Background: an optimization exercise with open tools, aiming at small area. Do not read the settings as production practice. At most, simulation tests tie the RTL to the original design; equivalence was not proved. The series may have gaps, and a smaller design here may also do less where the tests do not look. Function not checked in runs 8 to 11: the RTL went through the layout flow alone. No driver is modelled on the clock port, so clocking that relies on it looks cheaper here than on a real chip.

**design/flow/run.sh**
```bash
#!/bin/bash
# synth_recipe.tcl (not shown) runs the flow's synth.tcl, then flattens the netlist and writes it again
# the make line also repeats each setting of config.mk as NAME=value (left out here)
make -C /OpenROAD-flow-scripts/flow DESIGN_CONFIG=/design/flow/config.mk WORK_HOME=/design/flow/orfs CLKGATE_MAP_FILE= SYNTH_SCRIPT=/design/flow/synth_recipe.tcl finish
```
**design/flow/config.mk**
```make
export PLATFORM = sky130hd
export DESIGN_NAME = uart_core
export DESIGN_NICKNAME = uart_core
export VERILOG_FILES = /design/flow/design.v
export SDC_FILE = /design/flow/constraint.sdc
export NUM_CORES = 4
export LEC_CHECK = 0
export CAP_MARGIN = 20
export CORE_MARGIN = 2
export CORE_UTILIZATION = 40
export SLEW_MARGIN = 20
```
**design/flow/constraint.sdc**
```tcl
create_clock -name core_clock -period 8.0 [get_ports {clk}]
set_input_delay 1.6000 -clock core_clock [delete_from_list [all_inputs] [get_ports {clk}]]
set_output_delay 1.6000 -clock core_clock [all_outputs]
set_load 0.01 [all_outputs]
```
**design/flow/design.v**
```verilog
`timescale 1ns/10fs
module baud_generator(
  input            clk    ,
  input            rst_n  ,       
  input  [15:0]    baud_config_i ,
  output reg       en_16x_baud_o
);
  reg    [15:0]    baud_count;
  always @(posedge clk or negedge rst_n) begin
    if(!rst_n) begin
      en_16x_baud_o <= 1'b0;
      baud_count    <= 16'd0;
    end
    else if(baud_count == (baud_config_i-1)) begin
      baud_count    <= 16'd0;
      en_16x_baud_o <= 1'b1;
    end
    else begin
      baud_count    <= baud_count + 1;
      en_16x_baud_o <= 1'b0;
    end
  end
endmodule
`timescale 1ns/10fs
module bbfifo_16x8_mem (
  input                clk  ,
  input                rst_n,   
  input                wen_i   , 
  input   [7:0]        wdata_i , 
  input   [3:0]        waddr_i , 
  input   [3:0]        raddr_i , 
  output reg  [7:0]    rdata_o  
);
  reg  [7:0]       mregs0 ;
  reg  [7:0]       mregs1 ;
  reg  [7:0]       mregs2 ;
  reg  [7:0]       mregs3 ;  
  reg  [7:0]       mregs4 ;
  reg  [7:0]       mregs5 ;  
  reg  [7:0]       mregs6 ;
  reg  [7:0]       mregs7 ;  
  reg  [7:0]       mregs8 ;
  reg  [7:0]       mregs9 ;
  reg  [7:0]       mregsa ;
  reg  [7:0]       mregsb ;  
  reg  [7:0]       mregsc ;
  reg  [7:0]       mregsd ;  
  reg  [7:0]       mregse ;
  reg  [7:0]       mregsf ;
  always @(*) begin
    case (raddr_i[3:0])                        
      4'h0 :  rdata_o = mregs0 ;            
      4'h1 :  rdata_o = mregs1 ;            
      4'h2 :  rdata_o = mregs2 ;            
      4'h3 :  rdata_o = mregs3 ;            
      4'h4 :  rdata_o = mregs4 ;            
      4'h5 :  rdata_o = mregs5 ;            
      4'h6 :  rdata_o = mregs6 ;            
      4'h7 :  rdata_o = mregs7 ;            
      4'h8 :  rdata_o = mregs8 ;            
      4'h9 :  rdata_o = mregs9 ;            
      4'ha :  rdata_o = mregsa ;            
      4'hb :  rdata_o = mregsb ;            
      4'hc :  rdata_o = mregsc ;            
      4'hd :  rdata_o = mregsd ;            
      4'he :  rdata_o = mregse ;            
      4'hf :  rdata_o = mregsf ;            
    endcase                                    
  end  
  always @(posedge clk or negedge rst_n) begin
    if(!rst_n) begin
      mregs0  <= 8'h0 ;            
      mregs1  <= 8'h0 ;            
      mregs2  <= 8'h0 ;            
      mregs3  <= 8'h0 ;            
      mregs4  <= 8'h0 ;            
      mregs5  <= 8'h0 ;            
      mregs6  <= 8'h0 ;            
      mregs7  <= 8'h0 ;            
      mregs8  <= 8'h0 ;            
      mregs9  <= 8'h0 ;            
      mregsa  <= 8'h0 ;            
      mregsb  <= 8'h0 ;            
      mregsc  <= 8'h0 ;            
      mregsd  <= 8'h0 ;            
      mregse  <= 8'h0 ;            
      mregsf  <= 8'h0 ;                  
    end
    else if(wen_i == 1'b1) begin
      case (waddr_i[3:0])
        4'h0 :  mregs0  <= wdata_i ;
        4'h1 :  mregs1  <= wdata_i ;
        4'h2 :  mregs2  <= wdata_i ;
        4'h3 :  mregs3  <= wdata_i ;
        4'h4 :  mregs4  <= wdata_i ;
        4'h5 :  mregs5  <= wdata_i ;
        4'h6 :  mregs6  <= wdata_i ;
        4'h7 :  mregs7  <= wdata_i ;
        4'h8 :  mregs8  <= wdata_i ;
        4'h9 :  mregs9  <= wdata_i ;
        4'ha :  mregsa  <= wdata_i ;
        4'hb :  mregsb  <= wdata_i ;
        4'hc :  mregsc  <= wdata_i ;
        4'hd :  mregsd  <= wdata_i ;
        4'he :  mregse  <= wdata_i ;
        4'hf :  mregsf  <= wdata_i ;  
      endcase  
    end  
  end
endmodule
`timescale 1ns/10fs
module bbfifo_16x8(
  input          clk   ,
  input          rst_n ,       
  input          read_i    ,       
  input          write_i   ,       
  input  [7:0]   data_in_i ,
  output [7:0]   data_out_o      ,    
  output         data_present_o  ,
  output         full_o    ,
  output         hfull_o   ,   
  output         afull_o   ,   
  output         aempty_o      
);
reg [4:0] rptr;
reg [4:0] wptr;
wire  full ;
wire  empty;
wire  hfull;
wire  aempty;
wire  afull ;
assign full_o     = full;
assign hfull_o    = hfull;
assign data_present_o = ~empty;
assign afull_o  = afull;
assign aempty_o = aempty;
bbfifo_16x8_mem bbfifo_16x8_mem (
  .clk        (clk ),
  .rst_n      (rst_n ),    
  .wen_i      (write_i&(~full) ), 
  .wdata_i    (data_in_i ), 
  .waddr_i    (wptr[3:0] ), 
  .raddr_i    (rptr[3:0] ), 
  .rdata_o    (data_out_o )
);
always @(posedge clk or negedge rst_n)
  if(!rst_n)	
  	rptr <= 5'b0;
  else if(read_i && (!empty))
  	rptr <= rptr + 5'b1;
always @(posedge clk or negedge rst_n)
  if(!rst_n)
	  wptr <= 5'b0;
  else if(write_i && (!full))
  	wptr <= wptr + 5'b1;
assign full      = ((wptr[3:0] == rptr[3:0]) && (wptr[4] != rptr[4]));
assign empty     = (wptr[4:0] == rptr[4:0]);
wire [4:0] rptr_pl1 = rptr + 5'b1;
wire [4:0] wptr_pl8 = wptr + 5'h8;
wire [4:0] wptr_pl1 = wptr + 5'b1;
assign hfull    = ((wptr_pl8[3:0] == rptr[3:0]) && (wptr_pl8[4] != rptr[4]));   
assign afull  = ((wptr_pl1[3:0] == rptr[3:0]) && (wptr_pl1[4] != rptr[4]));
assign aempty = (wptr[4:0] == rptr_pl1[4:0]);
endmodule
`timescale 1ns/10fs
module kcuart_rx(
  input            clk    ,
  input            rst_n  ,       
  input            msb_first_i      ,    
  input            parity_en_i      ,    
  input            start_polarity_i ,    
  input            en_16x_baud_i ,
  input            serial_in_i   ,
  output reg [7:0] data_out_o  ,
  output reg       data_strobe_o      
);
  wire [3:0] bit_count_p1;
  reg  [3:0] bit_count;
  wire [3:0] baud_count_p1;
  reg  [3:0] baud_count;
  reg        serial_in_d1, serial_in_d2, serial_in_d3;
  wire       calculated_parity;
  reg        start_bit, stop_bit;
  wire       mismatch_parity;
  reg  [8:0] received_data;
  wire [7:0] par_data;
  reg        rx_active;
  reg        stop_condtion;
  wire       break_condition;
  wire       start_polarity = start_polarity_i;
  wire       stop_polarity = ~start_polarity;
  always @(posedge clk or negedge rst_n) begin
    if(!rst_n)
      {serial_in_d1, serial_in_d2, serial_in_d3} <= 3'b0;
    else
      {serial_in_d1, serial_in_d2, serial_in_d3} <= {serial_in_i, serial_in_d1, serial_in_d2};
  end
  wire   serial_negedge = (serial_in_d2 == 1'b0 && serial_in_d3 == 1'b1);
  wire   serial_posedge = (serial_in_d2 == 1'b1 && serial_in_d3 == 1'b0);
  wire   start_condition = (start_polarity == 1'b0) ? (serial_negedge == 1'b1 && bit_count[3:0] == 4'd0 && rx_active == 1'b0)
                                                    : (serial_posedge == 1'b1 && bit_count[3:0] == 4'd0 && rx_active == 1'b0);    
  always @(posedge clk or negedge rst_n) begin
    if(!rst_n)
      rx_active <= 1'b0;
    else if(start_condition == 1'b1)
      rx_active <= 1'b1;
    else if(bit_count == 4'd1 && start_bit != start_polarity)   
      rx_active <= 1'b0;
    else if(stop_condtion == 1'b1)
      rx_active <= 1'b0;
  end
  assign baud_count_p1 = baud_count + 1;
  always @(posedge clk or negedge rst_n) begin
    if(!rst_n)
      baud_count <= 4'd0;
    else if(en_16x_baud_i == 1'b1 && rx_active == 1'b1)
      baud_count <= baud_count_p1;
    else if(rx_active == 1'b0)
      baud_count <= 4'd0;
  end
  wire [3:0] bit_num = (parity_en_i == 1'b0) ? 10 : 11;
  assign bit_count_p1 = bit_count + 1;
  always @(posedge clk or negedge rst_n) begin
    if(!rst_n)
      bit_count <= 4'd0;
    else if(en_16x_baud_i == 1'b1 && baud_count == 4'd15 && rx_active == 1'b1) begin
      if(bit_count < (bit_num - 1))
        bit_count <= bit_count_p1;
      else if(bit_count >= (bit_num - 1))
        bit_count <= 4'd0;
    end
    else if(rx_active == 1'b0)
      bit_count <= 4'd0;
  end
  always @(posedge clk or negedge rst_n) begin
    if(!rst_n)
      stop_condtion <= 0;
    else 
      stop_condtion <= (baud_count == 4'd8 && bit_count == (bit_num - 1) && en_16x_baud_i == 1'b1) ? 1 : 0; 
  end
  always @(posedge clk or negedge rst_n) begin
    if(!rst_n) begin
      received_data <= 9'h0;
      start_bit     <= 1'b1;
      stop_bit      <= 1'b1;
    end
    else if(en_16x_baud_i == 1'b1 && baud_count == 4'd8 && rx_active == 1'b1) begin
      case(bit_count)
        4'd0:  start_bit        <= serial_in_d3 ;  
        4'd1:  received_data[0] <= serial_in_d3 ;
        4'd2:  received_data[1] <= serial_in_d3 ;
        4'd3:  received_data[2] <= serial_in_d3 ;
        4'd4:  received_data[3] <= serial_in_d3 ;
        4'd5:  received_data[4] <= serial_in_d3 ;
        4'd6:  received_data[5] <= serial_in_d3 ;
        4'd7:  received_data[6] <= serial_in_d3 ;
        4'd8:  received_data[7] <= serial_in_d3 ;
        4'd9:  
          if(parity_en_i == 1'b1)
            received_data[8] <= serial_in_d3 ; 
          else
            stop_bit         <= serial_in_d3 ;
        4'd10: 
          if(parity_en_i == 1'b1)
            stop_bit <= serial_in_d3 ;
      endcase
    end
    else if(rx_active == 1'b0) begin
      received_data <= 9'h0;
      start_bit     <= start_polarity;
      stop_bit      <= stop_polarity;
    end
  end
  assign break_condition = (stop_bit != stop_polarity && bit_count == (bit_num - 1)) ? 1 : 0;
  assign par_data[7:0] = (msb_first_i == 1'b0) ? received_data[7:0] : {received_data[0], received_data[1], received_data[2],
                           received_data[3], received_data[4], received_data[5], received_data[6], received_data[7]};
  assign calculated_parity = ^received_data[7:0];
  assign mismatch_parity = (parity_en_i == 1'b1 && calculated_parity != received_data[8]) ? 1'b1 : 1'b0;
  always @(posedge clk or negedge rst_n) begin
    if(!rst_n) 
      data_strobe_o <= 1'b0;
    else 
      data_strobe_o <= (stop_condtion == 1'b1 && break_condition == 1'b0 && mismatch_parity == 1'b0);
  end
  always @(posedge clk or negedge rst_n) begin
    if(!rst_n) 
      data_out_o <= 8'h0;
    else if(stop_condtion == 1'b1)
      data_out_o <= par_data[7:0];
  end
endmodule
`timescale 1ns/10fs
module kcuart_tx(
  input          clk     ,
  input          rst_n   ,       
  input          msb_first_i      ,     
  input          parity_en_i      ,     
  input          start_polarity_i ,     
  input  [7:0]   data_in_i        ,
  input          send_character_i ,
  input          en_16x_baud_i   ,
  output reg     serial_out_o     ,
  output reg     tx_complete_o      
);
  wire [3:0]      bit_count_p1;
  reg  [3:0]      bit_count;
  wire [3:0]      baud_count_p1;
  reg  [3:0]      baud_count;
  wire       start_polarity = start_polarity_i;
  wire       stop_polarity = ~start_polarity;
  assign baud_count_p1 = baud_count + 1;
  always @(posedge clk or negedge rst_n) begin
    if(!rst_n)
      baud_count <= 4'd0;
    else if(send_character_i == 1'b0)
      baud_count <= 4'd0;
    else if(en_16x_baud_i == 1'b1)
      baud_count <= baud_count_p1;
  end
  wire [3:0] bit_num = (parity_en_i == 1'b0) ? 10 : 11;
  assign bit_count_p1 = bit_count + 1;
  always @(posedge clk or negedge rst_n) begin
    if(!rst_n)
      bit_count <= 4'd0;
    else if(en_16x_baud_i == 1'b1 && baud_count == 4'd15) begin
      if(bit_count < (bit_num - 1) && send_character_i == 1'b1)
        bit_count <= bit_count_p1;
      else if(send_character_i == 1'b0 || bit_count >= (bit_num - 1))
        bit_count <= 4'd0;
    end
  end
  wire         parity_bit = ^data_in_i[7:0];
  wire [8:0]   data_sent = (msb_first_i == 1'b0) ? {parity_bit, data_in_i[7:0]} : {parity_bit, data_in_i[0], data_in_i[1],
                                  data_in_i[2], data_in_i[3], data_in_i[4], data_in_i[5], data_in_i[6], data_in_i[7]};
  always @(posedge clk or negedge rst_n) begin
    if(!rst_n)
      serial_out_o <= 1'b1;
    else if(en_16x_baud_i == 1'b1) begin
      if(baud_count == 4'b0 && send_character_i == 1'b1) 
        case(bit_count)
          4'd0:  serial_out_o <= start_polarity;  
          4'd1:  serial_out_o <= data_sent[0];
          4'd2:  serial_out_o <= data_sent[1];
          4'd3:  serial_out_o <= data_sent[2];
          4'd4:  serial_out_o <= data_sent[3];
          4'd5:  serial_out_o <= data_sent[4];
          4'd6:  serial_out_o <= data_sent[5];
          4'd7:  serial_out_o <= data_sent[6];
          4'd8:  serial_out_o <= data_sent[7];
          4'd9:  
            if(parity_en_i == 1'b1) 
              serial_out_o <= data_sent[8];
            else
              serial_out_o <= stop_polarity;    
          default: serial_out_o <= stop_polarity;
        endcase
      else if(send_character_i == 1'b0)
        serial_out_o <= stop_polarity;
    end
  end
  always @(posedge clk or negedge rst_n) begin
    if(!rst_n)
      tx_complete_o <= 1'b0;
    else if(en_16x_baud_i == 1'b1) begin
      if(bit_count == (bit_num - 1) && baud_count == 4'd15)
        tx_complete_o <= 1'b1;
      else
        tx_complete_o <= 1'b0;
    end
    else
      tx_complete_o <= 1'b0;
  end
endmodule
`timescale 1ns/10fs
module uart_rx(
  input          clk      ,
  input          rst_n    ,       
  input          msb_first_i       ,       
  input          parity_en_i       ,       
  input          start_polarity_i  ,       
  input          serial_in_i       ,
  output [7:0]   data_out_o        ,
  input          read_buffer_i     ,
  input          reset_buffer_i    ,                     
  input          en_16x_baud_i    ,
  output         buffer_data_present_o ,
  output         buffer_full_o         ,
  output         buffer_hfull_o    ,
  output         buffer_afull_o,
  output         buffer_aempty_o    
);
  wire  reset_buffer_n = rst_n & (~reset_buffer_i);
  wire  [7:0] rx_data;
  wire  data_strobe;
  bbfifo_16x8 bbfifo_16x8(
    .clk              (clk),
    .rst_n            (reset_buffer_n),      
    .read_i           (read_buffer_i),      
    .write_i          (data_strobe),      
    .data_in_i        (rx_data),
    .data_out_o       (data_out_o ),    
    .data_present_o   (buffer_data_present_o),
    .full_o           (buffer_full_o),
    .hfull_o          (buffer_hfull_o),
    .afull_o          (buffer_afull_o),
    .aempty_o         (buffer_aempty_o)    
  );                                
  kcuart_rx kcuart_rx(
    .clk              (clk)    ,
    .rst_n            (rst_n)  ,    
    .parity_en_i      (parity_en_i),    
    .msb_first_i      (msb_first_i),                          
    .start_polarity_i (start_polarity_i),
    .serial_in_i      (serial_in_i ),
    .en_16x_baud_i    (en_16x_baud_i ),
    .data_out_o       (rx_data ),
    .data_strobe_o    (data_strobe )  
  );
endmodule
`timescale 1ns/10fs
module uart_tx(
  input          clk      ,
  input          rst_n    ,       
  input          msb_first_i       ,    
  input          parity_en_i       ,    
  input          start_polarity_i  ,    
  input  [7:0]   data_in_i         ,
  input          write_buffer_i    ,       
  input          reset_buffer_i    ,       
  input          en_16x_baud_i    ,
  output         serial_out_o        ,
  output         buffer_full_o       ,
  output         buffer_hfull_o  ,
  output         buffer_afull_o,
  output         buffer_aempty_o  
);
  wire  reset_buffer_n = rst_n & (~reset_buffer_i);
  wire  tx_complete;
  wire  data_present;
  wire  [7:0] fifo_dout;
  bbfifo_16x8 bbfifo_16x8(
    .clk              (clk),
    .rst_n            (reset_buffer_n),      
    .read_i           (tx_complete),      
    .write_i          (write_buffer_i),      
    .data_in_i        (data_in_i),
    .data_out_o       (fifo_dout),    
    .data_present_o   (data_present),
    .full_o           (buffer_full_o),
    .hfull_o          (buffer_hfull_o),
    .afull_o          (buffer_afull_o),
    .aempty_o         (buffer_aempty_o)
  );                                
  kcuart_tx kcuart_tx(
    .clk              (clk),
    .rst_n            (rst_n),    
    .parity_en_i      (parity_en_i),    
    .msb_first_i      (msb_first_i),                          
    .start_polarity_i (start_polarity_i),
    .data_in_i        (fifo_dout),
    .send_character_i (data_present),
    .en_16x_baud_i    (en_16x_baud_i),
    .serial_out_o     (serial_out_o),
    .tx_complete_o    (tx_complete)  
  );
endmodule
`timescale 1ns/10fs
module uart_regs(
  input                bus2ip_clk      ,
  input                bus2ip_rst_n    ,
  input  [15:0]        bus2ip_addr_i   ,
  input  [15:0]        bus2ip_data_i   ,
  input                bus2ip_rd_ce_i  ,     
  input                bus2ip_wr_ce_i  ,     
  output reg [15:0]    ip2bus_data_o   ,
  input                rx_buffer_data_present_i ,
  input                rx_buffer_full_i         ,
  input                rx_buffer_hfull_i    ,
  input                rx_buffer_afull_i  ,
  input                rx_buffer_aempty_i ,
  input                tx_buffer_full_i       ,
  input                tx_buffer_hfull_i  ,
  input                tx_buffer_afull_i,
  input                tx_buffer_aempty_i,
  output reg           parity_en_o         ,       
  output reg           msb_first_o         ,       
  output reg           start_polarity_o    ,       
  output reg           reset_buffer_o      ,       
  output reg [15:0]    baud_config_o
);
  parameter BASEADDR = 4'h0;
  reg    reset_buffer, reset_buffer_d1, reset_buffer_d2;
  always @(*) begin
    ip2bus_data_o[15:0] = 16'h0;
    if(bus2ip_rd_ce_i == 1'b1 && bus2ip_addr_i[15:12] == BASEADDR) begin
      case(bus2ip_addr_i[11:0])
        12'h000:    ip2bus_data_o[15:0] = baud_config_o[15:0]; 
        12'h001:    ip2bus_data_o[15:0] = {13'b0, parity_en_o, msb_first_o, start_polarity_o};
        12'h003:    ip2bus_data_o[15:0] = {7'b0, rx_buffer_data_present_i, rx_buffer_full_i, rx_buffer_hfull_i,
	               rx_buffer_afull_i, rx_buffer_aempty_i,	tx_buffer_full_i, tx_buffer_hfull_i, 
		       tx_buffer_afull_i, tx_buffer_aempty_i};
        default:    ip2bus_data_o = 16'h0;
      endcase
    end
  end
  always @(posedge bus2ip_clk or negedge bus2ip_rst_n) begin
    if(!bus2ip_rst_n) begin
      baud_config_o[15:0] <= 16'd68;          
      parity_en_o         <= 1'b0;
      msb_first_o         <= 1'b0;
      start_polarity_o    <= 1'b0;
      reset_buffer        <= 1'b0;
    end
    else if(bus2ip_wr_ce_i == 1'b1 && bus2ip_addr_i[15:12] == BASEADDR) begin
      case(bus2ip_addr_i[11:0])
        12'h000:   baud_config_o[15:0]        <= bus2ip_data_i[15:0];
        12'h001:   {parity_en_o, msb_first_o, start_polarity_o} <= bus2ip_data_i[2:0] ;
        12'h002:   reset_buffer               <= bus2ip_data_i[0]   ;
      endcase
    end
    else
      reset_buffer       <= 1'b0;
  end
  always @(posedge bus2ip_clk or negedge bus2ip_rst_n) begin
    if(!bus2ip_rst_n) begin
      {reset_buffer_d1, reset_buffer_d2} <= 2'b0;
      reset_buffer_o  <= 1'b0;
    end
    else begin
      {reset_buffer_d1, reset_buffer_d2} <= {reset_buffer, reset_buffer_d1};
      reset_buffer_o  <= (reset_buffer | reset_buffer_d1) & (~reset_buffer_d2);
    end
  end
endmodule
`timescale 1ns/10fs
module bus_master(
  input                  clk               ,
  input                  rst_n             ,       
  input                  en_16x_baud_i        ,
  input  [7:0]           rx_data_out_i            ,
  output                 rx_read_buffer_o         ,
  input                  rx_buffer_data_present_i ,
  input                  rx_buffer_full_i         ,
  input                  rx_buffer_hfull_i    ,
  input                  rx_buffer_afull_i  ,
  input                  rx_buffer_aempty_i ,
  output reg [7:0]       tx_data_in_o           ,
  output reg             tx_write_buffer_o      ,       
  input                  tx_buffer_full_i       ,
  input                  tx_buffer_hfull_i  ,  
  input                  tx_buffer_afull_i,
  input                  tx_buffer_aempty_i,  
  output                 bus2ip_clk      ,
  output                 bus2ip_rst_n    ,
  output  [15:0]         bus2ip_addr_o   ,
  output  [15:0]         bus2ip_data_o   ,
  output                 bus2ip_rd_ce_o  ,     
  output                 bus2ip_wr_ce_o  ,     
  input   [15:0]         ip2bus_data_i
);
  parameter SOF = 8'haa;
  parameter EOF = 8'hd5;
  parameter TIMEOUT_VALUE = 12'd3200;   
  wire          get_sof_p1;
  reg           get_sof_done;
  wire          get_eof_p1;
  reg           get_eof_done;
  wire [7:0]    rx_data;
  reg  [11:0]   baud_timer;
  reg  [5:0]    byte_count;
  reg  [5:0]    expected_count;
  always @(posedge clk or negedge rst_n) begin
    if(!rst_n)
      baud_timer <= 12'd0;
    else if(rx_buffer_data_present_i == 1'b1 || get_eof_done == 1'b1)
      baud_timer <= 12'd0;
    else if(en_16x_baud_i == 1'b1 && baud_timer < TIMEOUT_VALUE)
      baud_timer <= baud_timer + 1;
  end
  wire baud_timeout = (baud_timer == TIMEOUT_VALUE) ? 1 : 0;
  assign rx_data[7:0] = (rx_buffer_data_present_i == 1'b1) ? rx_data_out_i[7:0] : 8'h0;
  assign get_sof_p1 = (rx_data[7:0] == SOF) ? 1 : 0;
  assign get_eof_p1 = (rx_data[7:0] == EOF && byte_count == expected_count) ? 1 : 0;
  always @(posedge clk or negedge rst_n) begin
    if(!rst_n) 
      get_sof_done <= 1'b0;
    else if(baud_timeout == 1'b1 || (get_eof_done == 1'b0 && get_eof_p1 == 1'b1))
      get_sof_done <= 1'b0;
    else if(get_sof_p1 == 1'b1)
      get_sof_done <= 1'b1;
  end 
  always @(posedge clk or negedge rst_n) begin
    if(!rst_n) 
      get_eof_done <= 1'b0;
    else if(get_sof_done == 1'b0 && get_sof_p1 == 1'b1)
      get_eof_done <= 1'b0;
    else if(get_eof_p1 == 1'b1)
      get_eof_done <= 1'b1;
  end
  always @(posedge clk or negedge rst_n) begin
    if(!rst_n) 
      byte_count <= 6'd0;
    else if(get_sof_done == 1'b0 && get_sof_p1 == 1'b1)
      byte_count <= 6'd1;
    else if(rx_buffer_data_present_i == 1'b1 && get_eof_p1 == 1'b0 && get_eof_done == 1'b0)
      byte_count <= byte_count + 1;
    else if(baud_timeout == 1'b1 || get_eof_done == 1'b1)
      byte_count <= 6'd0;
  end
  wire [3:0]    opcode;
  reg           write_reg;
  reg           read_reg;
  reg  [3:0]    burst_len;  
  wire [4:0]    burst_len_p1;
  reg  [15:0]   base_addr;
  assign opcode[3:0] = rx_data_out_i[7:4];
  assign burst_len_p1 = burst_len + 1;
  always @(posedge clk or negedge rst_n) begin
    if(!rst_n) begin
      write_reg <= 1'b0;
      read_reg  <= 1'b0;
    end
    else if(get_sof_done == 1'b0 && get_sof_p1 == 1'b1) begin
      write_reg <= 1'b0;
      read_reg  <= 1'b0;
    end
    else if(byte_count[5:0] == 6'd1 && rx_buffer_data_present_i == 1'b1) begin
      if(opcode[3:0] == 4'b0000)
        read_reg  <= 1'b1;
      else 
        read_reg  <= 1'b0;
      if(opcode[3:0] == 4'b0001)
        write_reg <= 1'b1;
      else
        write_reg <= 1'b0;
    end
  end
  always @(posedge clk or negedge rst_n) begin
    if(!rst_n) 
      burst_len[3:0] <= 4'h0;
    else if(get_sof_done == 1'b0 && get_sof_p1 == 1'b1)
      burst_len[3:0] <= 4'h0;
    else if(byte_count[5:0] == 6'd1 && rx_buffer_data_present_i == 1'b1)
      burst_len[3:0] <= rx_data_out_i[3:0];
  end
  always @(posedge clk or negedge rst_n) begin
    if(!rst_n) 
      base_addr[15:0] <= 16'h0;
    else if(get_sof_done == 1'b0 && get_sof_p1 == 1'b1)
      base_addr[15:0] <= 16'h0;
    else if(byte_count[5:0] == 6'd2 && rx_buffer_data_present_i == 1'b1)
      base_addr[15:8] <= rx_data_out_i[7:0];
    else if(byte_count[5:0] == 6'd3 && rx_buffer_data_present_i == 1'b1)
      base_addr[7:0] <= rx_data_out_i[7:0];
  end
  always @(posedge clk or negedge rst_n) begin
    if(!rst_n) 
      expected_count[5:0] <= 6'd63;
    else if(read_reg == 1'b1)
      expected_count[5:0] <= 6'd5;
    else if(write_reg == 1'b1)
      expected_count[5:0] <= 6'd5 + {burst_len_p1, 1'b0};
  end
  reg  [15:0]  write_data0;
  reg  [15:0]  write_data1;
  reg  [15:0]  write_data2;
  reg  [15:0]  write_data3;
  reg  [15:0]  write_data4;
  reg  [15:0]  write_data5;
  reg  [15:0]  write_data6;
  reg  [15:0]  write_data7;
  reg  [15:0]  write_data8;
  reg  [15:0]  write_data9;
  reg  [15:0]  write_dataa;
  reg  [15:0]  write_datab;
  reg  [15:0]  write_datac;
  reg  [15:0]  write_datad;
  reg  [15:0]  write_datae;
  reg  [15:0]  write_dataf;
  always @(posedge clk or negedge rst_n) begin
    if(!rst_n) begin
      write_data0 <= 16'h0;
      write_data1 <= 16'h0;
      write_data2 <= 16'h0;
      write_data3 <= 16'h0;
      write_data4 <= 16'h0;
      write_data5 <= 16'h0;
      write_data6 <= 16'h0;
      write_data7 <= 16'h0;
      write_data8 <= 16'h0;
      write_data9 <= 16'h0;
      write_dataa <= 16'h0;
      write_datab <= 16'h0;
      write_datac <= 16'h0;
      write_datad <= 16'h0;
      write_datae <= 16'h0;
      write_dataf <= 16'h0;
    end 
    else if(get_sof_done == 1'b0 && get_sof_p1 == 1'b1) begin
      write_data0 <= 16'h0;
      write_data1 <= 16'h0;
      write_data2 <= 16'h0;
      write_data3 <= 16'h0;
      write_data4 <= 16'h0;
      write_data5 <= 16'h0;
      write_data6 <= 16'h0;
      write_data7 <= 16'h0;
      write_data8 <= 16'h0;
      write_data9 <= 16'h0;
      write_dataa <= 16'h0;
      write_datab <= 16'h0;
      write_datac <= 16'h0;
      write_datad <= 16'h0;
      write_datae <= 16'h0;
      write_dataf <= 16'h0;
    end
    else if(rx_buffer_data_present_i == 1'b1 && write_reg == 1'b1) begin
      case(byte_count[5:0])
        6'd4:     write_data0[15:8] <= rx_data_out_i;  
        6'd5:     write_data0[7:0]  <= rx_data_out_i;
        6'd6:     write_data1[15:8] <= rx_data_out_i;  
        6'd7:     write_data1[7:0]  <= rx_data_out_i;
        6'd8:     write_data2[15:8] <= rx_data_out_i;  
        6'd9:     write_data2[7:0]  <= rx_data_out_i;
        6'd10:    write_data3[15:8] <= rx_data_out_i;  
        6'd11:    write_data3[7:0]  <= rx_data_out_i;
        6'd12:    write_data4[15:8] <= rx_data_out_i;  
        6'd13:    write_data4[7:0]  <= rx_data_out_i;
        6'd14:    write_data5[15:8] <= rx_data_out_i;  
        6'd15:    write_data5[7:0]  <= rx_data_out_i;
        6'd16:    write_data6[15:8] <= rx_data_out_i;  
        6'd17:    write_data6[7:0]  <= rx_data_out_i;
        6'd18:    write_data7[15:8] <= rx_data_out_i;  
        6'd19:    write_data7[7:0]  <= rx_data_out_i;
        6'd20:    write_data8[15:8] <= rx_data_out_i;  
        6'd21:    write_data8[7:0]  <= rx_data_out_i;
        6'd22:    write_data9[15:8] <= rx_data_out_i;  
        6'd23:    write_data9[7:0]  <= rx_data_out_i;
        6'd24:    write_dataa[15:8] <= rx_data_out_i;  
        6'd25:    write_dataa[7:0]  <= rx_data_out_i;
        6'd26:    write_datab[15:8] <= rx_data_out_i;  
        6'd27:    write_datab[7:0]  <= rx_data_out_i;
        6'd28:    write_datac[15:8] <= rx_data_out_i;  
        6'd29:    write_datac[7:0]  <= rx_data_out_i;
        6'd30:    write_datad[15:8] <= rx_data_out_i;  
        6'd31:    write_datad[7:0]  <= rx_data_out_i;
        6'd32:    write_datae[15:8] <= rx_data_out_i;  
        6'd33:    write_datae[7:0]  <= rx_data_out_i;
        6'd34:    write_dataf[15:8] <= rx_data_out_i;  
        6'd35:    write_dataf[7:0]  <= rx_data_out_i;
      endcase
    end
  end
  reg  [7:0]  calculated_fcs;
  wire [7:0]  received_fcs = rx_data_out_i;
  reg         fcs_matched;
  always @(posedge clk or negedge rst_n) begin
    if(!rst_n) 
      calculated_fcs <= 8'h0;
    else if(get_sof_done == 1'b0 && get_sof_p1 == 1'b1)
      calculated_fcs <= 8'h0;
    else if(byte_count > 0 && rx_buffer_data_present_i == 1'b1)
      calculated_fcs <= calculated_fcs ^ rx_data_out_i;
  end
  always @(posedge clk or negedge rst_n) begin
    if(!rst_n) 
      fcs_matched <= 1'b0;
    else if(get_sof_done == 1'b0 && get_sof_p1 == 1'b1)
      fcs_matched <= 1'b0;
    else if(byte_count == (expected_count-1) && rx_buffer_data_present_i == 1'b1)
      fcs_matched <= (calculated_fcs[7:0] == received_fcs[7:0]);
  end
  reg         write_in_progress;
  reg  [3:0]  write_count;
  reg         write_toggle;   
  reg  [15:0] write_addr;
  reg         write_enable;
  reg  [15:0] write_data; 
  always @(posedge clk or negedge rst_n) begin
    if(!rst_n) 
      write_in_progress <= 1'b0;
    else if(fcs_matched == 1'b1 && write_reg == 1'b1 && get_eof_done == 1'b0 && get_eof_p1 == 1'b1)
      write_in_progress <= 1'b1;
    else if(write_count == burst_len && write_toggle == 1'b1)
      write_in_progress <= 1'b0;
  end
  always @(posedge clk or negedge rst_n) begin
    if(!rst_n) 
      write_toggle <= 1'b0;
    else if(get_sof_done == 1'b0 && get_sof_p1 == 1'b1)
      write_toggle <= 1'b0;
    else if(write_in_progress == 1'b1)
      write_toggle <= ~write_toggle;
  end
  always @(posedge clk or negedge rst_n) begin
    if(!rst_n) 
      write_count <= 4'h0;
    else if(get_sof_done == 1'b0 && get_sof_p1 == 1'b1)
      write_count <= 4'h0;
    else if(write_in_progress == 1'b1 && write_toggle == 1'b1)
      write_count <= write_count + 1;
  end
  always @(posedge clk or negedge rst_n) begin
    if(!rst_n) 
      write_addr <= 16'h0;
    else
      write_addr <= base_addr + {12'h0, write_count};
  end
  always @(posedge clk or negedge rst_n) begin
    if(!rst_n) 
      write_enable <= 1'b0;
    else if(write_in_progress == 1'b1)
      write_enable <= 1'b1;
    else
      write_enable <= 1'b0;
  end
  always @(posedge clk or negedge rst_n) begin
    if(!rst_n) 
      write_data <= 16'h0;
    else if(write_in_progress == 1'b1)
      case(write_count)
        4'h0:    write_data <= write_data0;
        4'h1:    write_data <= write_data1;
        4'h2:    write_data <= write_data2;
        4'h3:    write_data <= write_data3;
        4'h4:    write_data <= write_data4;
        4'h5:    write_data <= write_data5;
        4'h6:    write_data <= write_data6;
        4'h7:    write_data <= write_data7;
        4'h8:    write_data <= write_data8;
        4'h9:    write_data <= write_data9;
        4'ha:    write_data <= write_dataa;
        4'hb:    write_data <= write_datab;
        4'hc:    write_data <= write_datac;
        4'hd:    write_data <= write_datad;
        4'he:    write_data <= write_datae;
        4'hf:    write_data <= write_dataf;
      endcase
  end
  reg         read_in_progress;
  reg  [3:0]  read_count;
  reg         read_toggle;   
  reg  [15:0] read_addr;
  reg         read_enable;
  reg  [15:0] read_data0; 
  reg  [15:0] read_data1;
  reg  [15:0] read_data2;
  reg  [15:0] read_data3;
  reg  [15:0] read_data4;
  reg  [15:0] read_data5;
  reg  [15:0] read_data6;
  reg  [15:0] read_data7;
  reg  [15:0] read_data8;
  reg  [15:0] read_data9;
  reg  [15:0] read_dataa;
  reg  [15:0] read_datab;
  reg  [15:0] read_datac;
  reg  [15:0] read_datad;
  reg  [15:0] read_datae;
  reg  [15:0] read_dataf;
  always @(posedge clk or negedge rst_n) begin
    if(!rst_n) 
      read_in_progress <= 1'b0;
    else if(fcs_matched == 1'b1 && read_reg == 1'b1 && get_eof_done == 1'b0 && get_eof_p1 == 1'b1)
      read_in_progress <= 1'b1;
    else if(read_count == burst_len && read_toggle == 1'b1)
      read_in_progress <= 1'b0;
  end
  always @(posedge clk or negedge rst_n) begin
    if(!rst_n) 
      read_toggle <= 1'b0;
    else if(get_sof_done == 1'b0 && get_sof_p1 == 1'b1)
      read_toggle <= 1'b0;
    else if(read_in_progress == 1'b1)
      read_toggle <= ~read_toggle;
  end
  always @(posedge clk or negedge rst_n) begin
    if(!rst_n) 
      read_count <= 4'h0;
    else if(get_sof_done == 1'b0 && get_sof_p1 == 1'b1)
      read_count <= 4'h0;
    else if(read_in_progress == 1'b1 && read_toggle == 1'b1)
      read_count <= read_count + 1;
  end
  always @(posedge clk or negedge rst_n) begin
    if(!rst_n) 
      read_addr <= 16'h0;
    else
      read_addr <= base_addr + {12'h0, read_count};
  end
  always @(posedge clk or negedge rst_n) begin
    if(!rst_n) 
      read_enable <= 1'b0;
    else if(read_in_progress == 1'b1)
      read_enable <= 1'b1;
    else
      read_enable <= 1'b0;
  end
  reg         read_in_progress_d1, read_in_progress_d2;
  reg  [3:0]  read_count_d1, read_count_d2;
  reg         read_toggle_d1, read_toggle_d2;   
  always @(posedge clk or negedge rst_n) begin
    if(!rst_n) begin
      {read_in_progress_d1, read_in_progress_d2} <= 2'b0;
      {read_count_d1, read_count_d2}             <= 8'h0;
      {read_toggle_d1, read_toggle_d2}           <= 2'b0;
    end
    else begin
      {read_in_progress_d1, read_in_progress_d2} <= {read_in_progress, read_in_progress_d1};
      {read_count_d1, read_count_d2}             <= {read_count, read_count_d1}            ;
      {read_toggle_d1, read_toggle_d2}           <= {read_toggle, read_toggle_d1}          ;
    end
  end
  always @(posedge clk or negedge rst_n) begin
    if(!rst_n) begin
      read_data0 <= 16'h0;
      read_data1 <= 16'h0;
      read_data2 <= 16'h0;
      read_data3 <= 16'h0;
      read_data4 <= 16'h0;
      read_data5 <= 16'h0;
      read_data6 <= 16'h0;
      read_data7 <= 16'h0;
      read_data8 <= 16'h0;
      read_data9 <= 16'h0;
      read_dataa <= 16'h0;
      read_datab <= 16'h0;
      read_datac <= 16'h0;
      read_datad <= 16'h0;
      read_datae <= 16'h0;
      read_dataf <= 16'h0;
    end
    else if(read_in_progress_d2 == 1'b1 && read_toggle_d2 == 1'b0) begin
      case(read_count_d2)
        4'h0:    read_data0 <= ip2bus_data_i;
        4'h1:    read_data1 <= ip2bus_data_i;
        4'h2:    read_data2 <= ip2bus_data_i;
        4'h3:    read_data3 <= ip2bus_data_i;
        4'h4:    read_data4 <= ip2bus_data_i;
        4'h5:    read_data5 <= ip2bus_data_i;
        4'h6:    read_data6 <= ip2bus_data_i;
        4'h7:    read_data7 <= ip2bus_data_i;
        4'h8:    read_data8 <= ip2bus_data_i;
        4'h9:    read_data9 <= ip2bus_data_i;
        4'ha:    read_dataa <= ip2bus_data_i;
        4'hb:    read_datab <= ip2bus_data_i;
        4'hc:    read_datac <= ip2bus_data_i;
        4'hd:    read_datad <= ip2bus_data_i;
        4'he:    read_datae <= ip2bus_data_i;
        4'hf:    read_dataf <= ip2bus_data_i;
      endcase
    end
  end
  reg    get_eof_done_d1;
  always @(posedge clk or negedge rst_n) begin
    if(!rst_n) 
      get_eof_done_d1 <= 1'b0;
    else
      get_eof_done_d1 <= get_eof_done;
  end
  assign rx_read_buffer_o = (write_in_progress || read_in_progress || (get_eof_done & (~get_eof_done_d1))) ? 1'b0 : rx_buffer_data_present_i;
  reg         tx_start;
  reg         tx_in_progress;
  reg  [5:0]  tx_count; 
  reg  [3:0]  tx_burst_len, tx_burst_len_z1;
  reg  [15:0] tx_base_addr, tx_base_addr_z1;
  wire [4:0] tx_burst_len_p1 = tx_burst_len_z1 + 1;
  wire [5:0] tx_byte_len = {tx_burst_len_p1, 1'b0};
  always @(posedge clk or negedge rst_n) begin
    if(!rst_n) begin
      tx_start <= 1'b0;
      tx_burst_len <= 4'h0;
      tx_base_addr <= 16'h0;
    end
    else if(read_in_progress_d2 == 1'b1 && read_in_progress_d1 == 1'b0) begin
      tx_start <= 1'b1;
      tx_burst_len <= burst_len;
      tx_base_addr <= base_addr;
    end
    else if(tx_in_progress == 1'b0) begin
      tx_start <= 1'b0;
      tx_burst_len <= 4'h0;
      tx_base_addr <= 16'h0;
    end
  end
  always @(posedge clk or negedge rst_n) begin
    if(!rst_n) begin
      tx_in_progress <= 1'b0;
      tx_burst_len_z1 <= 4'h0;
      tx_base_addr_z1 <= 16'h0;
    end
    else if(tx_start == 1'b1 && tx_in_progress == 1'b0) begin
      tx_in_progress <= 1'b1;
      tx_burst_len_z1 <= tx_burst_len;
      tx_base_addr_z1 <= tx_base_addr;
    end
    else if(tx_count == (tx_byte_len+5) && tx_buffer_full_i == 1'b0 && tx_buffer_afull_i == 1'b0) begin
      tx_in_progress <= 1'b0;
      tx_burst_len_z1 <= 4'h0;
      tx_base_addr_z1 <= 16'h0;
    end
  end
  wire [5:0] tx_count_p1 = tx_count + 1;
  always @(posedge clk or negedge rst_n) begin
    if(!rst_n) 
      tx_count <= 6'h0;
    else if(tx_in_progress == 1'b1 && tx_buffer_full_i == 1'b0 && tx_buffer_afull_i == 1'b0)
      tx_count <= tx_count_p1;
    else if(tx_in_progress == 1'b0)
      tx_count <= 6'h0;
  end
  reg   [7:0]   tx_data_in_p1;
  reg   [7:0]   tx_fcs;
  always @(*) begin
    tx_data_in_p1 = 8'h0;
    if(tx_in_progress == 1'b1 && tx_buffer_full_i == 1'b0 && tx_buffer_afull_i == 1'b0) begin
      case(tx_count)
        6'd0   :  tx_data_in_p1 = 8'haa;
        6'd1   :  tx_data_in_p1 = {4'b0, tx_burst_len_z1};
        6'd2   :  tx_data_in_p1 = tx_base_addr_z1[15:8];
        6'd3   :  tx_data_in_p1 = tx_base_addr_z1[7:0];
        6'd4   :  tx_data_in_p1 = read_data0[15:8];
        6'd5   :  tx_data_in_p1 = read_data0[7:0];
        6'd6   :  tx_data_in_p1 = read_data1[15:8];
        6'd7   :  tx_data_in_p1 = read_data1[7:0];
        6'd8   :  tx_data_in_p1 = read_data2[15:8];
        6'd9   :  tx_data_in_p1 = read_data2[7:0];
        6'd10  :  tx_data_in_p1 = read_data3[15:8];
        6'd11  :  tx_data_in_p1 = read_data3[7:0];
        6'd12  :  tx_data_in_p1 = read_data4[15:8];
        6'd13  :  tx_data_in_p1 = read_data4[7:0];
        6'd14  :  tx_data_in_p1 = read_data5[15:8];
        6'd15  :  tx_data_in_p1 = read_data5[7:0];
        6'd16  :  tx_data_in_p1 = read_data6[15:8];
        6'd17  :  tx_data_in_p1 = read_data6[7:0];
        6'd18  :  tx_data_in_p1 = read_data7[15:8];
        6'd19  :  tx_data_in_p1 = read_data7[7:0];
        6'd20  :  tx_data_in_p1 = read_data8[15:8];
        6'd21  :  tx_data_in_p1 = read_data8[7:0];
        6'd22  :  tx_data_in_p1 = read_data9[15:8];
        6'd23  :  tx_data_in_p1 = read_data9[7:0];
        6'd24  :  tx_data_in_p1 = read_dataa[15:8];
        6'd25  :  tx_data_in_p1 = read_dataa[7:0];
        6'd26  :  tx_data_in_p1 = read_datab[15:8];
        6'd27  :  tx_data_in_p1 = read_datab[7:0];
        6'd28  :  tx_data_in_p1 = read_datac[15:8];
        6'd29  :  tx_data_in_p1 = read_datac[7:0];
        6'd30  :  tx_data_in_p1 = read_datad[15:8];
        6'd31  :  tx_data_in_p1 = read_datad[7:0];
        6'd32  :  tx_data_in_p1 = read_datae[15:8];
        6'd33  :  tx_data_in_p1 = read_datae[7:0];
        6'd34  :  tx_data_in_p1 = read_dataf[15:8];
        6'd35  :  tx_data_in_p1 = read_dataf[7:0];
      endcase
    end
  end
  reg  tx_in_progress_d1;
  always @(posedge clk or negedge rst_n) begin
    if(!rst_n) 
      tx_in_progress_d1 <= 0;
    else
      tx_in_progress_d1 <= tx_in_progress;
   end
  always @(posedge clk or negedge rst_n) begin
    if(!rst_n) 
      tx_fcs <= 8'h0;
    else if(tx_in_progress == 1'b1 && tx_in_progress_d1 == 1'b1 && tx_buffer_full_i == 1'b0 && tx_buffer_afull_i == 1'b0)
      tx_fcs <= tx_data_in_p1[7:0] ^ tx_fcs;
    else if(tx_in_progress == 1'b0)
      tx_fcs <= 8'h0;
  end
  always @(posedge clk or negedge rst_n) begin
    if(!rst_n) 
      tx_data_in_o <= 8'h0;
    else if(tx_in_progress == 1'b1 && tx_buffer_full_i == 1'b0 && tx_buffer_afull_i == 1'b0 && tx_count == (tx_byte_len+4))
      tx_data_in_o <= tx_fcs;
    else if(tx_in_progress == 1'b1 && tx_buffer_full_i == 1'b0 && tx_buffer_afull_i == 1'b0 && tx_count == (tx_byte_len+5))
      tx_data_in_o <= 8'hd5;
    else
      tx_data_in_o <= tx_data_in_p1;
  end
  always @(posedge clk or negedge rst_n) begin
    if(!rst_n) 
      tx_write_buffer_o <= 1'b0;
    else if(tx_in_progress == 1'b1 && tx_buffer_full_i == 1'b0 && tx_buffer_afull_i == 1'b0)
      tx_write_buffer_o <= 1'b1;
    else 
      tx_write_buffer_o <= 1'b0;
  end
  reg write_in_progress_d1;
  always @(posedge clk or negedge rst_n) begin
    if(!rst_n) 
      write_in_progress_d1 <= 0;
    else
      write_in_progress_d1 <= write_in_progress;
  end
  assign bus2ip_clk     = clk; 
  assign bus2ip_rst_n   = rst_n;
  assign bus2ip_addr_o  = (write_in_progress == 1'b1 || write_in_progress_d1 == 1'b1) ? write_addr : read_addr;
  assign bus2ip_data_o  = write_data;
  assign bus2ip_rd_ce_o = read_enable;
  assign bus2ip_wr_ce_o = write_enable;
endmodule
`timescale 1ns/10fs
module uart_core(
  input                  clk     ,
  input                  rst_n   ,       
  input                  serial_in_i     ,
  output                 serial_out_o    ,  
  output  [15:0]         bus2ip_addr_o   ,
  output  [15:0]         bus2ip_data_o   ,
  output                 bus2ip_rd_ce_o  ,     
  output                 bus2ip_wr_ce_o  ,     
  input   [15:0]         ip2bus_data_i
);
  wire          parity_en ; 
  wire          msb_first ; 
  wire          start_polarity;
  wire          en_16x_baud;
  wire          reset_buffer;
  wire [7:0]    rx_data_out ;
  wire          rx_read_buffer;
  wire          rx_buffer_data_present;
  wire          rx_buffer_full;
  wire          rx_buffer_hfull;
  wire          rx_buffer_afull;
  wire          rx_buffer_aempty;  
  wire  [7:0]   tx_data_in         ; 
  wire          tx_write_buffer    ; 
  wire          tx_buffer_full     ; 
  wire          tx_buffer_hfull;
  wire          tx_buffer_afull;
  wire          tx_buffer_aempty; 
  wire  [15:0]  baud_config  ;
  wire          bus2ip_clk   ;
  wire          bus2ip_rst_n ;
  wire  [15:0]  bus2ip_addr  ; 
  wire  [15:0]  bus2ip_data  ; 
  wire          bus2ip_rd_ce ; 
  wire          bus2ip_wr_ce ; 
  wire  [15:0]  ip2bus_data  ; 
  uart_rx uart_rx(
    .clk                   (clk ),
    .rst_n                 (rst_n ),     
    .parity_en_i           (parity_en ),     
    .msb_first_i           (msb_first ),     
    .start_polarity_i      (start_polarity),
    .serial_in_i           (serial_in_i ),
    .data_out_o            (rx_data_out ),
    .read_buffer_i         (rx_read_buffer ),
    .reset_buffer_i        (reset_buffer ),                     
    .en_16x_baud_i         (en_16x_baud ),
    .buffer_data_present_o (rx_buffer_data_present ),
    .buffer_full_o         (rx_buffer_full ),
    .buffer_hfull_o        (rx_buffer_hfull ),
    .buffer_afull_o        (rx_buffer_afull ),
    .buffer_aempty_o       (rx_buffer_aempty )     
  );
  uart_tx uart_tx(
    .clk                   (clk ) , 
    .rst_n                 (rst_n ) , 
    .parity_en_i           (parity_en ) , 
    .msb_first_i           (msb_first ) , 
    .start_polarity_i      (start_polarity),
    .data_in_i             (tx_data_in ) , 
    .write_buffer_i        (tx_write_buffer ) , 
    .reset_buffer_i        (reset_buffer ) , 
    .en_16x_baud_i         (en_16x_baud ) , 
    .serial_out_o          (serial_out_o ) , 
    .buffer_full_o         (tx_buffer_full ) , 
    .buffer_hfull_o        (tx_buffer_hfull ),
    .buffer_afull_o        (tx_buffer_afull ),
    .buffer_aempty_o       (tx_buffer_aempty )         
  );
 baud_generator  baud_generator(
    .clk                   (clk )   ,
    .rst_n                 (rst_n)  ,
    .baud_config_i         (baud_config )  ,
    .en_16x_baud_o         (en_16x_baud )
  );
 uart_regs  uart_regs(
    .bus2ip_clk            (bus2ip_clk   ),
    .bus2ip_rst_n          (bus2ip_rst_n ),
    .bus2ip_addr_i         (bus2ip_addr  ),
    .bus2ip_data_i         (bus2ip_data  ),
    .bus2ip_rd_ce_i        (bus2ip_rd_ce ),
    .bus2ip_wr_ce_i        (bus2ip_wr_ce ),
    .ip2bus_data_o         (ip2bus_data  ),
    .rx_buffer_data_present_i (rx_buffer_data_present  ) ,
    .rx_buffer_full_i         (rx_buffer_full          ) ,
    .rx_buffer_hfull_i        (rx_buffer_hfull     ) ,
    .rx_buffer_afull_i        (rx_buffer_afull  ) ,
    .rx_buffer_aempty_i       (rx_buffer_aempty ) ,    
    .tx_buffer_full_i         (tx_buffer_full          ) ,
    .tx_buffer_hfull_i        (tx_buffer_hfull     ) ,
    .tx_buffer_afull_i        (tx_buffer_afull),
    .tx_buffer_aempty_i       (tx_buffer_aempty),   
    .parity_en_o            (parity_en    ) ,     
    .msb_first_o            (msb_first    ) ,    
    .start_polarity_o       (start_polarity),
    .reset_buffer_o         (reset_buffer ) ,   
    .baud_config_o          (baud_config  ) 
  );
 bus_master  bus_master(
    .clk                    (clk        ),
    .rst_n                  (rst_n      ),      
    .en_16x_baud_i          (en_16x_baud   ),
    .rx_data_out_i           (rx_data_out            ) ,
    .rx_read_buffer_o        (rx_read_buffer         ) ,
    .rx_buffer_data_present_i(rx_buffer_data_present ) ,
    .rx_buffer_full_i        (rx_buffer_full         ) ,
    .rx_buffer_hfull_i       (rx_buffer_hfull    ) ,
    .rx_buffer_afull_i       (rx_buffer_afull  ) ,
    .rx_buffer_aempty_i      (rx_buffer_aempty ) ,
    .tx_data_in_o            (tx_data_in          ) ,
    .tx_write_buffer_o       (tx_write_buffer     ) ,
    .tx_buffer_full_i        (tx_buffer_full      ) ,
    .tx_buffer_hfull_i       (tx_buffer_hfull ) , 
    .tx_buffer_afull_i       (tx_buffer_afull),
    .tx_buffer_aempty_i      (tx_buffer_aempty),   
    .bus2ip_clk              (bus2ip_clk    ) ,
    .bus2ip_rst_n            (bus2ip_rst_n  ) ,
    .bus2ip_addr_o           (bus2ip_addr   ) ,
    .bus2ip_data_o           (bus2ip_data   ) ,
    .bus2ip_rd_ce_o          (bus2ip_rd_ce  ) ,  
    .bus2ip_wr_ce_o          (bus2ip_wr_ce  ) , 
    .ip2bus_data_i           (ip2bus_data_i ) 
  );
  assign bus2ip_addr_o   = bus2ip_addr; 
  assign bus2ip_data_o   = bus2ip_data; 
  assign bus2ip_rd_ce_o  = bus2ip_rd_ce;    
  assign bus2ip_wr_ce_o  = bus2ip_wr_ce;    
endmodule
```
==> reports/qor.txt, run 1 <==
actual slew at the worst max-slew pin = 1180 ps
Iteration-0 DRC Markers = 3,240
layout cells sized above 1 = 20.4%
Synth async-reset ratio = 100%
die height = 356 um
Finish-stage setup viols = 0
Synth Area in Simple Gates = 11.4%
Gate Count Post-Synth = 4,378
Post-synth EDFFs = 0
Setup Fix Bufs, Post-CTS = 0
CTS tree = yes
mux cell area share after synthesis = 16.2%
Layout fillers = 11,400
vias after detailed routing = 35,300
n_diodes = 0
Fin Setup TNS = 0 ps
Worst EP required = 8560 ps
fin crit period = 5290 ps
met2 WL = 64.1 mm
CTS Buf Count = 110
clock-pin transition on the worst setup and hold timing paths = 60 ps
DRT antenna net count = 0
kind of critical path = flip-flop to flip-flop
Mapped Area = 49,600 sq um
Critical Path Start Type = flip-flop
yosys warns = 7
Synth Register Bits = 1,067
largest net degree at the start of global routing = 160
largest family of logic cells by synthesized area = multiplexers
Synth Area in Compound Gates = 10.8%
PostCTS Resize Cnt = 0
GRT overflow = 0
R2R Setup Slk = 2710 ps
Placeable Area = 123,000 sq um
Total Routed Length = 142 mm
initial antenna violation count = 1
Initial Utilization = 40.2%
Max Transition Viols Final = 0
RSZ-0062 raised after global routing = no
Port-buffer cells = 53
post-synth cell types = 85
metal3 WL = 8.93 mm
first-pass iteration count of the detailed router = 7
Post-CTS Hold Buffers = 0
Final HPWL DP = 89.1 mm
hold depth = 0
H-Tree Depth = 3
Reg-to-Reg End = bus_master.write_dataa[5]$_DFFE_PN0P_
xor/xnor share of the synthesized area = 3.14%
worst min path class = flip-flop to flip-flop
top_reg_cell synth = dfrtp_1
wire per inst = 23.5 um
Arr. time, crit path = 5840 ps
synthesized area per cell = 11.3 sq um
CTS sink count = 1,067
fmax = 0.189 GHz
Layout Skew = 37.2 ps
routed vias/inst = 5.84
row cnt = 129
Layout Nets = 4,398
Max clock buf depth = 3
outcome = timing/DRC/antenna clean
GRT Util Overall = 22.3%
Max-Cap Viols = 0
Hold WS = 348 ps
IO Count = 54
area growth from synthesis to layout = 12.4%
die area = 127,000 sq um
Hold EP = bus_master.read_count_d2[0]$_DFF_PN0_
Synth Area in Adders = 1.62%
vias in the first global route = 34,400
post-synthesis sequential area ratio = 53.8%
slew margin rel. = 20.8%
maximum fanout along the worst path = 65
Clk Tree Root Cell = clkbuf_16
post-synth top area cell = dfrtp_1
FF-to-FF Start = uart_rx.bbfifo_16x8.rptr[1]$_DFFE_PN0P_
top layer in use = met4
routability-driven placement congestion ratio = 0.860
syn_nets = 4,460
min-delay src = bus_master.read_count_d1[0]$_DFF_PN0_
Metal-1 WL = 65.0 mm
number of cells on the worst reg-to-reg path = 12
final hold violations = 0
Area contributors post-synth = dfrtp_1, mux2_2, mux2i_1, nand2_1, a22oi_1
post-synth top area share = 53.3%
Die X-Extent = 356 um
DR DRC count = 0
Final Cycle Share = 66.1%
CP Capture Type = flip-flop
first-pass GRT wire length = 218 mm
## run 1: how the worst max path moves through the flow
stage	cells past startpoint	start	slack (ps)	to
floorplan	1	rst_n	810	uart_rx.bbfifo_16x8.bbfifo_16x8_mem.mregs0[0]$_DFFE_PN0P_
global placement	11	uart_rx.bbfifo_16x8.rptr[1]$_DFFE_PN0P_	2920	bus_master.write_data0[1]$_DFFE_PN0P_
detailed placement	11	uart_rx.bbfifo_16x8.rptr[1]$_DFFE_PN0P_	2820	bus_master.write_data1[7]$_DFFE_PN0P_
CTS	11	uart_rx.bbfifo_16x8.rptr[1]$_DFFE_PN0P_	2800	bus_master.write_dataa[5]$_DFFE_PN0P_
global route	12	uart_rx.bbfifo_16x8.rptr[1]$_DFFE_PN0P_	2380	bus_master.write_dataa[5]$_DFFE_PN0P_
finish	12	uart_rx.bbfifo_16x8.rptr[1]$_DFFE_PN0P_	2710	bus_master.write_dataa[5]$_DFFE_PN0P_
## run 1: cell families after synthesis
group	Yosys count
and+or+nand+nor	1220
adders and majority gates	63
buffers and inverters	376
DFF	1067
muxes	731
xor gates and xnor gates	178
AOI/OAI and AO/OA	743
## run 1: Yosys cell counts, drive strengths merged (10+ instances only)
master  number
nor4        22
a22o        51
mux2i      171
and3        25
o21ai       80
a31oi       14
nor2       313
buf         85
nor3        25
nand3b      11
ha          61
nor3b       11
dfstp       10
a21oi       64
nand4       70
a221oi      57
or3         10
nand2      436
nand3      176
a211oi      13
o22ai      150
xor2        78
and2        29
xnor2      100
inv         58
nand2b      22
nor2b       33
a222oi      34
a22oi      181
dfrtp     1057
clkbuf     231
mux2       560
o22a        17
## run 1: worst max-delay path: stages, from the launching register on
cell and delay, ps:
dfrtp_1 440, inv_1 130, ha_1 710, or3_1 240, or2_1 540, o21ai_0 310
o22ai_4 180, buf_4 450, nand2_1 90, or4_1 600, nor2_4 530, buf_4 680
nor2_1 130
## run 1: cell usage in the layout, fill, tap and decap left out, types with 51 or more instances in the layout
| master | Yosys | final |
|---|---|---|
| ha_1 | 61 | 61 |
| dfrtp_1 | 1057 | 1056 |
| xnor2_1 | 100 | 100 |
| nand3_1 | 176 | 176 |
| a22oi_1 | 181 | 181 |
| buf_4 | 6 | 75 |
| clkbuf_16 | 0 | 111 |
| xor2_1 | 78 | 78 |
| a21oi_1 | 64 | 62 |
| inv_1 | 58 | 58 |
| nand4_1 | 70 | 70 |
| a221oi_1 | 57 | 57 |
| mux2_2 | 560 | 560 |
| nand2_1 | 436 | 436 |
| mux2i_1 | 171 | 171 |
| nor2_1 | 312 | 309 |
| o22ai_1 | 150 | 147 |
| o21ai_0 | 79 | 79 |
| a22o_1 | 51 | 51 |
| clkdlybuf4s50_1 | 0 | 52 |
## run 1: cell type report
cell class / count / area (sq um) / share of cell area, %
inverter: 60 / 225 / 0.404
multi-input combinational: 2935 / 21600 / 38.7
sequential: 1067 / 26700 / 47.9
timing repair buffer: 142 / 1330 / 2.38
tap: 1637 / 2050 / 3.67
clock buffer: 153 / 3210 / 5.75
clock inverter: 54 / 671 / 1.20
## run 1: per-stage QoR
stage                     worst slack [ps]  util [%]  area, sq um  instances
after global placement                2920      41.9        51700       5832
after floorplan                        814         -        49600       4378
after global routing                  2380      45.2        55800       6048
after CTS                             2800      45.1        55600       6041
final                                 2710      45.2        55800       6048
after detailed placement              2820      42.0        51700       5834
## run 1: per-layer routing
| layer | vias to the layer above | GRT usage [%] |
|---|---|---|
| li1 | 15700 | - |
| met1 | 18200 | 32.6 |
| met2 | 1134 | 34.1 |
| met3 | 249 | 3.65 |
| met4 | 0 | 6.30 |
| met5 | - | 0 |
### Power grid, run 1

(1.5 px per um) Pins as bars on the die edge. Tap cells in gray.
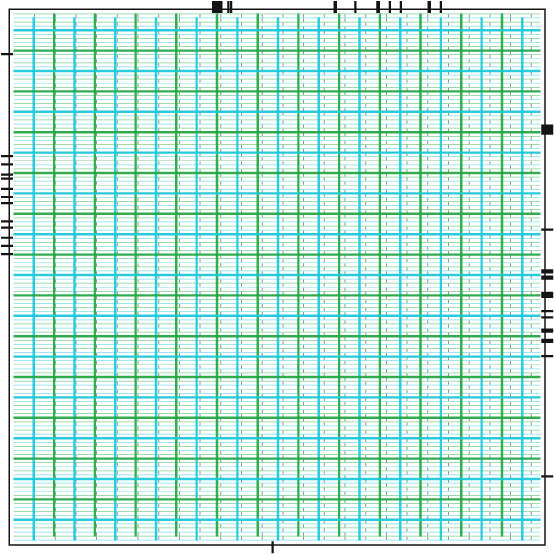
color	net
cyan	VSS
green	VDD
rows	129
met5 straps	25
met1 rails	130
tap cells	1,637
signal pins	54

### Cells colored by class, run 1

(1.5 px per um) Fill, decap, tap and diode cells in gray.
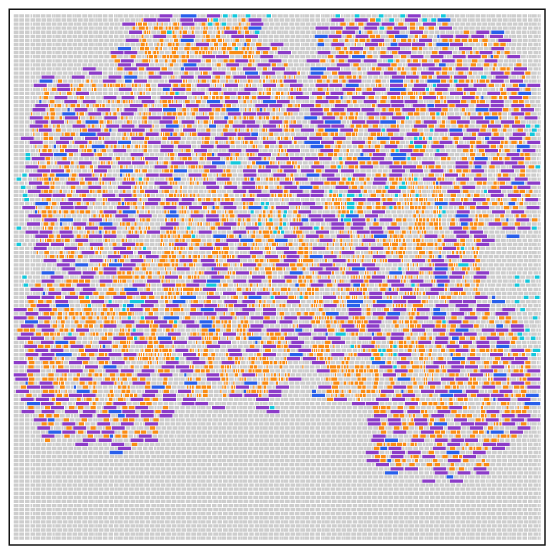
color	class	cells
purple	flops	1,067
cyan	other buffers and delay cells	142
orange	combinational and other logic	2,995
blue	clock drivers and dummy loads	207

### Clock distribution, run 1

(1 px per um)
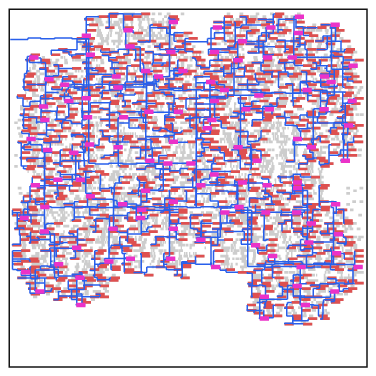
[magenta] clock drivers | count: 110
[blue] clock wires | length: 13,800 um
[red] flip-flops | count: 1,067
flops lie	spread over the die
routed clock nets	111
Skew-Pair Late Insertion Delay: 740 ps

--- run 2 (changed files replaced; the others as in run 1) ---
==> design/flow/design.v <==
`timescale 1ns/10fs
module baud_generator(
  input            clk    ,
  input            rst_n  ,       
  input  [15:0]    baud_config_i ,
  output reg       en_16x_baud_o
);
  reg    [15:0]    baud_count;
  wire   [15:0]    baud_count_p1 = baud_count + 16'd1;
  always @(posedge clk or negedge rst_n) begin
    if(!rst_n) begin
      en_16x_baud_o <= 1'b0;
      baud_count    <= 16'd0;
    end
    else if(baud_count_p1 == baud_config_i) begin
      baud_count    <= 16'd0;
      en_16x_baud_o <= 1'b1;
    end
    else begin
      baud_count    <= baud_count_p1;
      en_16x_baud_o <= 1'b0;
    end
  end
endmodule
`timescale 1ns/10fs
module bbfifo_16x8_mem (
  input                clk  ,
  input                wen_i   , 
  input   [7:0]        wdata_i , 
  input   [3:0]        waddr_i , 
  input   [3:0]        raddr_i , 
  output  [7:0]        rdata_o  
);
  reg  [7:0]       mregs [0:15];
  assign rdata_o = mregs[raddr_i];
  always @(posedge clk) begin
    if(wen_i == 1'b1)
      mregs[waddr_i] <= wdata_i;
  end
endmodule
`timescale 1ns/10fs
module bbfifo_16x8(
  input          clk   ,
  input          rst_n ,       
  input          read_i    ,       
  input          write_i   ,       
  input  [7:0]   data_in_i ,
  output [7:0]   data_out_o      ,    
  output         data_present_o  ,
  output         full_o    ,
  output         afull_o       
);
reg [4:0] rptr;
reg [4:0] wptr;
wire  full ;
wire  empty;
assign full_o     = full;
assign data_present_o = ~empty;
bbfifo_16x8_mem bbfifo_16x8_mem (
  .clk        (clk ),
  .wen_i      (write_i&(~full) ), 
  .wdata_i    (data_in_i ), 
  .waddr_i    (wptr[3:0] ), 
  .raddr_i    (rptr[3:0] ), 
  .rdata_o    (data_out_o )
);
always @(posedge clk or negedge rst_n)
  if(!rst_n)	
  	rptr <= 5'b0;
  else if(read_i && (!empty))
  	rptr <= rptr + 5'b1;
always @(posedge clk or negedge rst_n)
  if(!rst_n)
	  wptr <= 5'b0;
  else if(write_i && (!full))
  	wptr <= wptr + 5'b1;
wire [4:0] diff = wptr - rptr;
assign full    = (diff == 5'd16);
assign empty   = (diff == 5'd0);
assign afull_o = (diff == 5'd15);
endmodule
`timescale 1ns/10fs
module kcuart_rx(
  input            clk    ,
  input            rst_n  ,       
  input            msb_first_i      ,    
  input            parity_en_i      ,    
  input            start_polarity_i ,    
  input            en_16x_baud_i ,
  input            serial_in_i   ,
  output reg [7:0] data_out_o  ,
  output reg       data_strobe_o      
);
  wire [3:0] bit_count_p1;
  reg  [3:0] bit_count;
  wire [3:0] baud_count_p1;
  reg  [3:0] baud_count;
  reg        serial_in_d1, serial_in_d2, serial_in_d3;
  wire       calculated_parity;
  reg        start_bit, stop_bit;
  wire       mismatch_parity;
  reg  [8:0] received_data;
  wire [7:0] par_data;
  reg        rx_active;
  reg        stop_condtion;
  wire       break_condition;
  wire       start_polarity = start_polarity_i;
  wire       stop_polarity = ~start_polarity;
  always @(posedge clk or negedge rst_n) begin
    if(!rst_n)
      {serial_in_d1, serial_in_d2, serial_in_d3} <= 3'b0;
    else
      {serial_in_d1, serial_in_d2, serial_in_d3} <= {serial_in_i, serial_in_d1, serial_in_d2};
  end
  wire   serial_negedge = (serial_in_d2 == 1'b0 && serial_in_d3 == 1'b1);
  wire   serial_posedge = (serial_in_d2 == 1'b1 && serial_in_d3 == 1'b0);
  wire   start_condition = (start_polarity == 1'b0) ? (serial_negedge == 1'b1 && bit_count[3:0] == 4'd0 && rx_active == 1'b0)
                                                    : (serial_posedge == 1'b1 && bit_count[3:0] == 4'd0 && rx_active == 1'b0);    
  always @(posedge clk or negedge rst_n) begin
    if(!rst_n)
      rx_active <= 1'b0;
    else if(start_condition == 1'b1)
      rx_active <= 1'b1;
    else if(bit_count == 4'd1 && start_bit != start_polarity)   
      rx_active <= 1'b0;
    else if(stop_condtion == 1'b1)
      rx_active <= 1'b0;
  end
  assign baud_count_p1 = baud_count + 1;
  always @(posedge clk or negedge rst_n) begin
    if(!rst_n)
      baud_count <= 4'd0;
    else if(en_16x_baud_i == 1'b1 && rx_active == 1'b1)
      baud_count <= baud_count_p1;
    else if(rx_active == 1'b0)
      baud_count <= 4'd0;
  end
  wire [3:0] bit_num = (parity_en_i == 1'b0) ? 10 : 11;
  assign bit_count_p1 = bit_count + 1;
  always @(posedge clk or negedge rst_n) begin
    if(!rst_n)
      bit_count <= 4'd0;
    else if(en_16x_baud_i == 1'b1 && baud_count == 4'd15 && rx_active == 1'b1) begin
      if(bit_count < (bit_num - 1))
        bit_count <= bit_count_p1;
      else if(bit_count >= (bit_num - 1))
        bit_count <= 4'd0;
    end
    else if(rx_active == 1'b0)
      bit_count <= 4'd0;
  end
  always @(posedge clk or negedge rst_n) begin
    if(!rst_n)
      stop_condtion <= 0;
    else 
      stop_condtion <= (baud_count == 4'd8 && bit_count == (bit_num - 1) && en_16x_baud_i == 1'b1) ? 1 : 0; 
  end
  always @(posedge clk or negedge rst_n) begin
    if(!rst_n) begin
      received_data <= 9'h0;
      start_bit     <= 1'b1;
      stop_bit      <= 1'b1;
    end
    else if(en_16x_baud_i == 1'b1 && baud_count == 4'd8 && rx_active == 1'b1) begin
      case(bit_count)
        4'd0:  start_bit        <= serial_in_d3 ;  
        4'd1:  received_data[0] <= serial_in_d3 ;
        4'd2:  received_data[1] <= serial_in_d3 ;
        4'd3:  received_data[2] <= serial_in_d3 ;
        4'd4:  received_data[3] <= serial_in_d3 ;
        4'd5:  received_data[4] <= serial_in_d3 ;
        4'd6:  received_data[5] <= serial_in_d3 ;
        4'd7:  received_data[6] <= serial_in_d3 ;
        4'd8:  received_data[7] <= serial_in_d3 ;
        4'd9:  
          if(parity_en_i == 1'b1)
            received_data[8] <= serial_in_d3 ; 
          else
            stop_bit         <= serial_in_d3 ;
        4'd10: 
          if(parity_en_i == 1'b1)
            stop_bit <= serial_in_d3 ;
      endcase
    end
    else if(rx_active == 1'b0) begin
      received_data <= 9'h0;
      start_bit     <= start_polarity;
      stop_bit      <= stop_polarity;
    end
  end
  assign break_condition = (stop_bit != stop_polarity && bit_count == (bit_num - 1)) ? 1 : 0;
  assign par_data[7:0] = (msb_first_i == 1'b0) ? received_data[7:0] : {received_data[0], received_data[1], received_data[2],
                           received_data[3], received_data[4], received_data[5], received_data[6], received_data[7]};
  assign calculated_parity = ^received_data[7:0];
  assign mismatch_parity = (parity_en_i == 1'b1 && calculated_parity != received_data[8]) ? 1'b1 : 1'b0;
  always @(posedge clk or negedge rst_n) begin
    if(!rst_n) 
      data_strobe_o <= 1'b0;
    else 
      data_strobe_o <= (stop_condtion == 1'b1 && break_condition == 1'b0 && mismatch_parity == 1'b0);
  end
  always @(posedge clk) begin
    if(stop_condtion == 1'b1)
      data_out_o <= par_data[7:0];
  end
endmodule
`timescale 1ns/10fs
module kcuart_tx(
  input          clk     ,
  input          rst_n   ,       
  input          msb_first_i      ,     
  input          parity_en_i      ,     
  input          start_polarity_i ,     
  input  [7:0]   data_in_i        ,
  input          send_character_i ,
  input          en_16x_baud_i   ,
  output reg     serial_out_o     ,
  output reg     tx_complete_o      
);
  wire [3:0]      bit_count_p1;
  reg  [3:0]      bit_count;
  wire [3:0]      baud_count_p1;
  reg  [3:0]      baud_count;
  wire       start_polarity = start_polarity_i;
  wire       stop_polarity = ~start_polarity;
  assign baud_count_p1 = baud_count + 1;
  always @(posedge clk or negedge rst_n) begin
    if(!rst_n)
      baud_count <= 4'd0;
    else if(send_character_i == 1'b0)
      baud_count <= 4'd0;
    else if(en_16x_baud_i == 1'b1)
      baud_count <= baud_count_p1;
  end
  wire [3:0] bit_num = (parity_en_i == 1'b0) ? 10 : 11;
  assign bit_count_p1 = bit_count + 1;
  always @(posedge clk or negedge rst_n) begin
    if(!rst_n)
      bit_count <= 4'd0;
    else if(en_16x_baud_i == 1'b1 && baud_count == 4'd15) begin
      if(bit_count < (bit_num - 1) && send_character_i == 1'b1)
        bit_count <= bit_count_p1;
      else if(send_character_i == 1'b0 || bit_count >= (bit_num - 1))
        bit_count <= 4'd0;
    end
  end
  wire         parity_bit = ^data_in_i[7:0];
  wire [8:0]   data_sent = (msb_first_i == 1'b0) ? {parity_bit, data_in_i[7:0]} : {parity_bit, data_in_i[0], data_in_i[1],
                                  data_in_i[2], data_in_i[3], data_in_i[4], data_in_i[5], data_in_i[6], data_in_i[7]};
  always @(posedge clk or negedge rst_n) begin
    if(!rst_n)
      serial_out_o <= 1'b1;
    else if(en_16x_baud_i == 1'b1) begin
      if(baud_count == 4'b0 && send_character_i == 1'b1) 
        case(bit_count)
          4'd0:  serial_out_o <= start_polarity;  
          4'd1:  serial_out_o <= data_sent[0];
          4'd2:  serial_out_o <= data_sent[1];
          4'd3:  serial_out_o <= data_sent[2];
          4'd4:  serial_out_o <= data_sent[3];
          4'd5:  serial_out_o <= data_sent[4];
          4'd6:  serial_out_o <= data_sent[5];
          4'd7:  serial_out_o <= data_sent[6];
          4'd8:  serial_out_o <= data_sent[7];
          4'd9:  
            if(parity_en_i == 1'b1) 
              serial_out_o <= data_sent[8];
            else
              serial_out_o <= stop_polarity;    
          default: serial_out_o <= stop_polarity;
        endcase
      else if(send_character_i == 1'b0)
        serial_out_o <= stop_polarity;
    end
  end
  always @(posedge clk or negedge rst_n) begin
    if(!rst_n)
      tx_complete_o <= 1'b0;
    else if(en_16x_baud_i == 1'b1) begin
      if(bit_count == (bit_num - 1) && baud_count == 4'd15)
        tx_complete_o <= 1'b1;
      else
        tx_complete_o <= 1'b0;
    end
    else
      tx_complete_o <= 1'b0;
  end
endmodule
`timescale 1ns/10fs
module uart_rx(
  input          clk      ,
  input          rst_n    ,       
  input          msb_first_i       ,       
  input          parity_en_i       ,       
  input          start_polarity_i  ,       
  input          serial_in_i       ,
  output [7:0]   data_out_o        ,
  input          read_buffer_i     ,
  input          reset_buffer_i    ,                     
  input          en_16x_baud_i    ,
  output reg     buffer_data_present_o
);
  wire  reset_buffer_n = rst_n & (~reset_buffer_i);
  wire  data_strobe;
  always @(posedge clk or negedge reset_buffer_n) begin
    if(!reset_buffer_n)
      buffer_data_present_o <= 1'b0;
    else if(data_strobe)
      buffer_data_present_o <= 1'b1;
    else if(read_buffer_i)
      buffer_data_present_o <= 1'b0;
  end
  kcuart_rx kcuart_rx(
    .clk              (clk)    ,
    .rst_n            (rst_n)  ,    
    .parity_en_i      (parity_en_i),    
    .msb_first_i      (msb_first_i),                          
    .start_polarity_i (start_polarity_i),
    .serial_in_i      (serial_in_i ),
    .en_16x_baud_i    (en_16x_baud_i ),
    .data_out_o       (data_out_o ),
    .data_strobe_o    (data_strobe )  
  );
endmodule
`timescale 1ns/10fs
module uart_tx(
  input          clk      ,
  input          rst_n    ,       
  input          msb_first_i       ,    
  input          parity_en_i       ,    
  input          start_polarity_i  ,    
  input  [7:0]   data_in_i         ,
  input          write_buffer_i    ,       
  input          reset_buffer_i    ,       
  input          en_16x_baud_i    ,
  output         serial_out_o        ,
  output         buffer_full_o       ,
  output         buffer_afull_o
);
  wire  reset_buffer_n = rst_n & (~reset_buffer_i);
  wire  tx_complete;
  wire  data_present;
  wire  [7:0] fifo_dout;
  bbfifo_16x8 bbfifo_16x8(
    .clk              (clk),
    .rst_n            (reset_buffer_n),      
    .read_i           (tx_complete),      
    .write_i          (write_buffer_i),      
    .data_in_i        (data_in_i),
    .data_out_o       (fifo_dout),    
    .data_present_o   (data_present),
    .full_o           (buffer_full_o),
    .afull_o          (buffer_afull_o)
  );                                
  kcuart_tx kcuart_tx(
    .clk              (clk),
    .rst_n            (rst_n),    
    .parity_en_i      (parity_en_i),    
    .msb_first_i      (msb_first_i),                          
    .start_polarity_i (start_polarity_i),
    .data_in_i        (fifo_dout),
    .send_character_i (data_present),
    .en_16x_baud_i    (en_16x_baud_i),
    .serial_out_o     (serial_out_o),
    .tx_complete_o    (tx_complete)  
  );
endmodule
`timescale 1ns/10fs
module uart_regs(
  input                bus2ip_clk      ,
  input                bus2ip_rst_n    ,
  input  [15:0]        bus2ip_addr_i   ,
  input  [15:0]        bus2ip_data_i   ,
  input                bus2ip_wr_ce_i  ,     
  output reg           parity_en_o         ,       
  output reg           msb_first_o         ,       
  output reg           start_polarity_o    ,       
  output reg           reset_buffer_o      ,       
  output reg [15:0]    baud_config_o
);
  parameter BASEADDR = 4'h0;
  reg    reset_buffer, reset_buffer_d1, reset_buffer_d2;
  always @(posedge bus2ip_clk or negedge bus2ip_rst_n) begin
    if(!bus2ip_rst_n) begin
      baud_config_o[15:0] <= 16'd68;          
      parity_en_o         <= 1'b0;
      msb_first_o         <= 1'b0;
      start_polarity_o    <= 1'b0;
      reset_buffer        <= 1'b0;
    end
    else if(bus2ip_wr_ce_i == 1'b1 && bus2ip_addr_i[15:12] == BASEADDR) begin
      case(bus2ip_addr_i[11:0])
        12'h000:   baud_config_o[15:0]        <= bus2ip_data_i[15:0];
        12'h001:   {parity_en_o, msb_first_o, start_polarity_o} <= bus2ip_data_i[2:0] ;
        12'h002:   reset_buffer               <= bus2ip_data_i[0]   ;
      endcase
    end
    else
      reset_buffer       <= 1'b0;
  end
  always @(posedge bus2ip_clk or negedge bus2ip_rst_n) begin
    if(!bus2ip_rst_n) begin
      {reset_buffer_d1, reset_buffer_d2} <= 2'b0;
      reset_buffer_o  <= 1'b0;
    end
    else begin
      {reset_buffer_d1, reset_buffer_d2} <= {reset_buffer, reset_buffer_d1};
      reset_buffer_o  <= (reset_buffer | reset_buffer_d1) & (~reset_buffer_d2);
    end
  end
endmodule
`timescale 1ns/10fs
module bus_master(
  input                  clk               ,
  input                  rst_n             ,       
  input                  en_16x_baud_i        ,
  input  [7:0]           rx_data_out_i            ,
  output                 rx_read_buffer_o         ,
  input                  rx_buffer_data_present_i ,
  output reg [7:0]       tx_data_in_o           ,
  output reg             tx_write_buffer_o      ,       
  input                  tx_buffer_full_i       ,
  input                  tx_buffer_afull_i,
  output  [15:0]         bus2ip_addr_o   ,
  output  [15:0]         bus2ip_data_o   ,
  output                 bus2ip_rd_ce_o  ,     
  output                 bus2ip_wr_ce_o  ,     
  input   [15:0]         ip2bus_data_i
);
  parameter SOF = 8'haa;
  parameter EOF = 8'hd5;
  parameter TIMEOUT_VALUE = 12'd3200;   
  wire          present = rx_buffer_data_present_i;
  wire          get_sof_p1;
  reg           get_sof_done;
  wire          get_eof_p1;
  reg           get_eof_done;
  reg  [11:0]   baud_timer;
  reg  [5:0]    byte_count;
  reg  [5:0]    expected_count;
  wire [5:0]    byte_count_p1 = byte_count + 6'd1;
  always @(posedge clk or negedge rst_n) begin
    if(!rst_n)
      baud_timer <= 12'd0;
    else if(present == 1'b1 || get_eof_done == 1'b1)
      baud_timer <= 12'd0;
    else if(en_16x_baud_i == 1'b1 && baud_timer < TIMEOUT_VALUE)
      baud_timer <= baud_timer + 12'd1;
  end
  wire baud_timeout = (baud_timer == TIMEOUT_VALUE);
  assign get_sof_p1 = present && (rx_data_out_i == SOF);
  assign get_eof_p1 = present && (rx_data_out_i == EOF) && (byte_count == expected_count);
  wire   sof = (get_sof_done == 1'b0 && get_sof_p1 == 1'b1);
  always @(posedge clk or negedge rst_n) begin
    if(!rst_n)
      get_sof_done <= 1'b0;
    else if(baud_timeout == 1'b1 || (get_eof_done == 1'b0 && get_eof_p1 == 1'b1))
      get_sof_done <= 1'b0;
    else if(get_sof_p1 == 1'b1)
      get_sof_done <= 1'b1;
  end
  always @(posedge clk or negedge rst_n) begin
    if(!rst_n)
      get_eof_done <= 1'b0;
    else if(sof)
      get_eof_done <= 1'b0;
    else if(get_eof_p1 == 1'b1)
      get_eof_done <= 1'b1;
  end
  always @(posedge clk or negedge rst_n) begin
    if(!rst_n)
      byte_count <= 6'd0;
    else if(sof)
      byte_count <= 6'd1;
    else if(present == 1'b1 && get_eof_p1 == 1'b0 && get_eof_done == 1'b0)
      byte_count <= byte_count_p1;
    else if(baud_timeout == 1'b1 || get_eof_done == 1'b1)
      byte_count <= 6'd0;
  end
  wire [3:0]    opcode = rx_data_out_i[7:4];
  reg           write_reg;
  reg           read_reg;
  reg  [3:0]    burst_len;  
  reg  [15:0]   base_addr;
  always @(posedge clk or negedge rst_n) begin
    if(!rst_n) begin
      write_reg <= 1'b0;
      read_reg  <= 1'b0;
    end
    else if(sof) begin
      write_reg <= 1'b0;
      read_reg  <= 1'b0;
    end
    else if(byte_count == 6'd1 && present == 1'b1) begin
      read_reg  <= (opcode == 4'b0000);
      write_reg <= (opcode == 4'b0001);
    end
  end
  always @(posedge clk) begin
    if(byte_count == 6'd1 && present == 1'b1)
      burst_len <= rx_data_out_i[3:0];
  end
  always @(posedge clk) begin
    if(byte_count == 6'd2 && present == 1'b1)
      base_addr[15:8] <= rx_data_out_i;
    if(byte_count == 6'd3 && present == 1'b1)
      base_addr[7:0]  <= rx_data_out_i;
  end
  always @(posedge clk or negedge rst_n) begin
    if(!rst_n)
      expected_count <= 6'd63;
    else if(read_reg == 1'b1)
      expected_count <= 6'd5;
    else if(write_reg == 1'b1)
      expected_count <= {1'b0, burst_len, 1'b1} + 6'd6;
  end
  reg  [7:0]   wdata_hi [0:15];
  reg  [7:0]   wdata_lo [0:15];
  wire [5:0]   wpos = byte_count - 6'd4;
  always @(posedge clk) begin
    if(present == 1'b1 && write_reg == 1'b1 && !sof && byte_count >= 6'd4 && byte_count <= 6'd35) begin
      if(wpos[0] == 1'b0)
        wdata_hi[wpos[4:1]] <= rx_data_out_i;
      else
        wdata_lo[wpos[4:1]] <= rx_data_out_i;
    end
  end
  reg  [7:0]  calculated_fcs;
  reg         fcs_matched;
  always @(posedge clk or negedge rst_n) begin
    if(!rst_n)
      calculated_fcs <= 8'h0;
    else if(sof)
      calculated_fcs <= 8'h0;
    else if(byte_count != 6'd0 && present == 1'b1)
      calculated_fcs <= calculated_fcs ^ rx_data_out_i;
  end
  always @(posedge clk or negedge rst_n) begin
    if(!rst_n)
      fcs_matched <= 1'b0;
    else if(sof)
      fcs_matched <= 1'b0;
    else if(byte_count_p1 == expected_count && present == 1'b1)
      fcs_matched <= (calculated_fcs == rx_data_out_i);
  end
  reg         write_in_progress;
  reg  [4:0]  write_step;
  reg         write_enable;
  always @(posedge clk or negedge rst_n) begin
    if(!rst_n)
      write_in_progress <= 1'b0;
    else if(fcs_matched == 1'b1 && write_reg == 1'b1 && get_eof_done == 1'b0 && get_eof_p1 == 1'b1)
      write_in_progress <= 1'b1;
    else if(write_step == {burst_len, 1'b1})
      write_in_progress <= 1'b0;
  end
  always @(posedge clk or negedge rst_n) begin
    if(!rst_n)
      write_step <= 5'd0;
    else if(sof)
      write_step <= 5'd0;
    else if(write_in_progress == 1'b1)
      write_step <= write_step + 5'd1;
  end
  always @(posedge clk or negedge rst_n) begin
    if(!rst_n)
      write_enable <= 1'b0;
    else
      write_enable <= write_in_progress;
  end
  reg         read_in_progress;
  reg  [4:0]  read_step;
  reg         read_enable;
  reg         read_enable_d1;
  reg  [15:0] read_data [0:15];
  always @(posedge clk or negedge rst_n) begin
    if(!rst_n)
      read_in_progress <= 1'b0;
    else if(fcs_matched == 1'b1 && read_reg == 1'b1 && get_eof_done == 1'b0 && get_eof_p1 == 1'b1)
      read_in_progress <= 1'b1;
    else if(read_step == {burst_len, 1'b1})
      read_in_progress <= 1'b0;
  end
  always @(posedge clk or negedge rst_n) begin
    if(!rst_n)
      read_step <= 5'd0;
    else if(sof)
      read_step <= 5'd0;
    else if(read_in_progress == 1'b1)
      read_step <= read_step + 5'd1;
  end
  always @(posedge clk or negedge rst_n) begin
    if(!rst_n) begin
      read_enable    <= 1'b0;
      read_enable_d1 <= 1'b0;
    end
    else begin
      read_enable    <= read_in_progress;
      read_enable_d1 <= read_enable;
    end
  end
  wire [4:0]  write_step_m1 = write_step - 5'd1;
  wire [4:0]  read_step_m1  = read_step - 5'd1;
  always @(posedge clk) begin
    if(read_enable == 1'b1 && read_step[0] == 1'b0)
      read_data[read_step_m1[4:1]] <= ip2bus_data_i;
  end
  reg    get_eof_done_d1;
  always @(posedge clk or negedge rst_n) begin
    if(!rst_n)
      get_eof_done_d1 <= 1'b0;
    else
      get_eof_done_d1 <= get_eof_done;
  end
  assign rx_read_buffer_o = (write_in_progress || read_in_progress || (get_eof_done & (~get_eof_done_d1))) ? 1'b0 : present;
  reg         tx_start;
  reg         tx_in_progress;
  reg  [5:0]  tx_count;
  reg  [3:0]  tx_burst_len, tx_burst_len_z1;
  reg  [15:0] tx_base_addr, tx_base_addr_z1;
  wire [5:0]  tx_last = {1'b0, tx_burst_len_z1, 1'b1} + 6'd6;    
  wire        tx_ok = (tx_buffer_full_i == 1'b0 && tx_buffer_afull_i == 1'b0);
  wire        read_done = (read_enable_d1 == 1'b1 && read_enable == 1'b0);
  always @(posedge clk or negedge rst_n) begin
    if(!rst_n)
      tx_start <= 1'b0;
    else if(read_done)
      tx_start <= 1'b1;
    else if(tx_in_progress == 1'b0)
      tx_start <= 1'b0;
  end
  always @(posedge clk) begin
    if(read_done) begin
      tx_burst_len <= burst_len;
      tx_base_addr <= base_addr;
    end
  end
  always @(posedge clk or negedge rst_n) begin
    if(!rst_n)
      tx_in_progress <= 1'b0;
    else if(tx_start == 1'b1 && tx_in_progress == 1'b0)
      tx_in_progress <= 1'b1;
    else if(tx_count == tx_last && tx_ok)
      tx_in_progress <= 1'b0;
  end
  always @(posedge clk) begin
    if(tx_start == 1'b1 && tx_in_progress == 1'b0) begin
      tx_burst_len_z1 <= tx_burst_len;
      tx_base_addr_z1 <= tx_base_addr;
    end
  end
  always @(posedge clk or negedge rst_n) begin
    if(!rst_n)
      tx_count <= 6'h0;
    else if(tx_in_progress == 1'b1 && tx_ok)
      tx_count <= tx_count + 6'd1;
    else if(tx_in_progress == 1'b0)
      tx_count <= 6'h0;
  end
  wire [3:0]  tx_word = tx_count[4:1] - 4'd2;
  wire [15:0] tx_rd   = read_data[tx_word];
  reg  [7:0]  tx_byte;
  always @(*) begin
    case(tx_count)
      6'd0   :  tx_byte = 8'haa;
      6'd1   :  tx_byte = {4'b0, tx_burst_len_z1};
      6'd2   :  tx_byte = tx_base_addr_z1[15:8];
      6'd3   :  tx_byte = tx_base_addr_z1[7:0];
      default:  tx_byte = tx_count[0] ? tx_rd[7:0] : tx_rd[15:8];
    endcase
  end
  reg  tx_in_progress_d1;
  reg  [7:0] tx_fcs;
  always @(posedge clk or negedge rst_n) begin
    if(!rst_n)
      tx_in_progress_d1 <= 0;
    else
      tx_in_progress_d1 <= tx_in_progress;
   end
  always @(posedge clk or negedge rst_n) begin
    if(!rst_n)
      tx_fcs <= 8'h0;
    else if(tx_in_progress == 1'b1 && tx_in_progress_d1 == 1'b1 && tx_ok)
      tx_fcs <= tx_byte ^ tx_fcs;
    else if(tx_in_progress == 1'b0)
      tx_fcs <= 8'h0;
  end
  always @(posedge clk) begin
    if(tx_count == tx_last - 6'd1)
      tx_data_in_o <= tx_fcs;
    else if(tx_count == tx_last)
      tx_data_in_o <= 8'hd5;
    else
      tx_data_in_o <= tx_byte;
  end
  always @(posedge clk or negedge rst_n) begin
    if(!rst_n)
      tx_write_buffer_o <= 1'b0;
    else
      tx_write_buffer_o <= tx_in_progress && tx_ok;
  end
  wire [3:0]  bus_word = write_enable ? write_step_m1[4:1] : read_step_m1[4:1];
  assign bus2ip_addr_o  = base_addr + {12'h0, bus_word};
  assign bus2ip_data_o  = {wdata_hi[write_step_m1[4:1]], wdata_lo[write_step_m1[4:1]]};
  assign bus2ip_rd_ce_o = read_enable;
  assign bus2ip_wr_ce_o = write_enable;
endmodule
`timescale 1ns/10fs
module uart_core(
  input                  clk     ,
  input                  rst_n   ,       
  input                  serial_in_i     ,
  output                 serial_out_o    ,  
  output  [15:0]         bus2ip_addr_o   ,
  output  [15:0]         bus2ip_data_o   ,
  output                 bus2ip_rd_ce_o  ,     
  output                 bus2ip_wr_ce_o  ,     
  input   [15:0]         ip2bus_data_i
);
  wire          parity_en ; 
  wire          msb_first ; 
  wire          start_polarity;
  wire          en_16x_baud;
  wire          reset_buffer;
  wire [7:0]    rx_data_out ;
  wire          rx_read_buffer;
  wire          rx_buffer_data_present;
  wire  [7:0]   tx_data_in         ; 
  wire          tx_write_buffer    ; 
  wire          tx_buffer_full     ; 
  wire          tx_buffer_afull;
  wire  [15:0]  baud_config  ;
  uart_rx uart_rx(
    .clk                   (clk ),
    .rst_n                 (rst_n ),     
    .parity_en_i           (parity_en ),     
    .msb_first_i           (msb_first ),     
    .start_polarity_i      (start_polarity),
    .serial_in_i           (serial_in_i ),
    .data_out_o            (rx_data_out ),
    .read_buffer_i         (rx_read_buffer ),
    .reset_buffer_i        (reset_buffer ),                     
    .en_16x_baud_i         (en_16x_baud ),
    .buffer_data_present_o (rx_buffer_data_present )
  );
  uart_tx uart_tx(
    .clk                   (clk ) , 
    .rst_n                 (rst_n ) , 
    .parity_en_i           (parity_en ) , 
    .msb_first_i           (msb_first ) , 
    .start_polarity_i      (start_polarity),
    .data_in_i             (tx_data_in ) , 
    .write_buffer_i        (tx_write_buffer ) , 
    .reset_buffer_i        (reset_buffer ) , 
    .en_16x_baud_i         (en_16x_baud ) , 
    .serial_out_o          (serial_out_o ) , 
    .buffer_full_o         (tx_buffer_full ) , 
    .buffer_afull_o        (tx_buffer_afull )
  );
  baud_generator  baud_generator(
    .clk                   (clk )   ,
    .rst_n                 (rst_n)  ,
    .baud_config_i         (baud_config )  ,
    .en_16x_baud_o         (en_16x_baud )
  );
  uart_regs  uart_regs(
    .bus2ip_clk            (clk   ),
    .bus2ip_rst_n          (rst_n ),
    .bus2ip_addr_i         (bus2ip_addr_o  ),
    .bus2ip_data_i         (bus2ip_data_o  ),
    .bus2ip_wr_ce_i        (bus2ip_wr_ce_o ),
    .parity_en_o           (parity_en    ) ,     
    .msb_first_o           (msb_first    ) ,    
    .start_polarity_o      (start_polarity),
    .reset_buffer_o        (reset_buffer ) ,   
    .baud_config_o         (baud_config  ) 
  );
  bus_master  bus_master(
    .clk                     (clk        ),
    .rst_n                   (rst_n      ),      
    .en_16x_baud_i           (en_16x_baud   ),
    .rx_data_out_i           (rx_data_out            ) ,
    .rx_read_buffer_o        (rx_read_buffer         ) ,
    .rx_buffer_data_present_i(rx_buffer_data_present ) ,
    .tx_data_in_o            (tx_data_in          ) ,
    .tx_write_buffer_o       (tx_write_buffer     ) ,
    .tx_buffer_full_i        (tx_buffer_full      ) ,
    .tx_buffer_afull_i       (tx_buffer_afull),
    .bus2ip_addr_o           (bus2ip_addr_o   ) ,
    .bus2ip_data_o           (bus2ip_data_o   ) ,
    .bus2ip_rd_ce_o          (bus2ip_rd_ce_o  ) ,  
    .bus2ip_wr_ce_o          (bus2ip_wr_ce_o  ) , 
    .ip2bus_data_i           (ip2bus_data_i ) 
  );
endmodule
==> run 2 against run 1 <==
  * Still clean
  * Sequential share of layout area increased by 13 points
  * Flip-flop and latch count decreased by 195
  * Hold slack better by 1.7 ps
  * Clock skew fell by 5.3 ps
  * Synthesized cell count fell by 52%
==> reports/qor.txt, run 2 <==
vias after detailed routing = 19,100 (-46%)
Layout Nets = 2,297 (-48%)
Fin Setup TNS = 0 ps (unchanged)
RSZ-0062 raised after global routing = no
GRT overflow = 0 (unchanged)
Post-CTS Hold Buffers = 0 (unchanged)
routed vias/inst = 5.49 (-6.0%)
number of cells on the worst reg-to-reg path = 15 (+3)
worst min path class = flip-flop to flip-flop
clock-pin transition on the worst setup and hold timing paths = 60 ps (about the same)
synthesized area per cell = 17.3 sq um (+53%)
Max Transition Viols Final = 0 (unchanged)
Skew-Pair Late Insertion Delay = 670 ps (-70 ps)
top_reg_cell synth = edfxtp_1
initial antenna violation count = 2 (+1)
FF-to-FF Start = bus_master.write_step[0]$_DFFE_PN0P_
grt peak-use layer = met2
Hold EP = uart_rx.kcuart_rx.serial_in_d2$_DFF_PN0_
H-Tree Depth = 3 (unchanged)
GRT met2 Usage = 28.6% (-5.4 points)
die area = 94,000 sq um (-26%)
kind of critical path = flip-flop to output port
CP Capture Type = output port
post-synth top area cell = edfxtp_1
maximum fanout along the worst path = 35 (-46%)
IO Count = 54 (unchanged)
first-pass iteration count of the detailed router = 5 (-2)
Max-Cap Viols = 0 (unchanged)
Final Cycle Share = 76.0% (+9.9 points)
top post-synthesis cells by count = edfxtp_1, mux4_2, nor2_1, dfrtp_1, nand2_1
yosys warns = 8 (+1)
commonest non-fill, non-tap cell in the layout = edfxtp_1
Reg-to-Reg End = uart_regs.baud_config_o[8]$_DFFE_PN0P_
Mapped Area = 36,600 sq um (-26%)
min-delay src = uart_rx.kcuart_rx.serial_in_d1$_DFF_PN0_
Die X-Extent = 307 um (-14%)
Worst EP required = 6400 ps (-2160 ps)
Iteration-0 DRC Markers = 1,717 (-47%)
post-synth cell types = 81 (-4.7%)
Port-buffer cells = 53 (unchanged)
Synth Register Bits = 872 (-18%)
pre-CTS WS = 2580 ps (-236 ps)
CTS sink count = 872 (-18%)
vias in the first global route = 19,600 (-43%)
outcome = timing/DRC/antenna clean
max reg flops = 256
Layout Skew = 31.8 ps (-5.32 ps)
fin crit period = 6080 ps (+791 ps)
hold depth = 0 (unchanged)
Arr. time, crit path = 4480 ps (-1360 ps)
met3 usage = 3.09% (-0.56 points)
CTS tree = yes
DR DRC count = 0 (unchanged)
Gate Count Post-Synth = 2,118 (-52%)
Max clock buf depth = 3 (unchanged)
first-pass GRT wire length = 124 mm (-43%)
slew margin rel. = 22.6% (+1.8 points)
placed cell area = 38,700 sq um (-25%)
Finish-stage setup viols = 0 (unchanged)
Final HPWL DP = 50.0 mm (-44%)
Placeable Area = 90,400 sq um (-27%)
R2R Setup Slk = 3010 ps (+300 ps)
commonest cells after routing, fill and taps aside = edfxtp_1, mux4_2, nor2_1
post-synth top area share = 58.0% (+4.7 points)
post-synthesis sequential area ratio = 69.2% (+15 points)
Clk Tree Root Cell = clkbuf_16
final hold violations = 0 (unchanged)
cell with the most instances after synthesis = edfxtp_1
layout cells sized above 1 = 18.7% (-1.7 points)
Setup Fix Bufs, Post-CTS = 0 (unchanged)
largest net degree at the start of global routing = 79 (-51%)
Initial Utilization = 40.5% (+0.28 points)
row cnt = 110 (-15%)
actual slew at the worst max-slew pin = 1160 ps (-27.1 ps)
Post-synth EDFFs = 708 (+708)
Area contributors post-synth = edfxtp_1, mux4_2, dfrtp_1, xnor2_1, ha_1
fmax = 0.165 GHz (-13%)
GR Util met1 = 24.2% (-8.5 points)
PostCTS Resize Cnt = 0 (unchanged)
DRT antenna net count = 0 (unchanged)
cell area after layout = 41,600 sq um (-25%)
routability-driven placement congestion ratio = 0.808 (-6.1%)
Inst Count DP = 3,304 (-43%)
area growth from synthesis to layout = 13.7%
die height = 307 um (-14%)
Synth async-reset ratio = 17.9% (-82 points)
Critical Path Start Type = flip-flop
final setup margin = 1920 ps (-791 ps)
CTS Buf Count = 92 (-16%)
GRT Util Overall = 17.5% (-4.8 points)
syn_nets = 2,192 (-51%)
[run 2: cell types whose count changed after synthesis, moves of 45 or more]
cell,before,now
a21oi_1,64,19
a221oi_1,57,2
a22oi_1,181,6
clkbuf_1,229,54
dfrtp_1,1057,146
edfxtp_1,0,708
mux2_2,560,29
mux2i_1,171,40
mux4_2,0,166
nand2_1,436,96
nand3_1,176,43
nor2_1,312,164
o21ai_0,79,25
o22ai_1,150,5
[run 2: layout make-up]
cell class / instances / area [sq um]
Clock buffer: 120 / 2460
Tap cell: 1176 / 1470
Clock inverter: 51 / 500
Inverter: 57 / 214
Antenna cell: 1 / 2.50
Fill cell: 7585 / 48800
Timing Repair Buffer: 99 / 888
Multi-Input combinational cell: 1101 / 10800
Sequential cell: 872 / 25300
[run 2: logic make-up (layout without fill, tap and decap cells)]
group	Yosys count	count (layout)	share of synthesized area, %
flops	872	872	69.2
simple gates	485	485	6.53
mux	260	260	14.0
xor+xnor	161	161	3.89
buf+inv	145	327	1.75
compound gates	140	140	2.77
fa+ha+maj	55	55	1.92
other cells	0	1	0
[run 2: how the worst max path moves through the flow]
stage,startpoint,slack (ps),endpoint
after global routing,bus_master.write_step[0]$_DFFE_PN0P_,1540,bus2ip_addr_o[14]
final,bus_master.write_step[0]$_DFFE_PN0P_,1920,bus2ip_addr_o[14]
after floorplan,bus_master.write_step[0]$_DFFE_PN0P_,3030,bus2ip_addr_o[8]
after detailed placement,bus_master.write_step[0]$_DFFE_PN0P_,2580,bus2ip_addr_o[14]
after CTS,bus_master.write_step[0]$_DFFE_PN0P_,1820,bus2ip_addr_o[14]
after global placement,bus_master.write_step[0]$_DFFE_PN0P_,2660,bus2ip_addr_o[14]
[run 2: critical path, cell delays in order, from the launching register on]
cell             delay [ps]
dfrtp_1                 450
inv_1                   120
ha_4                    770
mux2i_1                 200
ha_1                    250
inv_1                    70
fa_1                    190
nor2b_1                  60
o21a_1                  170
or2_2                   400
nand3_1                 140
xor2_1                  270
inv_1                   200
clkdlybuf4s50_1         530
[run 2: through the flow]
step	hold slack, ps
after floorplan	331
after global placement	339
after detailed placement	340
after CTS	354
after global routing	363
final	350
[run 2: metal layers]
| metal | wire [um] | vias to the layer above |
|---|---|---|
| met5 | 0 | - |
| met4 | 1880 | 0 |
| met3 | 4720 | 124 |
| met1 | 35100 | 10000 |
| met2 | 39700 | 532 |
| li1 | - | 8441 |
### Wiring by layer, run 2

(1.5 px per um)
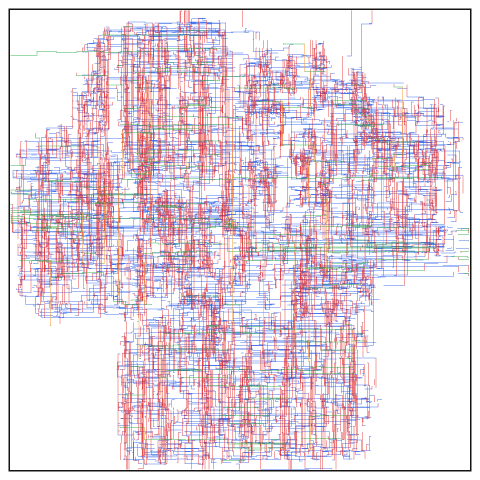
color	layer	wire length
green	metal 3	4,720 um
orange	metal 4	1,880 um
red	metal 2	39.7 mm
blue	metal 1	35.1 mm
Total Routed Length: 81.4 mm
wire per inst: 23.4 um

### Power grid, run 2

(1.5 px per um) Pins as bars on the die edge. Tap cells in gray.
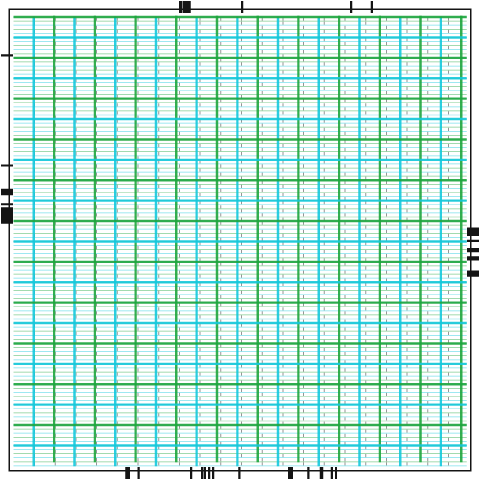
color	net
green	VDD
cyan	VSS
rows	110
met5 straps	22
met1 rails	111

### Path with the least slack, run 2

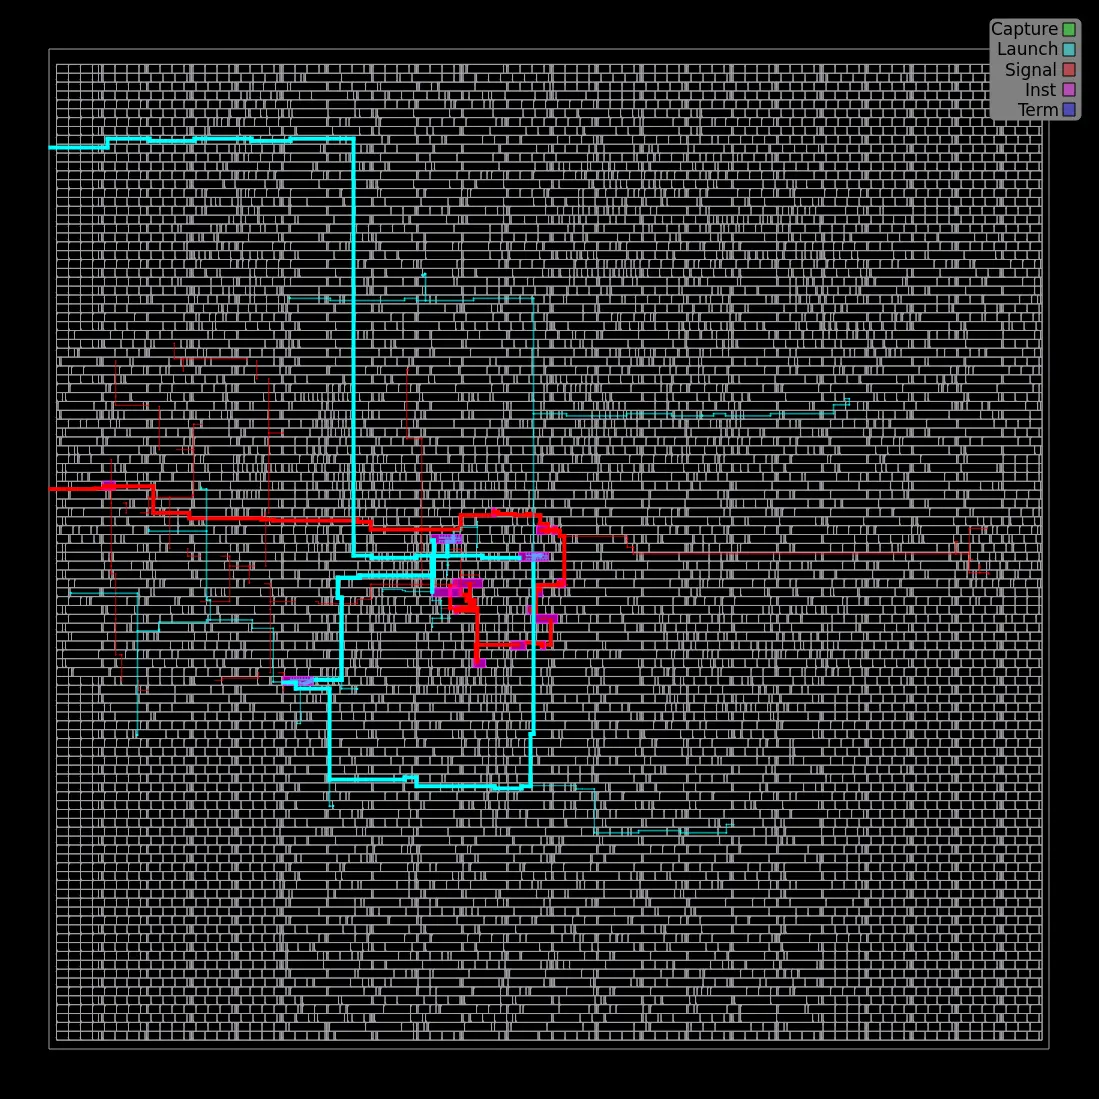
final core occ: 46.0%
Post-Layout Cell Count: 3,477

==> run 3: changes to the inputs <==
--- a/design/flow/design.v
+++ b/design/flow/design.v
@@ -516,13 +516,37 @@
   end
-  reg  [7:0]   wdata_hi [0:15];
-  reg  [7:0]   wdata_lo [0:15];
+  reg  [15:0]  wring [0:15];
+  reg  [3:0]   wphase;
+  reg          wpend;
+  reg          wpend_hi;
+  reg  [3:0]   wpend_word;
   wire [5:0]   wpos = byte_count - 6'd4;
+  wire         wcapture = present == 1'b1 && write_reg == 1'b1 && !sof && byte_count >= 6'd4 && byte_count <= 6'd35;
+  wire         winsert  = wpend && (wpend_word == wphase);
+  always @(posedge clk or negedge rst_n) begin
+    if(!rst_n)
+      wphase <= 4'd0;
+    else
+      wphase <= wphase + 4'd1;
+  end
+  always @(posedge clk or negedge rst_n) begin
+    if(!rst_n)
+      wpend <= 1'b0;
+    else if(wcapture)
+      wpend <= 1'b1;
+    else if(winsert)
+      wpend <= 1'b0;
+  end
   always @(posedge clk) begin
-    if(present == 1'b1 && write_reg == 1'b1 && !sof && byte_count >= 6'd4 && byte_count <= 6'd35) begin
-      if(wpos[0] == 1'b0)
-        wdata_hi[wpos[4:1]] <= rx_data_out_i;
-      else
-        wdata_lo[wpos[4:1]] <= rx_data_out_i;
+    if(wcapture) begin
+      wpend_hi   <= ~wpos[0];
+      wpend_word <= wpos[4:1];
     end
   end
+  integer k;
+  always @(posedge clk) begin
+    for(k = 0; k < 15; k = k + 1)
+      wring[k] <= wring[k+1];
+    wring[15][15:8] <= (winsert && wpend_hi)  ? rx_data_out_i : wring[0][15:8];
+    wring[15][7:0]  <= (winsert && !wpend_hi) ? rx_data_out_i : wring[0][7:0];
+  end
   reg  [7:0]  calculated_fcs;
@@ -703,3 +727,4 @@
   assign bus2ip_addr_o  = base_addr + {12'h0, bus_word};
-  assign bus2ip_data_o  = {wdata_hi[write_step_m1[4:1]], wdata_lo[write_step_m1[4:1]]};
+  wire [3:0]  wring_pos = write_step_m1[4:1] - wphase;
+  assign bus2ip_data_o  = wring[wring_pos];
   assign bus2ip_rd_ce_o = read_enable;
--- a/design/flow/config.mk
+++ b/design/flow/config.mk
@@ -7,5 +7,8 @@
 export LEC_CHECK = 0
+export ABC_AREA = 1
 export CAP_MARGIN = 20
 export CORE_MARGIN = 2
-export CORE_UTILIZATION = 40
+export CORE_UTILIZATION = 55
+export CTS_BUF_LIST = sky130_fd_sc_hd__clkbuf_4 sky130_fd_sc_hd__clkbuf_8
+export CTS_CLUSTER_SIZE = 24
 export SLEW_MARGIN = 20
==> run 3 against run 2 <==
  * Fmax shrank 16%
  * Final cell count grew 39%
  * Die area shrank 27%
  * Register-to-register slack gained 490 ps
  * Area after synthesis shrank 0.62%
  * Synthesized cell count grew 76%
  * Utilization grew 16 points
  * Global-route usage grew 9.8 points
  * Via count grew 37%
  * Sequential share of layout area shrank 4.6 points
==> reports/qor.txt, run 3 <==
syn_nets = 3,801 (+73%)
GRT Util Overall = 27.3% (+9.8 points)
first-pass GRT wire length = 142 mm (+15%)
first-pass iteration count of the detailed router = 6 (+1)
area growth from synthesis to layout = 12.5%
top post-synthesis cells by count = nand2_1, inv_1, edfxtp_1, nand3_1, nor2_1
Initial Utilization = 55.5% (+15 points)
GRT overflow = 0 (unchanged)
PostCTS Resize Cnt = 0 (unchanged)
Finish-stage setup viols = 0 (unchanged)
fmax = 0.139 GHz (-16%)
fin crit period = 7210 ps (+1130 ps)
commonest non-fill, non-tap cell in the layout = nand2_1
Layout Nets = 3,926 (+71%)
wire per inst = 19.1 um (-19%)
H-Tree Depth = 4 (+1)
top_reg_cell synth = edfxtp_1
post-synth cell types = 64 (-21%)
Area contributors post-synth = edfxtp_1, dfxtp_1, nand2_1, dfrtp_1, inv_1
Gate Count Post-Synth = 3,723 (+76%)
die area = 68,300 sq um (-27%)
CTS Buf Count = 141 (+53%)
vias after detailed routing = 26,100 (+37%)
DR DRC count = 0 (unchanged)
Worst EP required = 6400 ps (about the same)
Setup Fix Bufs, Post-CTS = 0 (unchanged)
CTS sink count = 882 (+1.1%)
Max clock buf depth = 3 (unchanged)
commonest cells after routing, fill and taps aside = nand2_1, inv_1, edfxtp_1
yosys warns = 9 (+1)
CP Capture Type = output port
Clk Tree Root Cell = clkbuf_8
Layout fillers = 5,479 (-28%)
routability-driven placement congestion ratio = 0.879 (+8.7%)
layout cells sized above 1 = 9.43% (-9.3 points)
Critical Path Start Type = flip-flop
kind of critical path = flip-flop to output port
IO Count = 54 (unchanged)
Final HPWL DP = 57.5 mm (+15%)
DRT antenna net count = 0 (unchanged)
post-synth top area cell = edfxtp_1
Final Cycle Share = 90.1% (+14 points)
Max Transition Viols Final = 0 (unchanged)
actual slew at the worst max-slew pin = 1090 ps (-66.0 ps)
initial antenna violation count = 1 (-1)
Skew-Pair Late Insertion Delay = 780 ps (+110 ps)
post-synthesis sequential area ratio = 63.3% (-5.9 points)
Port-buffer cells = 53 (unchanged)
Die X-Extent = 261 um (-15%)
vias in the first global route = 25,400 (+30%)
pre-CTS WS = 1640 ps (-939 ps)
synthesized area per cell = 9.78 sq um (-43%)
Arr. time, crit path = 5610 ps (+1130 ps)
post-synth top area share = 37.7% (-20 points)
worst min path class = flip-flop to async pin
RSZ-0062 raised after global routing = no
Layout Skew = 35.5 ps (+3.68 ps)
Post-synth EDFFs = 457 (-35%)
final setup margin = 790 ps (-1130 ps)
Iteration-0 DRC Markers = 2,213 (+29%)
Synth Register Bits = 882 (+1.1%)
die height = 261 um (-15%)
Mapped Area = 36,400 sq um (-0.62%)
final hold violations = 0 (unchanged)
Synth async-reset ratio = 18.3% (+0.36 points)
largest net degree at the start of global routing = 93 (+18%)
outcome = timing/DRC/antenna clean
routed vias/inst = 5.40 (-1.6%)
Max-Cap Viols = 0 (unchanged)
Post-CTS Hold Buffers = 0 (unchanged)
maximum fanout along the worst path = 15 (-57%)
slew margin rel. = 27.1% (+4.4 points)
Total Routed Length = 92.1 mm (+13%)
cell with the most instances after synthesis = nand2_1
Fin Setup TNS = 0 ps (unchanged)
CTS tree = yes
Placeable Area = 65,600 sq um (-27%)
clock-pin transition on the worst setup and hold timing paths = 60 ps (about the same)
==> run 3: path summary, 6_finish.rpt <==
| kind | start | to | slack, ps | depth (start not counted) |
|---|---|---|---|---|
| min in group core_clock | bus_master.wring[1][10]$_DFF_P_ | bus_master.wring[0][10]$_DFF_P_ | 320 | 0 |
| min | uart_regs.reset_buffer_o$_DFF_PN0_ | uart_tx.bbfifo_16x8.wptr[1]$_DFFE_PN0P_ | 300 | 2 |
| min reg2reg | uart_regs.reset_buffer_o$_DFF_PN0_ | uart_tx.bbfifo_16x8.wptr[1]$_DFFE_PN0P_ | 300 | 2 |
| max in group asynchronous | rst_n | bus_master.tx_count[1]$_DFFE_PN0P_ | 5580 | 2 |
| max reg2reg | bus_master.write_step[1]$_DFFE_PN0P_ | uart_regs.baud_config_o[7]$_DFFE_PN0P_ | 3500 | 17 |
| max | bus_master.write_step[1]$_DFFE_PN0P_ | bus2ip_data_o[1] | 790 | 15 |
==> run 3: metal layers <==
metal / GRT usage, % / vias up / wire [um]
met5: 0 / - / 0
met4: 10.5 / 0 / 2810
met3: 4.65 / 187 / 5630
met2: 44.0 / 812 / 43100
met1: 37.3 / 12600 / 40500
li1: - / 12500 / -
==> run 3: final cells by class <==
| cell class | instances | area (sq um) | area share [%] |
|---|---|---|---|
| antenna | 2 | 5.00 | 0.0122 |
| timing repair buffer | 98 | 882 | 2.15 |
| sequential | 882 | 23100 | 56.3 |
| multi-input combinational | 2240 | 11100 | 27.1 |
| clock buffer | 220 | 2740 | 6.69 |
| clock inverter | 41 | 289 | 0.705 |
| inverter | 485 | 1820 | 4.45 |
| tap | 864 | 1080 | 2.64 |
==> run 3: cell families (layout without fill, tap and decap cells) <==
kind of cell / Yosys count / in the layout / share of synthesized area (%)
xor gates and xnor gates: 98 / 98 / 2.36
buffers and inverters: 601 / 844 / 6.35
other: 0 / 2 / 0
and+or+nand+nor: 1698 / 1698 / 19.3
adders and majority gates: 59 / 59 / 2.09
muxes: 1 / 1 / 0.0309
AOI/OAI and AO/OA: 384 / 384 / 6.55
DFF: 882 / 882 / 63.3
==> run 3: critical path, cell delays in order (launching register included) <==
cell and delay [ps]:
dfrtp_1 390, inv_1 140, ha_1 290, ha_1 240, fa_1 680, inv_1 70
nor2_1 630, inv_1 270, nor2_2 880, nand2_1 100, nand2_1 90, inv_1 40
nand2_1 40, nor2_1 40, a21boi_0 300, clkdlybuf4s50_1 610
==> run 3: metrics by stage <==
stage	hold slack [ps]	instance area, sq um	std cells	utilization, %
finish	302	41000	4832	62.4
global route	311	41000	4832	62.4
CTS	297	41000	4830	62.4
detailed placement	327	37900	4569	57.8
global placement	327	37900	4568	57.8
floorplan	331	36400	3723	-
### Power grid, run 3

(2 px per um) Pins as bars on the die edge. Tap cells in gray.
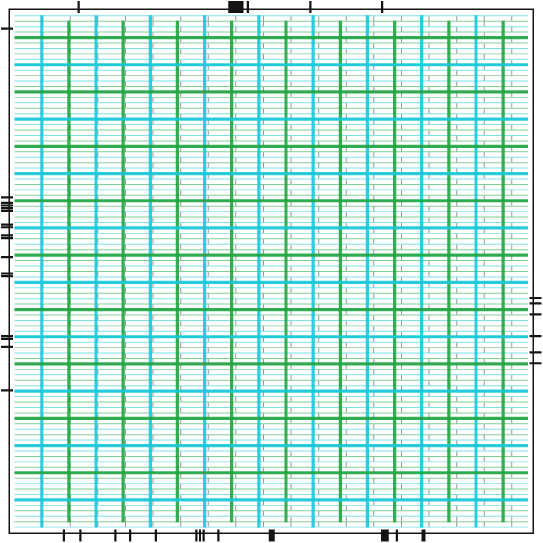
color	net
green	VDD
cyan	VSS
rows	94
met4 straps	18
met5 straps	18

### Wiring by layer, run 3

(2 px per um)
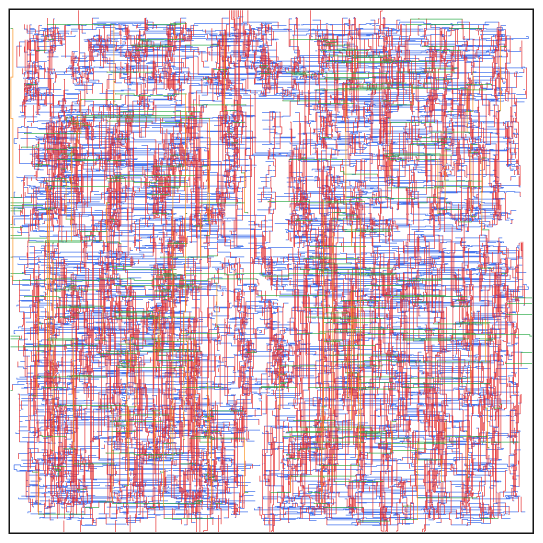
color	layer	wire length
red	metal 2	43.1 mm
blue	metal 1	40.5 mm
green	metal 3	5,630 um
orange	metal 4	2,810 um

### Cells colored by class, run 3

(2 px per um) Fill, decap, tap and diode cells in gray.
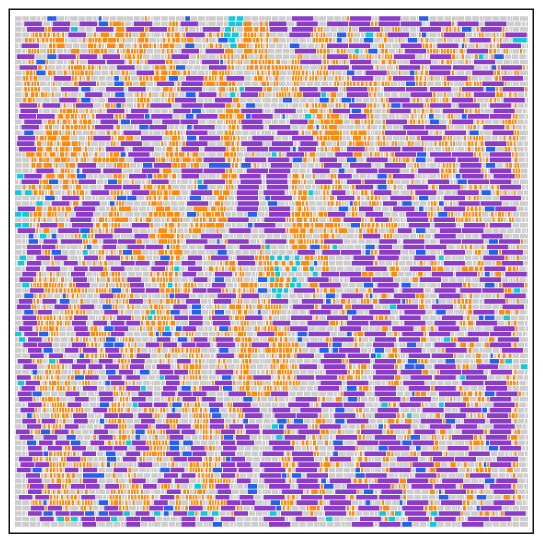
color	class	cells
orange	combinational and other logic	2,725
purple	flops	882
cyan	other buffers and delay cells	98
blue	clock drivers and dummy loads	261
row cnt: 94
final core occ: 62.4%
cell area after layout: 41,000 sq um

==> run 4: changes to the inputs <==
==> design/flow/config.mk (replaced) <==
export PLATFORM = sky130hd
export DESIGN_NAME = uart_core
export DESIGN_NICKNAME = uart_core
export VERILOG_FILES = /design/flow/design.v
export SDC_FILE = /design/flow/constraint.sdc
export NUM_CORES = 4
export LEC_CHECK = 0
export CAP_MARGIN = 20
export CORE_MARGIN = 2
export CORE_UTILIZATION = 40
export SLEW_MARGIN = 20
==> run 4 against run 3 <==
  * Routed wire length shrank 14%
  * Utilization shrank 16 points
  * Fmax grew 2.4%
  * Clock skew grew 13 ps
  * Non-clock buffer count shrank 4
  * Die area grew 30%
  * Critical endpoint is now bus2ip_data_o[3]
  * Via count shrank 24%
  * Clock-buffer cell count shrank 92
  * Critical path depth shrank 4
  * Register-to-register slack lost 200 ps
==> reports/qor.txt, run 4 <==
vias in the first global route = 20,700 (-19%)
IO Count = 54 (unchanged)
Layout Nets = 2,536 (-35%)
commonest non-fill, non-tap cell in the layout = edfxtp_1
Worst EP required = 6400 ps (about the same)
slowest cell delay on critical path = 840 ps (-40 ps)
Setup crit start = bus_master.write_step[0]$_DFFE_PN0P_
Clk Tree Root Cell = clkbuf_16
area growth from synthesis to layout = 14.7%
CTS tree = yes
Critical Path Start Type = flip-flop
min-delay src = bus_master.wring[2][10]$_DFF_P_
RSZ-0062 raised after global routing = no
layout cells sized above 1 = 16.1% (+6.7 points)
vias after detailed routing = 19,900 (-24%)
Arr. time, crit path = 5440 ps (-170 ps)
GRT overflow = 0 (unchanged)
Skew-Pair Late Insertion Delay = 660 ps (-120 ps)
yosys warns = 9 (unchanged)
first-pass GRT wire length = 123 mm (-14%)
Post-CTS Hold Buffers = 0 (unchanged)
Iteration-0 DRC Markers = 1,526 (-31%)
GRT Util Overall = 17.7% (-9.6 points)
Fin Setup TNS = 0 ps (unchanged)
Layout Skew = 48.5 ps (+12.9 ps)
Max clock buf depth = 3 (unchanged)
Max Transition Viols Final = 0 (unchanged)
post-synthesis sequential area ratio = 66.5% (+3.2 points)
Hold WS = 319 ps (+17.2 ps)
routability-driven placement congestion ratio = 0.856 (-2.6%)
slew margin rel. = 28.3% (+1.3 points)
clock-pin transition on the worst setup and hold timing paths = 60 ps (about the same)
actual slew at the worst max-slew pin = 1080 ps (-14.8 ps)
fmax = 0.142 GHz (+2.4%)
Synth async-reset ratio = 18.3% (unchanged)
FF-to-FF Start = bus_master.write_step[0]$_DFFE_PN0P_
Area contributors post-synth = edfxtp_1, dfxtp_1, dfrtp_1, mux4_2, mux2i_1
cell with the most instances after synthesis = edfxtp_1
die area = 89,000 sq um (+30%)
final hold violations = 0 (unchanged)
Initial Utilization = 40.5% (-15 points)
row cnt = 107 (+14%)
initial antenna violation count = 0 (-1)
Synth Register Bits = 882 (unchanged)
CTS Buf Count = 92 (-35%)
wire per inst = 21.4 um (+12%)
routed vias/inst = 5.41 (+0.23%)
Port-buffer cells = 53 (unchanged)
Setup Fix Bufs, Post-CTS = 0 (unchanged)
Mapped Area = 34,700 sq um (-4.8%)
PostCTS Resize Cnt = 0 (unchanged)
Gate Count Post-Synth = 2,387 (-36%)
worst min path class = flip-flop to flip-flop
cells along the critical path = inv_1, ha_1, ha_2, clkinv_1, nor2_1, buf_4, a221oi_1, a21oi_1, a211oi_1, o21ai_0, clkdlybuf4s50_1
first-pass iteration count of the detailed router = 7 (+1)
slowest cell on the critical path = clkinv_1
outcome = timing/DRC/antenna clean
final setup margin = 962 ps (+172 ps)
commonest cells after routing, fill and taps aside = edfxtp_1, dfxtp_1, dfrtp_1
post-synth cell types = 80 (+25%)
top_reg_cell synth = edfxtp_1
largest net degree at the start of global routing = 70 (-25%)
synthesized area per cell = 14.5 sq um (+49%)
fin crit period = 7040 ps (-172 ps)
Post-synth EDFFs = 457 (unchanged)
top post-synthesis cells by count = edfxtp_1, dfxtp_1, nor2_1, dfrtp_1, nand2_1
Final HPWL DP = 50.7 mm (-12%)
CP top delay family = buffers and inverters
kind of critical path = flip-flop to output port
Final Cycle Share = 88.0% (-2.1 points)
CTS sink count = 882 (unchanged)
worst path bufs/invs = 4 (-1)
post-synth top area cell = edfxtp_1
DR DRC count = 0 (unchanged)
syn_nets = 2,465 (-35%)
final core occ = 46.5% (-16 points)
maximum fanout along the worst path = 34 (+19)
Finish-stage setup viols = 0 (unchanged)
CP Capture Type = output port
pre-CTS WS = 1670 ps (+25.2 ps)
n_diodes = 0 (-2)
H-Tree Depth = 3 (-1)
Total Routed Length = 78.7 mm (-14%)
post-synth top area share = 39.6% (+1.9 points)
## run 4: cell types whose count changed after synthesis, moves of 26 or more
cell | before | now
nor2_1 | 274 | 161
nand3_1 | 285 | 52
and2_1 | 0 | 36
mux4_2 | 0 | 102
a21oi_1 | 93 | 67
mux2_2 | 1 | 62
mux2i_1 | 0 | 78
inv_1 | 472 | 57
xnor2_1 | 32 | 88
nand2_1 | 1026 | 121
o221ai_1 | 34 | 4
o21ai_0 | 123 | 64
a221oi_1 | 4 | 32
## run 4: layer usage
layer  up-vias  wire length (um)  track usage, %
li1       9034                 -               -
met1     10200             34300            23.5
met2       526             38200            29.2
met3       148              3520            2.69
met4         0              2760            7.01
met5         -                 0               0
## run 4: final cells by class
type	instances	area [sq um]
clock buffers	128	2690
clock inverters	46	581
flip-flops and latches	882	23100
fillers	7395	45800
repair buffers	94	850
multi-input cells	1327	10900
inverters	61	229
well taps	1144	1430
## run 4: kinds of logic (layout without fill, tap and decap cells)
logic type / after synthesis / after routing / share of synthesized area (%)
mux: 243 / 243 / 11.0
fa+ha+maj: 59 / 59 / 2.19
simple gates: 544 / 544 / 7.68
flops: 882 / 882 / 66.5
buf+inv: 178 / 329 / 2.26
xor+xnor: 169 / 169 / 4.33
compound gates: 312 / 312 / 6.07
## run 4: path summary, 6_finish.rpt
path                                                              to  slack (ps)  cells past startpoint
max                                                 bus2ip_data_o[3]         960                     11
min                                  bus_master.wring[1][10]$_DFF_P_         320                      0
max reg2reg                   uart_regs.baud_config_o[4]$_DFFE_PN0P_        3300                     15
min reg2reg                          bus_master.wring[1][10]$_DFF_P_         320                      0
max in group asynchronous    uart_tx.bbfifo_16x8.rptr[0]$_DFFE_PN0P_        5610                      4
min in group asynchronous  uart_rx.buffer_data_present_o$_DFFE_PN0P_         330                      2
## run 4: per-stage QoR
step	cells	instance area, sq um
floorplan	2387	34700
global placement	3507	36500
detailed placement	3507	36500
CTS	3681	39800
global route	3682	39800
finish	3682	39800
### Wiring by layer, run 4

(1.5 px per um)
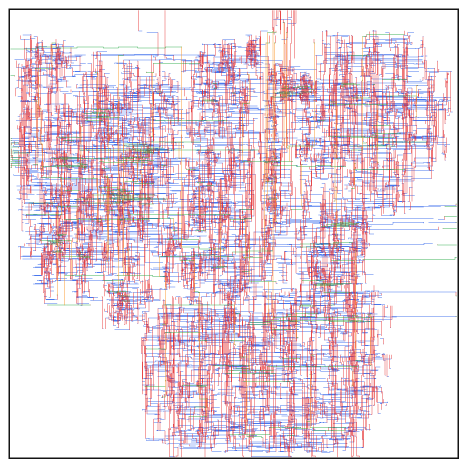
color	layer	wire length
orange	metal 4	2,760 um
red	metal 2	38.2 mm
green	metal 3	3,520 um
blue	metal 1	34.3 mm

### Power grid, run 4

(1.5 px per um) Pins as bars on the die edge. Tap cells in gray.
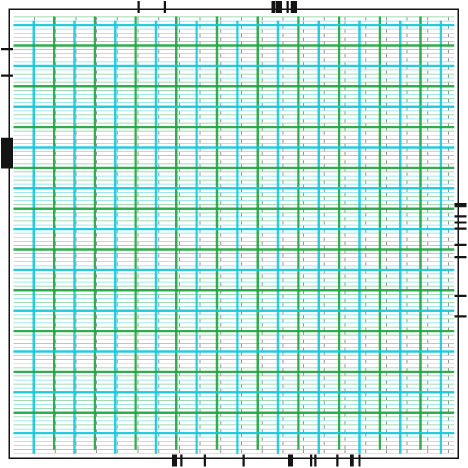
color	net
green	VDD
cyan	VSS
met4 straps	21
rows	107
die height: 298 um
Die X-Extent: 298 um
Placeable Area: 85,500 sq um

### Cells colored by class, run 4

(1.5 px per um) Fill, decap, tap and diode cells in gray.
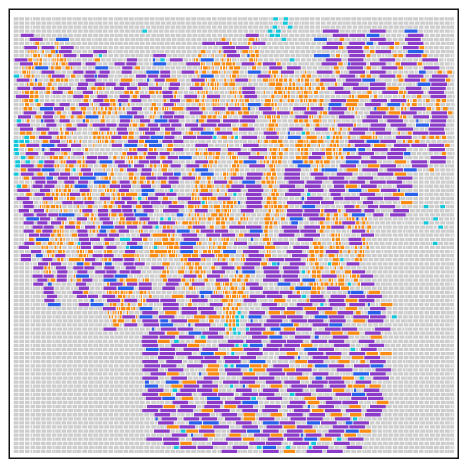
color	class	cells
purple	flops	882
orange	combinational and other logic	1,388
blue	clock drivers and dummy loads	174
cyan	other buffers and delay cells	94

==> run 5: changes to the inputs <==
--- a/design/flow/config.mk
+++ b/design/flow/config.mk
@@ -9,3 +9,5 @@
 export CORE_MARGIN = 2
-export CORE_UTILIZATION = 40
+export CORE_UTILIZATION = 60
+export CTS_CLUSTER_DIAMETER = 60
+export CTS_CLUSTER_SIZE = 28
 export SLEW_MARGIN = 20
==> run 5 against run 4 <==
  * Fmax is 7.7% higher
  * Still clean on timing, DRC and antenna
  * Die area is 33% lower
  * Synthesized cell count stayed put
  * Largest cell class unchanged
==> reports/qor.txt, run 5 <==
outcome = timing/DRC/antenna clean
Initial Utilization = 60.4% (+20 points)
Final HPWL DP = 48.7 mm (-3.9%)
top post-synthesis cells by count = edfxtp_1, dfxtp_1, nor2_1, dfrtp_1, nand2_1
die height = 244 um (-18%)
post-synth cell types = 80 (unchanged)
min-delay src = bus_master.wring[5][3]$_DFF_P_
Iteration-0 DRC Markers = 1,681 (+10%)
layout cells sized above 1 = 14.0% (-2.1 points)
top_reg_cell synth = edfxtp_1
Mapped Area = 34,700 sq um (unchanged)
Register Area = 23,100 sq um (unchanged)
slew margin rel. = 29.7% (+1.4 points)
Finish-stage setup viols = 0 (unchanged)
Area contributors post-synth = edfxtp_1, dfxtp_1, dfrtp_1, mux4_2, mux2i_1
clock-pin transition on the worst setup and hold timing paths = 100 ps (+40 ps)
Port-buffer cells = 53 (unchanged)
Arr. time, crit path = 4930 ps (-510 ps)
Reg-to-Reg End = uart_regs.baud_config_o[14]$_DFFE_PN0P_
Layout fillers = 4,128 (-44%)
Fin Setup TNS = 0 ps (unchanged)
R2R Setup Slk = 3590 ps (+290 ps)
Gate Count Post-Synth = 2,387 (unchanged)
post-synthesis sequential area ratio = 66.5% (unchanged)
yosys warns = 9 (unchanged)
CTS tree = yes
area growth from synthesis to layout = 9.06%
commonest cells after routing, fill and taps aside = edfxtp_1, dfxtp_1, nor2_1
synthesized area per cell = 14.5 sq um (unchanged)
Final Cycle Share = 81.7% (-6.3 points)
post-synth top area share = 39.6% (unchanged)
die area = 59,700 sq um (-33%)
hold depth = 0 (unchanged)
GRT Util Overall = 25.5% (+7.9 points)
Setup Fix Bufs, Post-CTS = 0 (unchanged)
Skew-Pair Late Insertion Delay = 630 ps (-30 ps)
first-pass iteration count of the detailed router = 5 (-2)
PostCTS Resize Cnt = 0 (unchanged)
Synth Register Bits = 882 (unchanged)
Max Transition Viols Final = 0 (unchanged)
RSZ-0062 raised after global routing = no
CTS Buf Count = 50 (-46%)
Post-synth EDFFs = 457 (unchanged)
CP Capture Type = output port
Setup crit start = bus_master.write_step[0]$_DFFE_PN0P_
largest net degree at the start of global routing = 75 (+7.1%)
commonest non-fill, non-tap cell in the layout = edfxtp_1
Worst EP required = 6400 ps (about the same)
GRT overflow = 0 (unchanged)
worst min path class = flip-flop to flip-flop
Synth async-reset ratio = 18.3% (unchanged)
final setup margin = 1470 ps (+506 ps)
initial antenna violation count = 2 (+2)
H-Tree Depth = 2 (-1)
Max clock buf depth = 3 (unchanged)
number of cells on the worst reg-to-reg path = 15 (unchanged)
Hold EP = bus_master.wring[4][3]$_DFF_P_
routed vias/inst = 6.03 (+11%)
kind of critical path = flip-flop to output port
cell with the most instances after synthesis = edfxtp_1
fin crit period = 6530 ps (-506 ps)
fmax = 0.153 GHz (+7.7%)
post-synth top area cell = edfxtp_1
Critical Path Start Type = flip-flop
vias in the first global route = 19,600 (-5.1%)
routability-driven placement congestion ratio = 0.831 (-2.9%)
syn_nets = 2,465 (unchanged)
DRT antenna net count = 0
DR DRC count = 0 (unchanged)
actual slew at the worst max-slew pin = 1050 ps (-25.2 ps)
multi-input gate area in the final layout = 10,900 sq um (about the same)
Hold WS = 340 ps (+20.6 ps)
pre-CTS WS = 1970 ps (+302 ps)
Post-CTS Hold Buffers = 0 (unchanged)
Clk Tree Root Cell = clkbuf_16
maximum fanout along the worst path = 22 (-35%)
Max-Cap Viols = 0
IO Count = 54 (unchanged)
n_diodes = 0 (unchanged)
final hold violations = 0 (unchanged)
first-pass GRT wire length = 117 mm (-5.0%)
FF-to-FF Start = bus_master.write_step[0]$_DFFE_PN0P_
Layout Nets = 2,496 (-1.6%)
CTS sink count = 882 (unchanged)
Die X-Extent = 244 um (-18%)
-- run 5: kinds of logic after synthesis --
family | count (synthesis) | share of synthesized area, %
flip-flops | 882 | 66.5
AND/OR/NAND/NOR | 544 | 7.68
AO/OA/AOI/OAI | 312 | 6.07
multiplexers | 243 | 11.0
buffers and inverters | 178 | 2.26
XOR/XNOR | 169 | 4.33
adder cells (fa/ha/maj) | 59 | 2.19
-- run 5: worst max-delay path, stage by stage, from the launching register on --
cell and delay [ps]:
dfrtp_1 460, inv_1 70, ha_1 330, ha_2 220
fa_2 420, xor2_4 610, buf_4 390, mux2i_1 110
mux4_2 490, a21oi_1 160, nor2_1 50, a21oi_1 340
clkdlybuf4s50_1 620
-- run 5: how the worst max path moves through the flow --
stage | endpoint | slack (ps) | depth (start not counted)
floorplan | bus2ip_data_o[0] | 3300 | 11
CTS | bus2ip_data_o[5] | 1240 | 12
finish | bus2ip_data_o[8] | 1470 | 12
global route | bus2ip_data_o[8] | 1160 | 12
global placement | bus2ip_data_o[12] | 2080 | 12
detailed placement | bus2ip_data_o[5] | 1970 | 12
-- run 5: metrics by stage --
stage,area (sq um),cells
after floorplan,34700,2387
after global placement,36000,3130
after detailed placement,36000,3130
after CTS,37800,3222
after global routing,37800,3223
final,37800,3223
-- run 5: layout make-up --
type | count | share of cell area, %
Clock buffer | 58 | 3.51
Sequential cell | 882 | 61.0
Tap cell | 765 | 2.53
Clock inverter | 34 | 1.19
Timing Repair Buffer | 96 | 2.26
Multi-Input combinational cell | 1327 | 28.9
Inverter | 61 | 0.606
-- run 5: per-layer routing --
metal | GRT usage [%] | wire (um) | vias to the layer above
li1 | - | - | 8904
met1 | 36.5 | 32500 | 9894
met2 | 41.5 | 35800 | 534
met3 | 3.69 | 4280 | 115
met4 | 6.90 | 1930 | 0
met5 | 0 | 0 | -
### Cells colored by class, run 5

(2 px per um) Fill, decap, tap and diode cells in gray.
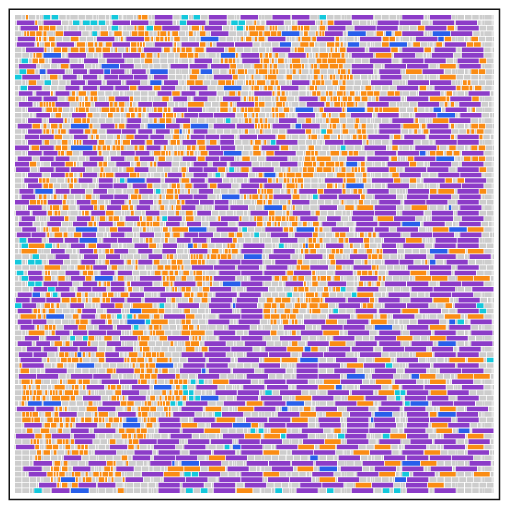
color	class	cells
blue	clock drivers and dummy loads	92
purple	flops	882
cyan	other buffers and delay cells	96
orange	combinational and other logic	1,388
cell area after layout: 37,800 sq um
final core occ: 65.9%
Placeable Area: 57,400 sq um
sequential share of cell area: 61.0%
row cnt: 88

### Clock distribution, run 5

(1.5 px per um)
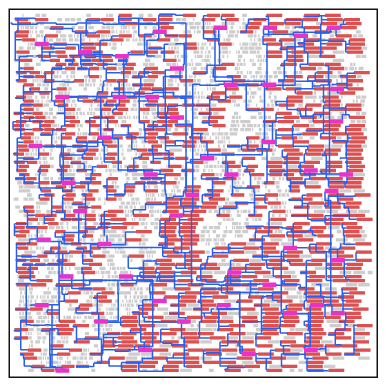
[magenta] clock drivers | count: 50
[blue] clock wires | length: 8,830 um
[red] flip-flops | count: 882
routed clock nets	51
flops lie	spread over the die
Layout Skew: 29.9 ps

### Wiring by layer, run 5

(2 px per um)
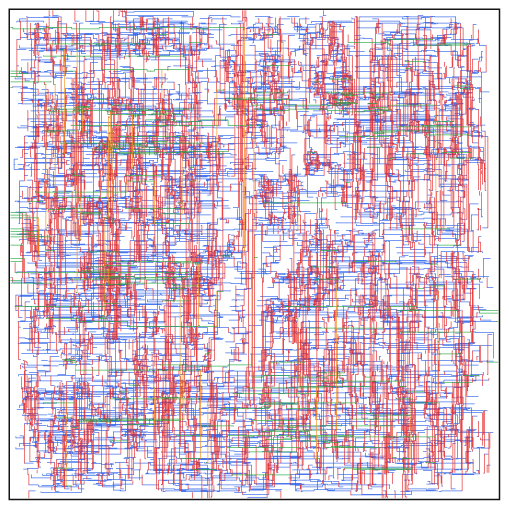
color	layer	wire length
blue	metal 1	32.5 mm
red	metal 2	35.8 mm
orange	metal 4	1,930 um
green	metal 3	4,280 um
wire per inst: 23.1 um
vias after detailed routing: 19,400
Total Routed Length: 74.5 mm

==> run 6: changes to the inputs <==
==> design/flow/flow/run.sh (new file) <==
#!/bin/bash
set -o pipefail
export CTS_ARGS="-sink_clustering_enable -repair_clock_nets -dont_use_dummy_load"
export BUFFER_PORTS_ARGS="-buffer_cell sky130_fd_sc_hd__buf_1"
bash standard.sh > standard.log 2>&1
==> design/flow/standard.sh (new file) <==
#!/bin/bash
# synth_recipe.tcl (not shown) runs the flow's synth.tcl, then flattens the netlist and writes it again
# the make line also repeats each setting of config.mk as NAME=value (left out here)
make -C /OpenROAD-flow-scripts/flow DESIGN_CONFIG=/design/flow/config.mk WORK_HOME=/design/flow/orfs CLKGATE_MAP_FILE= SYNTH_SCRIPT=/design/flow/synth_recipe.tcl "${@:-finish}"
--- a/design/flow/config.mk
+++ b/design/flow/config.mk
@@ -9,5 +9,3 @@
 export CORE_MARGIN = 2
-export CORE_UTILIZATION = 60
-export CTS_CLUSTER_DIAMETER = 60
-export CTS_CLUSTER_SIZE = 28
+export CORE_UTILIZATION = 40
 export SLEW_MARGIN = 20
removed: design/flow/run.sh
==> run 6 against run 5 <==
  * Still clean on timing, DRC and antenna
  * Flip-flop and latch count stayed put
  * First-iteration DRC count is 12% lower
  * Global-route usage is 8.1 points lower
  * Cell area is 1.8% higher
  * Synthesized cell count stayed put
  * Utilization is 21 points lower
  * Clock-buffer cell count is 36 higher
  * Worst setup slack better by 190 ps
  * Die area is 49% higher
  * Critical path depth is 1 lower
==> reports/qor.txt, run 6 <==
Layout Nets = 2,534 (+1.5%)
IO Count = 54 (unchanged)
Fin Setup TNS = 0 ps (unchanged)
Hold WS = 286 ps (-53.9 ps)
first-pass iteration count of the detailed router = 9 (+4)
Layout Skew = 92.4 ps (+62.5 ps)
Skew-Pair Late Insertion Delay = 670 ps (+40 ps)
Port-buffer cells = 53 (unchanged)
Max clock buf depth = 3 (unchanged)
cell with the most instances after synthesis = edfxtp_1
Setup crit start = bus_master.write_step[0]$_DFFE_PN0P_
die area = 89,000 sq um (+49%)
Synth async-reset ratio = 18.3% (unchanged)
worst path bufs/invs = 4 (+1)
CTS Buf Count = 94 (+88%)
post-synth top area cell = edfxtp_1
commonest non-fill, non-tap cell in the layout = edfxtp_1
worst min path class = flip-flop to flip-flop
DRT antenna net count = 0 (unchanged)
FF-to-FF Start = bus_master.write_step[0]$_DFFE_PN0P_
Setup Fix Bufs, Post-CTS = 0 (unchanged)
Max Transition Viols Final = 0 (unchanged)
Finish-stage setup viols = 0 (unchanged)
vias in the first global route = 20,500 (+4.2%)
fin crit period = 6340 ps (-190 ps)
area growth from synthesis to layout = 11.1%
routability-driven placement congestion ratio = 0.855 (+2.8%)
Arr. time, crit path = 4740 ps (-190 ps)
post-synth top area share = 39.6% (unchanged)
cells along the critical path = inv_1, ha_1, ha_2, clkinv_1, nor2_1, buf_4, a221oi_1, a21oi_1, a211oi_1, o21ai_0, buf_1
top_reg_cell synth = edfxtp_1
vias after detailed routing = 19,600 (+0.86%)
largest net degree at the start of global routing = 152 (+100%)
maximum fanout along the worst path = 19 (-14%)
first-pass GRT wire length = 121 mm (+3.8%)
CTS sink count = 882 (unchanged)
layout cells sized above 1 = 14.1% (+0.15 points)
syn_nets = 2,465 (unchanged)
die height = 298 um (+22%)
CP top delay family = buffers and inverters
yosys warns = 9 (unchanged)
Final Cycle Share = 79.3% (-2.4 points)
Max-Cap Viols = 0 (unchanged)
GRT Util Overall = 17.5% (-8.1 points)
routed vias/inst = 5.45 (-9.7%)
slowest cell on the critical path = nor2_1
top post-synthesis cells by count = edfxtp_1, dfxtp_1, nor2_1, dfrtp_1, nand2_1
H-Tree Depth = 3 (+1)
post-synthesis sequential area ratio = 66.5% (unchanged)
number of cells on the worst reg-to-reg path = 15 (unchanged)
Total Routed Length = 77.9 mm (+4.5%)
Synth Register Bits = 882 (unchanged)
Crit. path cell count = 11 (-1)
synthesized area per cell = 14.5 sq um (unchanged)
kind of critical path = flip-flop to output port
Mapped Area = 34,700 sq um (unchanged)
Initial Utilization = 40.5% (-20 points)
Post-CTS Hold Buffers = 0 (unchanged)
final hold violations = 0 (unchanged)
Die X-Extent = 298 um (+22%)
initial antenna violation count = 1 (-1)
outcome = timing/DRC/antenna clean
clock-pin transition on the worst setup and hold timing paths = 60 ps (-40 ps)
GRT overflow = 0 (unchanged)
wire per inst = 21.6 um (-6.4%)
Post-synth EDFFs = 457 (unchanged)
crit path capture = bus2ip_data_o[3]
actual slew at the worst max-slew pin = 1120 ps (+70.8 ps)
Iteration-0 DRC Markers = 1,475 (-12%)
Worst EP required = 6400 ps (about the same)
R2R Setup Slk = 3330 ps (-260 ps)
Reg-to-Reg End = uart_regs.baud_config_o[14]$_DFFE_PN0P_
CTS tree = yes
RSZ-0062 raised after global routing = no
PostCTS Resize Cnt = 0 (unchanged)
Critical Path Start Type = flip-flop
post-synth cell types = 80 (unchanged)
Clk Tree Root Cell = clkbuf_16
Area contributors post-synth = edfxtp_1, dfxtp_1, dfrtp_1, mux4_2, mux2i_1
Final HPWL DP = 50.3 mm (+3.4%)
fmax = 0.158 GHz (+3.0%)
slew margin rel. = 25.1% (-4.7 points)
DR DRC count = 0 (unchanged)
slowest cell delay on critical path = 760 ps (+140 ps)
commonest cells after routing, fill and taps aside = edfxtp_1, dfxtp_1, dfrtp_1
Gate Count Post-Synth = 2,387 (unchanged)
CP Capture Type = output port
==> run 6: cell counts after synthesis <==
Identical to the previous run, type by type.
==> run 6: per-layer routing <==
layer / track usage [%] / part of all wire [%] / vias up / routed length, um
met5: 0 / 0 / - / 0
met4: 6.05 / 3.0 / 0 / 2360
met3: 2.53 / 4.3 / 152 / 3350
met2: 29.5 / 49 / 495 / 38400
met1: 23.1 / 43 / 10000 / 33800
li1: - / - / 8945 / -
==> run 6: how the worst min path moves through the flow <==
stage	cells past startpoint	endpoint	from	slack (ps)
3_3_place_gp	2	uart_rx.buffer_data_present_o$_DFFE_PN0P_	uart_regs.reset_buffer_o$_DFF_PN0_	320
5_1_grt	0	bus_master.wring[9][6]$_DFF_P_	bus_master.wring[10][6]$_DFF_P_	300
2_1_floorplan	0	bus_master.wring[6][12]$_DFF_P_	bus_master.wring[7][12]$_DFF_P_	320
6_report	0	bus_master.wring[9][6]$_DFF_P_	bus_master.wring[10][6]$_DFF_P_	290
4_1_cts	0	bus_master.wring[9][6]$_DFF_P_	bus_master.wring[10][6]$_DFF_P_	280
3_5_place_dp	2	uart_rx.buffer_data_present_o$_DFFE_PN0P_	uart_regs.reset_buffer_o$_DFF_PN0_	320
==> run 6: area by class of cell <==
type / count / area [sq um]
fillers: 7471 / 47000
well taps: 1144 / 1430
diodes: 1 / 2.50
repair buffers: 90 / 493
inverters: 61 / 229
clock buffers: 94 / 2350
multi-input cells: 1327 / 10900
flip-flops and latches: 882 / 23100
==> run 6: cell families after synthesis <==
kind of cell | count (synthesis) | share of synthesized area (%)
AO/OA/AOI/OAI | 312 | 6.07
XOR/XNOR | 169 | 4.33
adder cells (fa/ha/maj) | 59 | 2.19
buffers and inverters | 178 | 2.26
flip-flops | 882 | 66.5
multiplexers | 243 | 11.0
AND/OR/NAND/NOR | 544 | 7.68
==> run 6: stage by stage <==
stage,area [sq um],setup slack [ps],cells
floorplan,34700,3300,2387
global route,38500,1360,3599
CTS,38500,1530,3598
global placement,36100,2250,3504
detailed placement,36100,2190,3504
finish,38500,1660,3599
### Cells colored by class, run 6

(1.5 px per um) Fill, decap, tap and diode cells in gray.
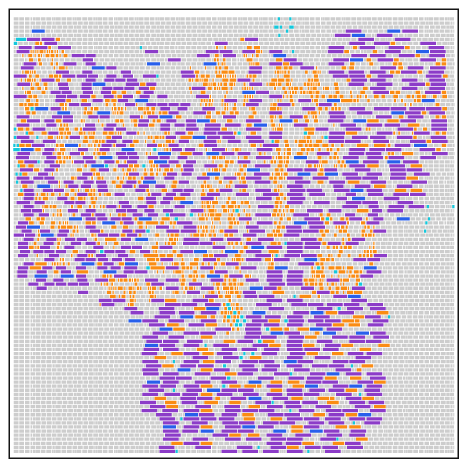
color	class	cells
blue	clock drivers	94
orange	combinational and other logic	1,388
cyan	other buffers and delay cells	90
purple	flops	882
Placeable Area: 85,500 sq um
row cnt: 107
sequential share of cell area: 59.9%
final core occ: 45.0%
cell area after layout: 38,500 sq um

### Wiring by layer, run 6

(1.5 px per um)
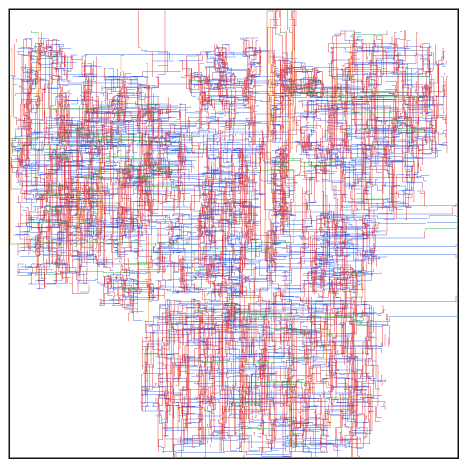
color	layer	wire length
blue	metal 1	33.8 mm
green	metal 3	3,350 um
red	metal 2	38.4 mm
orange	metal 4	2,360 um

### Path with the least slack, run 6

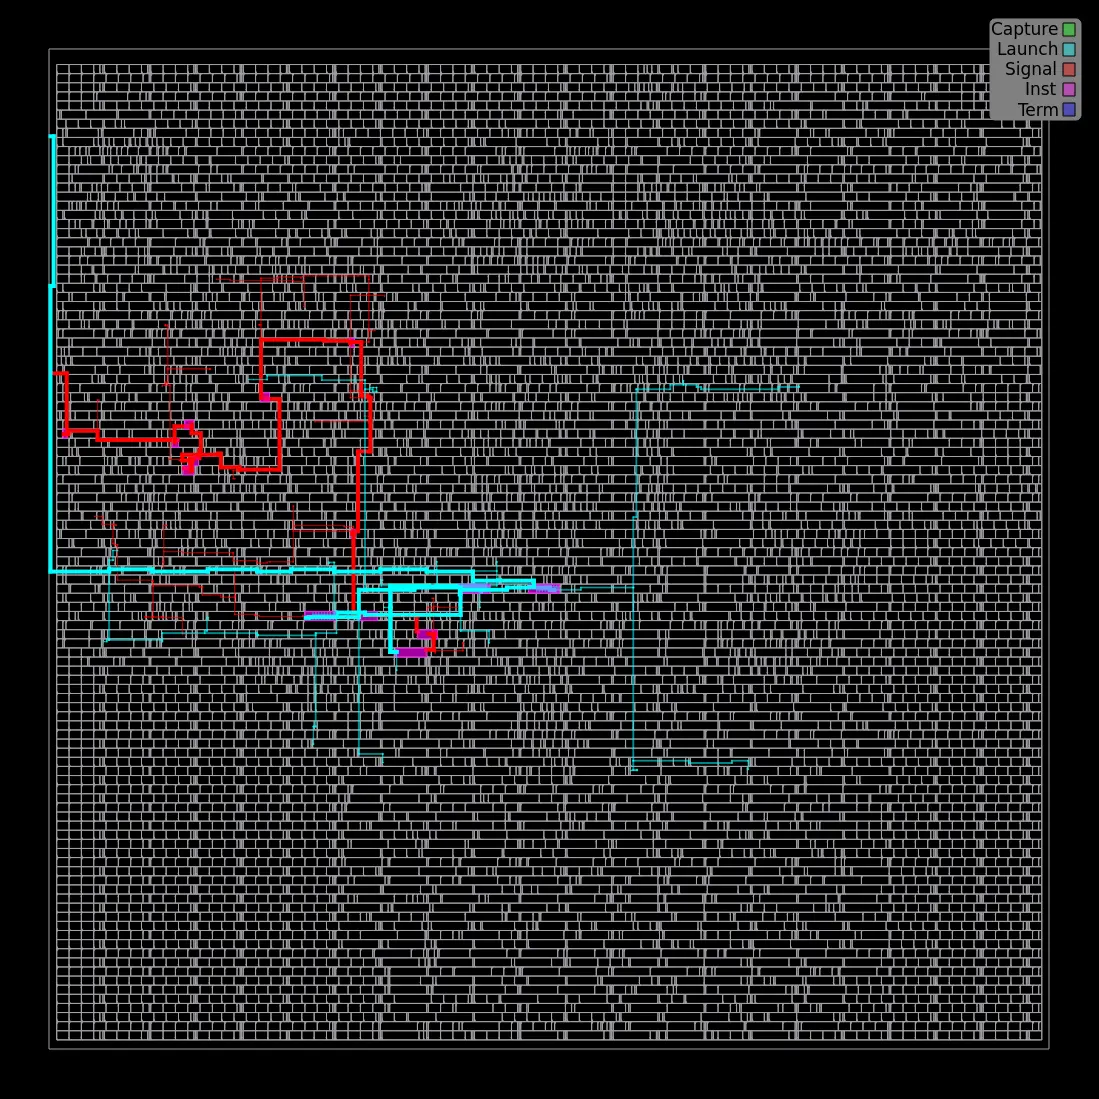
Post-Layout Cell Count: 3,599
final setup margin: 1660 ps

==> run 7: changes to the inputs <==
==> design/flow/flow/run.sh (replaced) <==
#!/bin/bash
set -o pipefail
export CTS_ARGS="-sink_clustering_enable -repair_clock_nets -dont_use_dummy_load -sink_clustering_size 28 -sink_clustering_max_diameter 60"
export BUFFER_PORTS_ARGS="-buffer_cell sky130_fd_sc_hd__buf_1"
bash standard.sh > standard.log 2>&1
--- a/design/flow/config.mk
+++ b/design/flow/config.mk
@@ -9,3 +9,3 @@
 export CORE_MARGIN = 2
-export CORE_UTILIZATION = 40
+export CORE_UTILIZATION = 60
 export SLEW_MARGIN = 20
==> run 7 against run 6 <==
  * First-iteration DRC count increased by 11%
  * Global-route usage is 8.4 points higher
  * Critical endpoint is now bus2ip_data_o[4]
  * Synthesized cell count is the same
  * Largest cell class unchanged
  * Cell area is 4.0% lower
  * Die area decreased by 33%
  * Utilization rose by 19 points
  * Still clean on timing, DRC and antenna
  * Routed wire length fell by 3.3%
==> reports/qor.txt, run 7 <==
GRT overflow = 0 (unchanged)
Gate Count Post-Synth = 2,387 (unchanged)
commonest non-fill, non-tap cell in the layout = edfxtp_1
Layout Skew = 68.3 ps (-24.1 ps)
largest net degree at the start of global routing = 71 (-53%)
post-synth cell types = 80 (unchanged)
cells along the critical path = inv_1, ha_1, ha_2, clkinv_1, nor2_2, nand3_1, o31ai_1, a21oi_1, o221ai_1, o21a_1, buf_1
synthesized area per cell = 14.5 sq um (unchanged)
Iteration-0 DRC Markers = 1,632 (+11%)
RSZ-0062 raised after global routing = no
Mapped Area = 34,700 sq um (unchanged)
worst min path class = flip-flop to flip-flop
GR Util met1 = 37.7% (+15 points)
Worst EP required = 6400 ps (about the same)
n_diodes = 0 (-1)
H-Tree Depth = 2 (-1)
CTS Buf Count = 51 (-46%)
Max clock buf depth = 3 (unchanged)
Die X-Extent = 244 um (-18%)
CP top delay family = adder cells
slew margin rel. = 29.5% (+4.5 points)
first-pass GRT wire length = 117 mm (-3.0%)
grt peak-use layer = met2
slowest cell delay on critical path = 910 ps (+150 ps)
DRT antenna net count = 0 (unchanged)
commonest cells after routing, fill and taps aside = edfxtp_1, dfxtp_1, dfrtp_1
Clk Tree Root Cell = clkbuf_16
Layout Nets = 2,495 (-1.5%)
Area contributors post-synth = edfxtp_1, dfxtp_1, dfrtp_1, mux4_2, mux2i_1
die area = 59,700 sq um (-33%)
Arr. time, crit path = 4990 ps (+250 ps)
multi-input gate area in the final layout = 10,900 sq um (about the same)
yosys warns = 9 (unchanged)
top post-synthesis cells by count = edfxtp_1, dfxtp_1, nor2_1, dfrtp_1, nand2_1
Initial Utilization = 60.4% (+20 points)
post-synth top area share = 39.6% (unchanged)
Final HPWL DP = 49.5 mm (-1.7%)
Max-Cap Viols = 0 (unchanged)
Total Routed Length = 75.3 mm (-3.3%)
syn_nets = 2,465 (unchanged)
R2R Setup Slk = 3430 ps (+100 ps)
GRT met2 Usage = 41.4% (+12 points)
Critical Path Start Type = flip-flop
Post-CTS Hold Buffers = 0 (unchanged)
Setup Fix Bufs, Post-CTS = 0 (unchanged)
PostCTS Resize Cnt = 0 (unchanged)
Finish-stage setup viols = 0 (unchanged)
met3 usage = 3.76% (+1.2 points)
Hold WS = 297 ps (+11.4 ps)
routability-driven placement congestion ratio = 0.858 (+0.35%)
final core occ = 64.4% (+19 points)
worst path bufs/invs = 3 (-1)
cell with the most instances after synthesis = edfxtp_1
clock-pin transition on the worst setup and hold timing paths = 100 ps (+40 ps)
first-pass iteration count of the detailed router = 6 (-3)
CP Capture Type = output port
row cnt = 88 (-18%)
Port-buffer cells = 53 (unchanged)
routed vias/inst = 6.08 (+12%)
Skew-Pair Late Insertion Delay = 640 ps (-30 ps)
GRT Util Overall = 25.9% (+8.4 points)
die height = 244 um (-18%)
slowest cell on the critical path = nor2_2
Max Transition Viols Final = 0 (unchanged)
cell area after layout = 37,000 sq um (-4.0%)
kind of critical path = flip-flop to output port
DR DRC count = 0 (unchanged)
CTS sink count = 882 (unchanged)
outcome = timing/DRC/antenna clean
Synth async-reset ratio = 18.3% (unchanged)
post-synthesis sequential area ratio = 66.5% (unchanged)
initial antenna violation count = 2 (+1)
Placeable Area = 57,400 sq um (-33%)
Post-synth EDFFs = 457 (unchanged)
IO Count = 54 (unchanged)
Layout fillers = 4,187 (-44%)
actual slew at the worst max-slew pin = 1060 ps (-64.0 ps)
Synth Register Bits = 882 (unchanged)
fmax = 0.152 GHz (-3.8%)
area growth from synthesis to layout = 6.65%
Register Area = 23,100 sq um (unchanged)
placed cell area = 35,700 sq um (-1.3%)
layout cells sized above 1 = 12.8% (-1.3 points)
final hold violations = 0 (unchanged)
Final Cycle Share = 82.4% (+3.1 points)
vias in the first global route = 19,600 (-4.0%)
top_reg_cell synth = edfxtp_1
maximum fanout along the worst path = 34 (+15)
CTS tree = yes
post-synth top area cell = edfxtp_1
run 7: stage by stage:
step / setup WS [ps] / instances
floorplan: 3300 / 2387
global placement: 2130 / 3129
detailed placement: 2050 / 3129
CTS: 1390 / 3180
global route: 1100 / 3180
finish: 1410 / 3180
run 7: logic make-up (layout without fill, tap and decap cells):
group	Yosys count	count (layout)	synth area share, %
buffers and inverters	178	206	2.26
muxes	243	243	11.0
AOI/OAI and AO/OA	312	312	6.07
xor gates and xnor gates	169	169	4.33
DFF	882	882	66.5
and+or+nand+nor	544	544	7.68
adders and majority gates	59	59	2.19
run 7: metal layers:
layer	part of all wire (%)	wire, um
met2	47	35700
met1	45	33800
met5	0.027	20
met3	5.3	3970
met4	2.4	1790
run 7: layout make-up:
class / count / area share [%]
repair buffers: 94 / 1.38
flip-flops and latches: 882 / 62.4
clock buffers: 51 / 3.45
inverters: 61 / 0.619
multi-input cells: 1327 / 29.6
well taps: 765 / 2.59
run 7: final timing paths:
check,start,cells past startpoint,endpoint
worst max-delay path,bus_master.write_step[0]$_DFFE_PN0P_,11,bus2ip_data_o[4]
worst min-delay path,bus_master.wring[5][1]$_DFF_P_,0,bus_master.wring[4][1]$_DFF_P_
worst max register to register,bus_master.write_step[0]$_DFFE_PN0P_,15,uart_regs.baud_config_o[4]$_DFFE_PN0P_
worst min register to register,bus_master.wring[5][1]$_DFF_P_,0,bus_master.wring[4][1]$_DFF_P_
max in group asynchronous,rst_n,3,uart_rx.kcuart_rx.received_data[3]$_DFFE_PN0P_
min in group asynchronous,uart_regs.reset_buffer_o$_DFF_PN0_,1,uart_rx.buffer_data_present_o$_DFFE_PN0P_
run 7: worst register-to-register path: stages (launching register included):
cell and delay, ps:
dfrtp_1 460, inv_1 70, ha_1 230, xnor2_1 360, nand2_1 130, o21a_1 140
ha_1 270, a21o_1 150, a21o_1 210, a21oi_2 350, nand3b_1 230, nor3b_1 250
o221ai_1 240, nor2_1 190, and2_1 760, mux2_2 420
### Path with the least slack, run 7

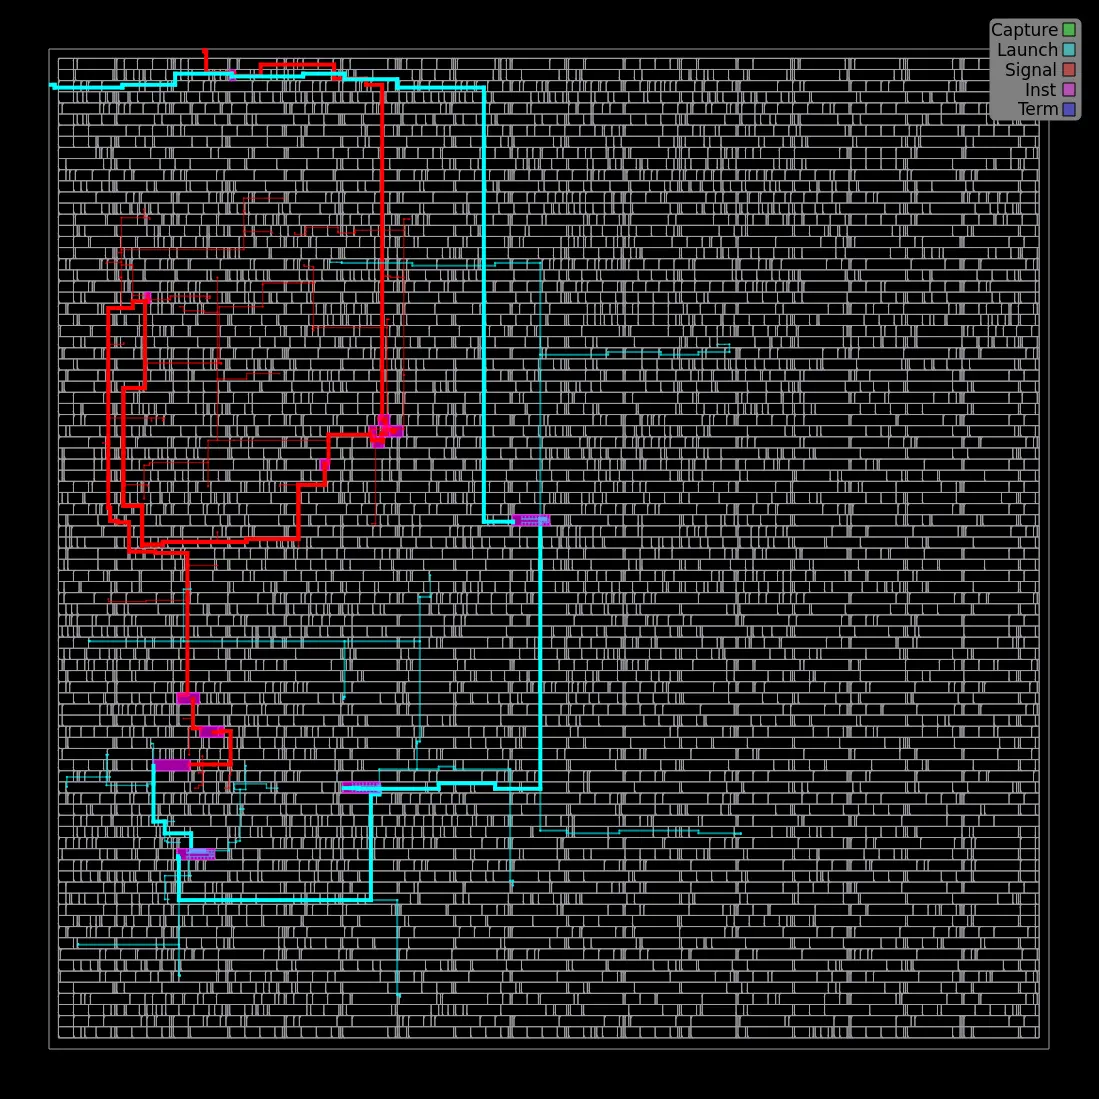
Post-Layout Cell Count: 3,180
Fin Setup TNS: 0 ps
fin crit period: 6590 ps

### Power grid, run 7

(2 px per um) Pins as bars on the die edge. Tap cells in gray.
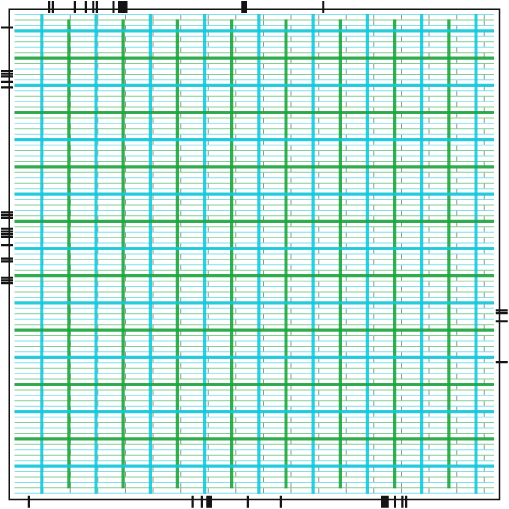
color	net
cyan	VSS
green	VDD
rows	88
met5 straps	17
signal pins	54

### Wiring by layer, run 7

(2 px per um)
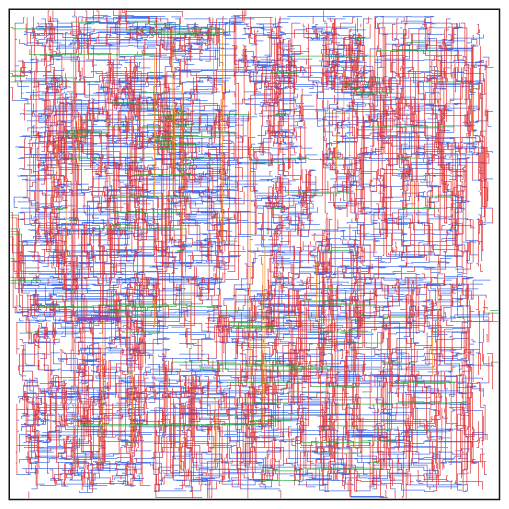
color	layer	wire length
green	metal 3	3,970 um
orange	metal 4	1,790 um
blue	metal 1	33.8 mm
red	metal 2	35.7 mm
purple	metal 5	20.2 um
vias after detailed routing: 19,300
wire per inst: 23.7 um

==> run 8: changes to the inputs <==
--- a/design/flow/design.v
+++ b/design/flow/design.v
@@ -46,2 +46,4 @@
   input          write_i   ,       
+  input          store_i   ,       
+  input          clear_i   ,       
   input  [7:0]   data_in_i ,
@@ -58,7 +60,8 @@
 assign data_present_o = ~empty;
+wire [3:0] store_addr = wptr[3:0] + {3'b0, write_i & ~clear_i};
 bbfifo_16x8_mem bbfifo_16x8_mem (
   .clk        (clk ),
-  .wen_i      (write_i&(~full) ), 
+  .wen_i      (store_i ), 
   .wdata_i    (data_in_i ), 
-  .waddr_i    (wptr[3:0] ), 
+  .waddr_i    (store_addr ), 
   .raddr_i    (rptr[3:0] ), 
@@ -157,5 +160,7 @@
   end
+  reg  [7:0] data_bits;
+  reg        parity_bit;
   always @(posedge clk or negedge rst_n) begin
     if(!rst_n) begin
-      received_data <= 9'h0;
+      parity_bit    <= 1'b0;
       start_bit     <= 1'b1;
@@ -166,13 +171,5 @@
         4'd0:  start_bit        <= serial_in_d3 ;  
-        4'd1:  received_data[0] <= serial_in_d3 ;
-        4'd2:  received_data[1] <= serial_in_d3 ;
-        4'd3:  received_data[2] <= serial_in_d3 ;
-        4'd4:  received_data[3] <= serial_in_d3 ;
-        4'd5:  received_data[4] <= serial_in_d3 ;
-        4'd6:  received_data[5] <= serial_in_d3 ;
-        4'd7:  received_data[6] <= serial_in_d3 ;
-        4'd8:  received_data[7] <= serial_in_d3 ;
         4'd9:  
           if(parity_en_i == 1'b1)
-            received_data[8] <= serial_in_d3 ; 
+            parity_bit <= serial_in_d3 ; 
           else
@@ -185,3 +182,3 @@
     else if(rx_active == 1'b0) begin
-      received_data <= 9'h0;
+      parity_bit    <= 1'b0;
       start_bit     <= start_polarity;
@@ -190,2 +187,17 @@
   end
+  always @(posedge clk) begin
+    if(en_16x_baud_i == 1'b1 && baud_count == 4'd8 && rx_active == 1'b1) begin
+      case(bit_count)
+        4'd1:  data_bits[0] <= serial_in_d3 ;
+        4'd2:  data_bits[1] <= serial_in_d3 ;
+        4'd3:  data_bits[2] <= serial_in_d3 ;
+        4'd4:  data_bits[3] <= serial_in_d3 ;
+        4'd5:  data_bits[4] <= serial_in_d3 ;
+        4'd6:  data_bits[5] <= serial_in_d3 ;
+        4'd7:  data_bits[6] <= serial_in_d3 ;
+        4'd8:  data_bits[7] <= serial_in_d3 ;
+      endcase
+    end
+  end
+  always @(*) received_data = {parity_bit, data_bits};
   assign break_condition = (stop_bit != stop_polarity && bit_count == (bit_num - 1)) ? 1 : 0;
@@ -201,6 +213,3 @@
   end
-  always @(posedge clk) begin
-    if(stop_condtion == 1'b1)
-      data_out_o <= par_data[7:0];
-  end
+  always @(*) data_out_o = par_data;
 endmodule
@@ -333,2 +342,3 @@
   input          write_buffer_i    ,       
+  input          write_now_i       ,       
   input          reset_buffer_i    ,       
@@ -347,3 +357,5 @@
     .read_i           (tx_complete),      
-    .write_i          (write_buffer_i),      
+    .write_i          (write_buffer_i),
+    .store_i          (write_now_i),
+    .clear_i          (reset_buffer_i),      
     .data_in_i        (data_in_i),
@@ -421,2 +433,3 @@
   output reg             tx_write_buffer_o      ,       
+  output                 tx_write_now_o         ,
   input                  tx_buffer_full_i       ,
@@ -675,6 +688,4 @@
   end
-  always @(posedge clk or negedge rst_n) begin
-    if(!rst_n)
-      tx_count <= 6'h0;
-    else if(tx_in_progress == 1'b1 && tx_ok)
+  always @(posedge clk) begin
+    if(tx_in_progress == 1'b1 && tx_ok)
       tx_count <= tx_count + 6'd1;
@@ -703,6 +714,4 @@
    end
-  always @(posedge clk or negedge rst_n) begin
-    if(!rst_n)
-      tx_fcs <= 8'h0;
-    else if(tx_in_progress == 1'b1 && tx_in_progress_d1 == 1'b1 && tx_ok)
+  always @(posedge clk) begin
+    if(tx_in_progress == 1'b1 && tx_in_progress_d1 == 1'b1 && tx_ok)
       tx_fcs <= tx_byte ^ tx_fcs;
@@ -711,10 +720,11 @@
   end
-  always @(posedge clk) begin
+  always @(*) begin
     if(tx_count == tx_last - 6'd1)
-      tx_data_in_o <= tx_fcs;
+      tx_data_in_o = tx_fcs;
     else if(tx_count == tx_last)
-      tx_data_in_o <= 8'hd5;
+      tx_data_in_o = 8'hd5;
     else
-      tx_data_in_o <= tx_byte;
+      tx_data_in_o = tx_byte;
   end
+  assign tx_write_now_o = tx_in_progress && tx_ok;
   always @(posedge clk or negedge rst_n) begin
@@ -723,3 +733,3 @@
     else
-      tx_write_buffer_o <= tx_in_progress && tx_ok;
+      tx_write_buffer_o <= tx_write_now_o;
   end
@@ -754,2 +764,3 @@
   wire          tx_write_buffer    ; 
+  wire          tx_write_now       ; 
   wire          tx_buffer_full     ; 
@@ -778,2 +789,3 @@
     .write_buffer_i        (tx_write_buffer ) , 
+    .write_now_i           (tx_write_now ) , 
     .reset_buffer_i        (reset_buffer ) , 
@@ -811,2 +823,3 @@
     .tx_write_buffer_o       (tx_write_buffer     ) ,
+    .tx_write_now_o          (tx_write_now        ) ,
     .tx_buffer_full_i        (tx_buffer_full      ) ,
==> run 8 against run 7 <==
  * Via count is 0.18% lower
  * Final cell count is 0.25% lower
  * Critical path type unchanged
  * Critical endpoint unchanged
  * Highest routed layer is now met4
==> reports/qor.txt, run 8 <==
clock-pin transition on the worst setup and hold timing paths = 90 ps (about the same)
H-Tree Depth = 2 (unchanged)
maximum fanout along the worst path = 24 (-29%)
number of cells on the worst reg-to-reg path = 14 (-1)
Worst EP required = 6400 ps (about the same)
die height = 243 um (-0.46%)
Mapped Area = 34,300 sq um (-0.93%)
post-synth top area share = 41.2% (+1.6 points)
R2R Setup Slk = 3380 ps (-50 ps)
post-synth top area cell = edfxtp_1
Gate Count Post-Synth = 2,367 (-0.84%)
layout cells sized above 1 = 11.9% (-0.96 points)
DRT antenna net count = 0 (unchanged)
Area contributors post-synth = edfxtp_1, dfxtp_1, dfrtp_1, mux4_2, xnor2_1
Layout fillers = 4,122 (-1.6%)
post-synthesis sequential area ratio = 66.3% (-0.22 points)
GRT Util Overall = 25.3% (-0.51 points)
Max Transition Viols Final = 0 (unchanged)
Die X-Extent = 243 um (-0.46%)
syn_nets = 2,444 (-0.85%)
Setup Fix Bufs, Post-CTS = 0 (unchanged)
CTS tree = yes
synthesized area per cell = 14.5 sq um (about the same)
Placeable Area = 56,500 sq um (-1.5%)
actual slew at the worst max-slew pin = 1060 ps (+3.91 ps)
FF-to-FF Start = bus_master.read_step[0]$_DFFE_PN0P_
yosys warns = 9 (unchanged)
IO Count = 54 (unchanged)
Post-synth EDFFs = 471 (+3.1%)
die area = 59,200 sq um (-0.92%)
vias in the first global route = 19,700 (+0.39%)
routability-driven placement congestion ratio = 0.891 (+3.9%)
Layout Skew = 71.8 ps (+3.52 ps)
Fin Setup TNS = 0 ps (unchanged)
largest net degree at the start of global routing = 81 (+14%)
slew margin rel. = 29.0% (-0.52 points)
fmax = 0.152 GHz (about the same)
RSZ-0062 raised after global routing = no
DR DRC count = 0 (unchanged)
first-pass iteration count of the detailed router = 6 (unchanged)
Synth Register Bits = 866 (-1.8%)
top post-synthesis cells by count = edfxtp_1, dfxtp_1, nor2_1, nand2_1, dfrtp_1
outcome = timing/DRC/antenna clean
n_diodes = 0 (unchanged)
CTS Buf Count = 49 (-3.9%)
vias after detailed routing = 19,300 (-0.18%)
Reg-to-Reg End = uart_regs.baud_config_o[3]$_DFFE_PN0P_
kind of critical path = flip-flop to output port
commonest non-fill, non-tap cell in the layout = edfxtp_1
Finish-stage setup viols = 0 (unchanged)
Initial Utilization = 60.8% (+0.36 points)
Layout Nets = 2,495 (unchanged)
run 8: cell count changes after synthesis, sizes merged, moves of 11 or more:
cell    change
a31oi      -12
a221oi     -11
edfxtp     +14
nor2       +27
nand2      +16
mux2i      -11
inv        +12
nor3       -11
and2       -16
mux4       +14
dfrtp      -22
clkbuf     -18
mux2       -27
run 8: final cells by class:
class / instances / area (sq um) / share of cell area [%]
Timing Repair Buffer: 101 / 564 / 1.54
Inverter: 70 / 263 / 0.716
Sequential cell: 866 / 22800 / 62.0
Tap cell: 756 / 946 / 2.58
Multi-Input combinational cell: 1330 / 10900 / 29.8
Clock buffer: 49 / 1230 / 3.34
run 8: logic make-up (layout without fill, tap and decap cells):
group	after synthesis	after routing	share of synthesized area, %
XOR/XNOR	173	173	4.51
buffers and inverters	171	220	2.16
adder cells (fa/ha/maj)	58	58	2.18
multiplexers	219	219	10.9
AO/OA/AOI/OAI	301	301	5.83
AND/OR/NAND/NOR	579	579	8.10
flip-flops	866	866	66.3
run 8: through the flow:
step	cells	setup WS, ps	area, sq um	utilization, %	hold WS [ps]
after global placement	3120	2180	35400	62.7	296
after detailed placement	3122	2070	35500	62.8	282
after global routing	3172	1090	36700	65.0	293
after floorplan	2367	3190	34300	-	324
final	3172	1410	36700	65.0	254
after CTS	3171	1390	36700	64.9	256
run 8: worst max path at each step:
stage,end,slack (ps)
after floorplan,bus2ip_data_o[2],3190
after global placement,bus2ip_data_o[4],2180
after detailed placement,bus2ip_data_o[4],2070
after CTS,bus2ip_data_o[4],1390
after global routing,bus2ip_data_o[4],1090
final,bus2ip_data_o[4],1410
run 8: layer usage:
metal	global-route usage [%]	share of wire (%)	routed length, um
met2	43.3	50	37200
met4	6.98	2.6	1900
met3	3.24	4.6	3380
met5	0	0	0
met1	34.5	43	31600
run 8: critical path, cell delays in order (launching register included):
cell      delay [ps]
dfrtp_1          420
inv_1             80
ha_1             350
ha_2             210
fa_2             920
buf_4            360
nand2b_1         160
nor2_1           760
a21oi_1          180
nand3_1          110
o21ai_0           90
a21oi_1          510
buf_1            210
### Wiring by layer, run 8

(2 px per um)
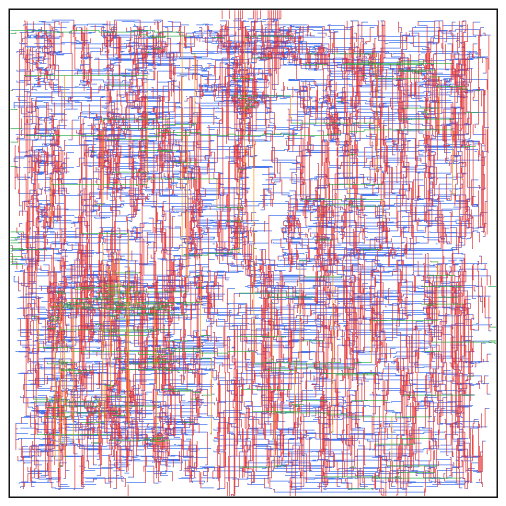
color	layer	wire length
blue	metal 1	31.6 mm
green	metal 3	3,380 um
red	metal 2	37.2 mm
orange	metal 4	1,900 um

### Path with the least slack, run 8

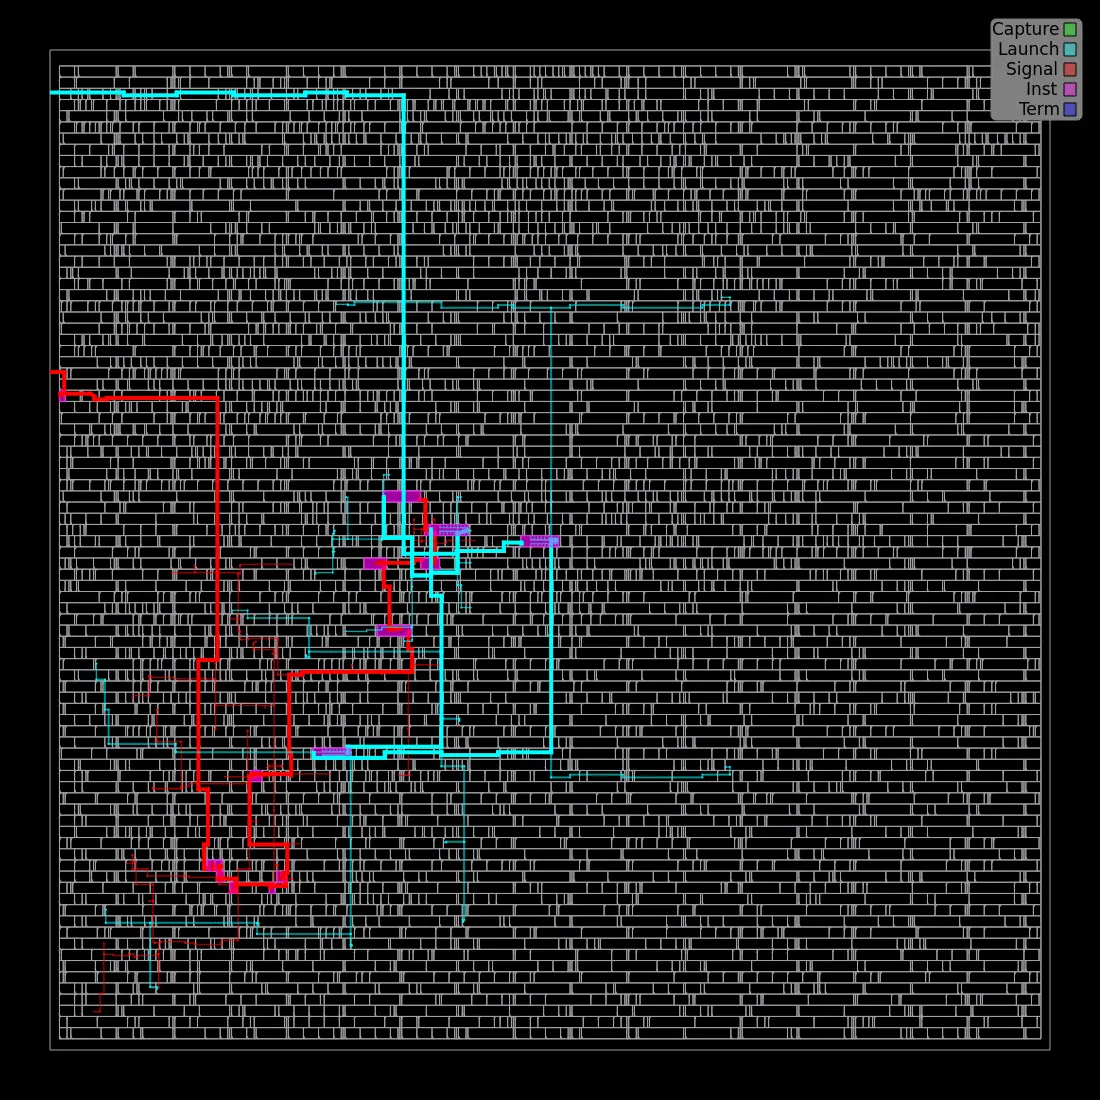
Post-Layout Cell Count: 3,172
final setup margin: 1410 ps
final core occ: 65.0%
fin crit period: 6590 ps

### Cells colored by class, run 8

(2 px per um) Fill, decap, tap and diode cells in gray.
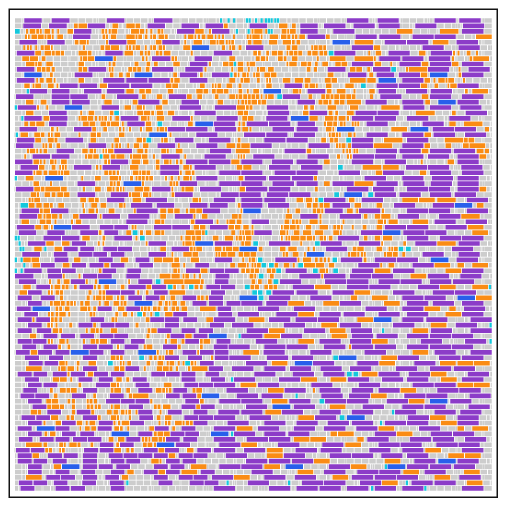
color	class	cells
cyan	other buffers and delay cells	101
blue	clock drivers	49
orange	combinational and other logic	1,400
purple	flops	866

==> run 9: changes to the inputs <==
==> design/flow/flow/run.sh (replaced) <==
#!/bin/bash
set -o pipefail
export CTS_ARGS="-sink_clustering_enable -repair_clock_nets -dont_use_dummy_load -sink_clustering_size 34 -sink_clustering_max_diameter 70"
export BUFFER_PORTS_ARGS="-buffer_cell sky130_fd_sc_hd__buf_1"
bash standard.sh > standard.log 2>&1
==> run 9 against run 8 <==
  * First-iteration DRC count decreased by 2.5%
  * Via count decreased by 0.28%
  * Final cell count decreased by 0.22%
  * Cell area decreased by 0.48%
  * Worst setup slack improved by 69 ps
==> reports/qor.txt, run 9 <==
GRT Util Overall = 25.2% (-0.15 points)
Clk Tree Root Cell = clkbuf_16
wire per inst = 23.3 um
synthesized area per cell = 14.5 sq um (unchanged)
Inst Count DP = 3,122 (unchanged)
DRT antenna net count = 0 (unchanged)
n_diodes = 0 (unchanged)
maximum fanout along the worst path = 24 (unchanged)
Final Cycle Share = 81.6%
routed vias/inst = 6.08
post-synthesis sequential area ratio = 66.3% (unchanged)
final setup margin = 1480 ps (+69.0 ps)
layout cells sized above 1 = 11.6% (-0.26 points)
outcome = timing/DRC/antenna clean
Initial Utilization = 60.8% (unchanged)
row cnt = 87
area growth from synthesis to layout = 6.37%
Post-synth EDFFs = 471 (unchanged)
PostCTS Resize Cnt = 0
GRT overflow = 0
top post-synthesis cells by count = edfxtp_1, dfxtp_1, nor2_1, nand2_1, dfrtp_1
Max-Cap Viols = 0
syn_nets = 2,444 (unchanged)
Arr. time, crit path = 4920 ps
Max Transition Viols Final = 0 (unchanged)
placed cell area = 35,500 sq um (unchanged)
kind of critical path = flip-flop to output port
Critical Path Start Type = flip-flop
clock-pin transition on the worst setup and hold timing paths = 80 ps (about the same)
commonest non-fill, non-tap cell in the layout = edfxtp_1
Synth Register Bits = 866 (unchanged)
top_reg_cell synth = edfxtp_1
R2R Setup Slk = 3430 ps (+50 ps)
Total Routed Length = 73.7 mm
RSZ-0062 raised after global routing = no
pre-CTS WS = 2070 ps (unchanged)
Mapped Area = 34,300 sq um (unchanged)
H-Tree Depth = 2 (unchanged)
Setup Fix Bufs, Post-CTS = 0 (unchanged)
Port-buffer cells = 53
initial antenna violation count = 0
post-synth cell types = 82
Post-CTS Hold Buffers = 0
Iteration-0 DRC Markers = 1,617
post-synth top area cell = edfxtp_1
Post-Layout Cell Count = 3,165 (-0.22%)
actual slew at the worst max-slew pin = 1070 ps (+12.7 ps)
Final HPWL DP = 48.3 mm
Layout fillers = 4,149 (+0.66%)
slew margin rel. = 28.2% (-0.85 points)
CTS tree = yes
final hold violations = 0
CTS Buf Count = 42 (-14%)
Layout Skew = 73.4 ps (+1.53 ps)
DR DRC count = 0 (unchanged)
Synth async-reset ratio = 16.1%
Max clock buf depth = 3
Worst EP required = 6400 ps (about the same)
commonest cells after routing, fill and taps aside = edfxtp_1, dfxtp_1, nor2_1
Skew-Pair Late Insertion Delay = 620 ps
largest net degree at the start of global routing = 81 (unchanged)
Area contributors post-synth = edfxtp_1, dfxtp_1, dfrtp_1, mux4_2, xnor2_1
worst min path class = flip-flop to async pin
Finish-stage setup viols = 0 (unchanged)
cell area after layout = 36,500 sq um (-0.48%)
Fin Setup TNS = 0 ps (unchanged)
first-pass iteration count of the detailed router = 6 (unchanged)
cell with the most instances after synthesis = edfxtp_1
IO Count = 54 (unchanged)
die area = 59,200 sq um (unchanged)
fin crit period = 6520 ps (-69.0 ps)
vias in the first global route = 19,500 (-1.1%)
vias after detailed routing = 19,200 (-0.28%)
fmax = 0.153 GHz (+1.1%)
routability-driven placement congestion ratio = 0.891 (unchanged)
Gate Count Post-Synth = 2,367 (unchanged)
first-pass GRT wire length = 115 mm
CTS sink count = 866
Layout Nets = 2,488 (-0.28%)
yosys warns = 9 (unchanged)
CP Capture Type = output port
post-synth top area share = 41.2% (unchanged)
[run 9: cell counts after synthesis]
No cell type changed its count.
[run 9: through the flow]
step	util, %	hold WS, ps
floorplan	-	324
global placement	62.7	296
detailed placement	62.8	282
CTS	64.6	284
global route	64.7	282
finish	64.7	278
[run 9: worst max-delay path: stages, from the launching register on]
cell and delay [ps]:
dfrtp_1 430, inv_1 90, ha_1 340, ha_2 210, fa_2 910, buf_4 360, nand2b_1 150, nor2_1 750
a21oi_1 170, nand3_1 110, o21ai_0 90, a21oi_1 530, buf_1 210
[run 9: area by class of cell]
| cell class | instances | area (sq um) | share of cell area, % |
|---|---|---|---|
| clock buffer | 42 | 1050 | 2.88 |
| sequential | 866 | 22800 | 62.3 |
| inverter | 70 | 263 | 0.719 |
| tap | 756 | 946 | 2.59 |
| timing repair buffer | 101 | 564 | 1.54 |
| multi-input combinational | 1330 | 10900 | 30.0 |
[run 9: kinds of logic (layout without fill, tap and decap cells)]
group           Yosys count  in the layout  share of synthesized area (%)
buf+inv                 171            213                           2.16
xor+xnor                173            173                           4.51
flops                   866            866                           66.3
compound gates          301            301                           5.83
fa+ha+maj                58             58                           2.18
simple gates            579            579                           8.10
mux                     219            219                           10.9
[run 9: metal layers]
layer | global-route usage [%] | part of all wire (%) | up-vias
met3 | 2.94 | 4.2 | 104
met4 | 6.44 | 2.4 | 0
met2 | 43.1 | 50 | 483
li1 | - | - | 8843
met1 | 34.6 | 43 | 9817
met5 | 0 | 0 | -
[run 9: path summary, 6_finish.rpt]
check / start / endpoint / depth (start not counted)
worst max-delay path: bus_master.write_step[0]$_DFFE_PN0P_ / bus2ip_data_o[4] / 12
worst min-delay path: uart_regs.reset_buffer_o$_DFF_PN0_ / uart_rx.buffer_data_present_o$_DFFE_PN0P_ / 1
worst max register to register: bus_master.write_step[0]$_DFFE_PN0P_ / uart_regs.baud_config_o[3]$_DFFE_PN0P_ / 13
worst min register to register: uart_regs.reset_buffer_o$_DFF_PN0_ / uart_rx.buffer_data_present_o$_DFFE_PN0P_ / 1
max in group asynchronous: rst_n / bus_master.read_step[1]$_DFFE_PN0P_ / 2
min in group core_clock: bus_master.wring[6][0]$_DFF_P_ / bus_master.wring[5][0]$_DFF_P_ / 0
### Power grid, run 9

(2 px per um) Pins as bars on the die edge. Tap cells in gray.
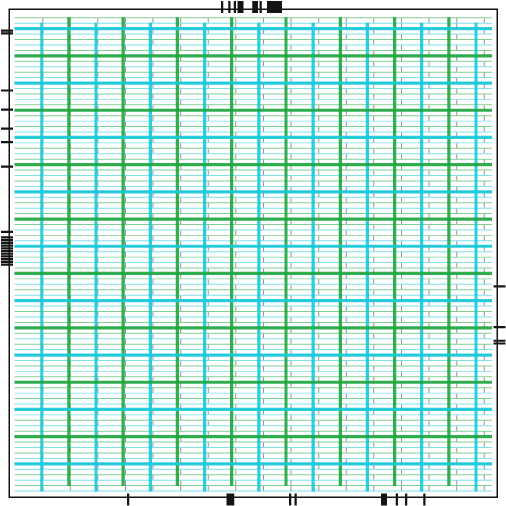
color	net
cyan	VSS
green	VDD
rows	87
met5 straps	17
Die X-Extent: 243 um
Placeable Area: 56,500 sq um

### Wiring by layer, run 9

(2 px per um)
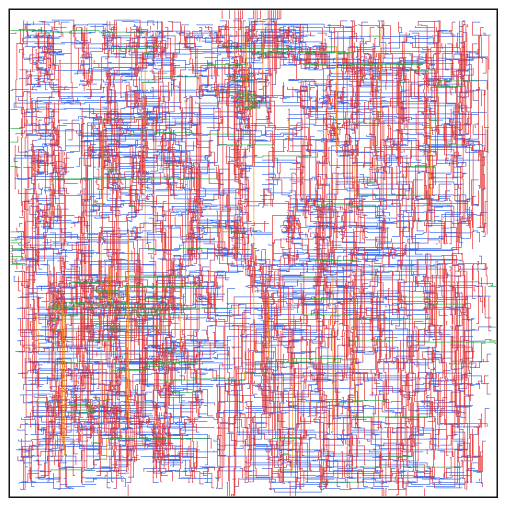
color	layer	wire length
red	metal 2	37.1 mm
orange	metal 4	1,790 um
green	metal 3	3,120 um
blue	metal 1	31.7 mm

### Cells colored by class, run 9

(2 px per um) Fill, decap, tap and diode cells in gray.
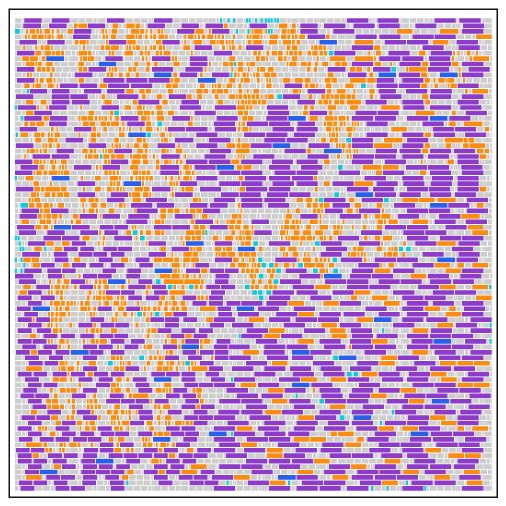
color	class	cells
orange	combinational and other logic	1,400
blue	clock drivers	42
cyan	other buffers and delay cells	101
purple	flops	866

==> run 10: changes to the inputs <==
==> design/flow/flow/run.sh (replaced) <==
#!/bin/bash
set -o pipefail
export CTS_ARGS="-sink_clustering_enable -repair_clock_nets -dont_use_dummy_load -sink_clustering_size 30 -sink_clustering_max_diameter 100"
export BUFFER_PORTS_ARGS="-buffer_cell sky130_fd_sc_hd__buf_1"
bash standard.sh > standard.log 2>&1
==> run 10 against run 9 <==
  * Final cell count shrank 0.22%
  * Die area is the same
  * Still clean
  * Hold slack gained 30 ps
  * Largest cell class unchanged
  * Area after synthesis is the same
==> reports/qor.txt, run 10 <==
outcome = timing/DRC/antenna clean
cell with the most instances after synthesis = edfxtp_1
Post-synth EDFFs = 471 (unchanged)
Arr. time, crit path = 4950 ps (+30 ps)
vias after detailed routing = 19,200 (-0.43%)
slew margin rel. = 28.5% (+0.30 points)
maximum fanout along the worst path = 24 (unchanged)
IO Count = 54 (unchanged)
die area = 59,200 sq um (unchanged)
Layout Skew = 56.6 ps (-16.7 ps)
post-synthesis sequential area ratio = 66.3% (unchanged)
first-pass GRT wire length = 115 mm (about the same)
GRT Util Overall = 25.2% (about the same)
DR DRC count = 0 (unchanged)
post-synth cell types = 82 (unchanged)
Initial Utilization = 60.8% (unchanged)
routability-driven placement congestion ratio = 0.891 (unchanged)
post-synth top area share = 41.2% (unchanged)
Synth async-reset ratio = 16.1% (unchanged)
Mapped Area = 34,300 sq um (unchanged)
Critical Path Start Type = flip-flop
pre-CTS WS = 2070 ps (unchanged)
Gate Count Post-Synth = 2,367 (unchanged)
Die X-Extent = 243 um (unchanged)
CP Capture Type = output port
CTS Buf Count = 35 (-17%)
H-Tree Depth = 2 (unchanged)
routed vias/inst = 6.07 (-0.21%)
Layout fillers = 4,169 (+0.48%)
CTS tree = yes
Synth Register Bits = 866 (unchanged)
top post-synthesis cells by count = edfxtp_1, dfxtp_1, nor2_1, nand2_1, dfrtp_1
initial antenna violation count = 0 (unchanged)
PostCTS Resize Cnt = 0 (unchanged)
Area contributors post-synth = edfxtp_1, dfxtp_1, dfrtp_1, mux4_2, xnor2_1
die height = 243 um
DRT antenna net count = 0 (unchanged)
Clk Tree Root Cell = clkbuf_16
Placeable Area = 56,500 sq um (unchanged)
Fin Setup TNS = 0 ps (unchanged)
CTS sink count = 866 (unchanged)
first-pass iteration count of the detailed router = 5 (-1)
vias in the first global route = 19,500 (+0.031%)
yosys warns = 9 (unchanged)
Port-buffer cells = 53 (unchanged)
Skew-Pair Late Insertion Delay = 610 ps (about the same)
final hold violations = 0 (unchanged)
commonest cells after routing, fill and taps aside = edfxtp_1, dfxtp_1, nor2_1
clock-pin transition on the worst setup and hold timing paths = 110 ps (+30 ps)
Total Routed Length = 73.7 mm (about the same)
commonest non-fill, non-tap cell in the layout = edfxtp_1
xor/xnor share of the synthesized area = 4.51% (unchanged)
wire per inst = 23.3 um (+0.20%)
Finish-stage setup viols = 0 (unchanged)
largest net degree at the start of global routing = 81 (unchanged)
Synth Area in Compound Gates = 5.83% (unchanged)
synthesized area per cell = 14.5 sq um (unchanged)
Synth Area in Adders = 2.18% (unchanged)
Final Cycle Share = 81.9% (+0.38 points)
actual slew at the worst max-slew pin = 1070 ps (-4.54 ps)
Iteration-0 DRC Markers = 1,609 (-0.49%)
area growth from synthesis to layout = 5.86%
post-synth top area cell = edfxtp_1
fmax = 0.153 GHz (-0.46%)
Max-Cap Viols = 0 (unchanged)
mux cell area share after synthesis = 10.9% (unchanged)
Max clock buf depth = 3 (unchanged)
layout cells sized above 1 = 11.4% (-0.26 points)
number of cells on the worst reg-to-reg path = 13 (unchanged)
Synth Area in Simple Gates = 8.10% (unchanged)
GRT overflow = 0 (unchanged)
Layout Nets = 2,481 (-0.28%)
largest family of logic cells by synthesized area = multiplexers
syn_nets = 2,444 (unchanged)
Worst EP required = 6400 ps (about the same)
Final HPWL DP = 48.3 mm (unchanged)
kind of critical path = flip-flop to output port
top_reg_cell synth = edfxtp_1
row cnt = 87 (unchanged)
Setup Fix Bufs, Post-CTS = 0 (unchanged)
RSZ-0062 raised after global routing = no
worst min path class = flip-flop to async pin
Post-CTS Hold Buffers = 0 (unchanged)
Max Transition Viols Final = 0 (unchanged)
n_diodes = 0 (unchanged)
run 10: cell count changes in the layout (fill, tap and decap cells not counted):
cell | before | now
clkbuf_16 | 42 | 35
run 10: worst max-delay path: stages, from the launching register on:
cell and delay, ps:
dfrtp_1 440, inv_1 90, ha_1 220, xnor2_1 410, fa_2 760, or2_2 460
nor2_1 830, a222oi_1 270, nand2_1 100, o21ai_0 70, a21oi_1 510, buf_1 230
run 10: layout make-up:
class	instances	area (sq um)	area share [%]
Sequential cell	866	22800	62.6
Multi-Input combinational cell	1330	10900	30.1
Tap cell	756	946	2.60
Clock buffer	35	876	2.41
Timing Repair Buffer	101	564	1.55
Inverter	70	263	0.723
run 10: stage by stage:
step           instances  hold WS, ps  cell area (sq um)  utilization, %
2_1_floorplan       2367          324              34300               -
3_3_place_gp        3120          296              35400            62.7
5_1_grt             3158          322              36400            64.4
4_1_cts             3157          289              36300            64.3
6_report            3158          308              36400            64.4
3_5_place_dp        3122          282              35500            62.8
run 10: path summary, 6_finish.rpt:
check,slack (ps),start,end
max in group asynchronous,5720,rst_n,bus_master.read_in_progress$_DFFE_PN0P_
min in group core_clock,320,bus_master.wring[8][12]$_DFF_P_,bus_master.wring[7][12]$_DFF_P_
hold reg to reg,310,uart_regs.reset_buffer_o$_DFF_PN0_,uart_rx.buffer_data_present_o$_DFFE_PN0P_
setup / recovery,1450,bus_master.write_step[0]$_DFFE_PN0P_,bus2ip_data_o[10]
setup reg to reg,3400,bus_master.write_step[0]$_DFFE_PN0P_,uart_regs.baud_config_o[3]$_DFFE_PN0P_
hold / removal,310,uart_regs.reset_buffer_o$_DFF_PN0_,uart_rx.buffer_data_present_o$_DFFE_PN0P_
run 10: cell families after synthesis:
group,count (synthesis)
compound gates,301
xor+xnor,173
fa+ha+maj,58
buf+inv,171
flops,866
mux,219
simple gates,579
run 10: routing by layer:
| metal | global-route usage [%] | wire [um] | share of wire (%) | up-vias |
|---|---|---|---|---|
| met4 | 7.47 | 1980 | 2.7 | 0 |
| met2 | 43.0 | 36800 | 50 | 475 |
| met5 | 0 | 0 | 0 | - |
| li1 | - | - | - | 8830 |
| met3 | 2.62 | 2880 | 3.9 | 101 |
| met1 | 34.6 | 32000 | 43 | 9759 |
### Cells colored by class, run 10

(2 px per um) Fill, decap, tap and diode cells in gray.
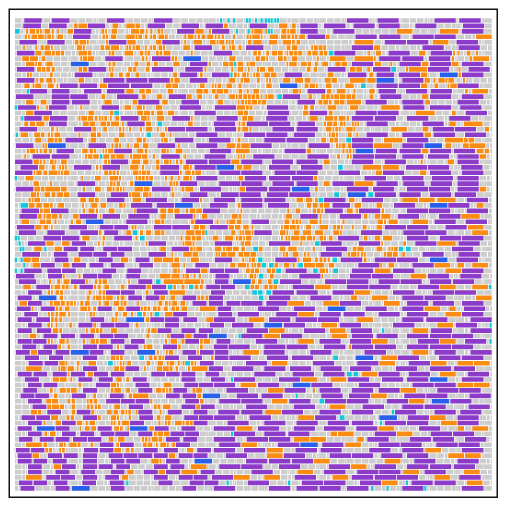
color	class	cells
blue	clock drivers	35
orange	combinational and other logic	1,400
cyan	other buffers and delay cells	101
purple	flops	866

### Path with the least slack, run 10

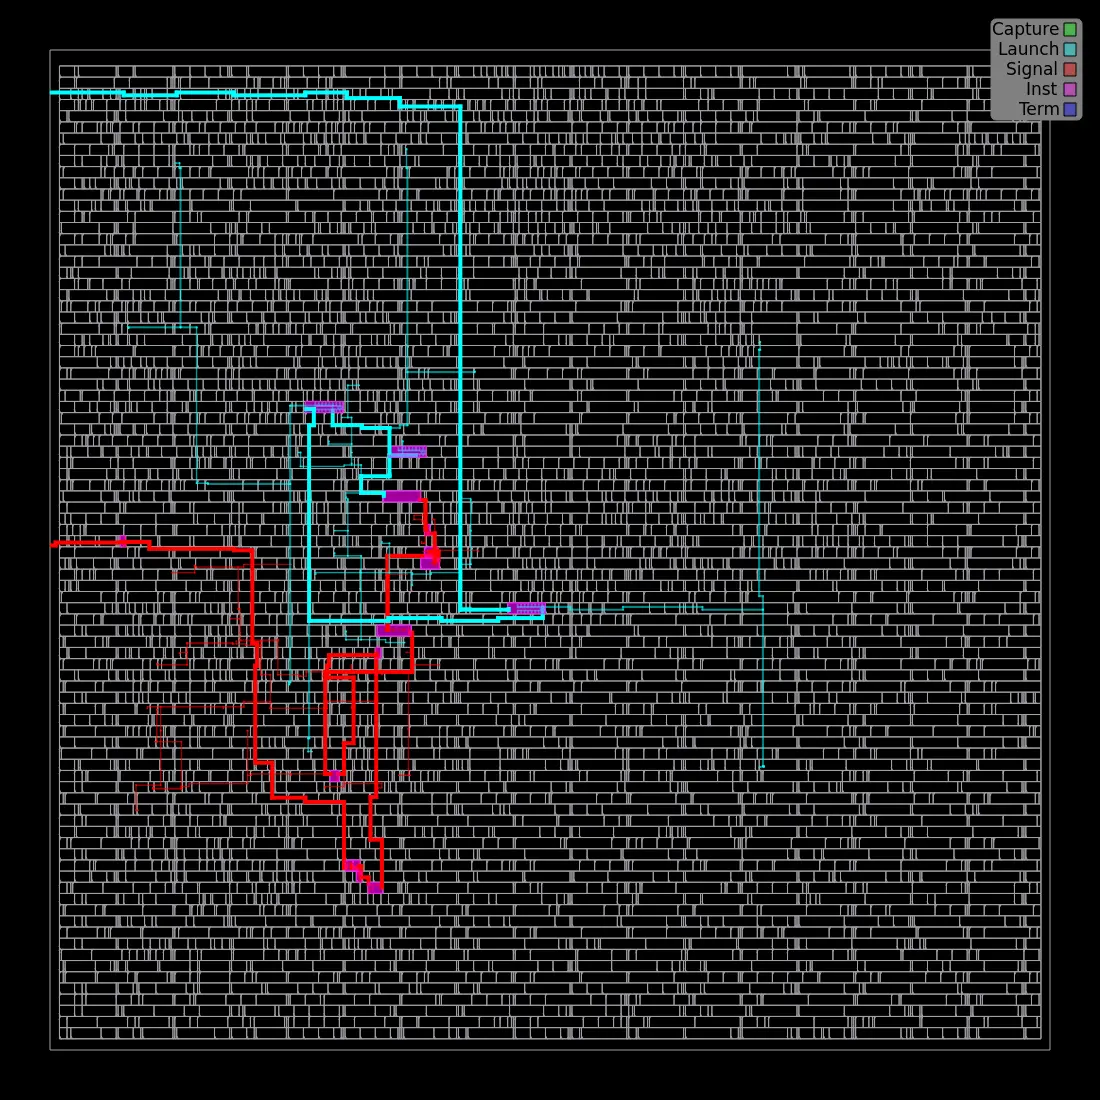
fin crit period: 6550 ps
final setup margin: 1450 ps

### Wiring by layer, run 10

(2 px per um)
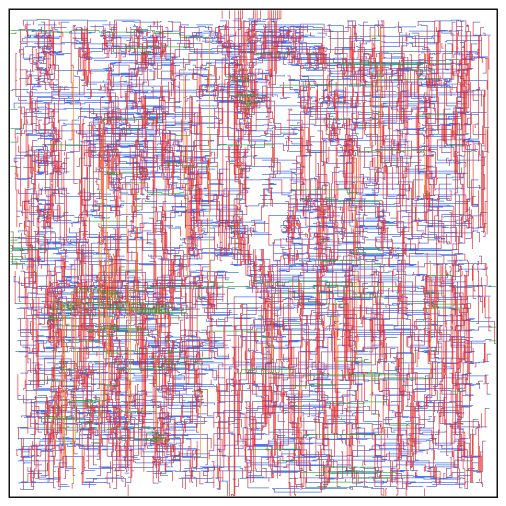
color	layer	wire length
red	metal 2	36.8 mm
green	metal 3	2,880 um
orange	metal 4	1,980 um
blue	metal 1	32.0 mm

==> run 11: changes to the inputs <==
==> design/flow/flow/run.sh (replaced) <==
#!/bin/bash
set -o pipefail
export CTS_ARGS="-sink_clustering_enable -repair_clock_nets -dont_use_dummy_load -sink_clustering_size 32 -sink_clustering_max_diameter 50"
export BUFFER_PORTS_ARGS="-buffer_cell sky130_fd_sc_hd__buf_1"
bash standard.sh > standard.log 2>&1
--- a/design/flow/config.mk
+++ b/design/flow/config.mk
@@ -7,5 +7,5 @@
 export LEC_CHECK = 0
-export CAP_MARGIN = 20
+export CAP_MARGIN = 5
 export CORE_MARGIN = 2
 export CORE_UTILIZATION = 60
-export SLEW_MARGIN = 20
+export SLEW_MARGIN = 5
==> run 11 against run 10 <==
  * Die area did not move
  * Cell area rose by 2.3%
  * Routed wire length rose by 1.6%
  * Final cell count rose by 1.0%
==> reports/qor.txt, run 11 <==
Iteration-0 DRC Markers = 1,801 (+12%)
post-synth top area share = 41.2% (unchanged)
post-synth top area cell = edfxtp_1
GRT overflow = 0 (unchanged)
first-pass iteration count of the detailed router = 8 (+3)
area growth from synthesis to layout = 8.25%
Synth Register Bits = 866 (unchanged)
kind of critical path = flip-flop to output port
Die X-Extent = 243 um (unchanged)
top layer in use = met4
post-synth cell types = 82 (unchanged)
fmax = 0.152 GHz (-0.29%)
largest net degree at the start of global routing = 81 (unchanged)
Max-Cap Viols = 0 (unchanged)
CP Capture Type = output port
PostCTS Resize Cnt = 0 (unchanged)
IO Count = 54 (unchanged)
commonest non-fill, non-tap cell in the layout = edfxtp_1
slowest cell delay on critical path = 840 ps (about the same)
DR DRC count = 0 (unchanged)
routed vias/inst = 6.10 (+0.56%)
cells along the critical path = inv_1, ha_1, xnor2_1, fa_2, or2_2, nor2_1, a222oi_1, nand2_1, o21ai_0, a21oi_1, buf_1
Final HPWL DP = 48.2 mm (about the same)
Layout Skew = 54.4 ps (-2.20 ps)
maximum fanout along the worst path = 24 (unchanged)
Arr. time, crit path = 4970 ps (+20 ps)
Area contributors post-synth = edfxtp_1, dfxtp_1, dfrtp_1, mux4_2, xnor2_1
metal3 WL = 3.96 mm (+38%)
Finish-stage setup viols = 0 (unchanged)
cell with the most instances after synthesis = edfxtp_1
Layout Nets = 2,512 (+1.2%)
vias in the first global route = 19,900 (+1.8%)
commonest cells after routing, fill and taps aside = edfxtp_1, dfxtp_1, nor2_1
RSZ-0062 raised after global routing = no
post-synthesis sequential area ratio = 66.3% (unchanged)
Skew-Pair Late Insertion Delay = 620 ps (about the same)
CTS tree = yes
Placeable Area = 56,500 sq um (unchanged)
slew margin rel. = 16.1% (-12 points)
synthesized area per cell = 14.5 sq um (unchanged)
Mapped Area = 34,300 sq um (unchanged)
Metal-1 WL = 31.6 mm (-1.3%)
Max Transition Viols Final = 0 (unchanged)
Clk Tree Root Cell = clkbuf_16
die area = 59,200 sq um (unchanged)
layout cells sized above 1 = 12.3% (+0.96 points)
CTS sink count = 866 (unchanged)
Synth async-reset ratio = 16.1% (unchanged)
Post-CTS Hold Buffers = 0 (unchanged)
Port-buffer cells = 53 (unchanged)
top post-synthesis cells by count = edfxtp_1, dfxtp_1, nor2_1, nand2_1, dfrtp_1
Critical Path Start Type = flip-flop
first-pass GRT wire length = 116 mm (+1.5%)
fin crit period = 6570 ps (+18.9 ps)
slowest cell on the critical path = nor2_1
final hold violations = 0 (unchanged)
Initial Utilization = 60.8% (unchanged)
CTS Buf Count = 69 (+97%)
met2 WL = 37.1 mm (+0.77%)
Worst EP required = 6400 ps (about the same)
Setup Fix Bufs, Post-CTS = 0 (unchanged)
clock-pin transition on the worst setup and hold timing paths = 60 ps (-50 ps)
yosys warns = 9 (unchanged)
Post-synth EDFFs = 471 (unchanged)
actual slew at the worst max-slew pin = 1220 ps (+155 ps)
syn_nets = 2,444 (unchanged)
top_reg_cell synth = edfxtp_1
Final Cycle Share = 82.2% (+0.24 points)
routability-driven placement congestion ratio = 0.891 (unchanged)
DRT antenna net count = 0 (unchanged)
initial antenna violation count = 2 (+2)
Fin Setup TNS = 0 ps (unchanged)
outcome = timing/DRC/antenna clean
Max clock buf depth = 3 (unchanged)
die height = 243 um (unchanged)
worst min path class = flip-flop to async pin
Gate Count Post-Synth = 2,367 (unchanged)
H-Tree Depth = 3 (+1)
run 11: changes by cell type in the layout (fill, tap and decap cells not counted), sizes merged:
cell    previous run  this run
diode              0         2
clkbuf            37        70
buf               99        97
run 11: metrics by stage:
stage               instance area [sq um]  std cells  setup slack, ps  hold slack, ps
finish                              37200       3191             1430             299
global route                        37200       3191             1150             317
CTS                                 37200       3189             1430             289
detailed placement                  35400       3120             2060             287
global placement                    35400       3120             2180             296
floorplan                           34300       2367             3190             324
run 11: cell families after synthesis:
group                      after synthesis  share of synthesized area (%)
DFF                                    866                           66.3
and+or+nand+nor                        579                           8.10
AOI/OAI and AO/OA                      301                           5.83
muxes                                  219                           10.9
xor gates and xnor gates               173                           4.51
buffers and inverters                  171                           2.16
adders and majority gates               58                           2.18
run 11: worst max-delay path, delay by kind of cell (launching register included):
kind	cells	cell delay, ps
and+or+nand+nor	3	1400
AOI/OAI and AO/OA	3	920
DFF	1	420
adders and majority gates	2	970
xor gates and xnor gates	1	370
buffers and inverters	2	310
run 11: layer usage:
metal,track usage [%],up-vias
li1,-,8890
met1,34.9,9885
met2,43.1,574
met3,3.70,125
met4,8.70,0
met5,0,-
run 11: area by class of cell:
cell class | instances | area, sq um
Sequential cell | 866 | 22800
Fill cell | 4067 | 19300
Tap cell | 756 | 946
Multi-Input combinational cell | 1330 | 10900
Inverter | 70 | 263
Clock buffer | 69 | 1730
Antenna cell | 2 | 5.00
Timing Repair Buffer | 98 | 541
run 11: final timing paths:
kind / startpoint / end / slack (ps) / depth (start not counted)
worst max-delay path: bus_master.write_step[0]$_DFFE_PN0P_ / bus2ip_data_o[10] / 1430 / 11
worst min-delay path: uart_regs.reset_buffer_o$_DFF_PN0_ / uart_rx.buffer_data_present_o$_DFFE_PN0P_ / 300 / 1
worst max register to register: bus_master.read_step[0]$_DFFE_PN0P_ / uart_regs.baud_config_o[3]$_DFFE_PN0P_ / 3390 / 14
worst min register to register: uart_regs.reset_buffer_o$_DFF_PN0_ / uart_rx.buffer_data_present_o$_DFFE_PN0P_ / 300 / 1
max in group asynchronous: rst_n / uart_rx.kcuart_rx.serial_in_d3$_DFF_PN0_ / 5350 / 2
min in group core_clock: bus_master.wring[10][14]$_DFF_P_ / bus_master.wring[9][14]$_DFF_P_ / 310 / 0
### Clock distribution, run 11

(1.5 px per um)
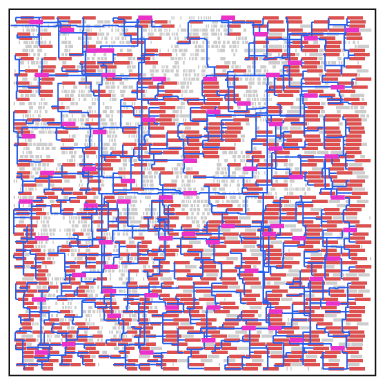
[red] flip-flops | count: 866
[blue] clock wires | length: 8,930 um
[magenta] clock drivers | count: 69
flops lie	spread over the die

### Cells colored by class, run 11

(2 px per um) Fill, decap, tap and diode cells in gray.
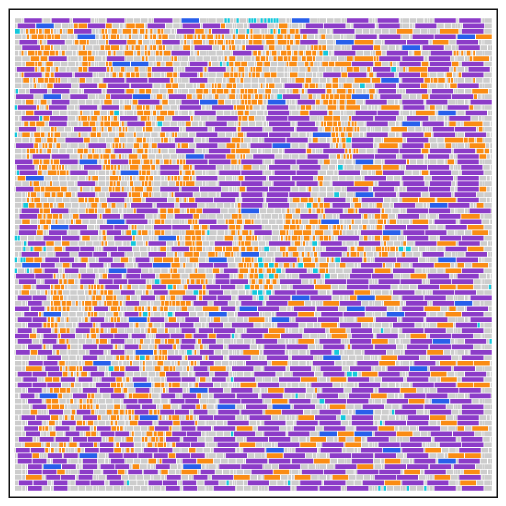
color	class	cells
orange	combinational and other logic	1,400
blue	clock drivers	69
cyan	other buffers and delay cells	98
purple	flops	866
sequential share of cell area: 61.2%
row cnt: 87
cell area after layout: 37,200 sq um
final core occ: 65.8%

### Wiring by layer, run 11

(2 px per um)
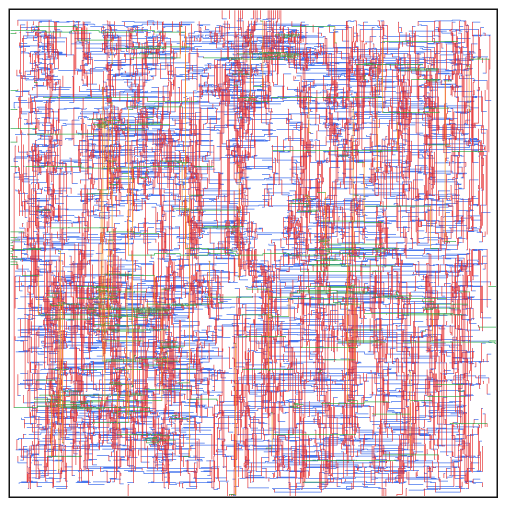
color	layer	wire length
green	metal 3	3,960 um
red	metal 2	37.1 mm
blue	metal 1	31.6 mm
orange	metal 4	2,230 um
wire per inst: 23.5 um
vias after detailed routing: 19,500
GRT Util Overall: 25.8%
Total Routed Length: 74.9 mm

==> run 12: changes to the inputs <==
--- a/design/flow/design.v
+++ b/design/flow/design.v
@@ -60,3 +60,5 @@
 assign data_present_o = ~empty;
-wire [3:0] store_addr = wptr[3:0] + {3'b0, write_i & ~clear_i};
+wire [4:0] rptr_p1 = rptr + 5'b1;
+wire [4:0] wptr_p1 = wptr + 5'b1;
+wire [3:0] store_addr = (write_i & ~clear_i) ? wptr_p1[3:0] : wptr[3:0];
 bbfifo_16x8_mem bbfifo_16x8_mem (
@@ -73,3 +75,3 @@
   else if(read_i && (!empty))
-  	rptr <= rptr + 5'b1;
+  	rptr <= rptr_p1;
 always @(posedge clk or negedge rst_n)
@@ -78,7 +80,7 @@
   else if(write_i && (!full))
-  	wptr <= wptr + 5'b1;
-wire [4:0] diff = wptr - rptr;
-assign full    = (diff == 5'd16);
-assign empty   = (diff == 5'd0);
-assign afull_o = (diff == 5'd15);
+  	wptr <= wptr_p1;
+wire same_slot = (wptr[3:0] == rptr[3:0]);
+assign full    = same_slot && (wptr[4] != rptr[4]);
+assign empty   = same_slot && (wptr[4] == rptr[4]);
+assign afull_o = (wptr_p1[3:0] == rptr[3:0]) && (wptr_p1[4] != rptr[4]);
 endmodule
@@ -451,2 +453,3 @@
   reg  [11:0]   baud_timer;
+  wire          baud_timeout = (baud_timer == TIMEOUT_VALUE);
   reg  [5:0]    byte_count;
@@ -459,6 +462,5 @@
       baud_timer <= 12'd0;
-    else if(en_16x_baud_i == 1'b1 && baud_timer < TIMEOUT_VALUE)
+    else if(en_16x_baud_i == 1'b1 && !baud_timeout)    
       baud_timer <= baud_timer + 12'd1;
   end
-  wire baud_timeout = (baud_timer == TIMEOUT_VALUE);
   assign get_sof_p1 = present && (rx_data_out_i == SOF);
@@ -590,3 +592,3 @@
       write_in_progress <= 1'b1;
-    else if(write_step == {burst_len, 1'b1})
+    else if(write_step == {burst_len, 1'b0})
       write_in_progress <= 1'b0;
@@ -595,5 +597,5 @@
     if(!rst_n)
-      write_step <= 5'd0;
+      write_step <= 5'd31;
     else if(sof)
-      write_step <= 5'd0;
+      write_step <= 5'd31;
     else if(write_in_progress == 1'b1)
@@ -617,3 +619,3 @@
       read_in_progress <= 1'b1;
-    else if(read_step == {burst_len, 1'b1})
+    else if(read_step == {burst_len, 1'b0})
       read_in_progress <= 1'b0;
@@ -622,5 +624,5 @@
     if(!rst_n)
-      read_step <= 5'd0;
+      read_step <= 5'd31;
     else if(sof)
-      read_step <= 5'd0;
+      read_step <= 5'd31;
     else if(read_in_progress == 1'b1)
@@ -638,7 +640,5 @@
   end
-  wire [4:0]  write_step_m1 = write_step - 5'd1;
-  wire [4:0]  read_step_m1  = read_step - 5'd1;
   always @(posedge clk) begin
-    if(read_enable == 1'b1 && read_step[0] == 1'b0)
-      read_data[read_step_m1[4:1]] <= ip2bus_data_i;
+    if(read_enable == 1'b1 && read_step[0] == 1'b1)
+      read_data[read_step[4:1]] <= ip2bus_data_i;
   end
@@ -735,5 +735,5 @@
   end
-  wire [3:0]  bus_word = write_enable ? write_step_m1[4:1] : read_step_m1[4:1];
+  wire [3:0]  bus_word = write_enable ? write_step[4:1] : read_step[4:1];
   assign bus2ip_addr_o  = base_addr + {12'h0, bus_word};
-  wire [3:0]  wring_pos = write_step_m1[4:1] - wphase;
+  wire [3:0]  wring_pos = write_step[4:1] - wphase;
   assign bus2ip_data_o  = wring[wring_pos];
==> design/flow/flow/run.sh (replaced) <==
#!/bin/bash
set -o pipefail
export CTS_ARGS="-sink_clustering_enable -repair_clock_nets -dont_use_dummy_load -sink_clustering_size 30 -sink_clustering_max_diameter 100"
export BUFFER_PORTS_ARGS="-buffer_cell sky130_fd_sc_hd__buf_1"
bash standard.sh > standard.log 2>&1
--- a/design/flow/config.mk
+++ b/design/flow/config.mk
@@ -7,5 +7,6 @@
 export LEC_CHECK = 0
-export CAP_MARGIN = 5
+export CAP_MARGIN = 20
 export CORE_MARGIN = 2
-export CORE_UTILIZATION = 60
-export SLEW_MARGIN = 5
+export CORE_UTILIZATION = 70
+export PLACE_DENSITY = 0.75
+export SLEW_MARGIN = 20
==> run 12 against run 11 <==
  * Register-to-register slack gained 310 ps
  * Final cell count shrank 5.4%
  * Synthesized cell count shrank 0.13%
  * Hold slack better by 11 ps
  * First-iteration DRC count rose by 21%
==> reports/qor.txt, run 12 <==
Hold WS = 311 ps (+11.4 ps)
row cnt = 80 (-8.0%)
Setup Fix Bufs, Post-CTS = 0 (unchanged)
Max clock buf depth = 3 (unchanged)
H-Tree Depth = 2 (-1)
CTS tree = yes
largest net degree at the start of global routing = 68 (-16%)
Placeable Area = 47,900 sq um (-15%)
actual slew at the worst max-slew pin = 1160 ps (-65.4 ps)
commonest cells after routing, fill and taps aside = edfxtp_1, dfxtp_1, nor2_1
grt peak-use layer = met2
Finish-stage setup viols = 0 (unchanged)
R2R Setup Slk = 3700 ps (+310 ps)
Fin Setup TNS = 0 ps (unchanged)
fmax = 0.157 GHz (+3.3%)
first-pass GRT wire length = 114 mm (-1.8%)
post-synth top area cell = edfxtp_1
CP Capture Type = output port
yosys warns = 9 (unchanged)
Post-CTS Hold Buffers = 0 (unchanged)
worst min path class = flip-flop to async pin
Total Routed Length = 74.4 mm (-0.66%)
PostCTS Resize Cnt = 0 (unchanged)
fin crit period = 6360 ps (-213 ps)
slew margin rel. = 22.8% (+6.7 points)
area growth from synthesis to layout = 5.40%
cell with the most instances after synthesis = edfxtp_1
Worst EP required = 6400 ps (about the same)
Max-Cap Viols = 0 (unchanged)
RSZ-0062 raised after global routing = no
met3 usage = 3.57% (-0.13 points)
FF-to-FF Start = bus_master.write_step[1]$_DFFE_PN1P_
post-synth cell types = 88 (+7.3%)
syn_nets = 2,432 (-0.49%)
Critical Path Start Type = flip-flop
Synth Register Bits = 866 (unchanged)
placed cell area = 35,200 sq um (-0.77%)
commonest non-fill, non-tap cell in the layout = edfxtp_1
Die X-Extent = 225 um (-7.5%)
initial antenna violation count = 1 (-1)
Max Transition Viols Final = 0 (unchanged)
routed vias/inst = 6.49 (+6.4%)
Mapped Area = 34,200 sq um (-0.46%)
Final HPWL DP = 49.0 mm (+1.7%)
Final Cycle Share = 79.5% (-2.7 points)
kind of critical path = flip-flop to output port
GRT met2 Usage = 51.1% (+8.0 points)
routability-driven placement congestion ratio = 0.909 (+2.0%)
Post-synth EDFFs = 471 (unchanged)
GRT overflow = 0 (unchanged)
DR DRC count = 0 (unchanged)
Clk Tree Root Cell = clkbuf_16
GR Util met1 = 40.6% (+5.7 points)
outcome = timing/DRC/antenna clean
top_reg_cell synth = edfxtp_1
final hold violations = 0 (unchanged)
die height = 225 um (-7.5%)
DRT antenna net count = 0 (unchanged)
Skew-Pair Late Insertion Delay = 600 ps (-20 ps)
synthesized area per cell = 14.5 sq um (-0.33%)
Reg-to-Reg End = uart_regs.baud_config_o[12]$_DFFE_PN0P_
post-synth top area share = 41.4% (+0.19 points)
die area = 50,600 sq um (-14%)
CTS sink count = 866 (unchanged)
first-pass iteration count of the detailed router = 6 (-2)
Initial Utilization = 71.3% (+11 points)
vias in the first global route = 19,700 (-0.71%)
Port-buffer cells = 53 (unchanged)
Setup crit start = bus_master.write_step[1]$_DFFE_PN1P_
Iteration-0 DRC Markers = 2,176 (+21%)
Layout Nets = 2,474 (-1.5%)
CTS Buf Count = 34 (-51%)
Gate Count Post-Synth = 2,364 (-0.13%)
number of cells on the worst reg-to-reg path = 13 (-1)
IO Count = 54 (unchanged)
post-synthesis sequential area ratio = 66.6% (+0.34 points)
Area contributors post-synth = edfxtp_1, dfxtp_1, dfrtp_1, mux4_2, xnor2_1
maximum fanout along the worst path = 21 (-13%)
cell area after layout = 36,000 sq um (-3.1%)
top post-synthesis cells by count = edfxtp_1, dfxtp_1, nor2_1, nand2_1, dfrtp_1
layout cells sized above 1 = 12.6% (+0.32 points)
Arr. time, crit path = 4760 ps (-210 ps)
Synth async-reset ratio = 16.1% (unchanged)
Layout Skew = 45.1 ps (-9.31 ps)
clock-pin transition on the worst setup and hold timing paths = 110 ps (+50 ps)
run 12: cell count changes in the layout (fill, tap and decap cells not counted), moves of 11 or more:
cell,previous run,this run
a21oi_1,75,63
a22oi_1,18,35
mux4_1,15,0
mux2_2,35,24
and3_1,26,10
o21ai_0,63,52
clkbuf_16,69,34
nand2_1,138,164
xor2_1,79,66
run 12: worst max path at each step:
stage,endpoint,slack [ps],cells past startpoint
finish,bus2ip_data_o[6],1640,8
floorplan,bus2ip_data_o[8],3630,12
global placement,bus2ip_data_o[6],2440,8
detailed placement,bus2ip_data_o[6],2340,8
CTS,bus2ip_data_o[6],1710,8
global route,bus2ip_data_o[3],1450,10
run 12: layout make-up:
class | count | area (sq um)
flip-flops and latches | 866 | 22800
fillers | 2948 | 11900
multi-input cells | 1330 | 10800
clock buffers | 34 | 851
well taps | 615 | 769
repair buffers | 107 | 608
inverters | 67 | 251
diodes | 1 | 2.50
run 12: through the flow:
stage,setup WS (ps),cells,util (%)
2_1_floorplan,3630,2364,-
3_3_place_gp,2440,2985,73.4
3_5_place_dp,2340,2985,73.4
4_1_cts,1710,3019,75.1
5_1_grt,1450,3020,75.1
6_report,1640,3020,75.1
run 12: layer usage:
metal	part of all wire, %	routed length [um]
met1	40	29700
met2	50	37100
met3	6.8	5050
met4	3.4	2530
met5	0	0
run 12: kinds of logic after synthesis:
logic type               after synthesis  synth area share, %
AO/OA/AOI/OAI                        304                 6.27
XOR/XNOR                             167                 4.32
adder cells (fa/ha/maj)               49                 1.84
buffers and inverters                168                 2.16
flip-flops                           866                 66.6
multiplexers                         214                 10.3
AND/OR/NAND/NOR                      596                 8.48
run 12: worst max-delay path, stage by stage, from the launching register on:
cell and delay, ps:
dfstp_2 410, inv_1 80, ha_1 170, inv_1 70
fa_1 510, xnor2_2 830, nand3_1 1020, a31oi_1 890
buf_1 210
### Power grid, run 12

(2 px per um) Pins as bars on the die edge. Tap cells in gray.
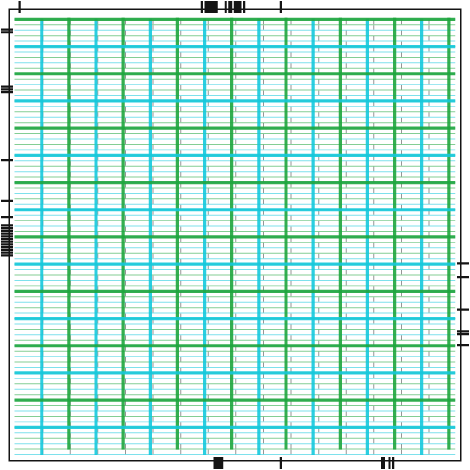
color	net
green	VDD
cyan	VSS
tap cells	615
signal pins	54
rows	80
met1 rails	81

### Wiring by layer, run 12

(2 px per um)
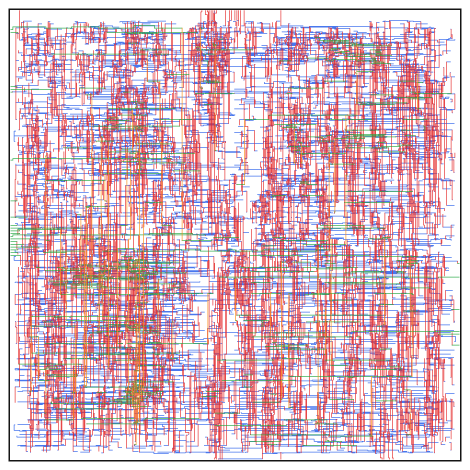
color	layer	wire length
blue	metal 1	29.7 mm
red	metal 2	37.1 mm
green	metal 3	5,050 um
orange	metal 4	2,530 um
vias after detailed routing: 19,600
wire per inst: 24.6 um
GRT Util Overall: 30.0%

### Clock distribution, run 12

(1.5 px per um)
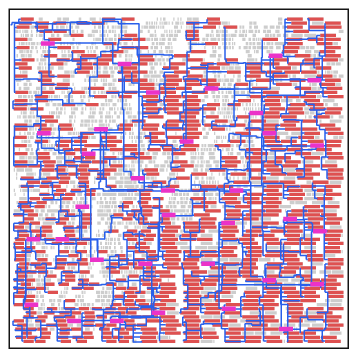
[red] flip-flops | count: 866
[magenta] clock drivers | count: 34
[blue] clock wires | length: 7,630 um
routed clock nets	35
flops lie	spread over the die

==> run 13: changes to the inputs <==
--- a/design/flow/config.mk
+++ b/design/flow/config.mk
@@ -9,4 +9,3 @@
 export CORE_MARGIN = 2
-export CORE_UTILIZATION = 70
-export PLACE_DENSITY = 0.75
+export CORE_UTILIZATION = 60
 export SLEW_MARGIN = 20
==> run 13 against run 12 <==
  * Still clean
  * Cell area up 0.64%
  * Worst setup slack worse by 65 ps
  * Critical path depth rose by 6
  * Non-clock buffer count down 1
  * Utilization is 11 points lower
  * Final cell count rose by 4.7%
  * Clock-buffer cell count increased by 2
  * Register-to-register slack improved by 50 ps
  * Global-route usage decreased by 4.1 points
  * Die area is 16% higher
  * Critical path type unchanged
  * Largest cell class unchanged
==> reports/qor.txt, run 13 <==
die height = 243 um (+7.9%)
xor/xnor share of the synthesized area = 4.32% (unchanged)
Post-CTS Hold Buffers = 0 (unchanged)
wire per inst = 23.7 um (-3.6%)
Fin Setup TNS = 0 ps (unchanged)
PostCTS Resize Cnt = 0 (unchanged)
Finish-stage setup viols = 0 (unchanged)
slew margin rel. = 24.3% (+1.6 points)
CP top delay family = buffers and inverters
Setup Fix Bufs, Post-CTS = 0 (unchanged)
Synth async-reset ratio = 16.1% (unchanged)
IO Count = 54 (unchanged)
vias after detailed routing = 19,300 (-1.7%)
Skew-Pair Late Insertion Delay = 630 ps (+30 ps)
CP Capture Type = output port
routability-driven placement congestion ratio = 0.884 (-2.7%)
Clk Tree Root Cell = clkbuf_16
outcome = timing/DRC/antenna clean
Iteration-0 DRC Markers = 1,587 (-27%)
Layout Skew = 78.3 ps (+33.2 ps)
RSZ-0062 raised after global routing = no
synthesized area per cell = 14.5 sq um (unchanged)
slowest cell delay on critical path = 710 ps (-310 ps)
Post-synth EDFFs = 471 (unchanged)
post-synth top area cell = edfxtp_1
cells along the critical path = inv_1, ha_1, inv_1, fa_1, xnor2_2, buf_4, nand2_1, nor3_1, buf_4, a22oi_1, o21ai_0, a2111oi_0, a31oi_1, buf_1
actual slew at the worst max-slew pin = 1130 ps (-23.4 ps)
CTS sink count = 866 (unchanged)
Gate Count Post-Synth = 2,364 (unchanged)
top_reg_cell synth = edfxtp_1
Total Routed Length = 75.0 mm (+0.88%)
post-synth top area share = 41.4% (unchanged)
maximum fanout along the worst path = 21 (unchanged)
kind of critical path = flip-flop to output port
Synth Area in Simple Gates = 8.48% (unchanged)
Mapped Area = 34,200 sq um (unchanged)
Critical Path Start Type = flip-flop
Final Cycle Share = 80.3% (+0.81 points)
GRT Util Overall = 25.9% (-4.1 points)
Layout Nets = 2,475 (+0.040%)
vias in the first global route = 19,400 (-1.4%)
initial antenna violation count = 0 (-1)
GRT overflow = 0 (unchanged)
row cnt = 87 (+8.8%)
Area contributors post-synth = edfxtp_1, dfxtp_1, dfrtp_1, mux4_2, xnor2_1
Max clock buf depth = 3 (unchanged)
worst path bufs/invs = 5 (+2)
cell with the most instances after synthesis = edfxtp_1
Synth Area in Adders = 1.84% (unchanged)
post-synth cell types = 88 (unchanged)
Arr. time, crit path = 4830 ps (+70 ps)
routed vias/inst = 6.10 (-6.1%)
Synth Register Bits = 866 (unchanged)
first-pass GRT wire length = 117 mm (+2.4%)
slowest cell on the critical path = xnor2_2
==> run 13: cell counts after synthesis <==
No cell type changed its count.
==> run 13: layout make-up <==
cell class	count	area, sq um	share of cell area, %
clock buffers	36	901	2.48
well taps	756	946	2.61
multi-input cells	1330	10800	29.7
repair buffers	106	604	1.67
inverters	67	251	0.694
flip-flops and latches	866	22800	62.8
==> run 13: worst paths after layout <==
check | start | endpoint | slack, ps | cells past startpoint
worst max-delay path | bus_master.write_step[1]$_DFFE_PN1P_ | bus2ip_data_o[12] | 1570 | 14
worst min-delay path | bus_master.wring[1][8]$_DFF_P_ | bus_master.wring[0][8]$_DFF_P_ | 320 | 0
worst max register to register | bus_master.write_step[1]$_DFFE_PN1P_ | uart_regs.baud_config_o[12]$_DFFE_PN0P_ | 3750 | 14
worst min register to register | bus_master.wring[1][8]$_DFF_P_ | bus_master.wring[0][8]$_DFF_P_ | 320 | 0
max in group asynchronous | rst_n | bus_master.baud_timer[4]$_DFFE_PN0P_ | 6130 | 2
min in group asynchronous | uart_regs.reset_buffer_o$_DFF_PN0_ | uart_tx.bbfifo_16x8.wptr[1]$_DFFE_PN0P_ | 510 | 1
==> run 13: per-layer routing <==
| layer | routed length [um] | vias up | track usage [%] |
|---|---|---|---|
| met5 | 0 | - | 0 |
| met4 | 1630 | 0 | 6.73 |
| met3 | 3610 | 98 | 2.83 |
| met2 | 38200 | 529 | 44.7 |
| met1 | 31600 | 9817 | 35.6 |
| li1 | - | 8834 | - |
==> run 13: cells by family after synthesis <==
kind of cell / Yosys count
flip-flops: 866
AND/OR/NAND/NOR: 596
AO/OA/AOI/OAI: 304
multiplexers: 214
buffers and inverters: 168
XOR/XNOR: 167
adder cells (fa/ha/maj): 49
==> run 13: metrics by stage <==
stage / hold slack [ps] / std cells / setup slack, ps / area, sq um
after global placement: 332 / 3123 / 2180 / 35300
after CTS: 314 / 3159 / 1470 / 36200
after floorplan: 323 / 2364 / 3630 / 34200
after global routing: 313 / 3161 / 1280 / 36300
final: 315 / 3161 / 1570 / 36300
after detailed placement: 334 / 3123 / 2150 / 35300
### Wiring by layer, run 13

(2 px per um)
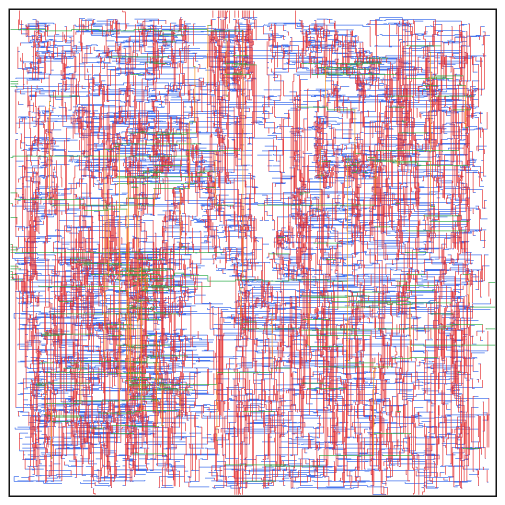
color	layer	wire length
orange	metal 4	1,630 um
red	metal 2	38.2 mm
blue	metal 1	31.6 mm
green	metal 3	3,610 um

### Cells colored by class, run 13

(2 px per um) Fill, decap, tap and diode cells in gray.
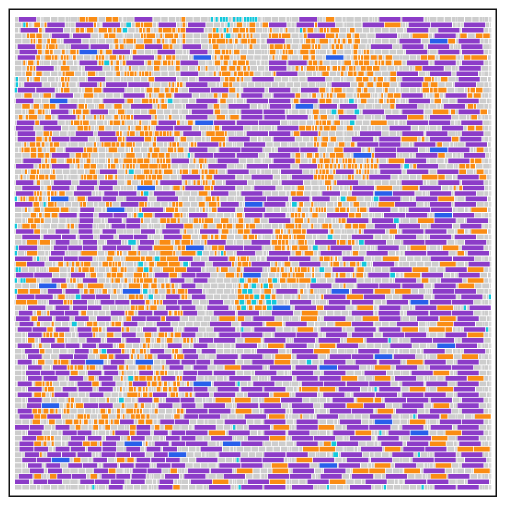
color	class	cells
cyan	other buffers and delay cells	106
blue	clock drivers	36
purple	flops	866
orange	combinational and other logic	1,397
cell area after layout: 36,300 sq um
Placeable Area: 56,400 sq um
final core occ: 64.3%
sequential share of cell area: 62.8%

### Path with the least slack, run 13

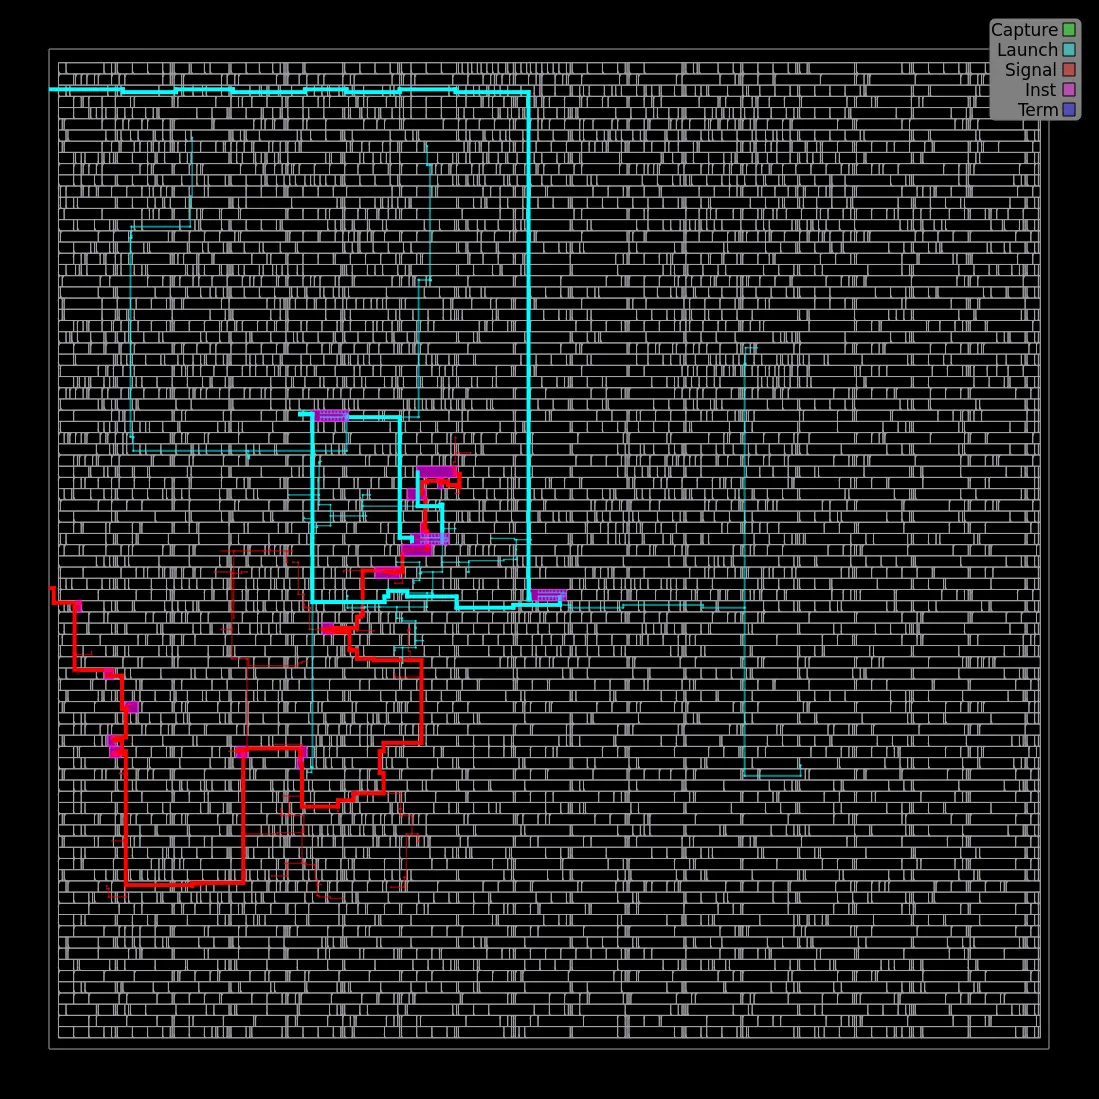
final setup margin: 1570 ps
Post-Layout Cell Count: 3,161
fin crit period: 6430 ps

==> run 14: changes to the inputs <==
--- a/design/flow/config.mk
+++ b/design/flow/config.mk
@@ -10,2 +10,3 @@
 export CORE_UTILIZATION = 60
+export PLACE_DENSITY = 0.7
 export SLEW_MARGIN = 20
==> run 14 against run 13 <==
  * Non-clock buffer count shrank 4
  * Global-route usage is 0.55 points lower
  * Hold slack worse by 18 ps
  * Final cell count down 0.16%
  * Cell area fell by 0.15%
  * Clock-buffer cell count shrank 1
  * Register-to-register slack hardly changed
  * Routed wire length shrank 0.89%
  * Largest cell class unchanged
==> reports/qor.txt, run 14 <==
outcome = timing/DRC/antenna clean
Clk Tree Root Cell = clkbuf_16
H-Tree Depth = 2
Max clock buf depth = 3 (unchanged)
RSZ-0062 raised after global routing = no
Post-synth EDFFs = 471 (unchanged)
first-pass iteration count of the detailed router = 8
multi-input gate area in the final layout = 10,800 sq um (about the same)
layout cells sized above 1 = 12.7%
Post-CTS Hold Buffers = 0 (unchanged)
vias in the first global route = 19,500 (+0.27%)
initial antenna violation count = 0 (unchanged)
first-pass GRT wire length = 115 mm (-1.9%)
GRT Util Overall = 25.4% (-0.55 points)
Finish-stage setup viols = 0 (unchanged)
Port-buffer cells = 53
IO Count = 54 (unchanged)
n_diodes = 0
syn_nets = 2,432
die area = 58,900 sq um
Final Cycle Share = 79.3% (-1.0 points)
Most Frequent Cell on Critical Path = inv_1
Arr. time, crit path = 4740 ps (-90 ps)
DR DRC count = 0
top_reg_cell synth = edfxtp_1
Total Routed Length = 74.4 mm (-0.89%)
Fin Setup TNS = 0 ps (unchanged)
worst min path class = flip-flop to flip-flop
CTS sink count = 866 (unchanged)
R2R Setup Slk = 3740 ps (about the same)
CTS tree = yes
Layout Skew = 48.3 ps (-30.0 ps)
CTS Buf Count = 35
post-synth cell types = 88 (unchanged)
PostCTS Resize Cnt = 0 (unchanged)
wire per inst = 23.6 um (-0.73%)
actual slew at the worst max-slew pin = 1080 ps (-51.6 ps)
Layout fillers = 4,135
Layout Nets = 2,470 (-0.20%)
Setup Fix Bufs, Post-CTS = 0 (unchanged)
Max-Cap Viols = 0
worst path bufs/invs = 3 (-2)
Iteration-0 DRC Markers = 1,699 (+7.1%)
vias after detailed routing = 19,500 (+1.2%)
Initial Utilization = 60.6%
CP top delay family = adder cells
Gate Count Post-Synth = 2,364 (unchanged)
top post-synthesis cells by count = edfxtp_1, dfxtp_1, nor2_1, nand2_1, dfrtp_1
Area contributors post-synth = edfxtp_1, dfxtp_1, dfrtp_1, mux4_2, xnor2_1
Placeable Area = 56,400 sq um (unchanged)
Synth async-reset ratio = 16.1% (unchanged)
yosys warns = 9
Final HPWL DP = 48.9 mm
Max Transition Viols Final = 0
placed cell area = 35,300 sq um (about the same)
cell with the most instances after synthesis = edfxtp_1
largest net degree at the start of global routing = 74
kind of critical path = flip-flop to output port
Synth Register Bits = 866 (unchanged)
post-synth top area cell = edfxtp_1
DRT antenna net count = 0
maximum fanout along the worst path = 24 (+14%)
final hold violations = 0
Skew-Pair Late Insertion Delay = 600 ps (-30 ps)
slowest cell delay on critical path = 1240 ps (+530 ps)
synthesized area per cell = 14.5 sq um (unchanged)
cells along the critical path = inv_1, ha_1, inv_1, fa_1, nor2b_1, nand2_1, a21o_1, o2111ai_1, a2111oi_0, a31oi_1, buf_1
area growth from synthesis to layout = 5.91%
commonest cells after routing, fill and taps aside = edfxtp_1, dfxtp_1, nor2_1
Mapped Area = 34,200 sq um (unchanged)
CP Capture Type = output port
Critical Path Start Type = flip-flop
Register Area = 22,800 sq um (unchanged)
slowest cell on the critical path = fa_1
routability-driven placement congestion ratio = 0.875 (-1.0%)
row cnt = 87 (unchanged)
post-synth top area share = 41.4% (unchanged)
post-synthesis sequential area ratio = 66.6%
GRT overflow = 0 (unchanged)
clock-pin transition on the worst setup and hold timing paths = 110 ps
routed vias/inst = 6.18 (+1.4%)
fmax = 0.158 GHz
commonest non-fill, non-tap cell in the layout = edfxtp_1
slew margin rel. = 27.2% (+2.9 points)
Worst EP required = 6400 ps
==> run 14: cell counts after synthesis <==
Identical to the previous run, type by type.
==> run 14: metal layers <==
layer / GRT usage (%) / share of wire [%]
met1: 34.8 / 41
met2: 43.0 / 50
met3: 2.61 / 5.9
met4: 8.57 / 3.5
met5: 0 / 0
==> run 14: cell type report <==
type,instances,area share (%)
flip-flops and latches,866,62.9
multi-input cells,1330,29.8
well taps,756,2.61
clock buffers,35,2.42
repair buffers,102,1.58
inverters,67,0.695
==> run 14: final timing paths <==
| kind | end | cells past startpoint | from |
|---|---|---|---|
| max in group asynchronous | baud_generator.baud_count[13]$_DFF_PN0_ | 3 | rst_n |
| hold reg to reg | bus_master.wring[0][11]$_DFF_P_ | 0 | bus_master.wring[1][11]$_DFF_P_ |
| setup / recovery | bus2ip_data_o[6] | 11 | bus_master.write_step[1]$_DFFE_PN1P_ |
| hold / removal | bus_master.wring[0][11]$_DFF_P_ | 0 | bus_master.wring[1][11]$_DFF_P_ |
| min in group asynchronous | uart_rx.buffer_data_present_o$_DFFE_PN0P_ | 1 | uart_regs.reset_buffer_o$_DFF_PN0_ |
| setup reg to reg | uart_regs.baud_config_o[4]$_DFFE_PN0P_ | 12 | bus_master.write_step[1]$_DFFE_PN1P_ |
==> run 14: worst register-to-register path, stage by stage (launching register included) <==
cell      delay [ps]
dfstp_2          580
inv_1             70
ha_1             210
inv_1             80
fa_1             770
nor2_1           380
nand2_1          100
nor3_1           690
buf_4            320
a222oi_1         120
o211a_1          150
a31oi_1          460
mux2_2           270
==> run 14: logic make-up after synthesis <==
group	synth area share [%]
buffers and inverters	2.16
and+or+nand+nor	8.48
DFF	66.6
xor gates and xnor gates	4.32
AOI/OAI and AO/OA	6.27
muxes	10.3
adders and majority gates	1.84
==> run 14: metrics by stage <==
step / cells / utilization, % / setup WS [ps] / hold WS, ps
final: 3156 / 64.2 / 1660 / 297
after global routing: 3156 / 64.2 / 1440 / 305
after CTS: 3156 / 64.2 / 1670 / 302
after detailed placement: 3121 / 62.6 / 2330 / 335
after global placement: 3121 / 62.6 / 2430 / 330
after floorplan: 2364 / - / 3630 / 323
### Power grid, run 14

(2 px per um) Pins as bars on the die edge. Tap cells in gray.
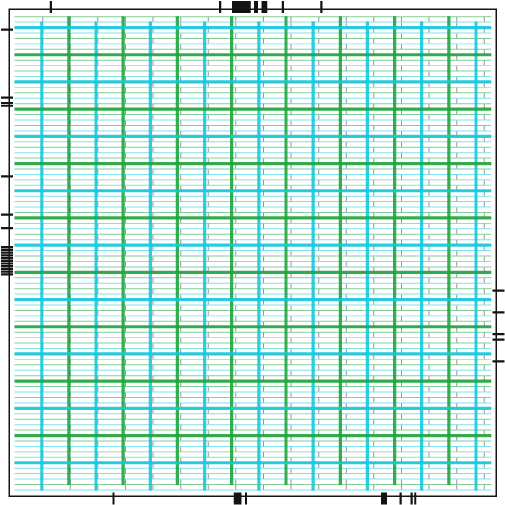
color	net
cyan	VSS
green	VDD
tap cells	756
rows	87
met5 straps	17
signal pins	54
die height: 243 um
Die X-Extent: 243 um

### Cells colored by class, run 14

(2 px per um) Fill, decap, tap and diode cells in gray.
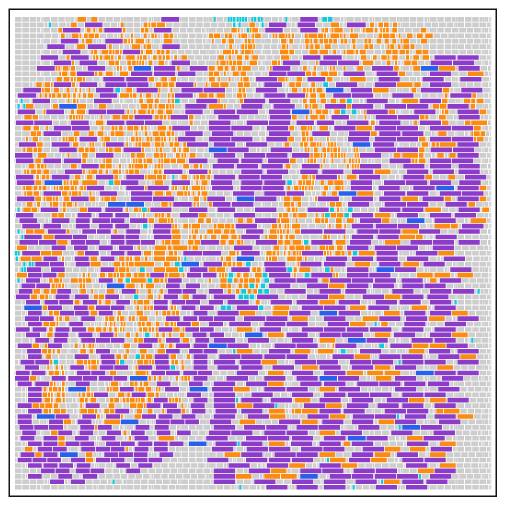
color	class	cells
blue	clock drivers	35
purple	flops	866
orange	combinational and other logic	1,397
cyan	other buffers and delay cells	102
cell area after layout: 36,200 sq um
final core occ: 64.2%

### Path with the least slack, run 14

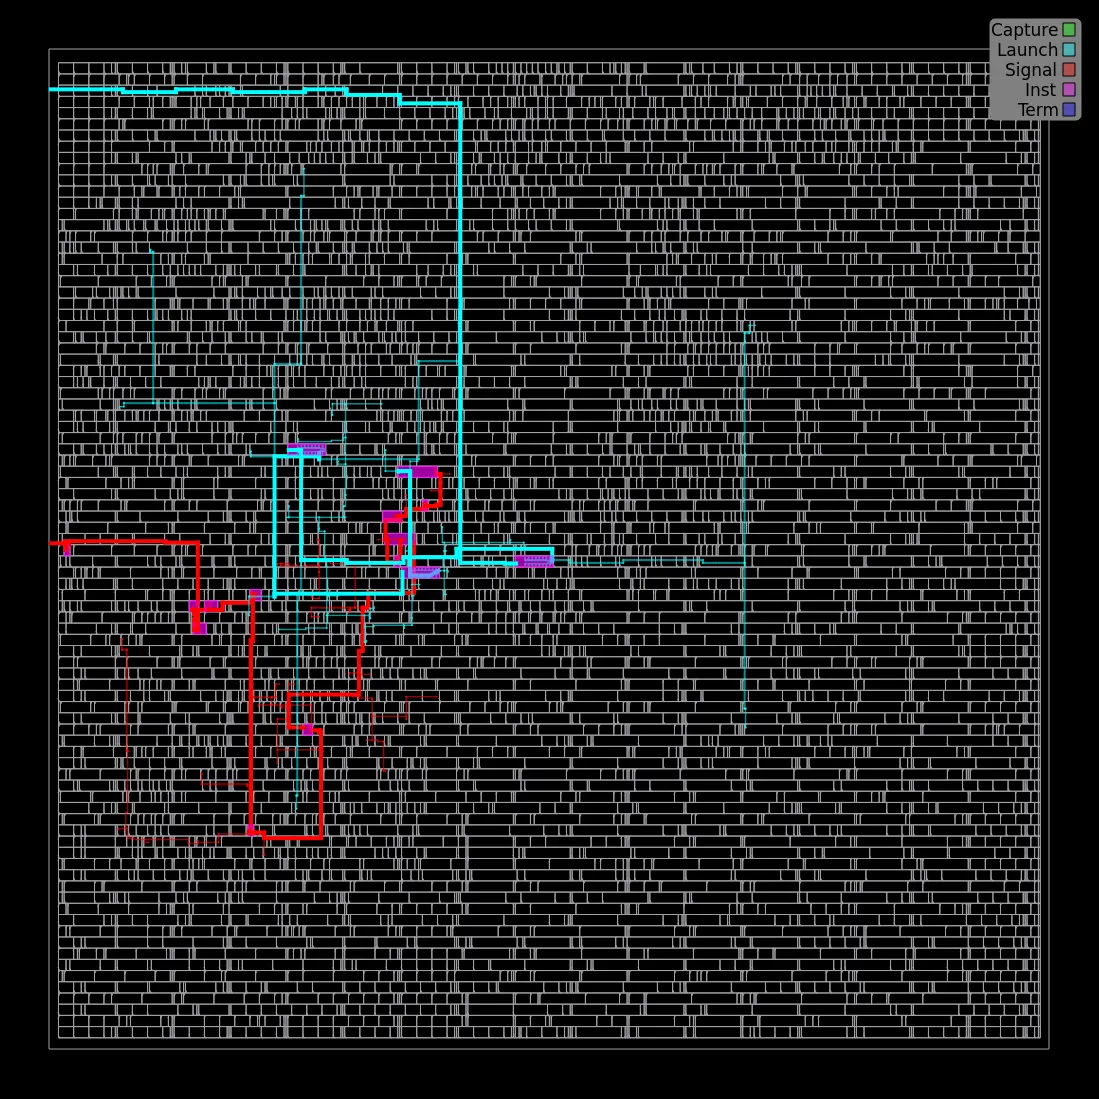
fin crit period: 6340 ps
Post-Layout Cell Count: 3,156
final setup margin: 1660 ps

==> run 15: changes to the inputs <==
--- a/design/flow/config.mk
+++ b/design/flow/config.mk
@@ -10,3 +10,4 @@
 export CORE_UTILIZATION = 60
-export PLACE_DENSITY = 0.7
+export GPL_ROUTABILITY_DRIVEN = 0
+export GPL_TIMING_DRIVEN = 0
 export SLEW_MARGIN = 20
==> run 15 against run 14 <==
  * Clock-buffer cell count up 1
  * Area after synthesis stayed put
  * Routed wire length is 7.5% higher
  * Critical path depth stayed put
  * Via count grew 1.8%
  * First-iteration DRC count increased by 10%
  * Cell area rose by 1.0%
  * Clock skew increased by 51 ps
  * Final cell count up 2.2%
  * Fmax down 3.8%
  * Critical path type unchanged
==> reports/qor.txt, run 15 <==
outcome = timing/DRC/antenna clean
top post-synthesis cells by count = edfxtp_1, dfxtp_1, nor2_1, nand2_1, dfrtp_1
post-synth top area cell = edfxtp_1
xor/xnor share of the synthesized area = 4.32% (unchanged)
Most Frequent Cell on Critical Path = inv_1
Synth Area in Compound Gates = 6.27% (unchanged)
Final Cycle Share = 82.5% (+3.2 points)
DRT antenna net count = 0 (unchanged)
synthesized area per cell = 14.5 sq um (unchanged)
routed vias/inst = 6.15 (-0.48%)
syn_nets = 2,432 (unchanged)
RSZ-0062 raised after global routing = no
Setup Fix Bufs, Post-CTS = 0 (unchanged)
CTS tree = yes
largest net degree at the start of global routing = 34 (-54%)
first-pass iteration count of the detailed router = 6 (-2)
Synth async-reset ratio = 16.1% (unchanged)
min-delay src = bus_master.wring[2][5]$_DFF_P_
Mapped Area = 34,200 sq um (unchanged)
Gate Count Post-Synth = 2,364 (unchanged)
CTS Buf Count = 36 (+2.9%)
post-synth top area share = 41.4% (unchanged)
IO Count = 54 (unchanged)
cell area after layout = 36,600 sq um (+1.0%)
maximum fanout along the worst path = 10 (-58%)
Layout Skew = 99.3 ps (+51.0 ps)
first-pass GRT wire length = 122 mm (+6.6%)
vias in the first global route = 19,900 (+1.9%)
die height = 243 um (unchanged)
clock-pin transition on the worst setup and hold timing paths = 120 ps (about the same)
Iteration-0 DRC Markers = 1,869 (+10%)
commonest non-fill, non-tap cell in the layout = edfxtp_1
DR DRC count = 0 (unchanged)
slew margin rel. = 24.3% (-2.9 points)
Port-buffer cells = 53 (unchanged)
FF-to-FF Start = bus_master.tx_count[2]$_SDFFCE_PN0P_
kind of critical path = flip-flop to output port
wire per inst = 24.8 um (+5.2%)
post-synth cell types = 88 (unchanged)
Final HPWL DP = 54.1 mm (+11%)
post-synthesis sequential area ratio = 66.6% (unchanged)
PostCTS Resize Cnt = 0 (unchanged)
Setup crit start = bus_master.write_step[1]$_DFFE_PN1P_
area growth from synthesis to layout = 6.99%
n_diodes = 0 (unchanged)
Synth Area in Simple Gates = 8.48% (unchanged)
fin crit period = 6600 ps (+253 ps)
slowest cell delay on critical path = 830 ps (-410 ps)
final hold violations = 0 (unchanged)
Total Routed Length = 80.0 mm (+7.5%)
GRT overflow = 0 (unchanged)
Synth Area in Adders = 1.84% (unchanged)
worst min path class = flip-flop to flip-flop
Arr. time, crit path = 5000 ps (+260 ps)
cell with the most instances after synthesis = edfxtp_1
Max clock buf depth = 3 (unchanged)
slowest cell on the critical path = a21oi_1
Synth Register Bits = 866 (unchanged)
Area contributors post-synth = edfxtp_1, dfxtp_1, dfrtp_1, mux4_2, xnor2_1
CP Capture Type = output port
cells along the critical path = inv_1, ha_1, inv_1, fa_1, clkbuf_1, nand3_1, a21oi_1, buf_2, a222oi_1, a31oi_1, buf_1
Initial Utilization = 60.6% (unchanged)
row cnt = 87 (unchanged)
die area = 58,900 sq um (unchanged)
largest family of logic cells by synthesized area = multiplexers
Post-synth EDFFs = 471 (unchanged)
Max-Cap Viols = 0 (unchanged)
placed cell area = 35,700 sq um (+0.96%)
Max Transition Viols Final = 0 (unchanged)
mux cell area share after synthesis = 10.3% (unchanged)
yosys warns = 9 (unchanged)
CTS sink count = 866 (unchanged)
actual slew at the worst max-slew pin = 1130 ps (+44.2 ps)
Layout Nets = 2,541 (+2.9%)
commonest cells after routing, fill and taps aside = edfxtp_1, dfxtp_1, nor2_1
top_reg_cell synth = edfxtp_1
Skew-Pair Late Insertion Delay = 630 ps (+30 ps)
Worst EP required = 6400 ps (about the same)
layout cells sized above 1 = 13.0% (+0.28 points)
Finish-stage setup viols = 0 (unchanged)
final core occ = 64.9% (+0.65 points)
Post-CTS Hold Buffers = 0 (unchanged)
Critical Path Start Type = flip-flop
Die X-Extent = 243 um (unchanged)
Clk Tree Root Cell = clkbuf_16
H-Tree Depth = 2 (unchanged)
Placeable Area = 56,400 sq um (unchanged)
fmax = 0.152 GHz (-3.8%)
initial antenna violation count = 0 (unchanged)
-- run 15: worst max-delay path: cells and delay by family, from the launching register on --
| family | cells | cell delay (ps) |
|---|---|---|
| AOI/OAI and AO/OA | 3 | 1640 |
| adders and majority gates | 2 | 860 |
| buffers and inverters | 5 | 1260 |
| DFF | 1 | 420 |
| and+or+nand+nor | 1 | 190 |
-- run 15: cell families after synthesis --
family	Yosys count
flops	866
simple gates	596
compound gates	304
mux	214
buf+inv	168
xor+xnor	167
fa+ha+maj	49
-- run 15: worst paths after layout --
| check | to | slack [ps] | cells past startpoint |
|---|---|---|---|
| max | bus2ip_data_o[6] | 1400 | 11 |
| min | bus_master.wring[1][5]$_DFF_P_ | 270 | 0 |
| max reg2reg | uart_tx.bbfifo_16x8.bbfifo_16x8_mem.mregs[12][2]$_DFFE_PP_ | 3120 | 10 |
| min reg2reg | bus_master.wring[1][5]$_DFF_P_ | 270 | 0 |
| max in group asynchronous | uart_tx.bbfifo_16x8.rptr[3]$_DFFE_PN0P_ | 5700 | 3 |
| min in group asynchronous | uart_tx.bbfifo_16x8.rptr[4]$_DFFE_PN0P_ | 490 | 1 |
-- run 15: final cells by class --
| class | count | area [sq um] |
|---|---|---|
| Multi-Input combinational cell | 1330 | 10800 |
| Tap cell | 756 | 946 |
| Clock buffer | 36 | 901 |
| Buffer | 101 | 488 |
| Inverter | 67 | 251 |
| Fill cell | 4241 | 19800 |
| Sequential cell | 866 | 22800 |
| Timing Repair Buffer | 71 | 393 |
-- run 15: per-stage QoR --
step	cells	setup slack (ps)	TNS (ps)	hold WS, ps
2_1_floorplan	2364	3630	0	323
3_3_place_gp	3173	-514	-55290	328
3_5_place_dp	3191	2170	0	331
4_1_cts	3227	1460	0	275
5_1_grt	3227	1300	0	271
6_report	3227	1400	0	271
-- run 15: metal layers --
layer  track usage (%)  vias to the layer above  wire [um]
met3              3.58                      124       4830
li1                  -                     8941          -
met2              45.7                      690      38800
met4              7.67                        0       2350
met1              38.5                    10100      34000
met5                 0                        -          0
### Cells colored by class, run 15

(2 px per um) Fill, decap, tap and diode cells in gray.
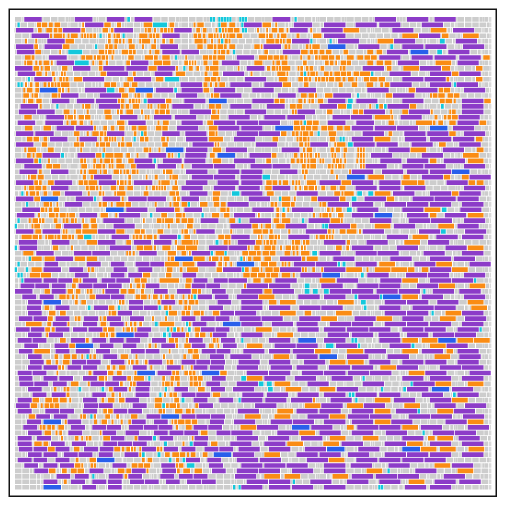
color	class	cells
cyan	other buffers and delay cells	172
orange	combinational and other logic	1,397
purple	flops	866
blue	clock drivers	36

### Wiring by layer, run 15

(2 px per um)
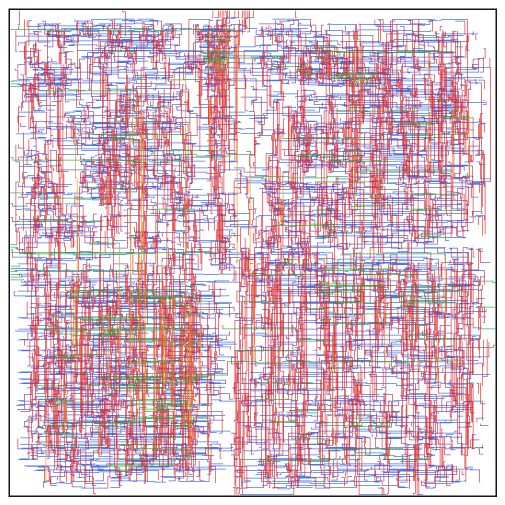
color	layer	wire length
red	metal 2	38.8 mm
orange	metal 4	2,350 um
green	metal 3	4,830 um
blue	metal 1	34.0 mm
vias after detailed routing: 19,900
GRT Util Overall: 27.5%

### Power grid, run 15

(2 px per um) Pins as bars on the die edge. Tap cells in gray.
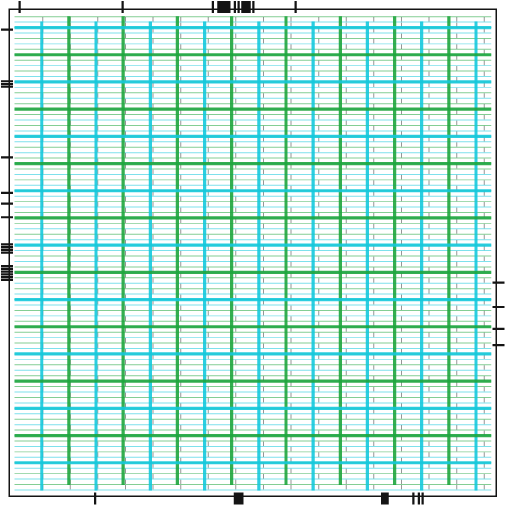
color	net
green	VDD
cyan	VSS
rows	87
met4 straps	17
met5 straps	17
tap cells	756
signal pins	54

==> run 16: changes to the inputs <==
==> design/flow/config.mk (replaced) <==
export PLATFORM = sky130hd
export DESIGN_NAME = uart_core
export DESIGN_NICKNAME = uart_core
export VERILOG_FILES = /design/flow/design.v
export SDC_FILE = /design/flow/constraint.sdc
export NUM_CORES = 4
export LEC_CHECK = 0
export CAP_MARGIN = 0
export CORE_MARGIN = 2
export CORE_UTILIZATION = 65
export SLEW_MARGIN = 0
==> run 16 against run 15 <==
  * Still clean on timing, DRC and antenna
  * Fmax is 6.2% higher
  * Final cell count is 4.2% lower
  * Hold slack better by 14 ps
  * First-iteration DRC count is 3.3% higher
  * Area after synthesis stayed put
  * Clock-buffer cell count is 1 lower
  * Sequential share of layout area is 0.76 points higher
  * Register-to-register slack better by 530 ps
  * Critical path type unchanged
  * Synthesized cell count stayed put
  * Global-route usage is 0.39 points higher
  * Worst setup slack better by 390 ps
==> reports/qor.txt, run 16 <==
Final HPWL DP = 49.1 mm (-9.2%)
Total Routed Length = 74.2 mm (-7.2%)
IO Count = 54 (unchanged)
Arr. time, crit path = 4610 ps (-390 ps)
GRT Util Overall = 27.9% (+0.39 points)
layout cells sized above 1 = 12.6% (-0.35 points)
slowest cell on the critical path = nand3_1
Gate Count Post-Synth = 2,364 (unchanged)
Layout Skew = 67.8 ps (-31.5 ps)
post-synthesis sequential area ratio = 66.6% (unchanged)
first-pass iteration count of the detailed router = 7 (+1)
CTS sink count = 866 (unchanged)
Synth async-reset ratio = 16.1% (unchanged)
kind of critical path = flip-flop to output port
GRT overflow = 0 (unchanged)
post-synth top area cell = edfxtp_1
vias after detailed routing = 19,500 (-1.6%)
Max clock buf depth = 3 (unchanged)
Max-Cap Viols = 0 (unchanged)
Setup crit start = bus_master.write_step[2]$_DFFE_PN1P_
Placeable Area = 52,200 sq um (-7.4%)
cell area after layout = 36,100 sq um (-1.2%)
first-pass GRT wire length = 114 mm (-6.6%)
Reg-to-Reg End = bus_master.wpend$_DFFE_PN0P_
Skew-Pair Late Insertion Delay = 620 ps (about the same)
wire per inst = 24.0 um (-3.1%)
Layout Nets = 2,474 (-2.6%)
actual slew at the worst max-slew pin = 1300 ps (+176 ps)
number of cells on the worst reg-to-reg path = 8 (-2)
FF-to-FF Start = uart_regs.msb_first_o$_DFFE_PN0P_
worst path bufs/invs = 1 (-4)
CP Capture Type = output port
synthesized area per cell = 14.5 sq um (unchanged)
n_diodes = 0 (unchanged)
routability-driven placement congestion ratio = 0.923
DR DRC count = 0 (unchanged)
fmax = 0.161 GHz (+6.2%)
top post-synthesis cells by count = edfxtp_1, dfxtp_1, nor2_1, nand2_1, dfrtp_1
H-Tree Depth = 2 (unchanged)
syn_nets = 2,432 (unchanged)
area growth from synthesis to layout = 5.70%
Worst EP required = 6400 ps (about the same)
cells along the critical path = ha_1, nor2b_1, o21ai_1, nand3_4, nand2_4, nand3_1, o211ai_1, a211oi_1, a31oi_1, buf_1
Setup Fix Bufs, Post-CTS = 0 (unchanged)
cell with the most instances after synthesis = edfxtp_1
Inst Count DP = 3,057 (-4.2%)
Iteration-0 DRC Markers = 1,930 (+3.3%)
Post-CTS Hold Buffers = 0 (unchanged)
slew margin rel. = 10.6% (-14 points)
row cnt = 84 (-3.4%)
CP top delay family = simple AND/OR/NAND/NOR gates
worst min path class = flip-flop to flip-flop
Crit. path cell count = 10 (-1)
die height = 233 um (-3.9%)
Post-synth EDFFs = 471 (unchanged)
final hold violations = 0 (unchanged)
routed vias/inst = 6.32 (+2.7%)
PostCTS Resize Cnt = 0 (unchanged)
crit path capture = bus2ip_data_o[3]
die area = 54,400 sq um (-7.6%)
Die X-Extent = 233 um (-3.9%)
maximum fanout along the worst path = 43 (+33)
post-synth cell types = 88 (unchanged)
Initial Utilization = 65.4% (+4.8 points)
post-synth top area share = 41.4% (unchanged)
Fin Setup TNS = 0 ps (unchanged)
yosys warns = 9 (unchanged)
top_reg_cell synth = edfxtp_1
Finish-stage setup viols = 0 (unchanged)
slowest cell delay on critical path = 890 ps (+60 ps)
Max Transition Viols Final = 0 (unchanged)
Port-buffer cells = 53 (unchanged)
placed cell area = 35,300 sq um (-1.1%)
RSZ-0062 raised after global routing = no
outcome = timing/DRC/antenna clean
Final Cycle Share = 77.6% (-4.8 points)
Critical Path Start Type = flip-flop
vias in the first global route = 19,400 (-2.5%)
commonest cells after routing, fill and taps aside = edfxtp_1, dfxtp_1, nor2_1
Area contributors post-synth = edfxtp_1, dfxtp_1, dfrtp_1, mux4_2, xnor2_1
largest net degree at the start of global routing = 67 (+97%)
Clk Tree Root Cell = clkbuf_16
DRT antenna net count = 0 (unchanged)
Synth Register Bits = 866 (unchanged)
Mapped Area = 34,200 sq um (unchanged)
initial antenna violation count = 0 (unchanged)
CTS Buf Count = 35 (-2.8%)
clock-pin transition on the worst setup and hold timing paths = 110 ps (about the same)
commonest non-fill, non-tap cell in the layout = edfxtp_1
CTS tree = yes
R2R Setup Slk = 3650 ps (+530 ps)
==> run 16: how the worst min path moves through the flow <==
stage | start | end | cells past startpoint | slack (ps)
finish | bus_master.wring[2][11]$_DFF_P_ | bus_master.wring[1][11]$_DFF_P_ | 0 | 290
global route | bus_master.wring[2][11]$_DFF_P_ | bus_master.wring[1][11]$_DFF_P_ | 0 | 270
CTS | bus_master.wring[2][11]$_DFF_P_ | bus_master.wring[1][11]$_DFF_P_ | 0 | 280
detailed placement | bus_master.wring[7][9]$_DFF_P_ | bus_master.wring[6][9]$_DFF_P_ | 0 | 340
global placement | bus_master.wring[7][4]$_DFF_P_ | bus_master.wring[6][4]$_DFF_P_ | 0 | 330
floorplan | bus_master.wring[4][15]$_DFF_P_ | bus_master.wring[3][15]$_DFF_P_ | 0 | 320
==> run 16: cell type report <==
class / instances / area, sq um
clock buffers: 35 / 876
inverters: 67 / 251
multi-input cells: 1330 / 10800
well taps: 688 / 861
flip-flops and latches: 866 / 22800
fillers: 3490 / 16100
repair buffers: 106 / 601
==> run 16: through the flow <==
step	setup WS, ps	hold slack [ps]
2_1_floorplan	3630	323
3_3_place_gp	2510	330
3_5_place_dp	2460	335
4_1_cts	1810	282
5_1_grt	1490	275
6_report	1790	285
==> run 16: cells by family (layout without fill, tap and decap cells) <==
| family | count (synthesis) | count (layout) | synth area share, % |
|---|---|---|---|
| flip-flops | 866 | 866 | 66.6 |
| AND/OR/NAND/NOR | 596 | 596 | 8.48 |
| multiplexers | 214 | 214 | 10.3 |
| buffers and inverters | 168 | 208 | 2.16 |
| XOR/XNOR | 167 | 167 | 4.32 |
| adder cells (fa/ha/maj) | 49 | 49 | 1.84 |
| AO/OA/AOI/OAI | 304 | 304 | 6.27 |
==> run 16: per-layer routing <==
| layer | track usage (%) | share of wire, % | up-vias |
|---|---|---|---|
| met4 | 10.5 | 3.7 | 0 |
| met2 | 46.2 | 49 | 672 |
| met5 | 0 | 0 | - |
| met1 | 38.1 | 41 | 9952 |
| met3 | 3.50 | 5.7 | 131 |
| li1 | - | - | 8794 |
### Wiring by layer, run 16

(2 px per um)
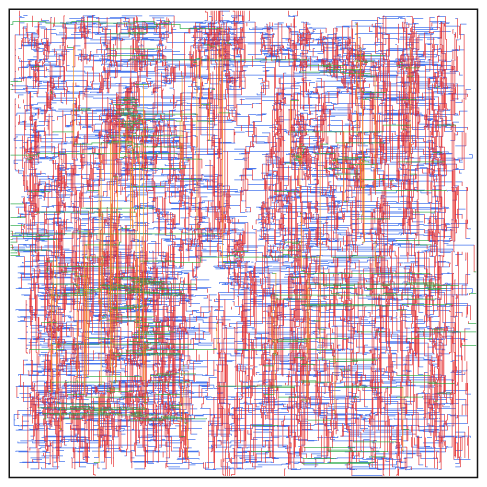
color	layer	wire length
green	metal 3	4,240 um
orange	metal 4	2,760 um
blue	metal 1	30.5 mm
red	metal 2	36.7 mm

### Path with the least slack, run 16

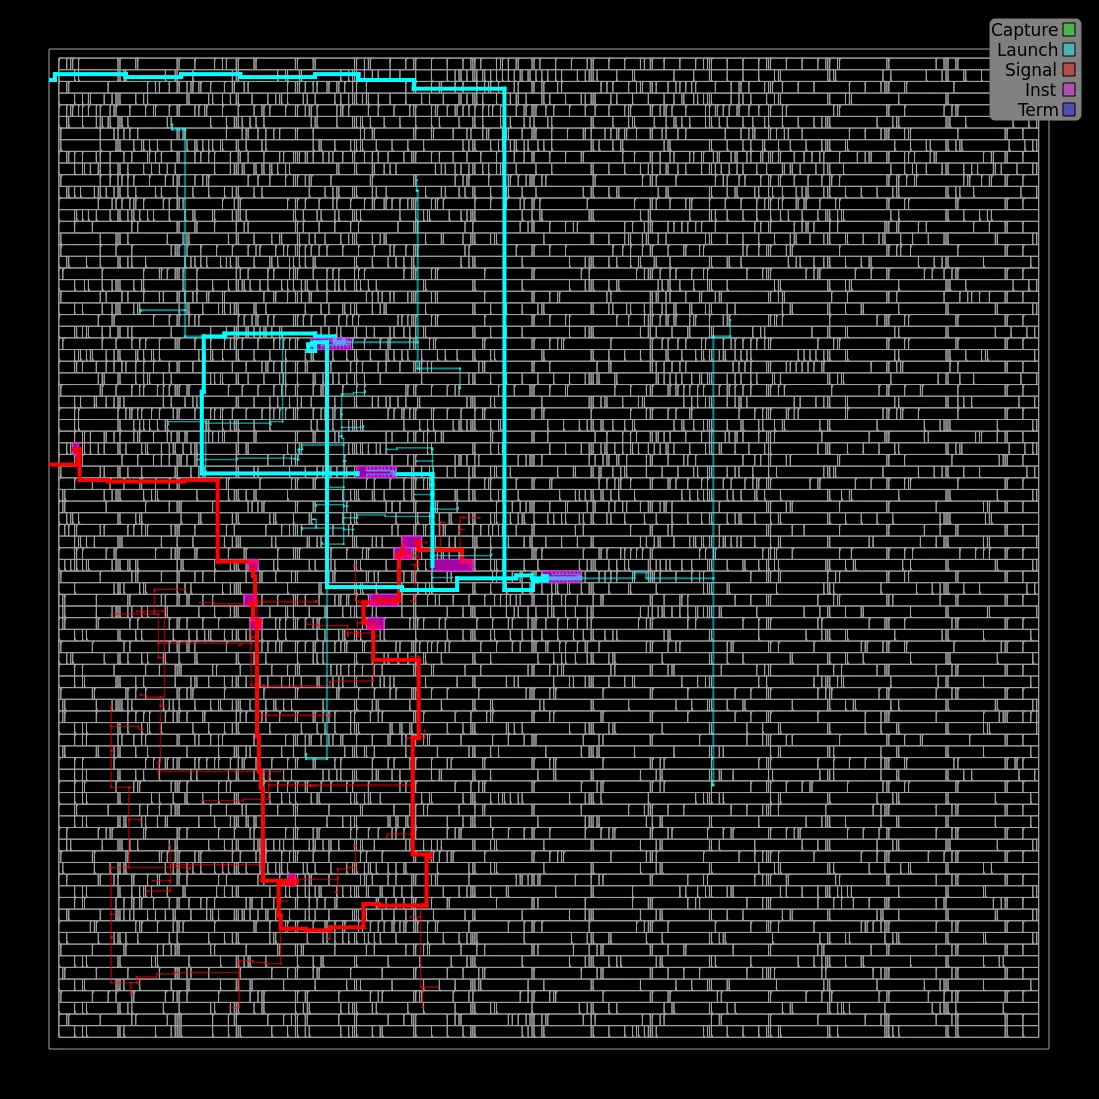
fin crit period: 6210 ps
final setup margin: 1790 ps
final core occ: 69.2%
Post-Layout Cell Count: 3,092

### Power grid, run 16

(2 px per um) Pins as bars on the die edge. Tap cells in gray.
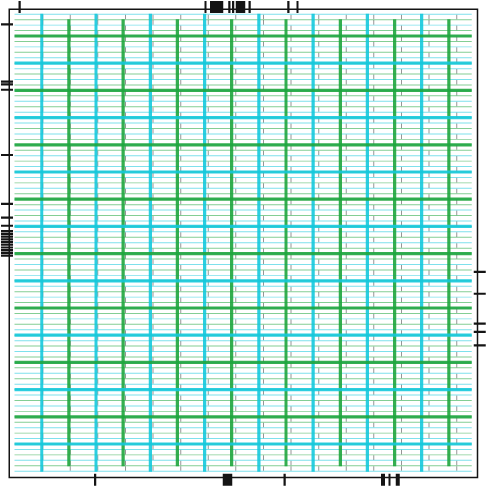
color	net
green	VDD
cyan	VSS
tap cells	688
met1 rails	85
met4 straps	16
signal pins	54

static timing again, ports no longer ideal:
The flow's constraints put no driver on any port. The routed layouts listed below were extracted and timed again, unchanged, in two steps. Step 1, drivers: a clkbuf_16 drives clk and a buf_2 each remaining input, both assumed. Step 2, shift: input delay + t, output delay - t, t = (earliest + latest rising clock arrival at the registers) / 2. This alone moves slack from input paths to output paths. a / b / c = no drivers / after step 1 / after step 2; a / b = the first two.
run | t, ns | setup WS [ns] | hold slack, ns | slew at the worst register clock pin (ns)
run 1 | 0.795 | 2.713 / 2.713 / 2.713 | 0.348 / 0.348 / 0.348 | 0.07 / 0.07
run 2 | 0.718 | 1.922 / 1.854 / 2.572 | 0.350 / 0.350 / 0.350 | 0.07 / 0.07
run 3 | 0.822 | 0.790 / 0.733 / 1.555 | 0.302 / 0.302 / 0.302 | 0.07 / 0.07
run 4 | 0.700 | 0.962 / 0.897 / 1.597 | 0.319 / 0.319 / 0.319 | 0.07 / 0.07
run 5 | 0.685 | 1.468 / 1.403 / 2.088 | 0.340 / 0.340 / 0.340 | 0.10 / 0.10
run 6 | 0.686 | 1.658 / 1.594 / 2.280 | 0.286 / 0.286 / 0.286 | 0.06 / 0.06
run 7 | 0.661 | 1.410 / 1.347 / 2.009 | 0.297 / 0.297 / 0.297 | 0.10 / 0.10
run 8 | 0.660 | 1.407 / 1.344 / 2.005 | 0.254 / 0.254 / 0.254 | 0.10 / 0.10
run 9 | 0.650 | 1.476 / 1.414 / 2.064 | 0.278 / 0.278 / 0.278 | 0.12 / 0.12
run 10 | 0.637 | 1.445 / 1.383 / 2.021 | 0.308 / 0.308 / 0.308 | 0.11 / 0.11
run 11 | 0.653 | 1.427 / 1.365 / 2.018 | 0.299 / 0.299 / 0.299 | 0.11 / 0.11
run 12 | 0.639 | 1.639 / 1.579 / 2.218 | 0.311 / 0.311 / 0.311 | 0.12 / 0.12
run 13 | 0.658 | 1.574 / 1.505 / 2.163 | 0.315 / 0.315 / 0.315 | 0.11 / 0.11
run 14 | 0.636 | 1.657 / 1.595 / 2.231 | 0.297 / 0.297 / 0.297 | 0.12 / 0.12
run 15 | 0.639 | 1.404 / 1.341 / 1.980 | 0.271 / 0.271 / 0.271 | 0.12 / 0.12
run 16 | 0.653 | 1.791 / 1.726 / 2.379 | 0.285 / 0.285 / 0.285 | 0.12 / 0.12
After both steps every run listed still meets setup and hold.
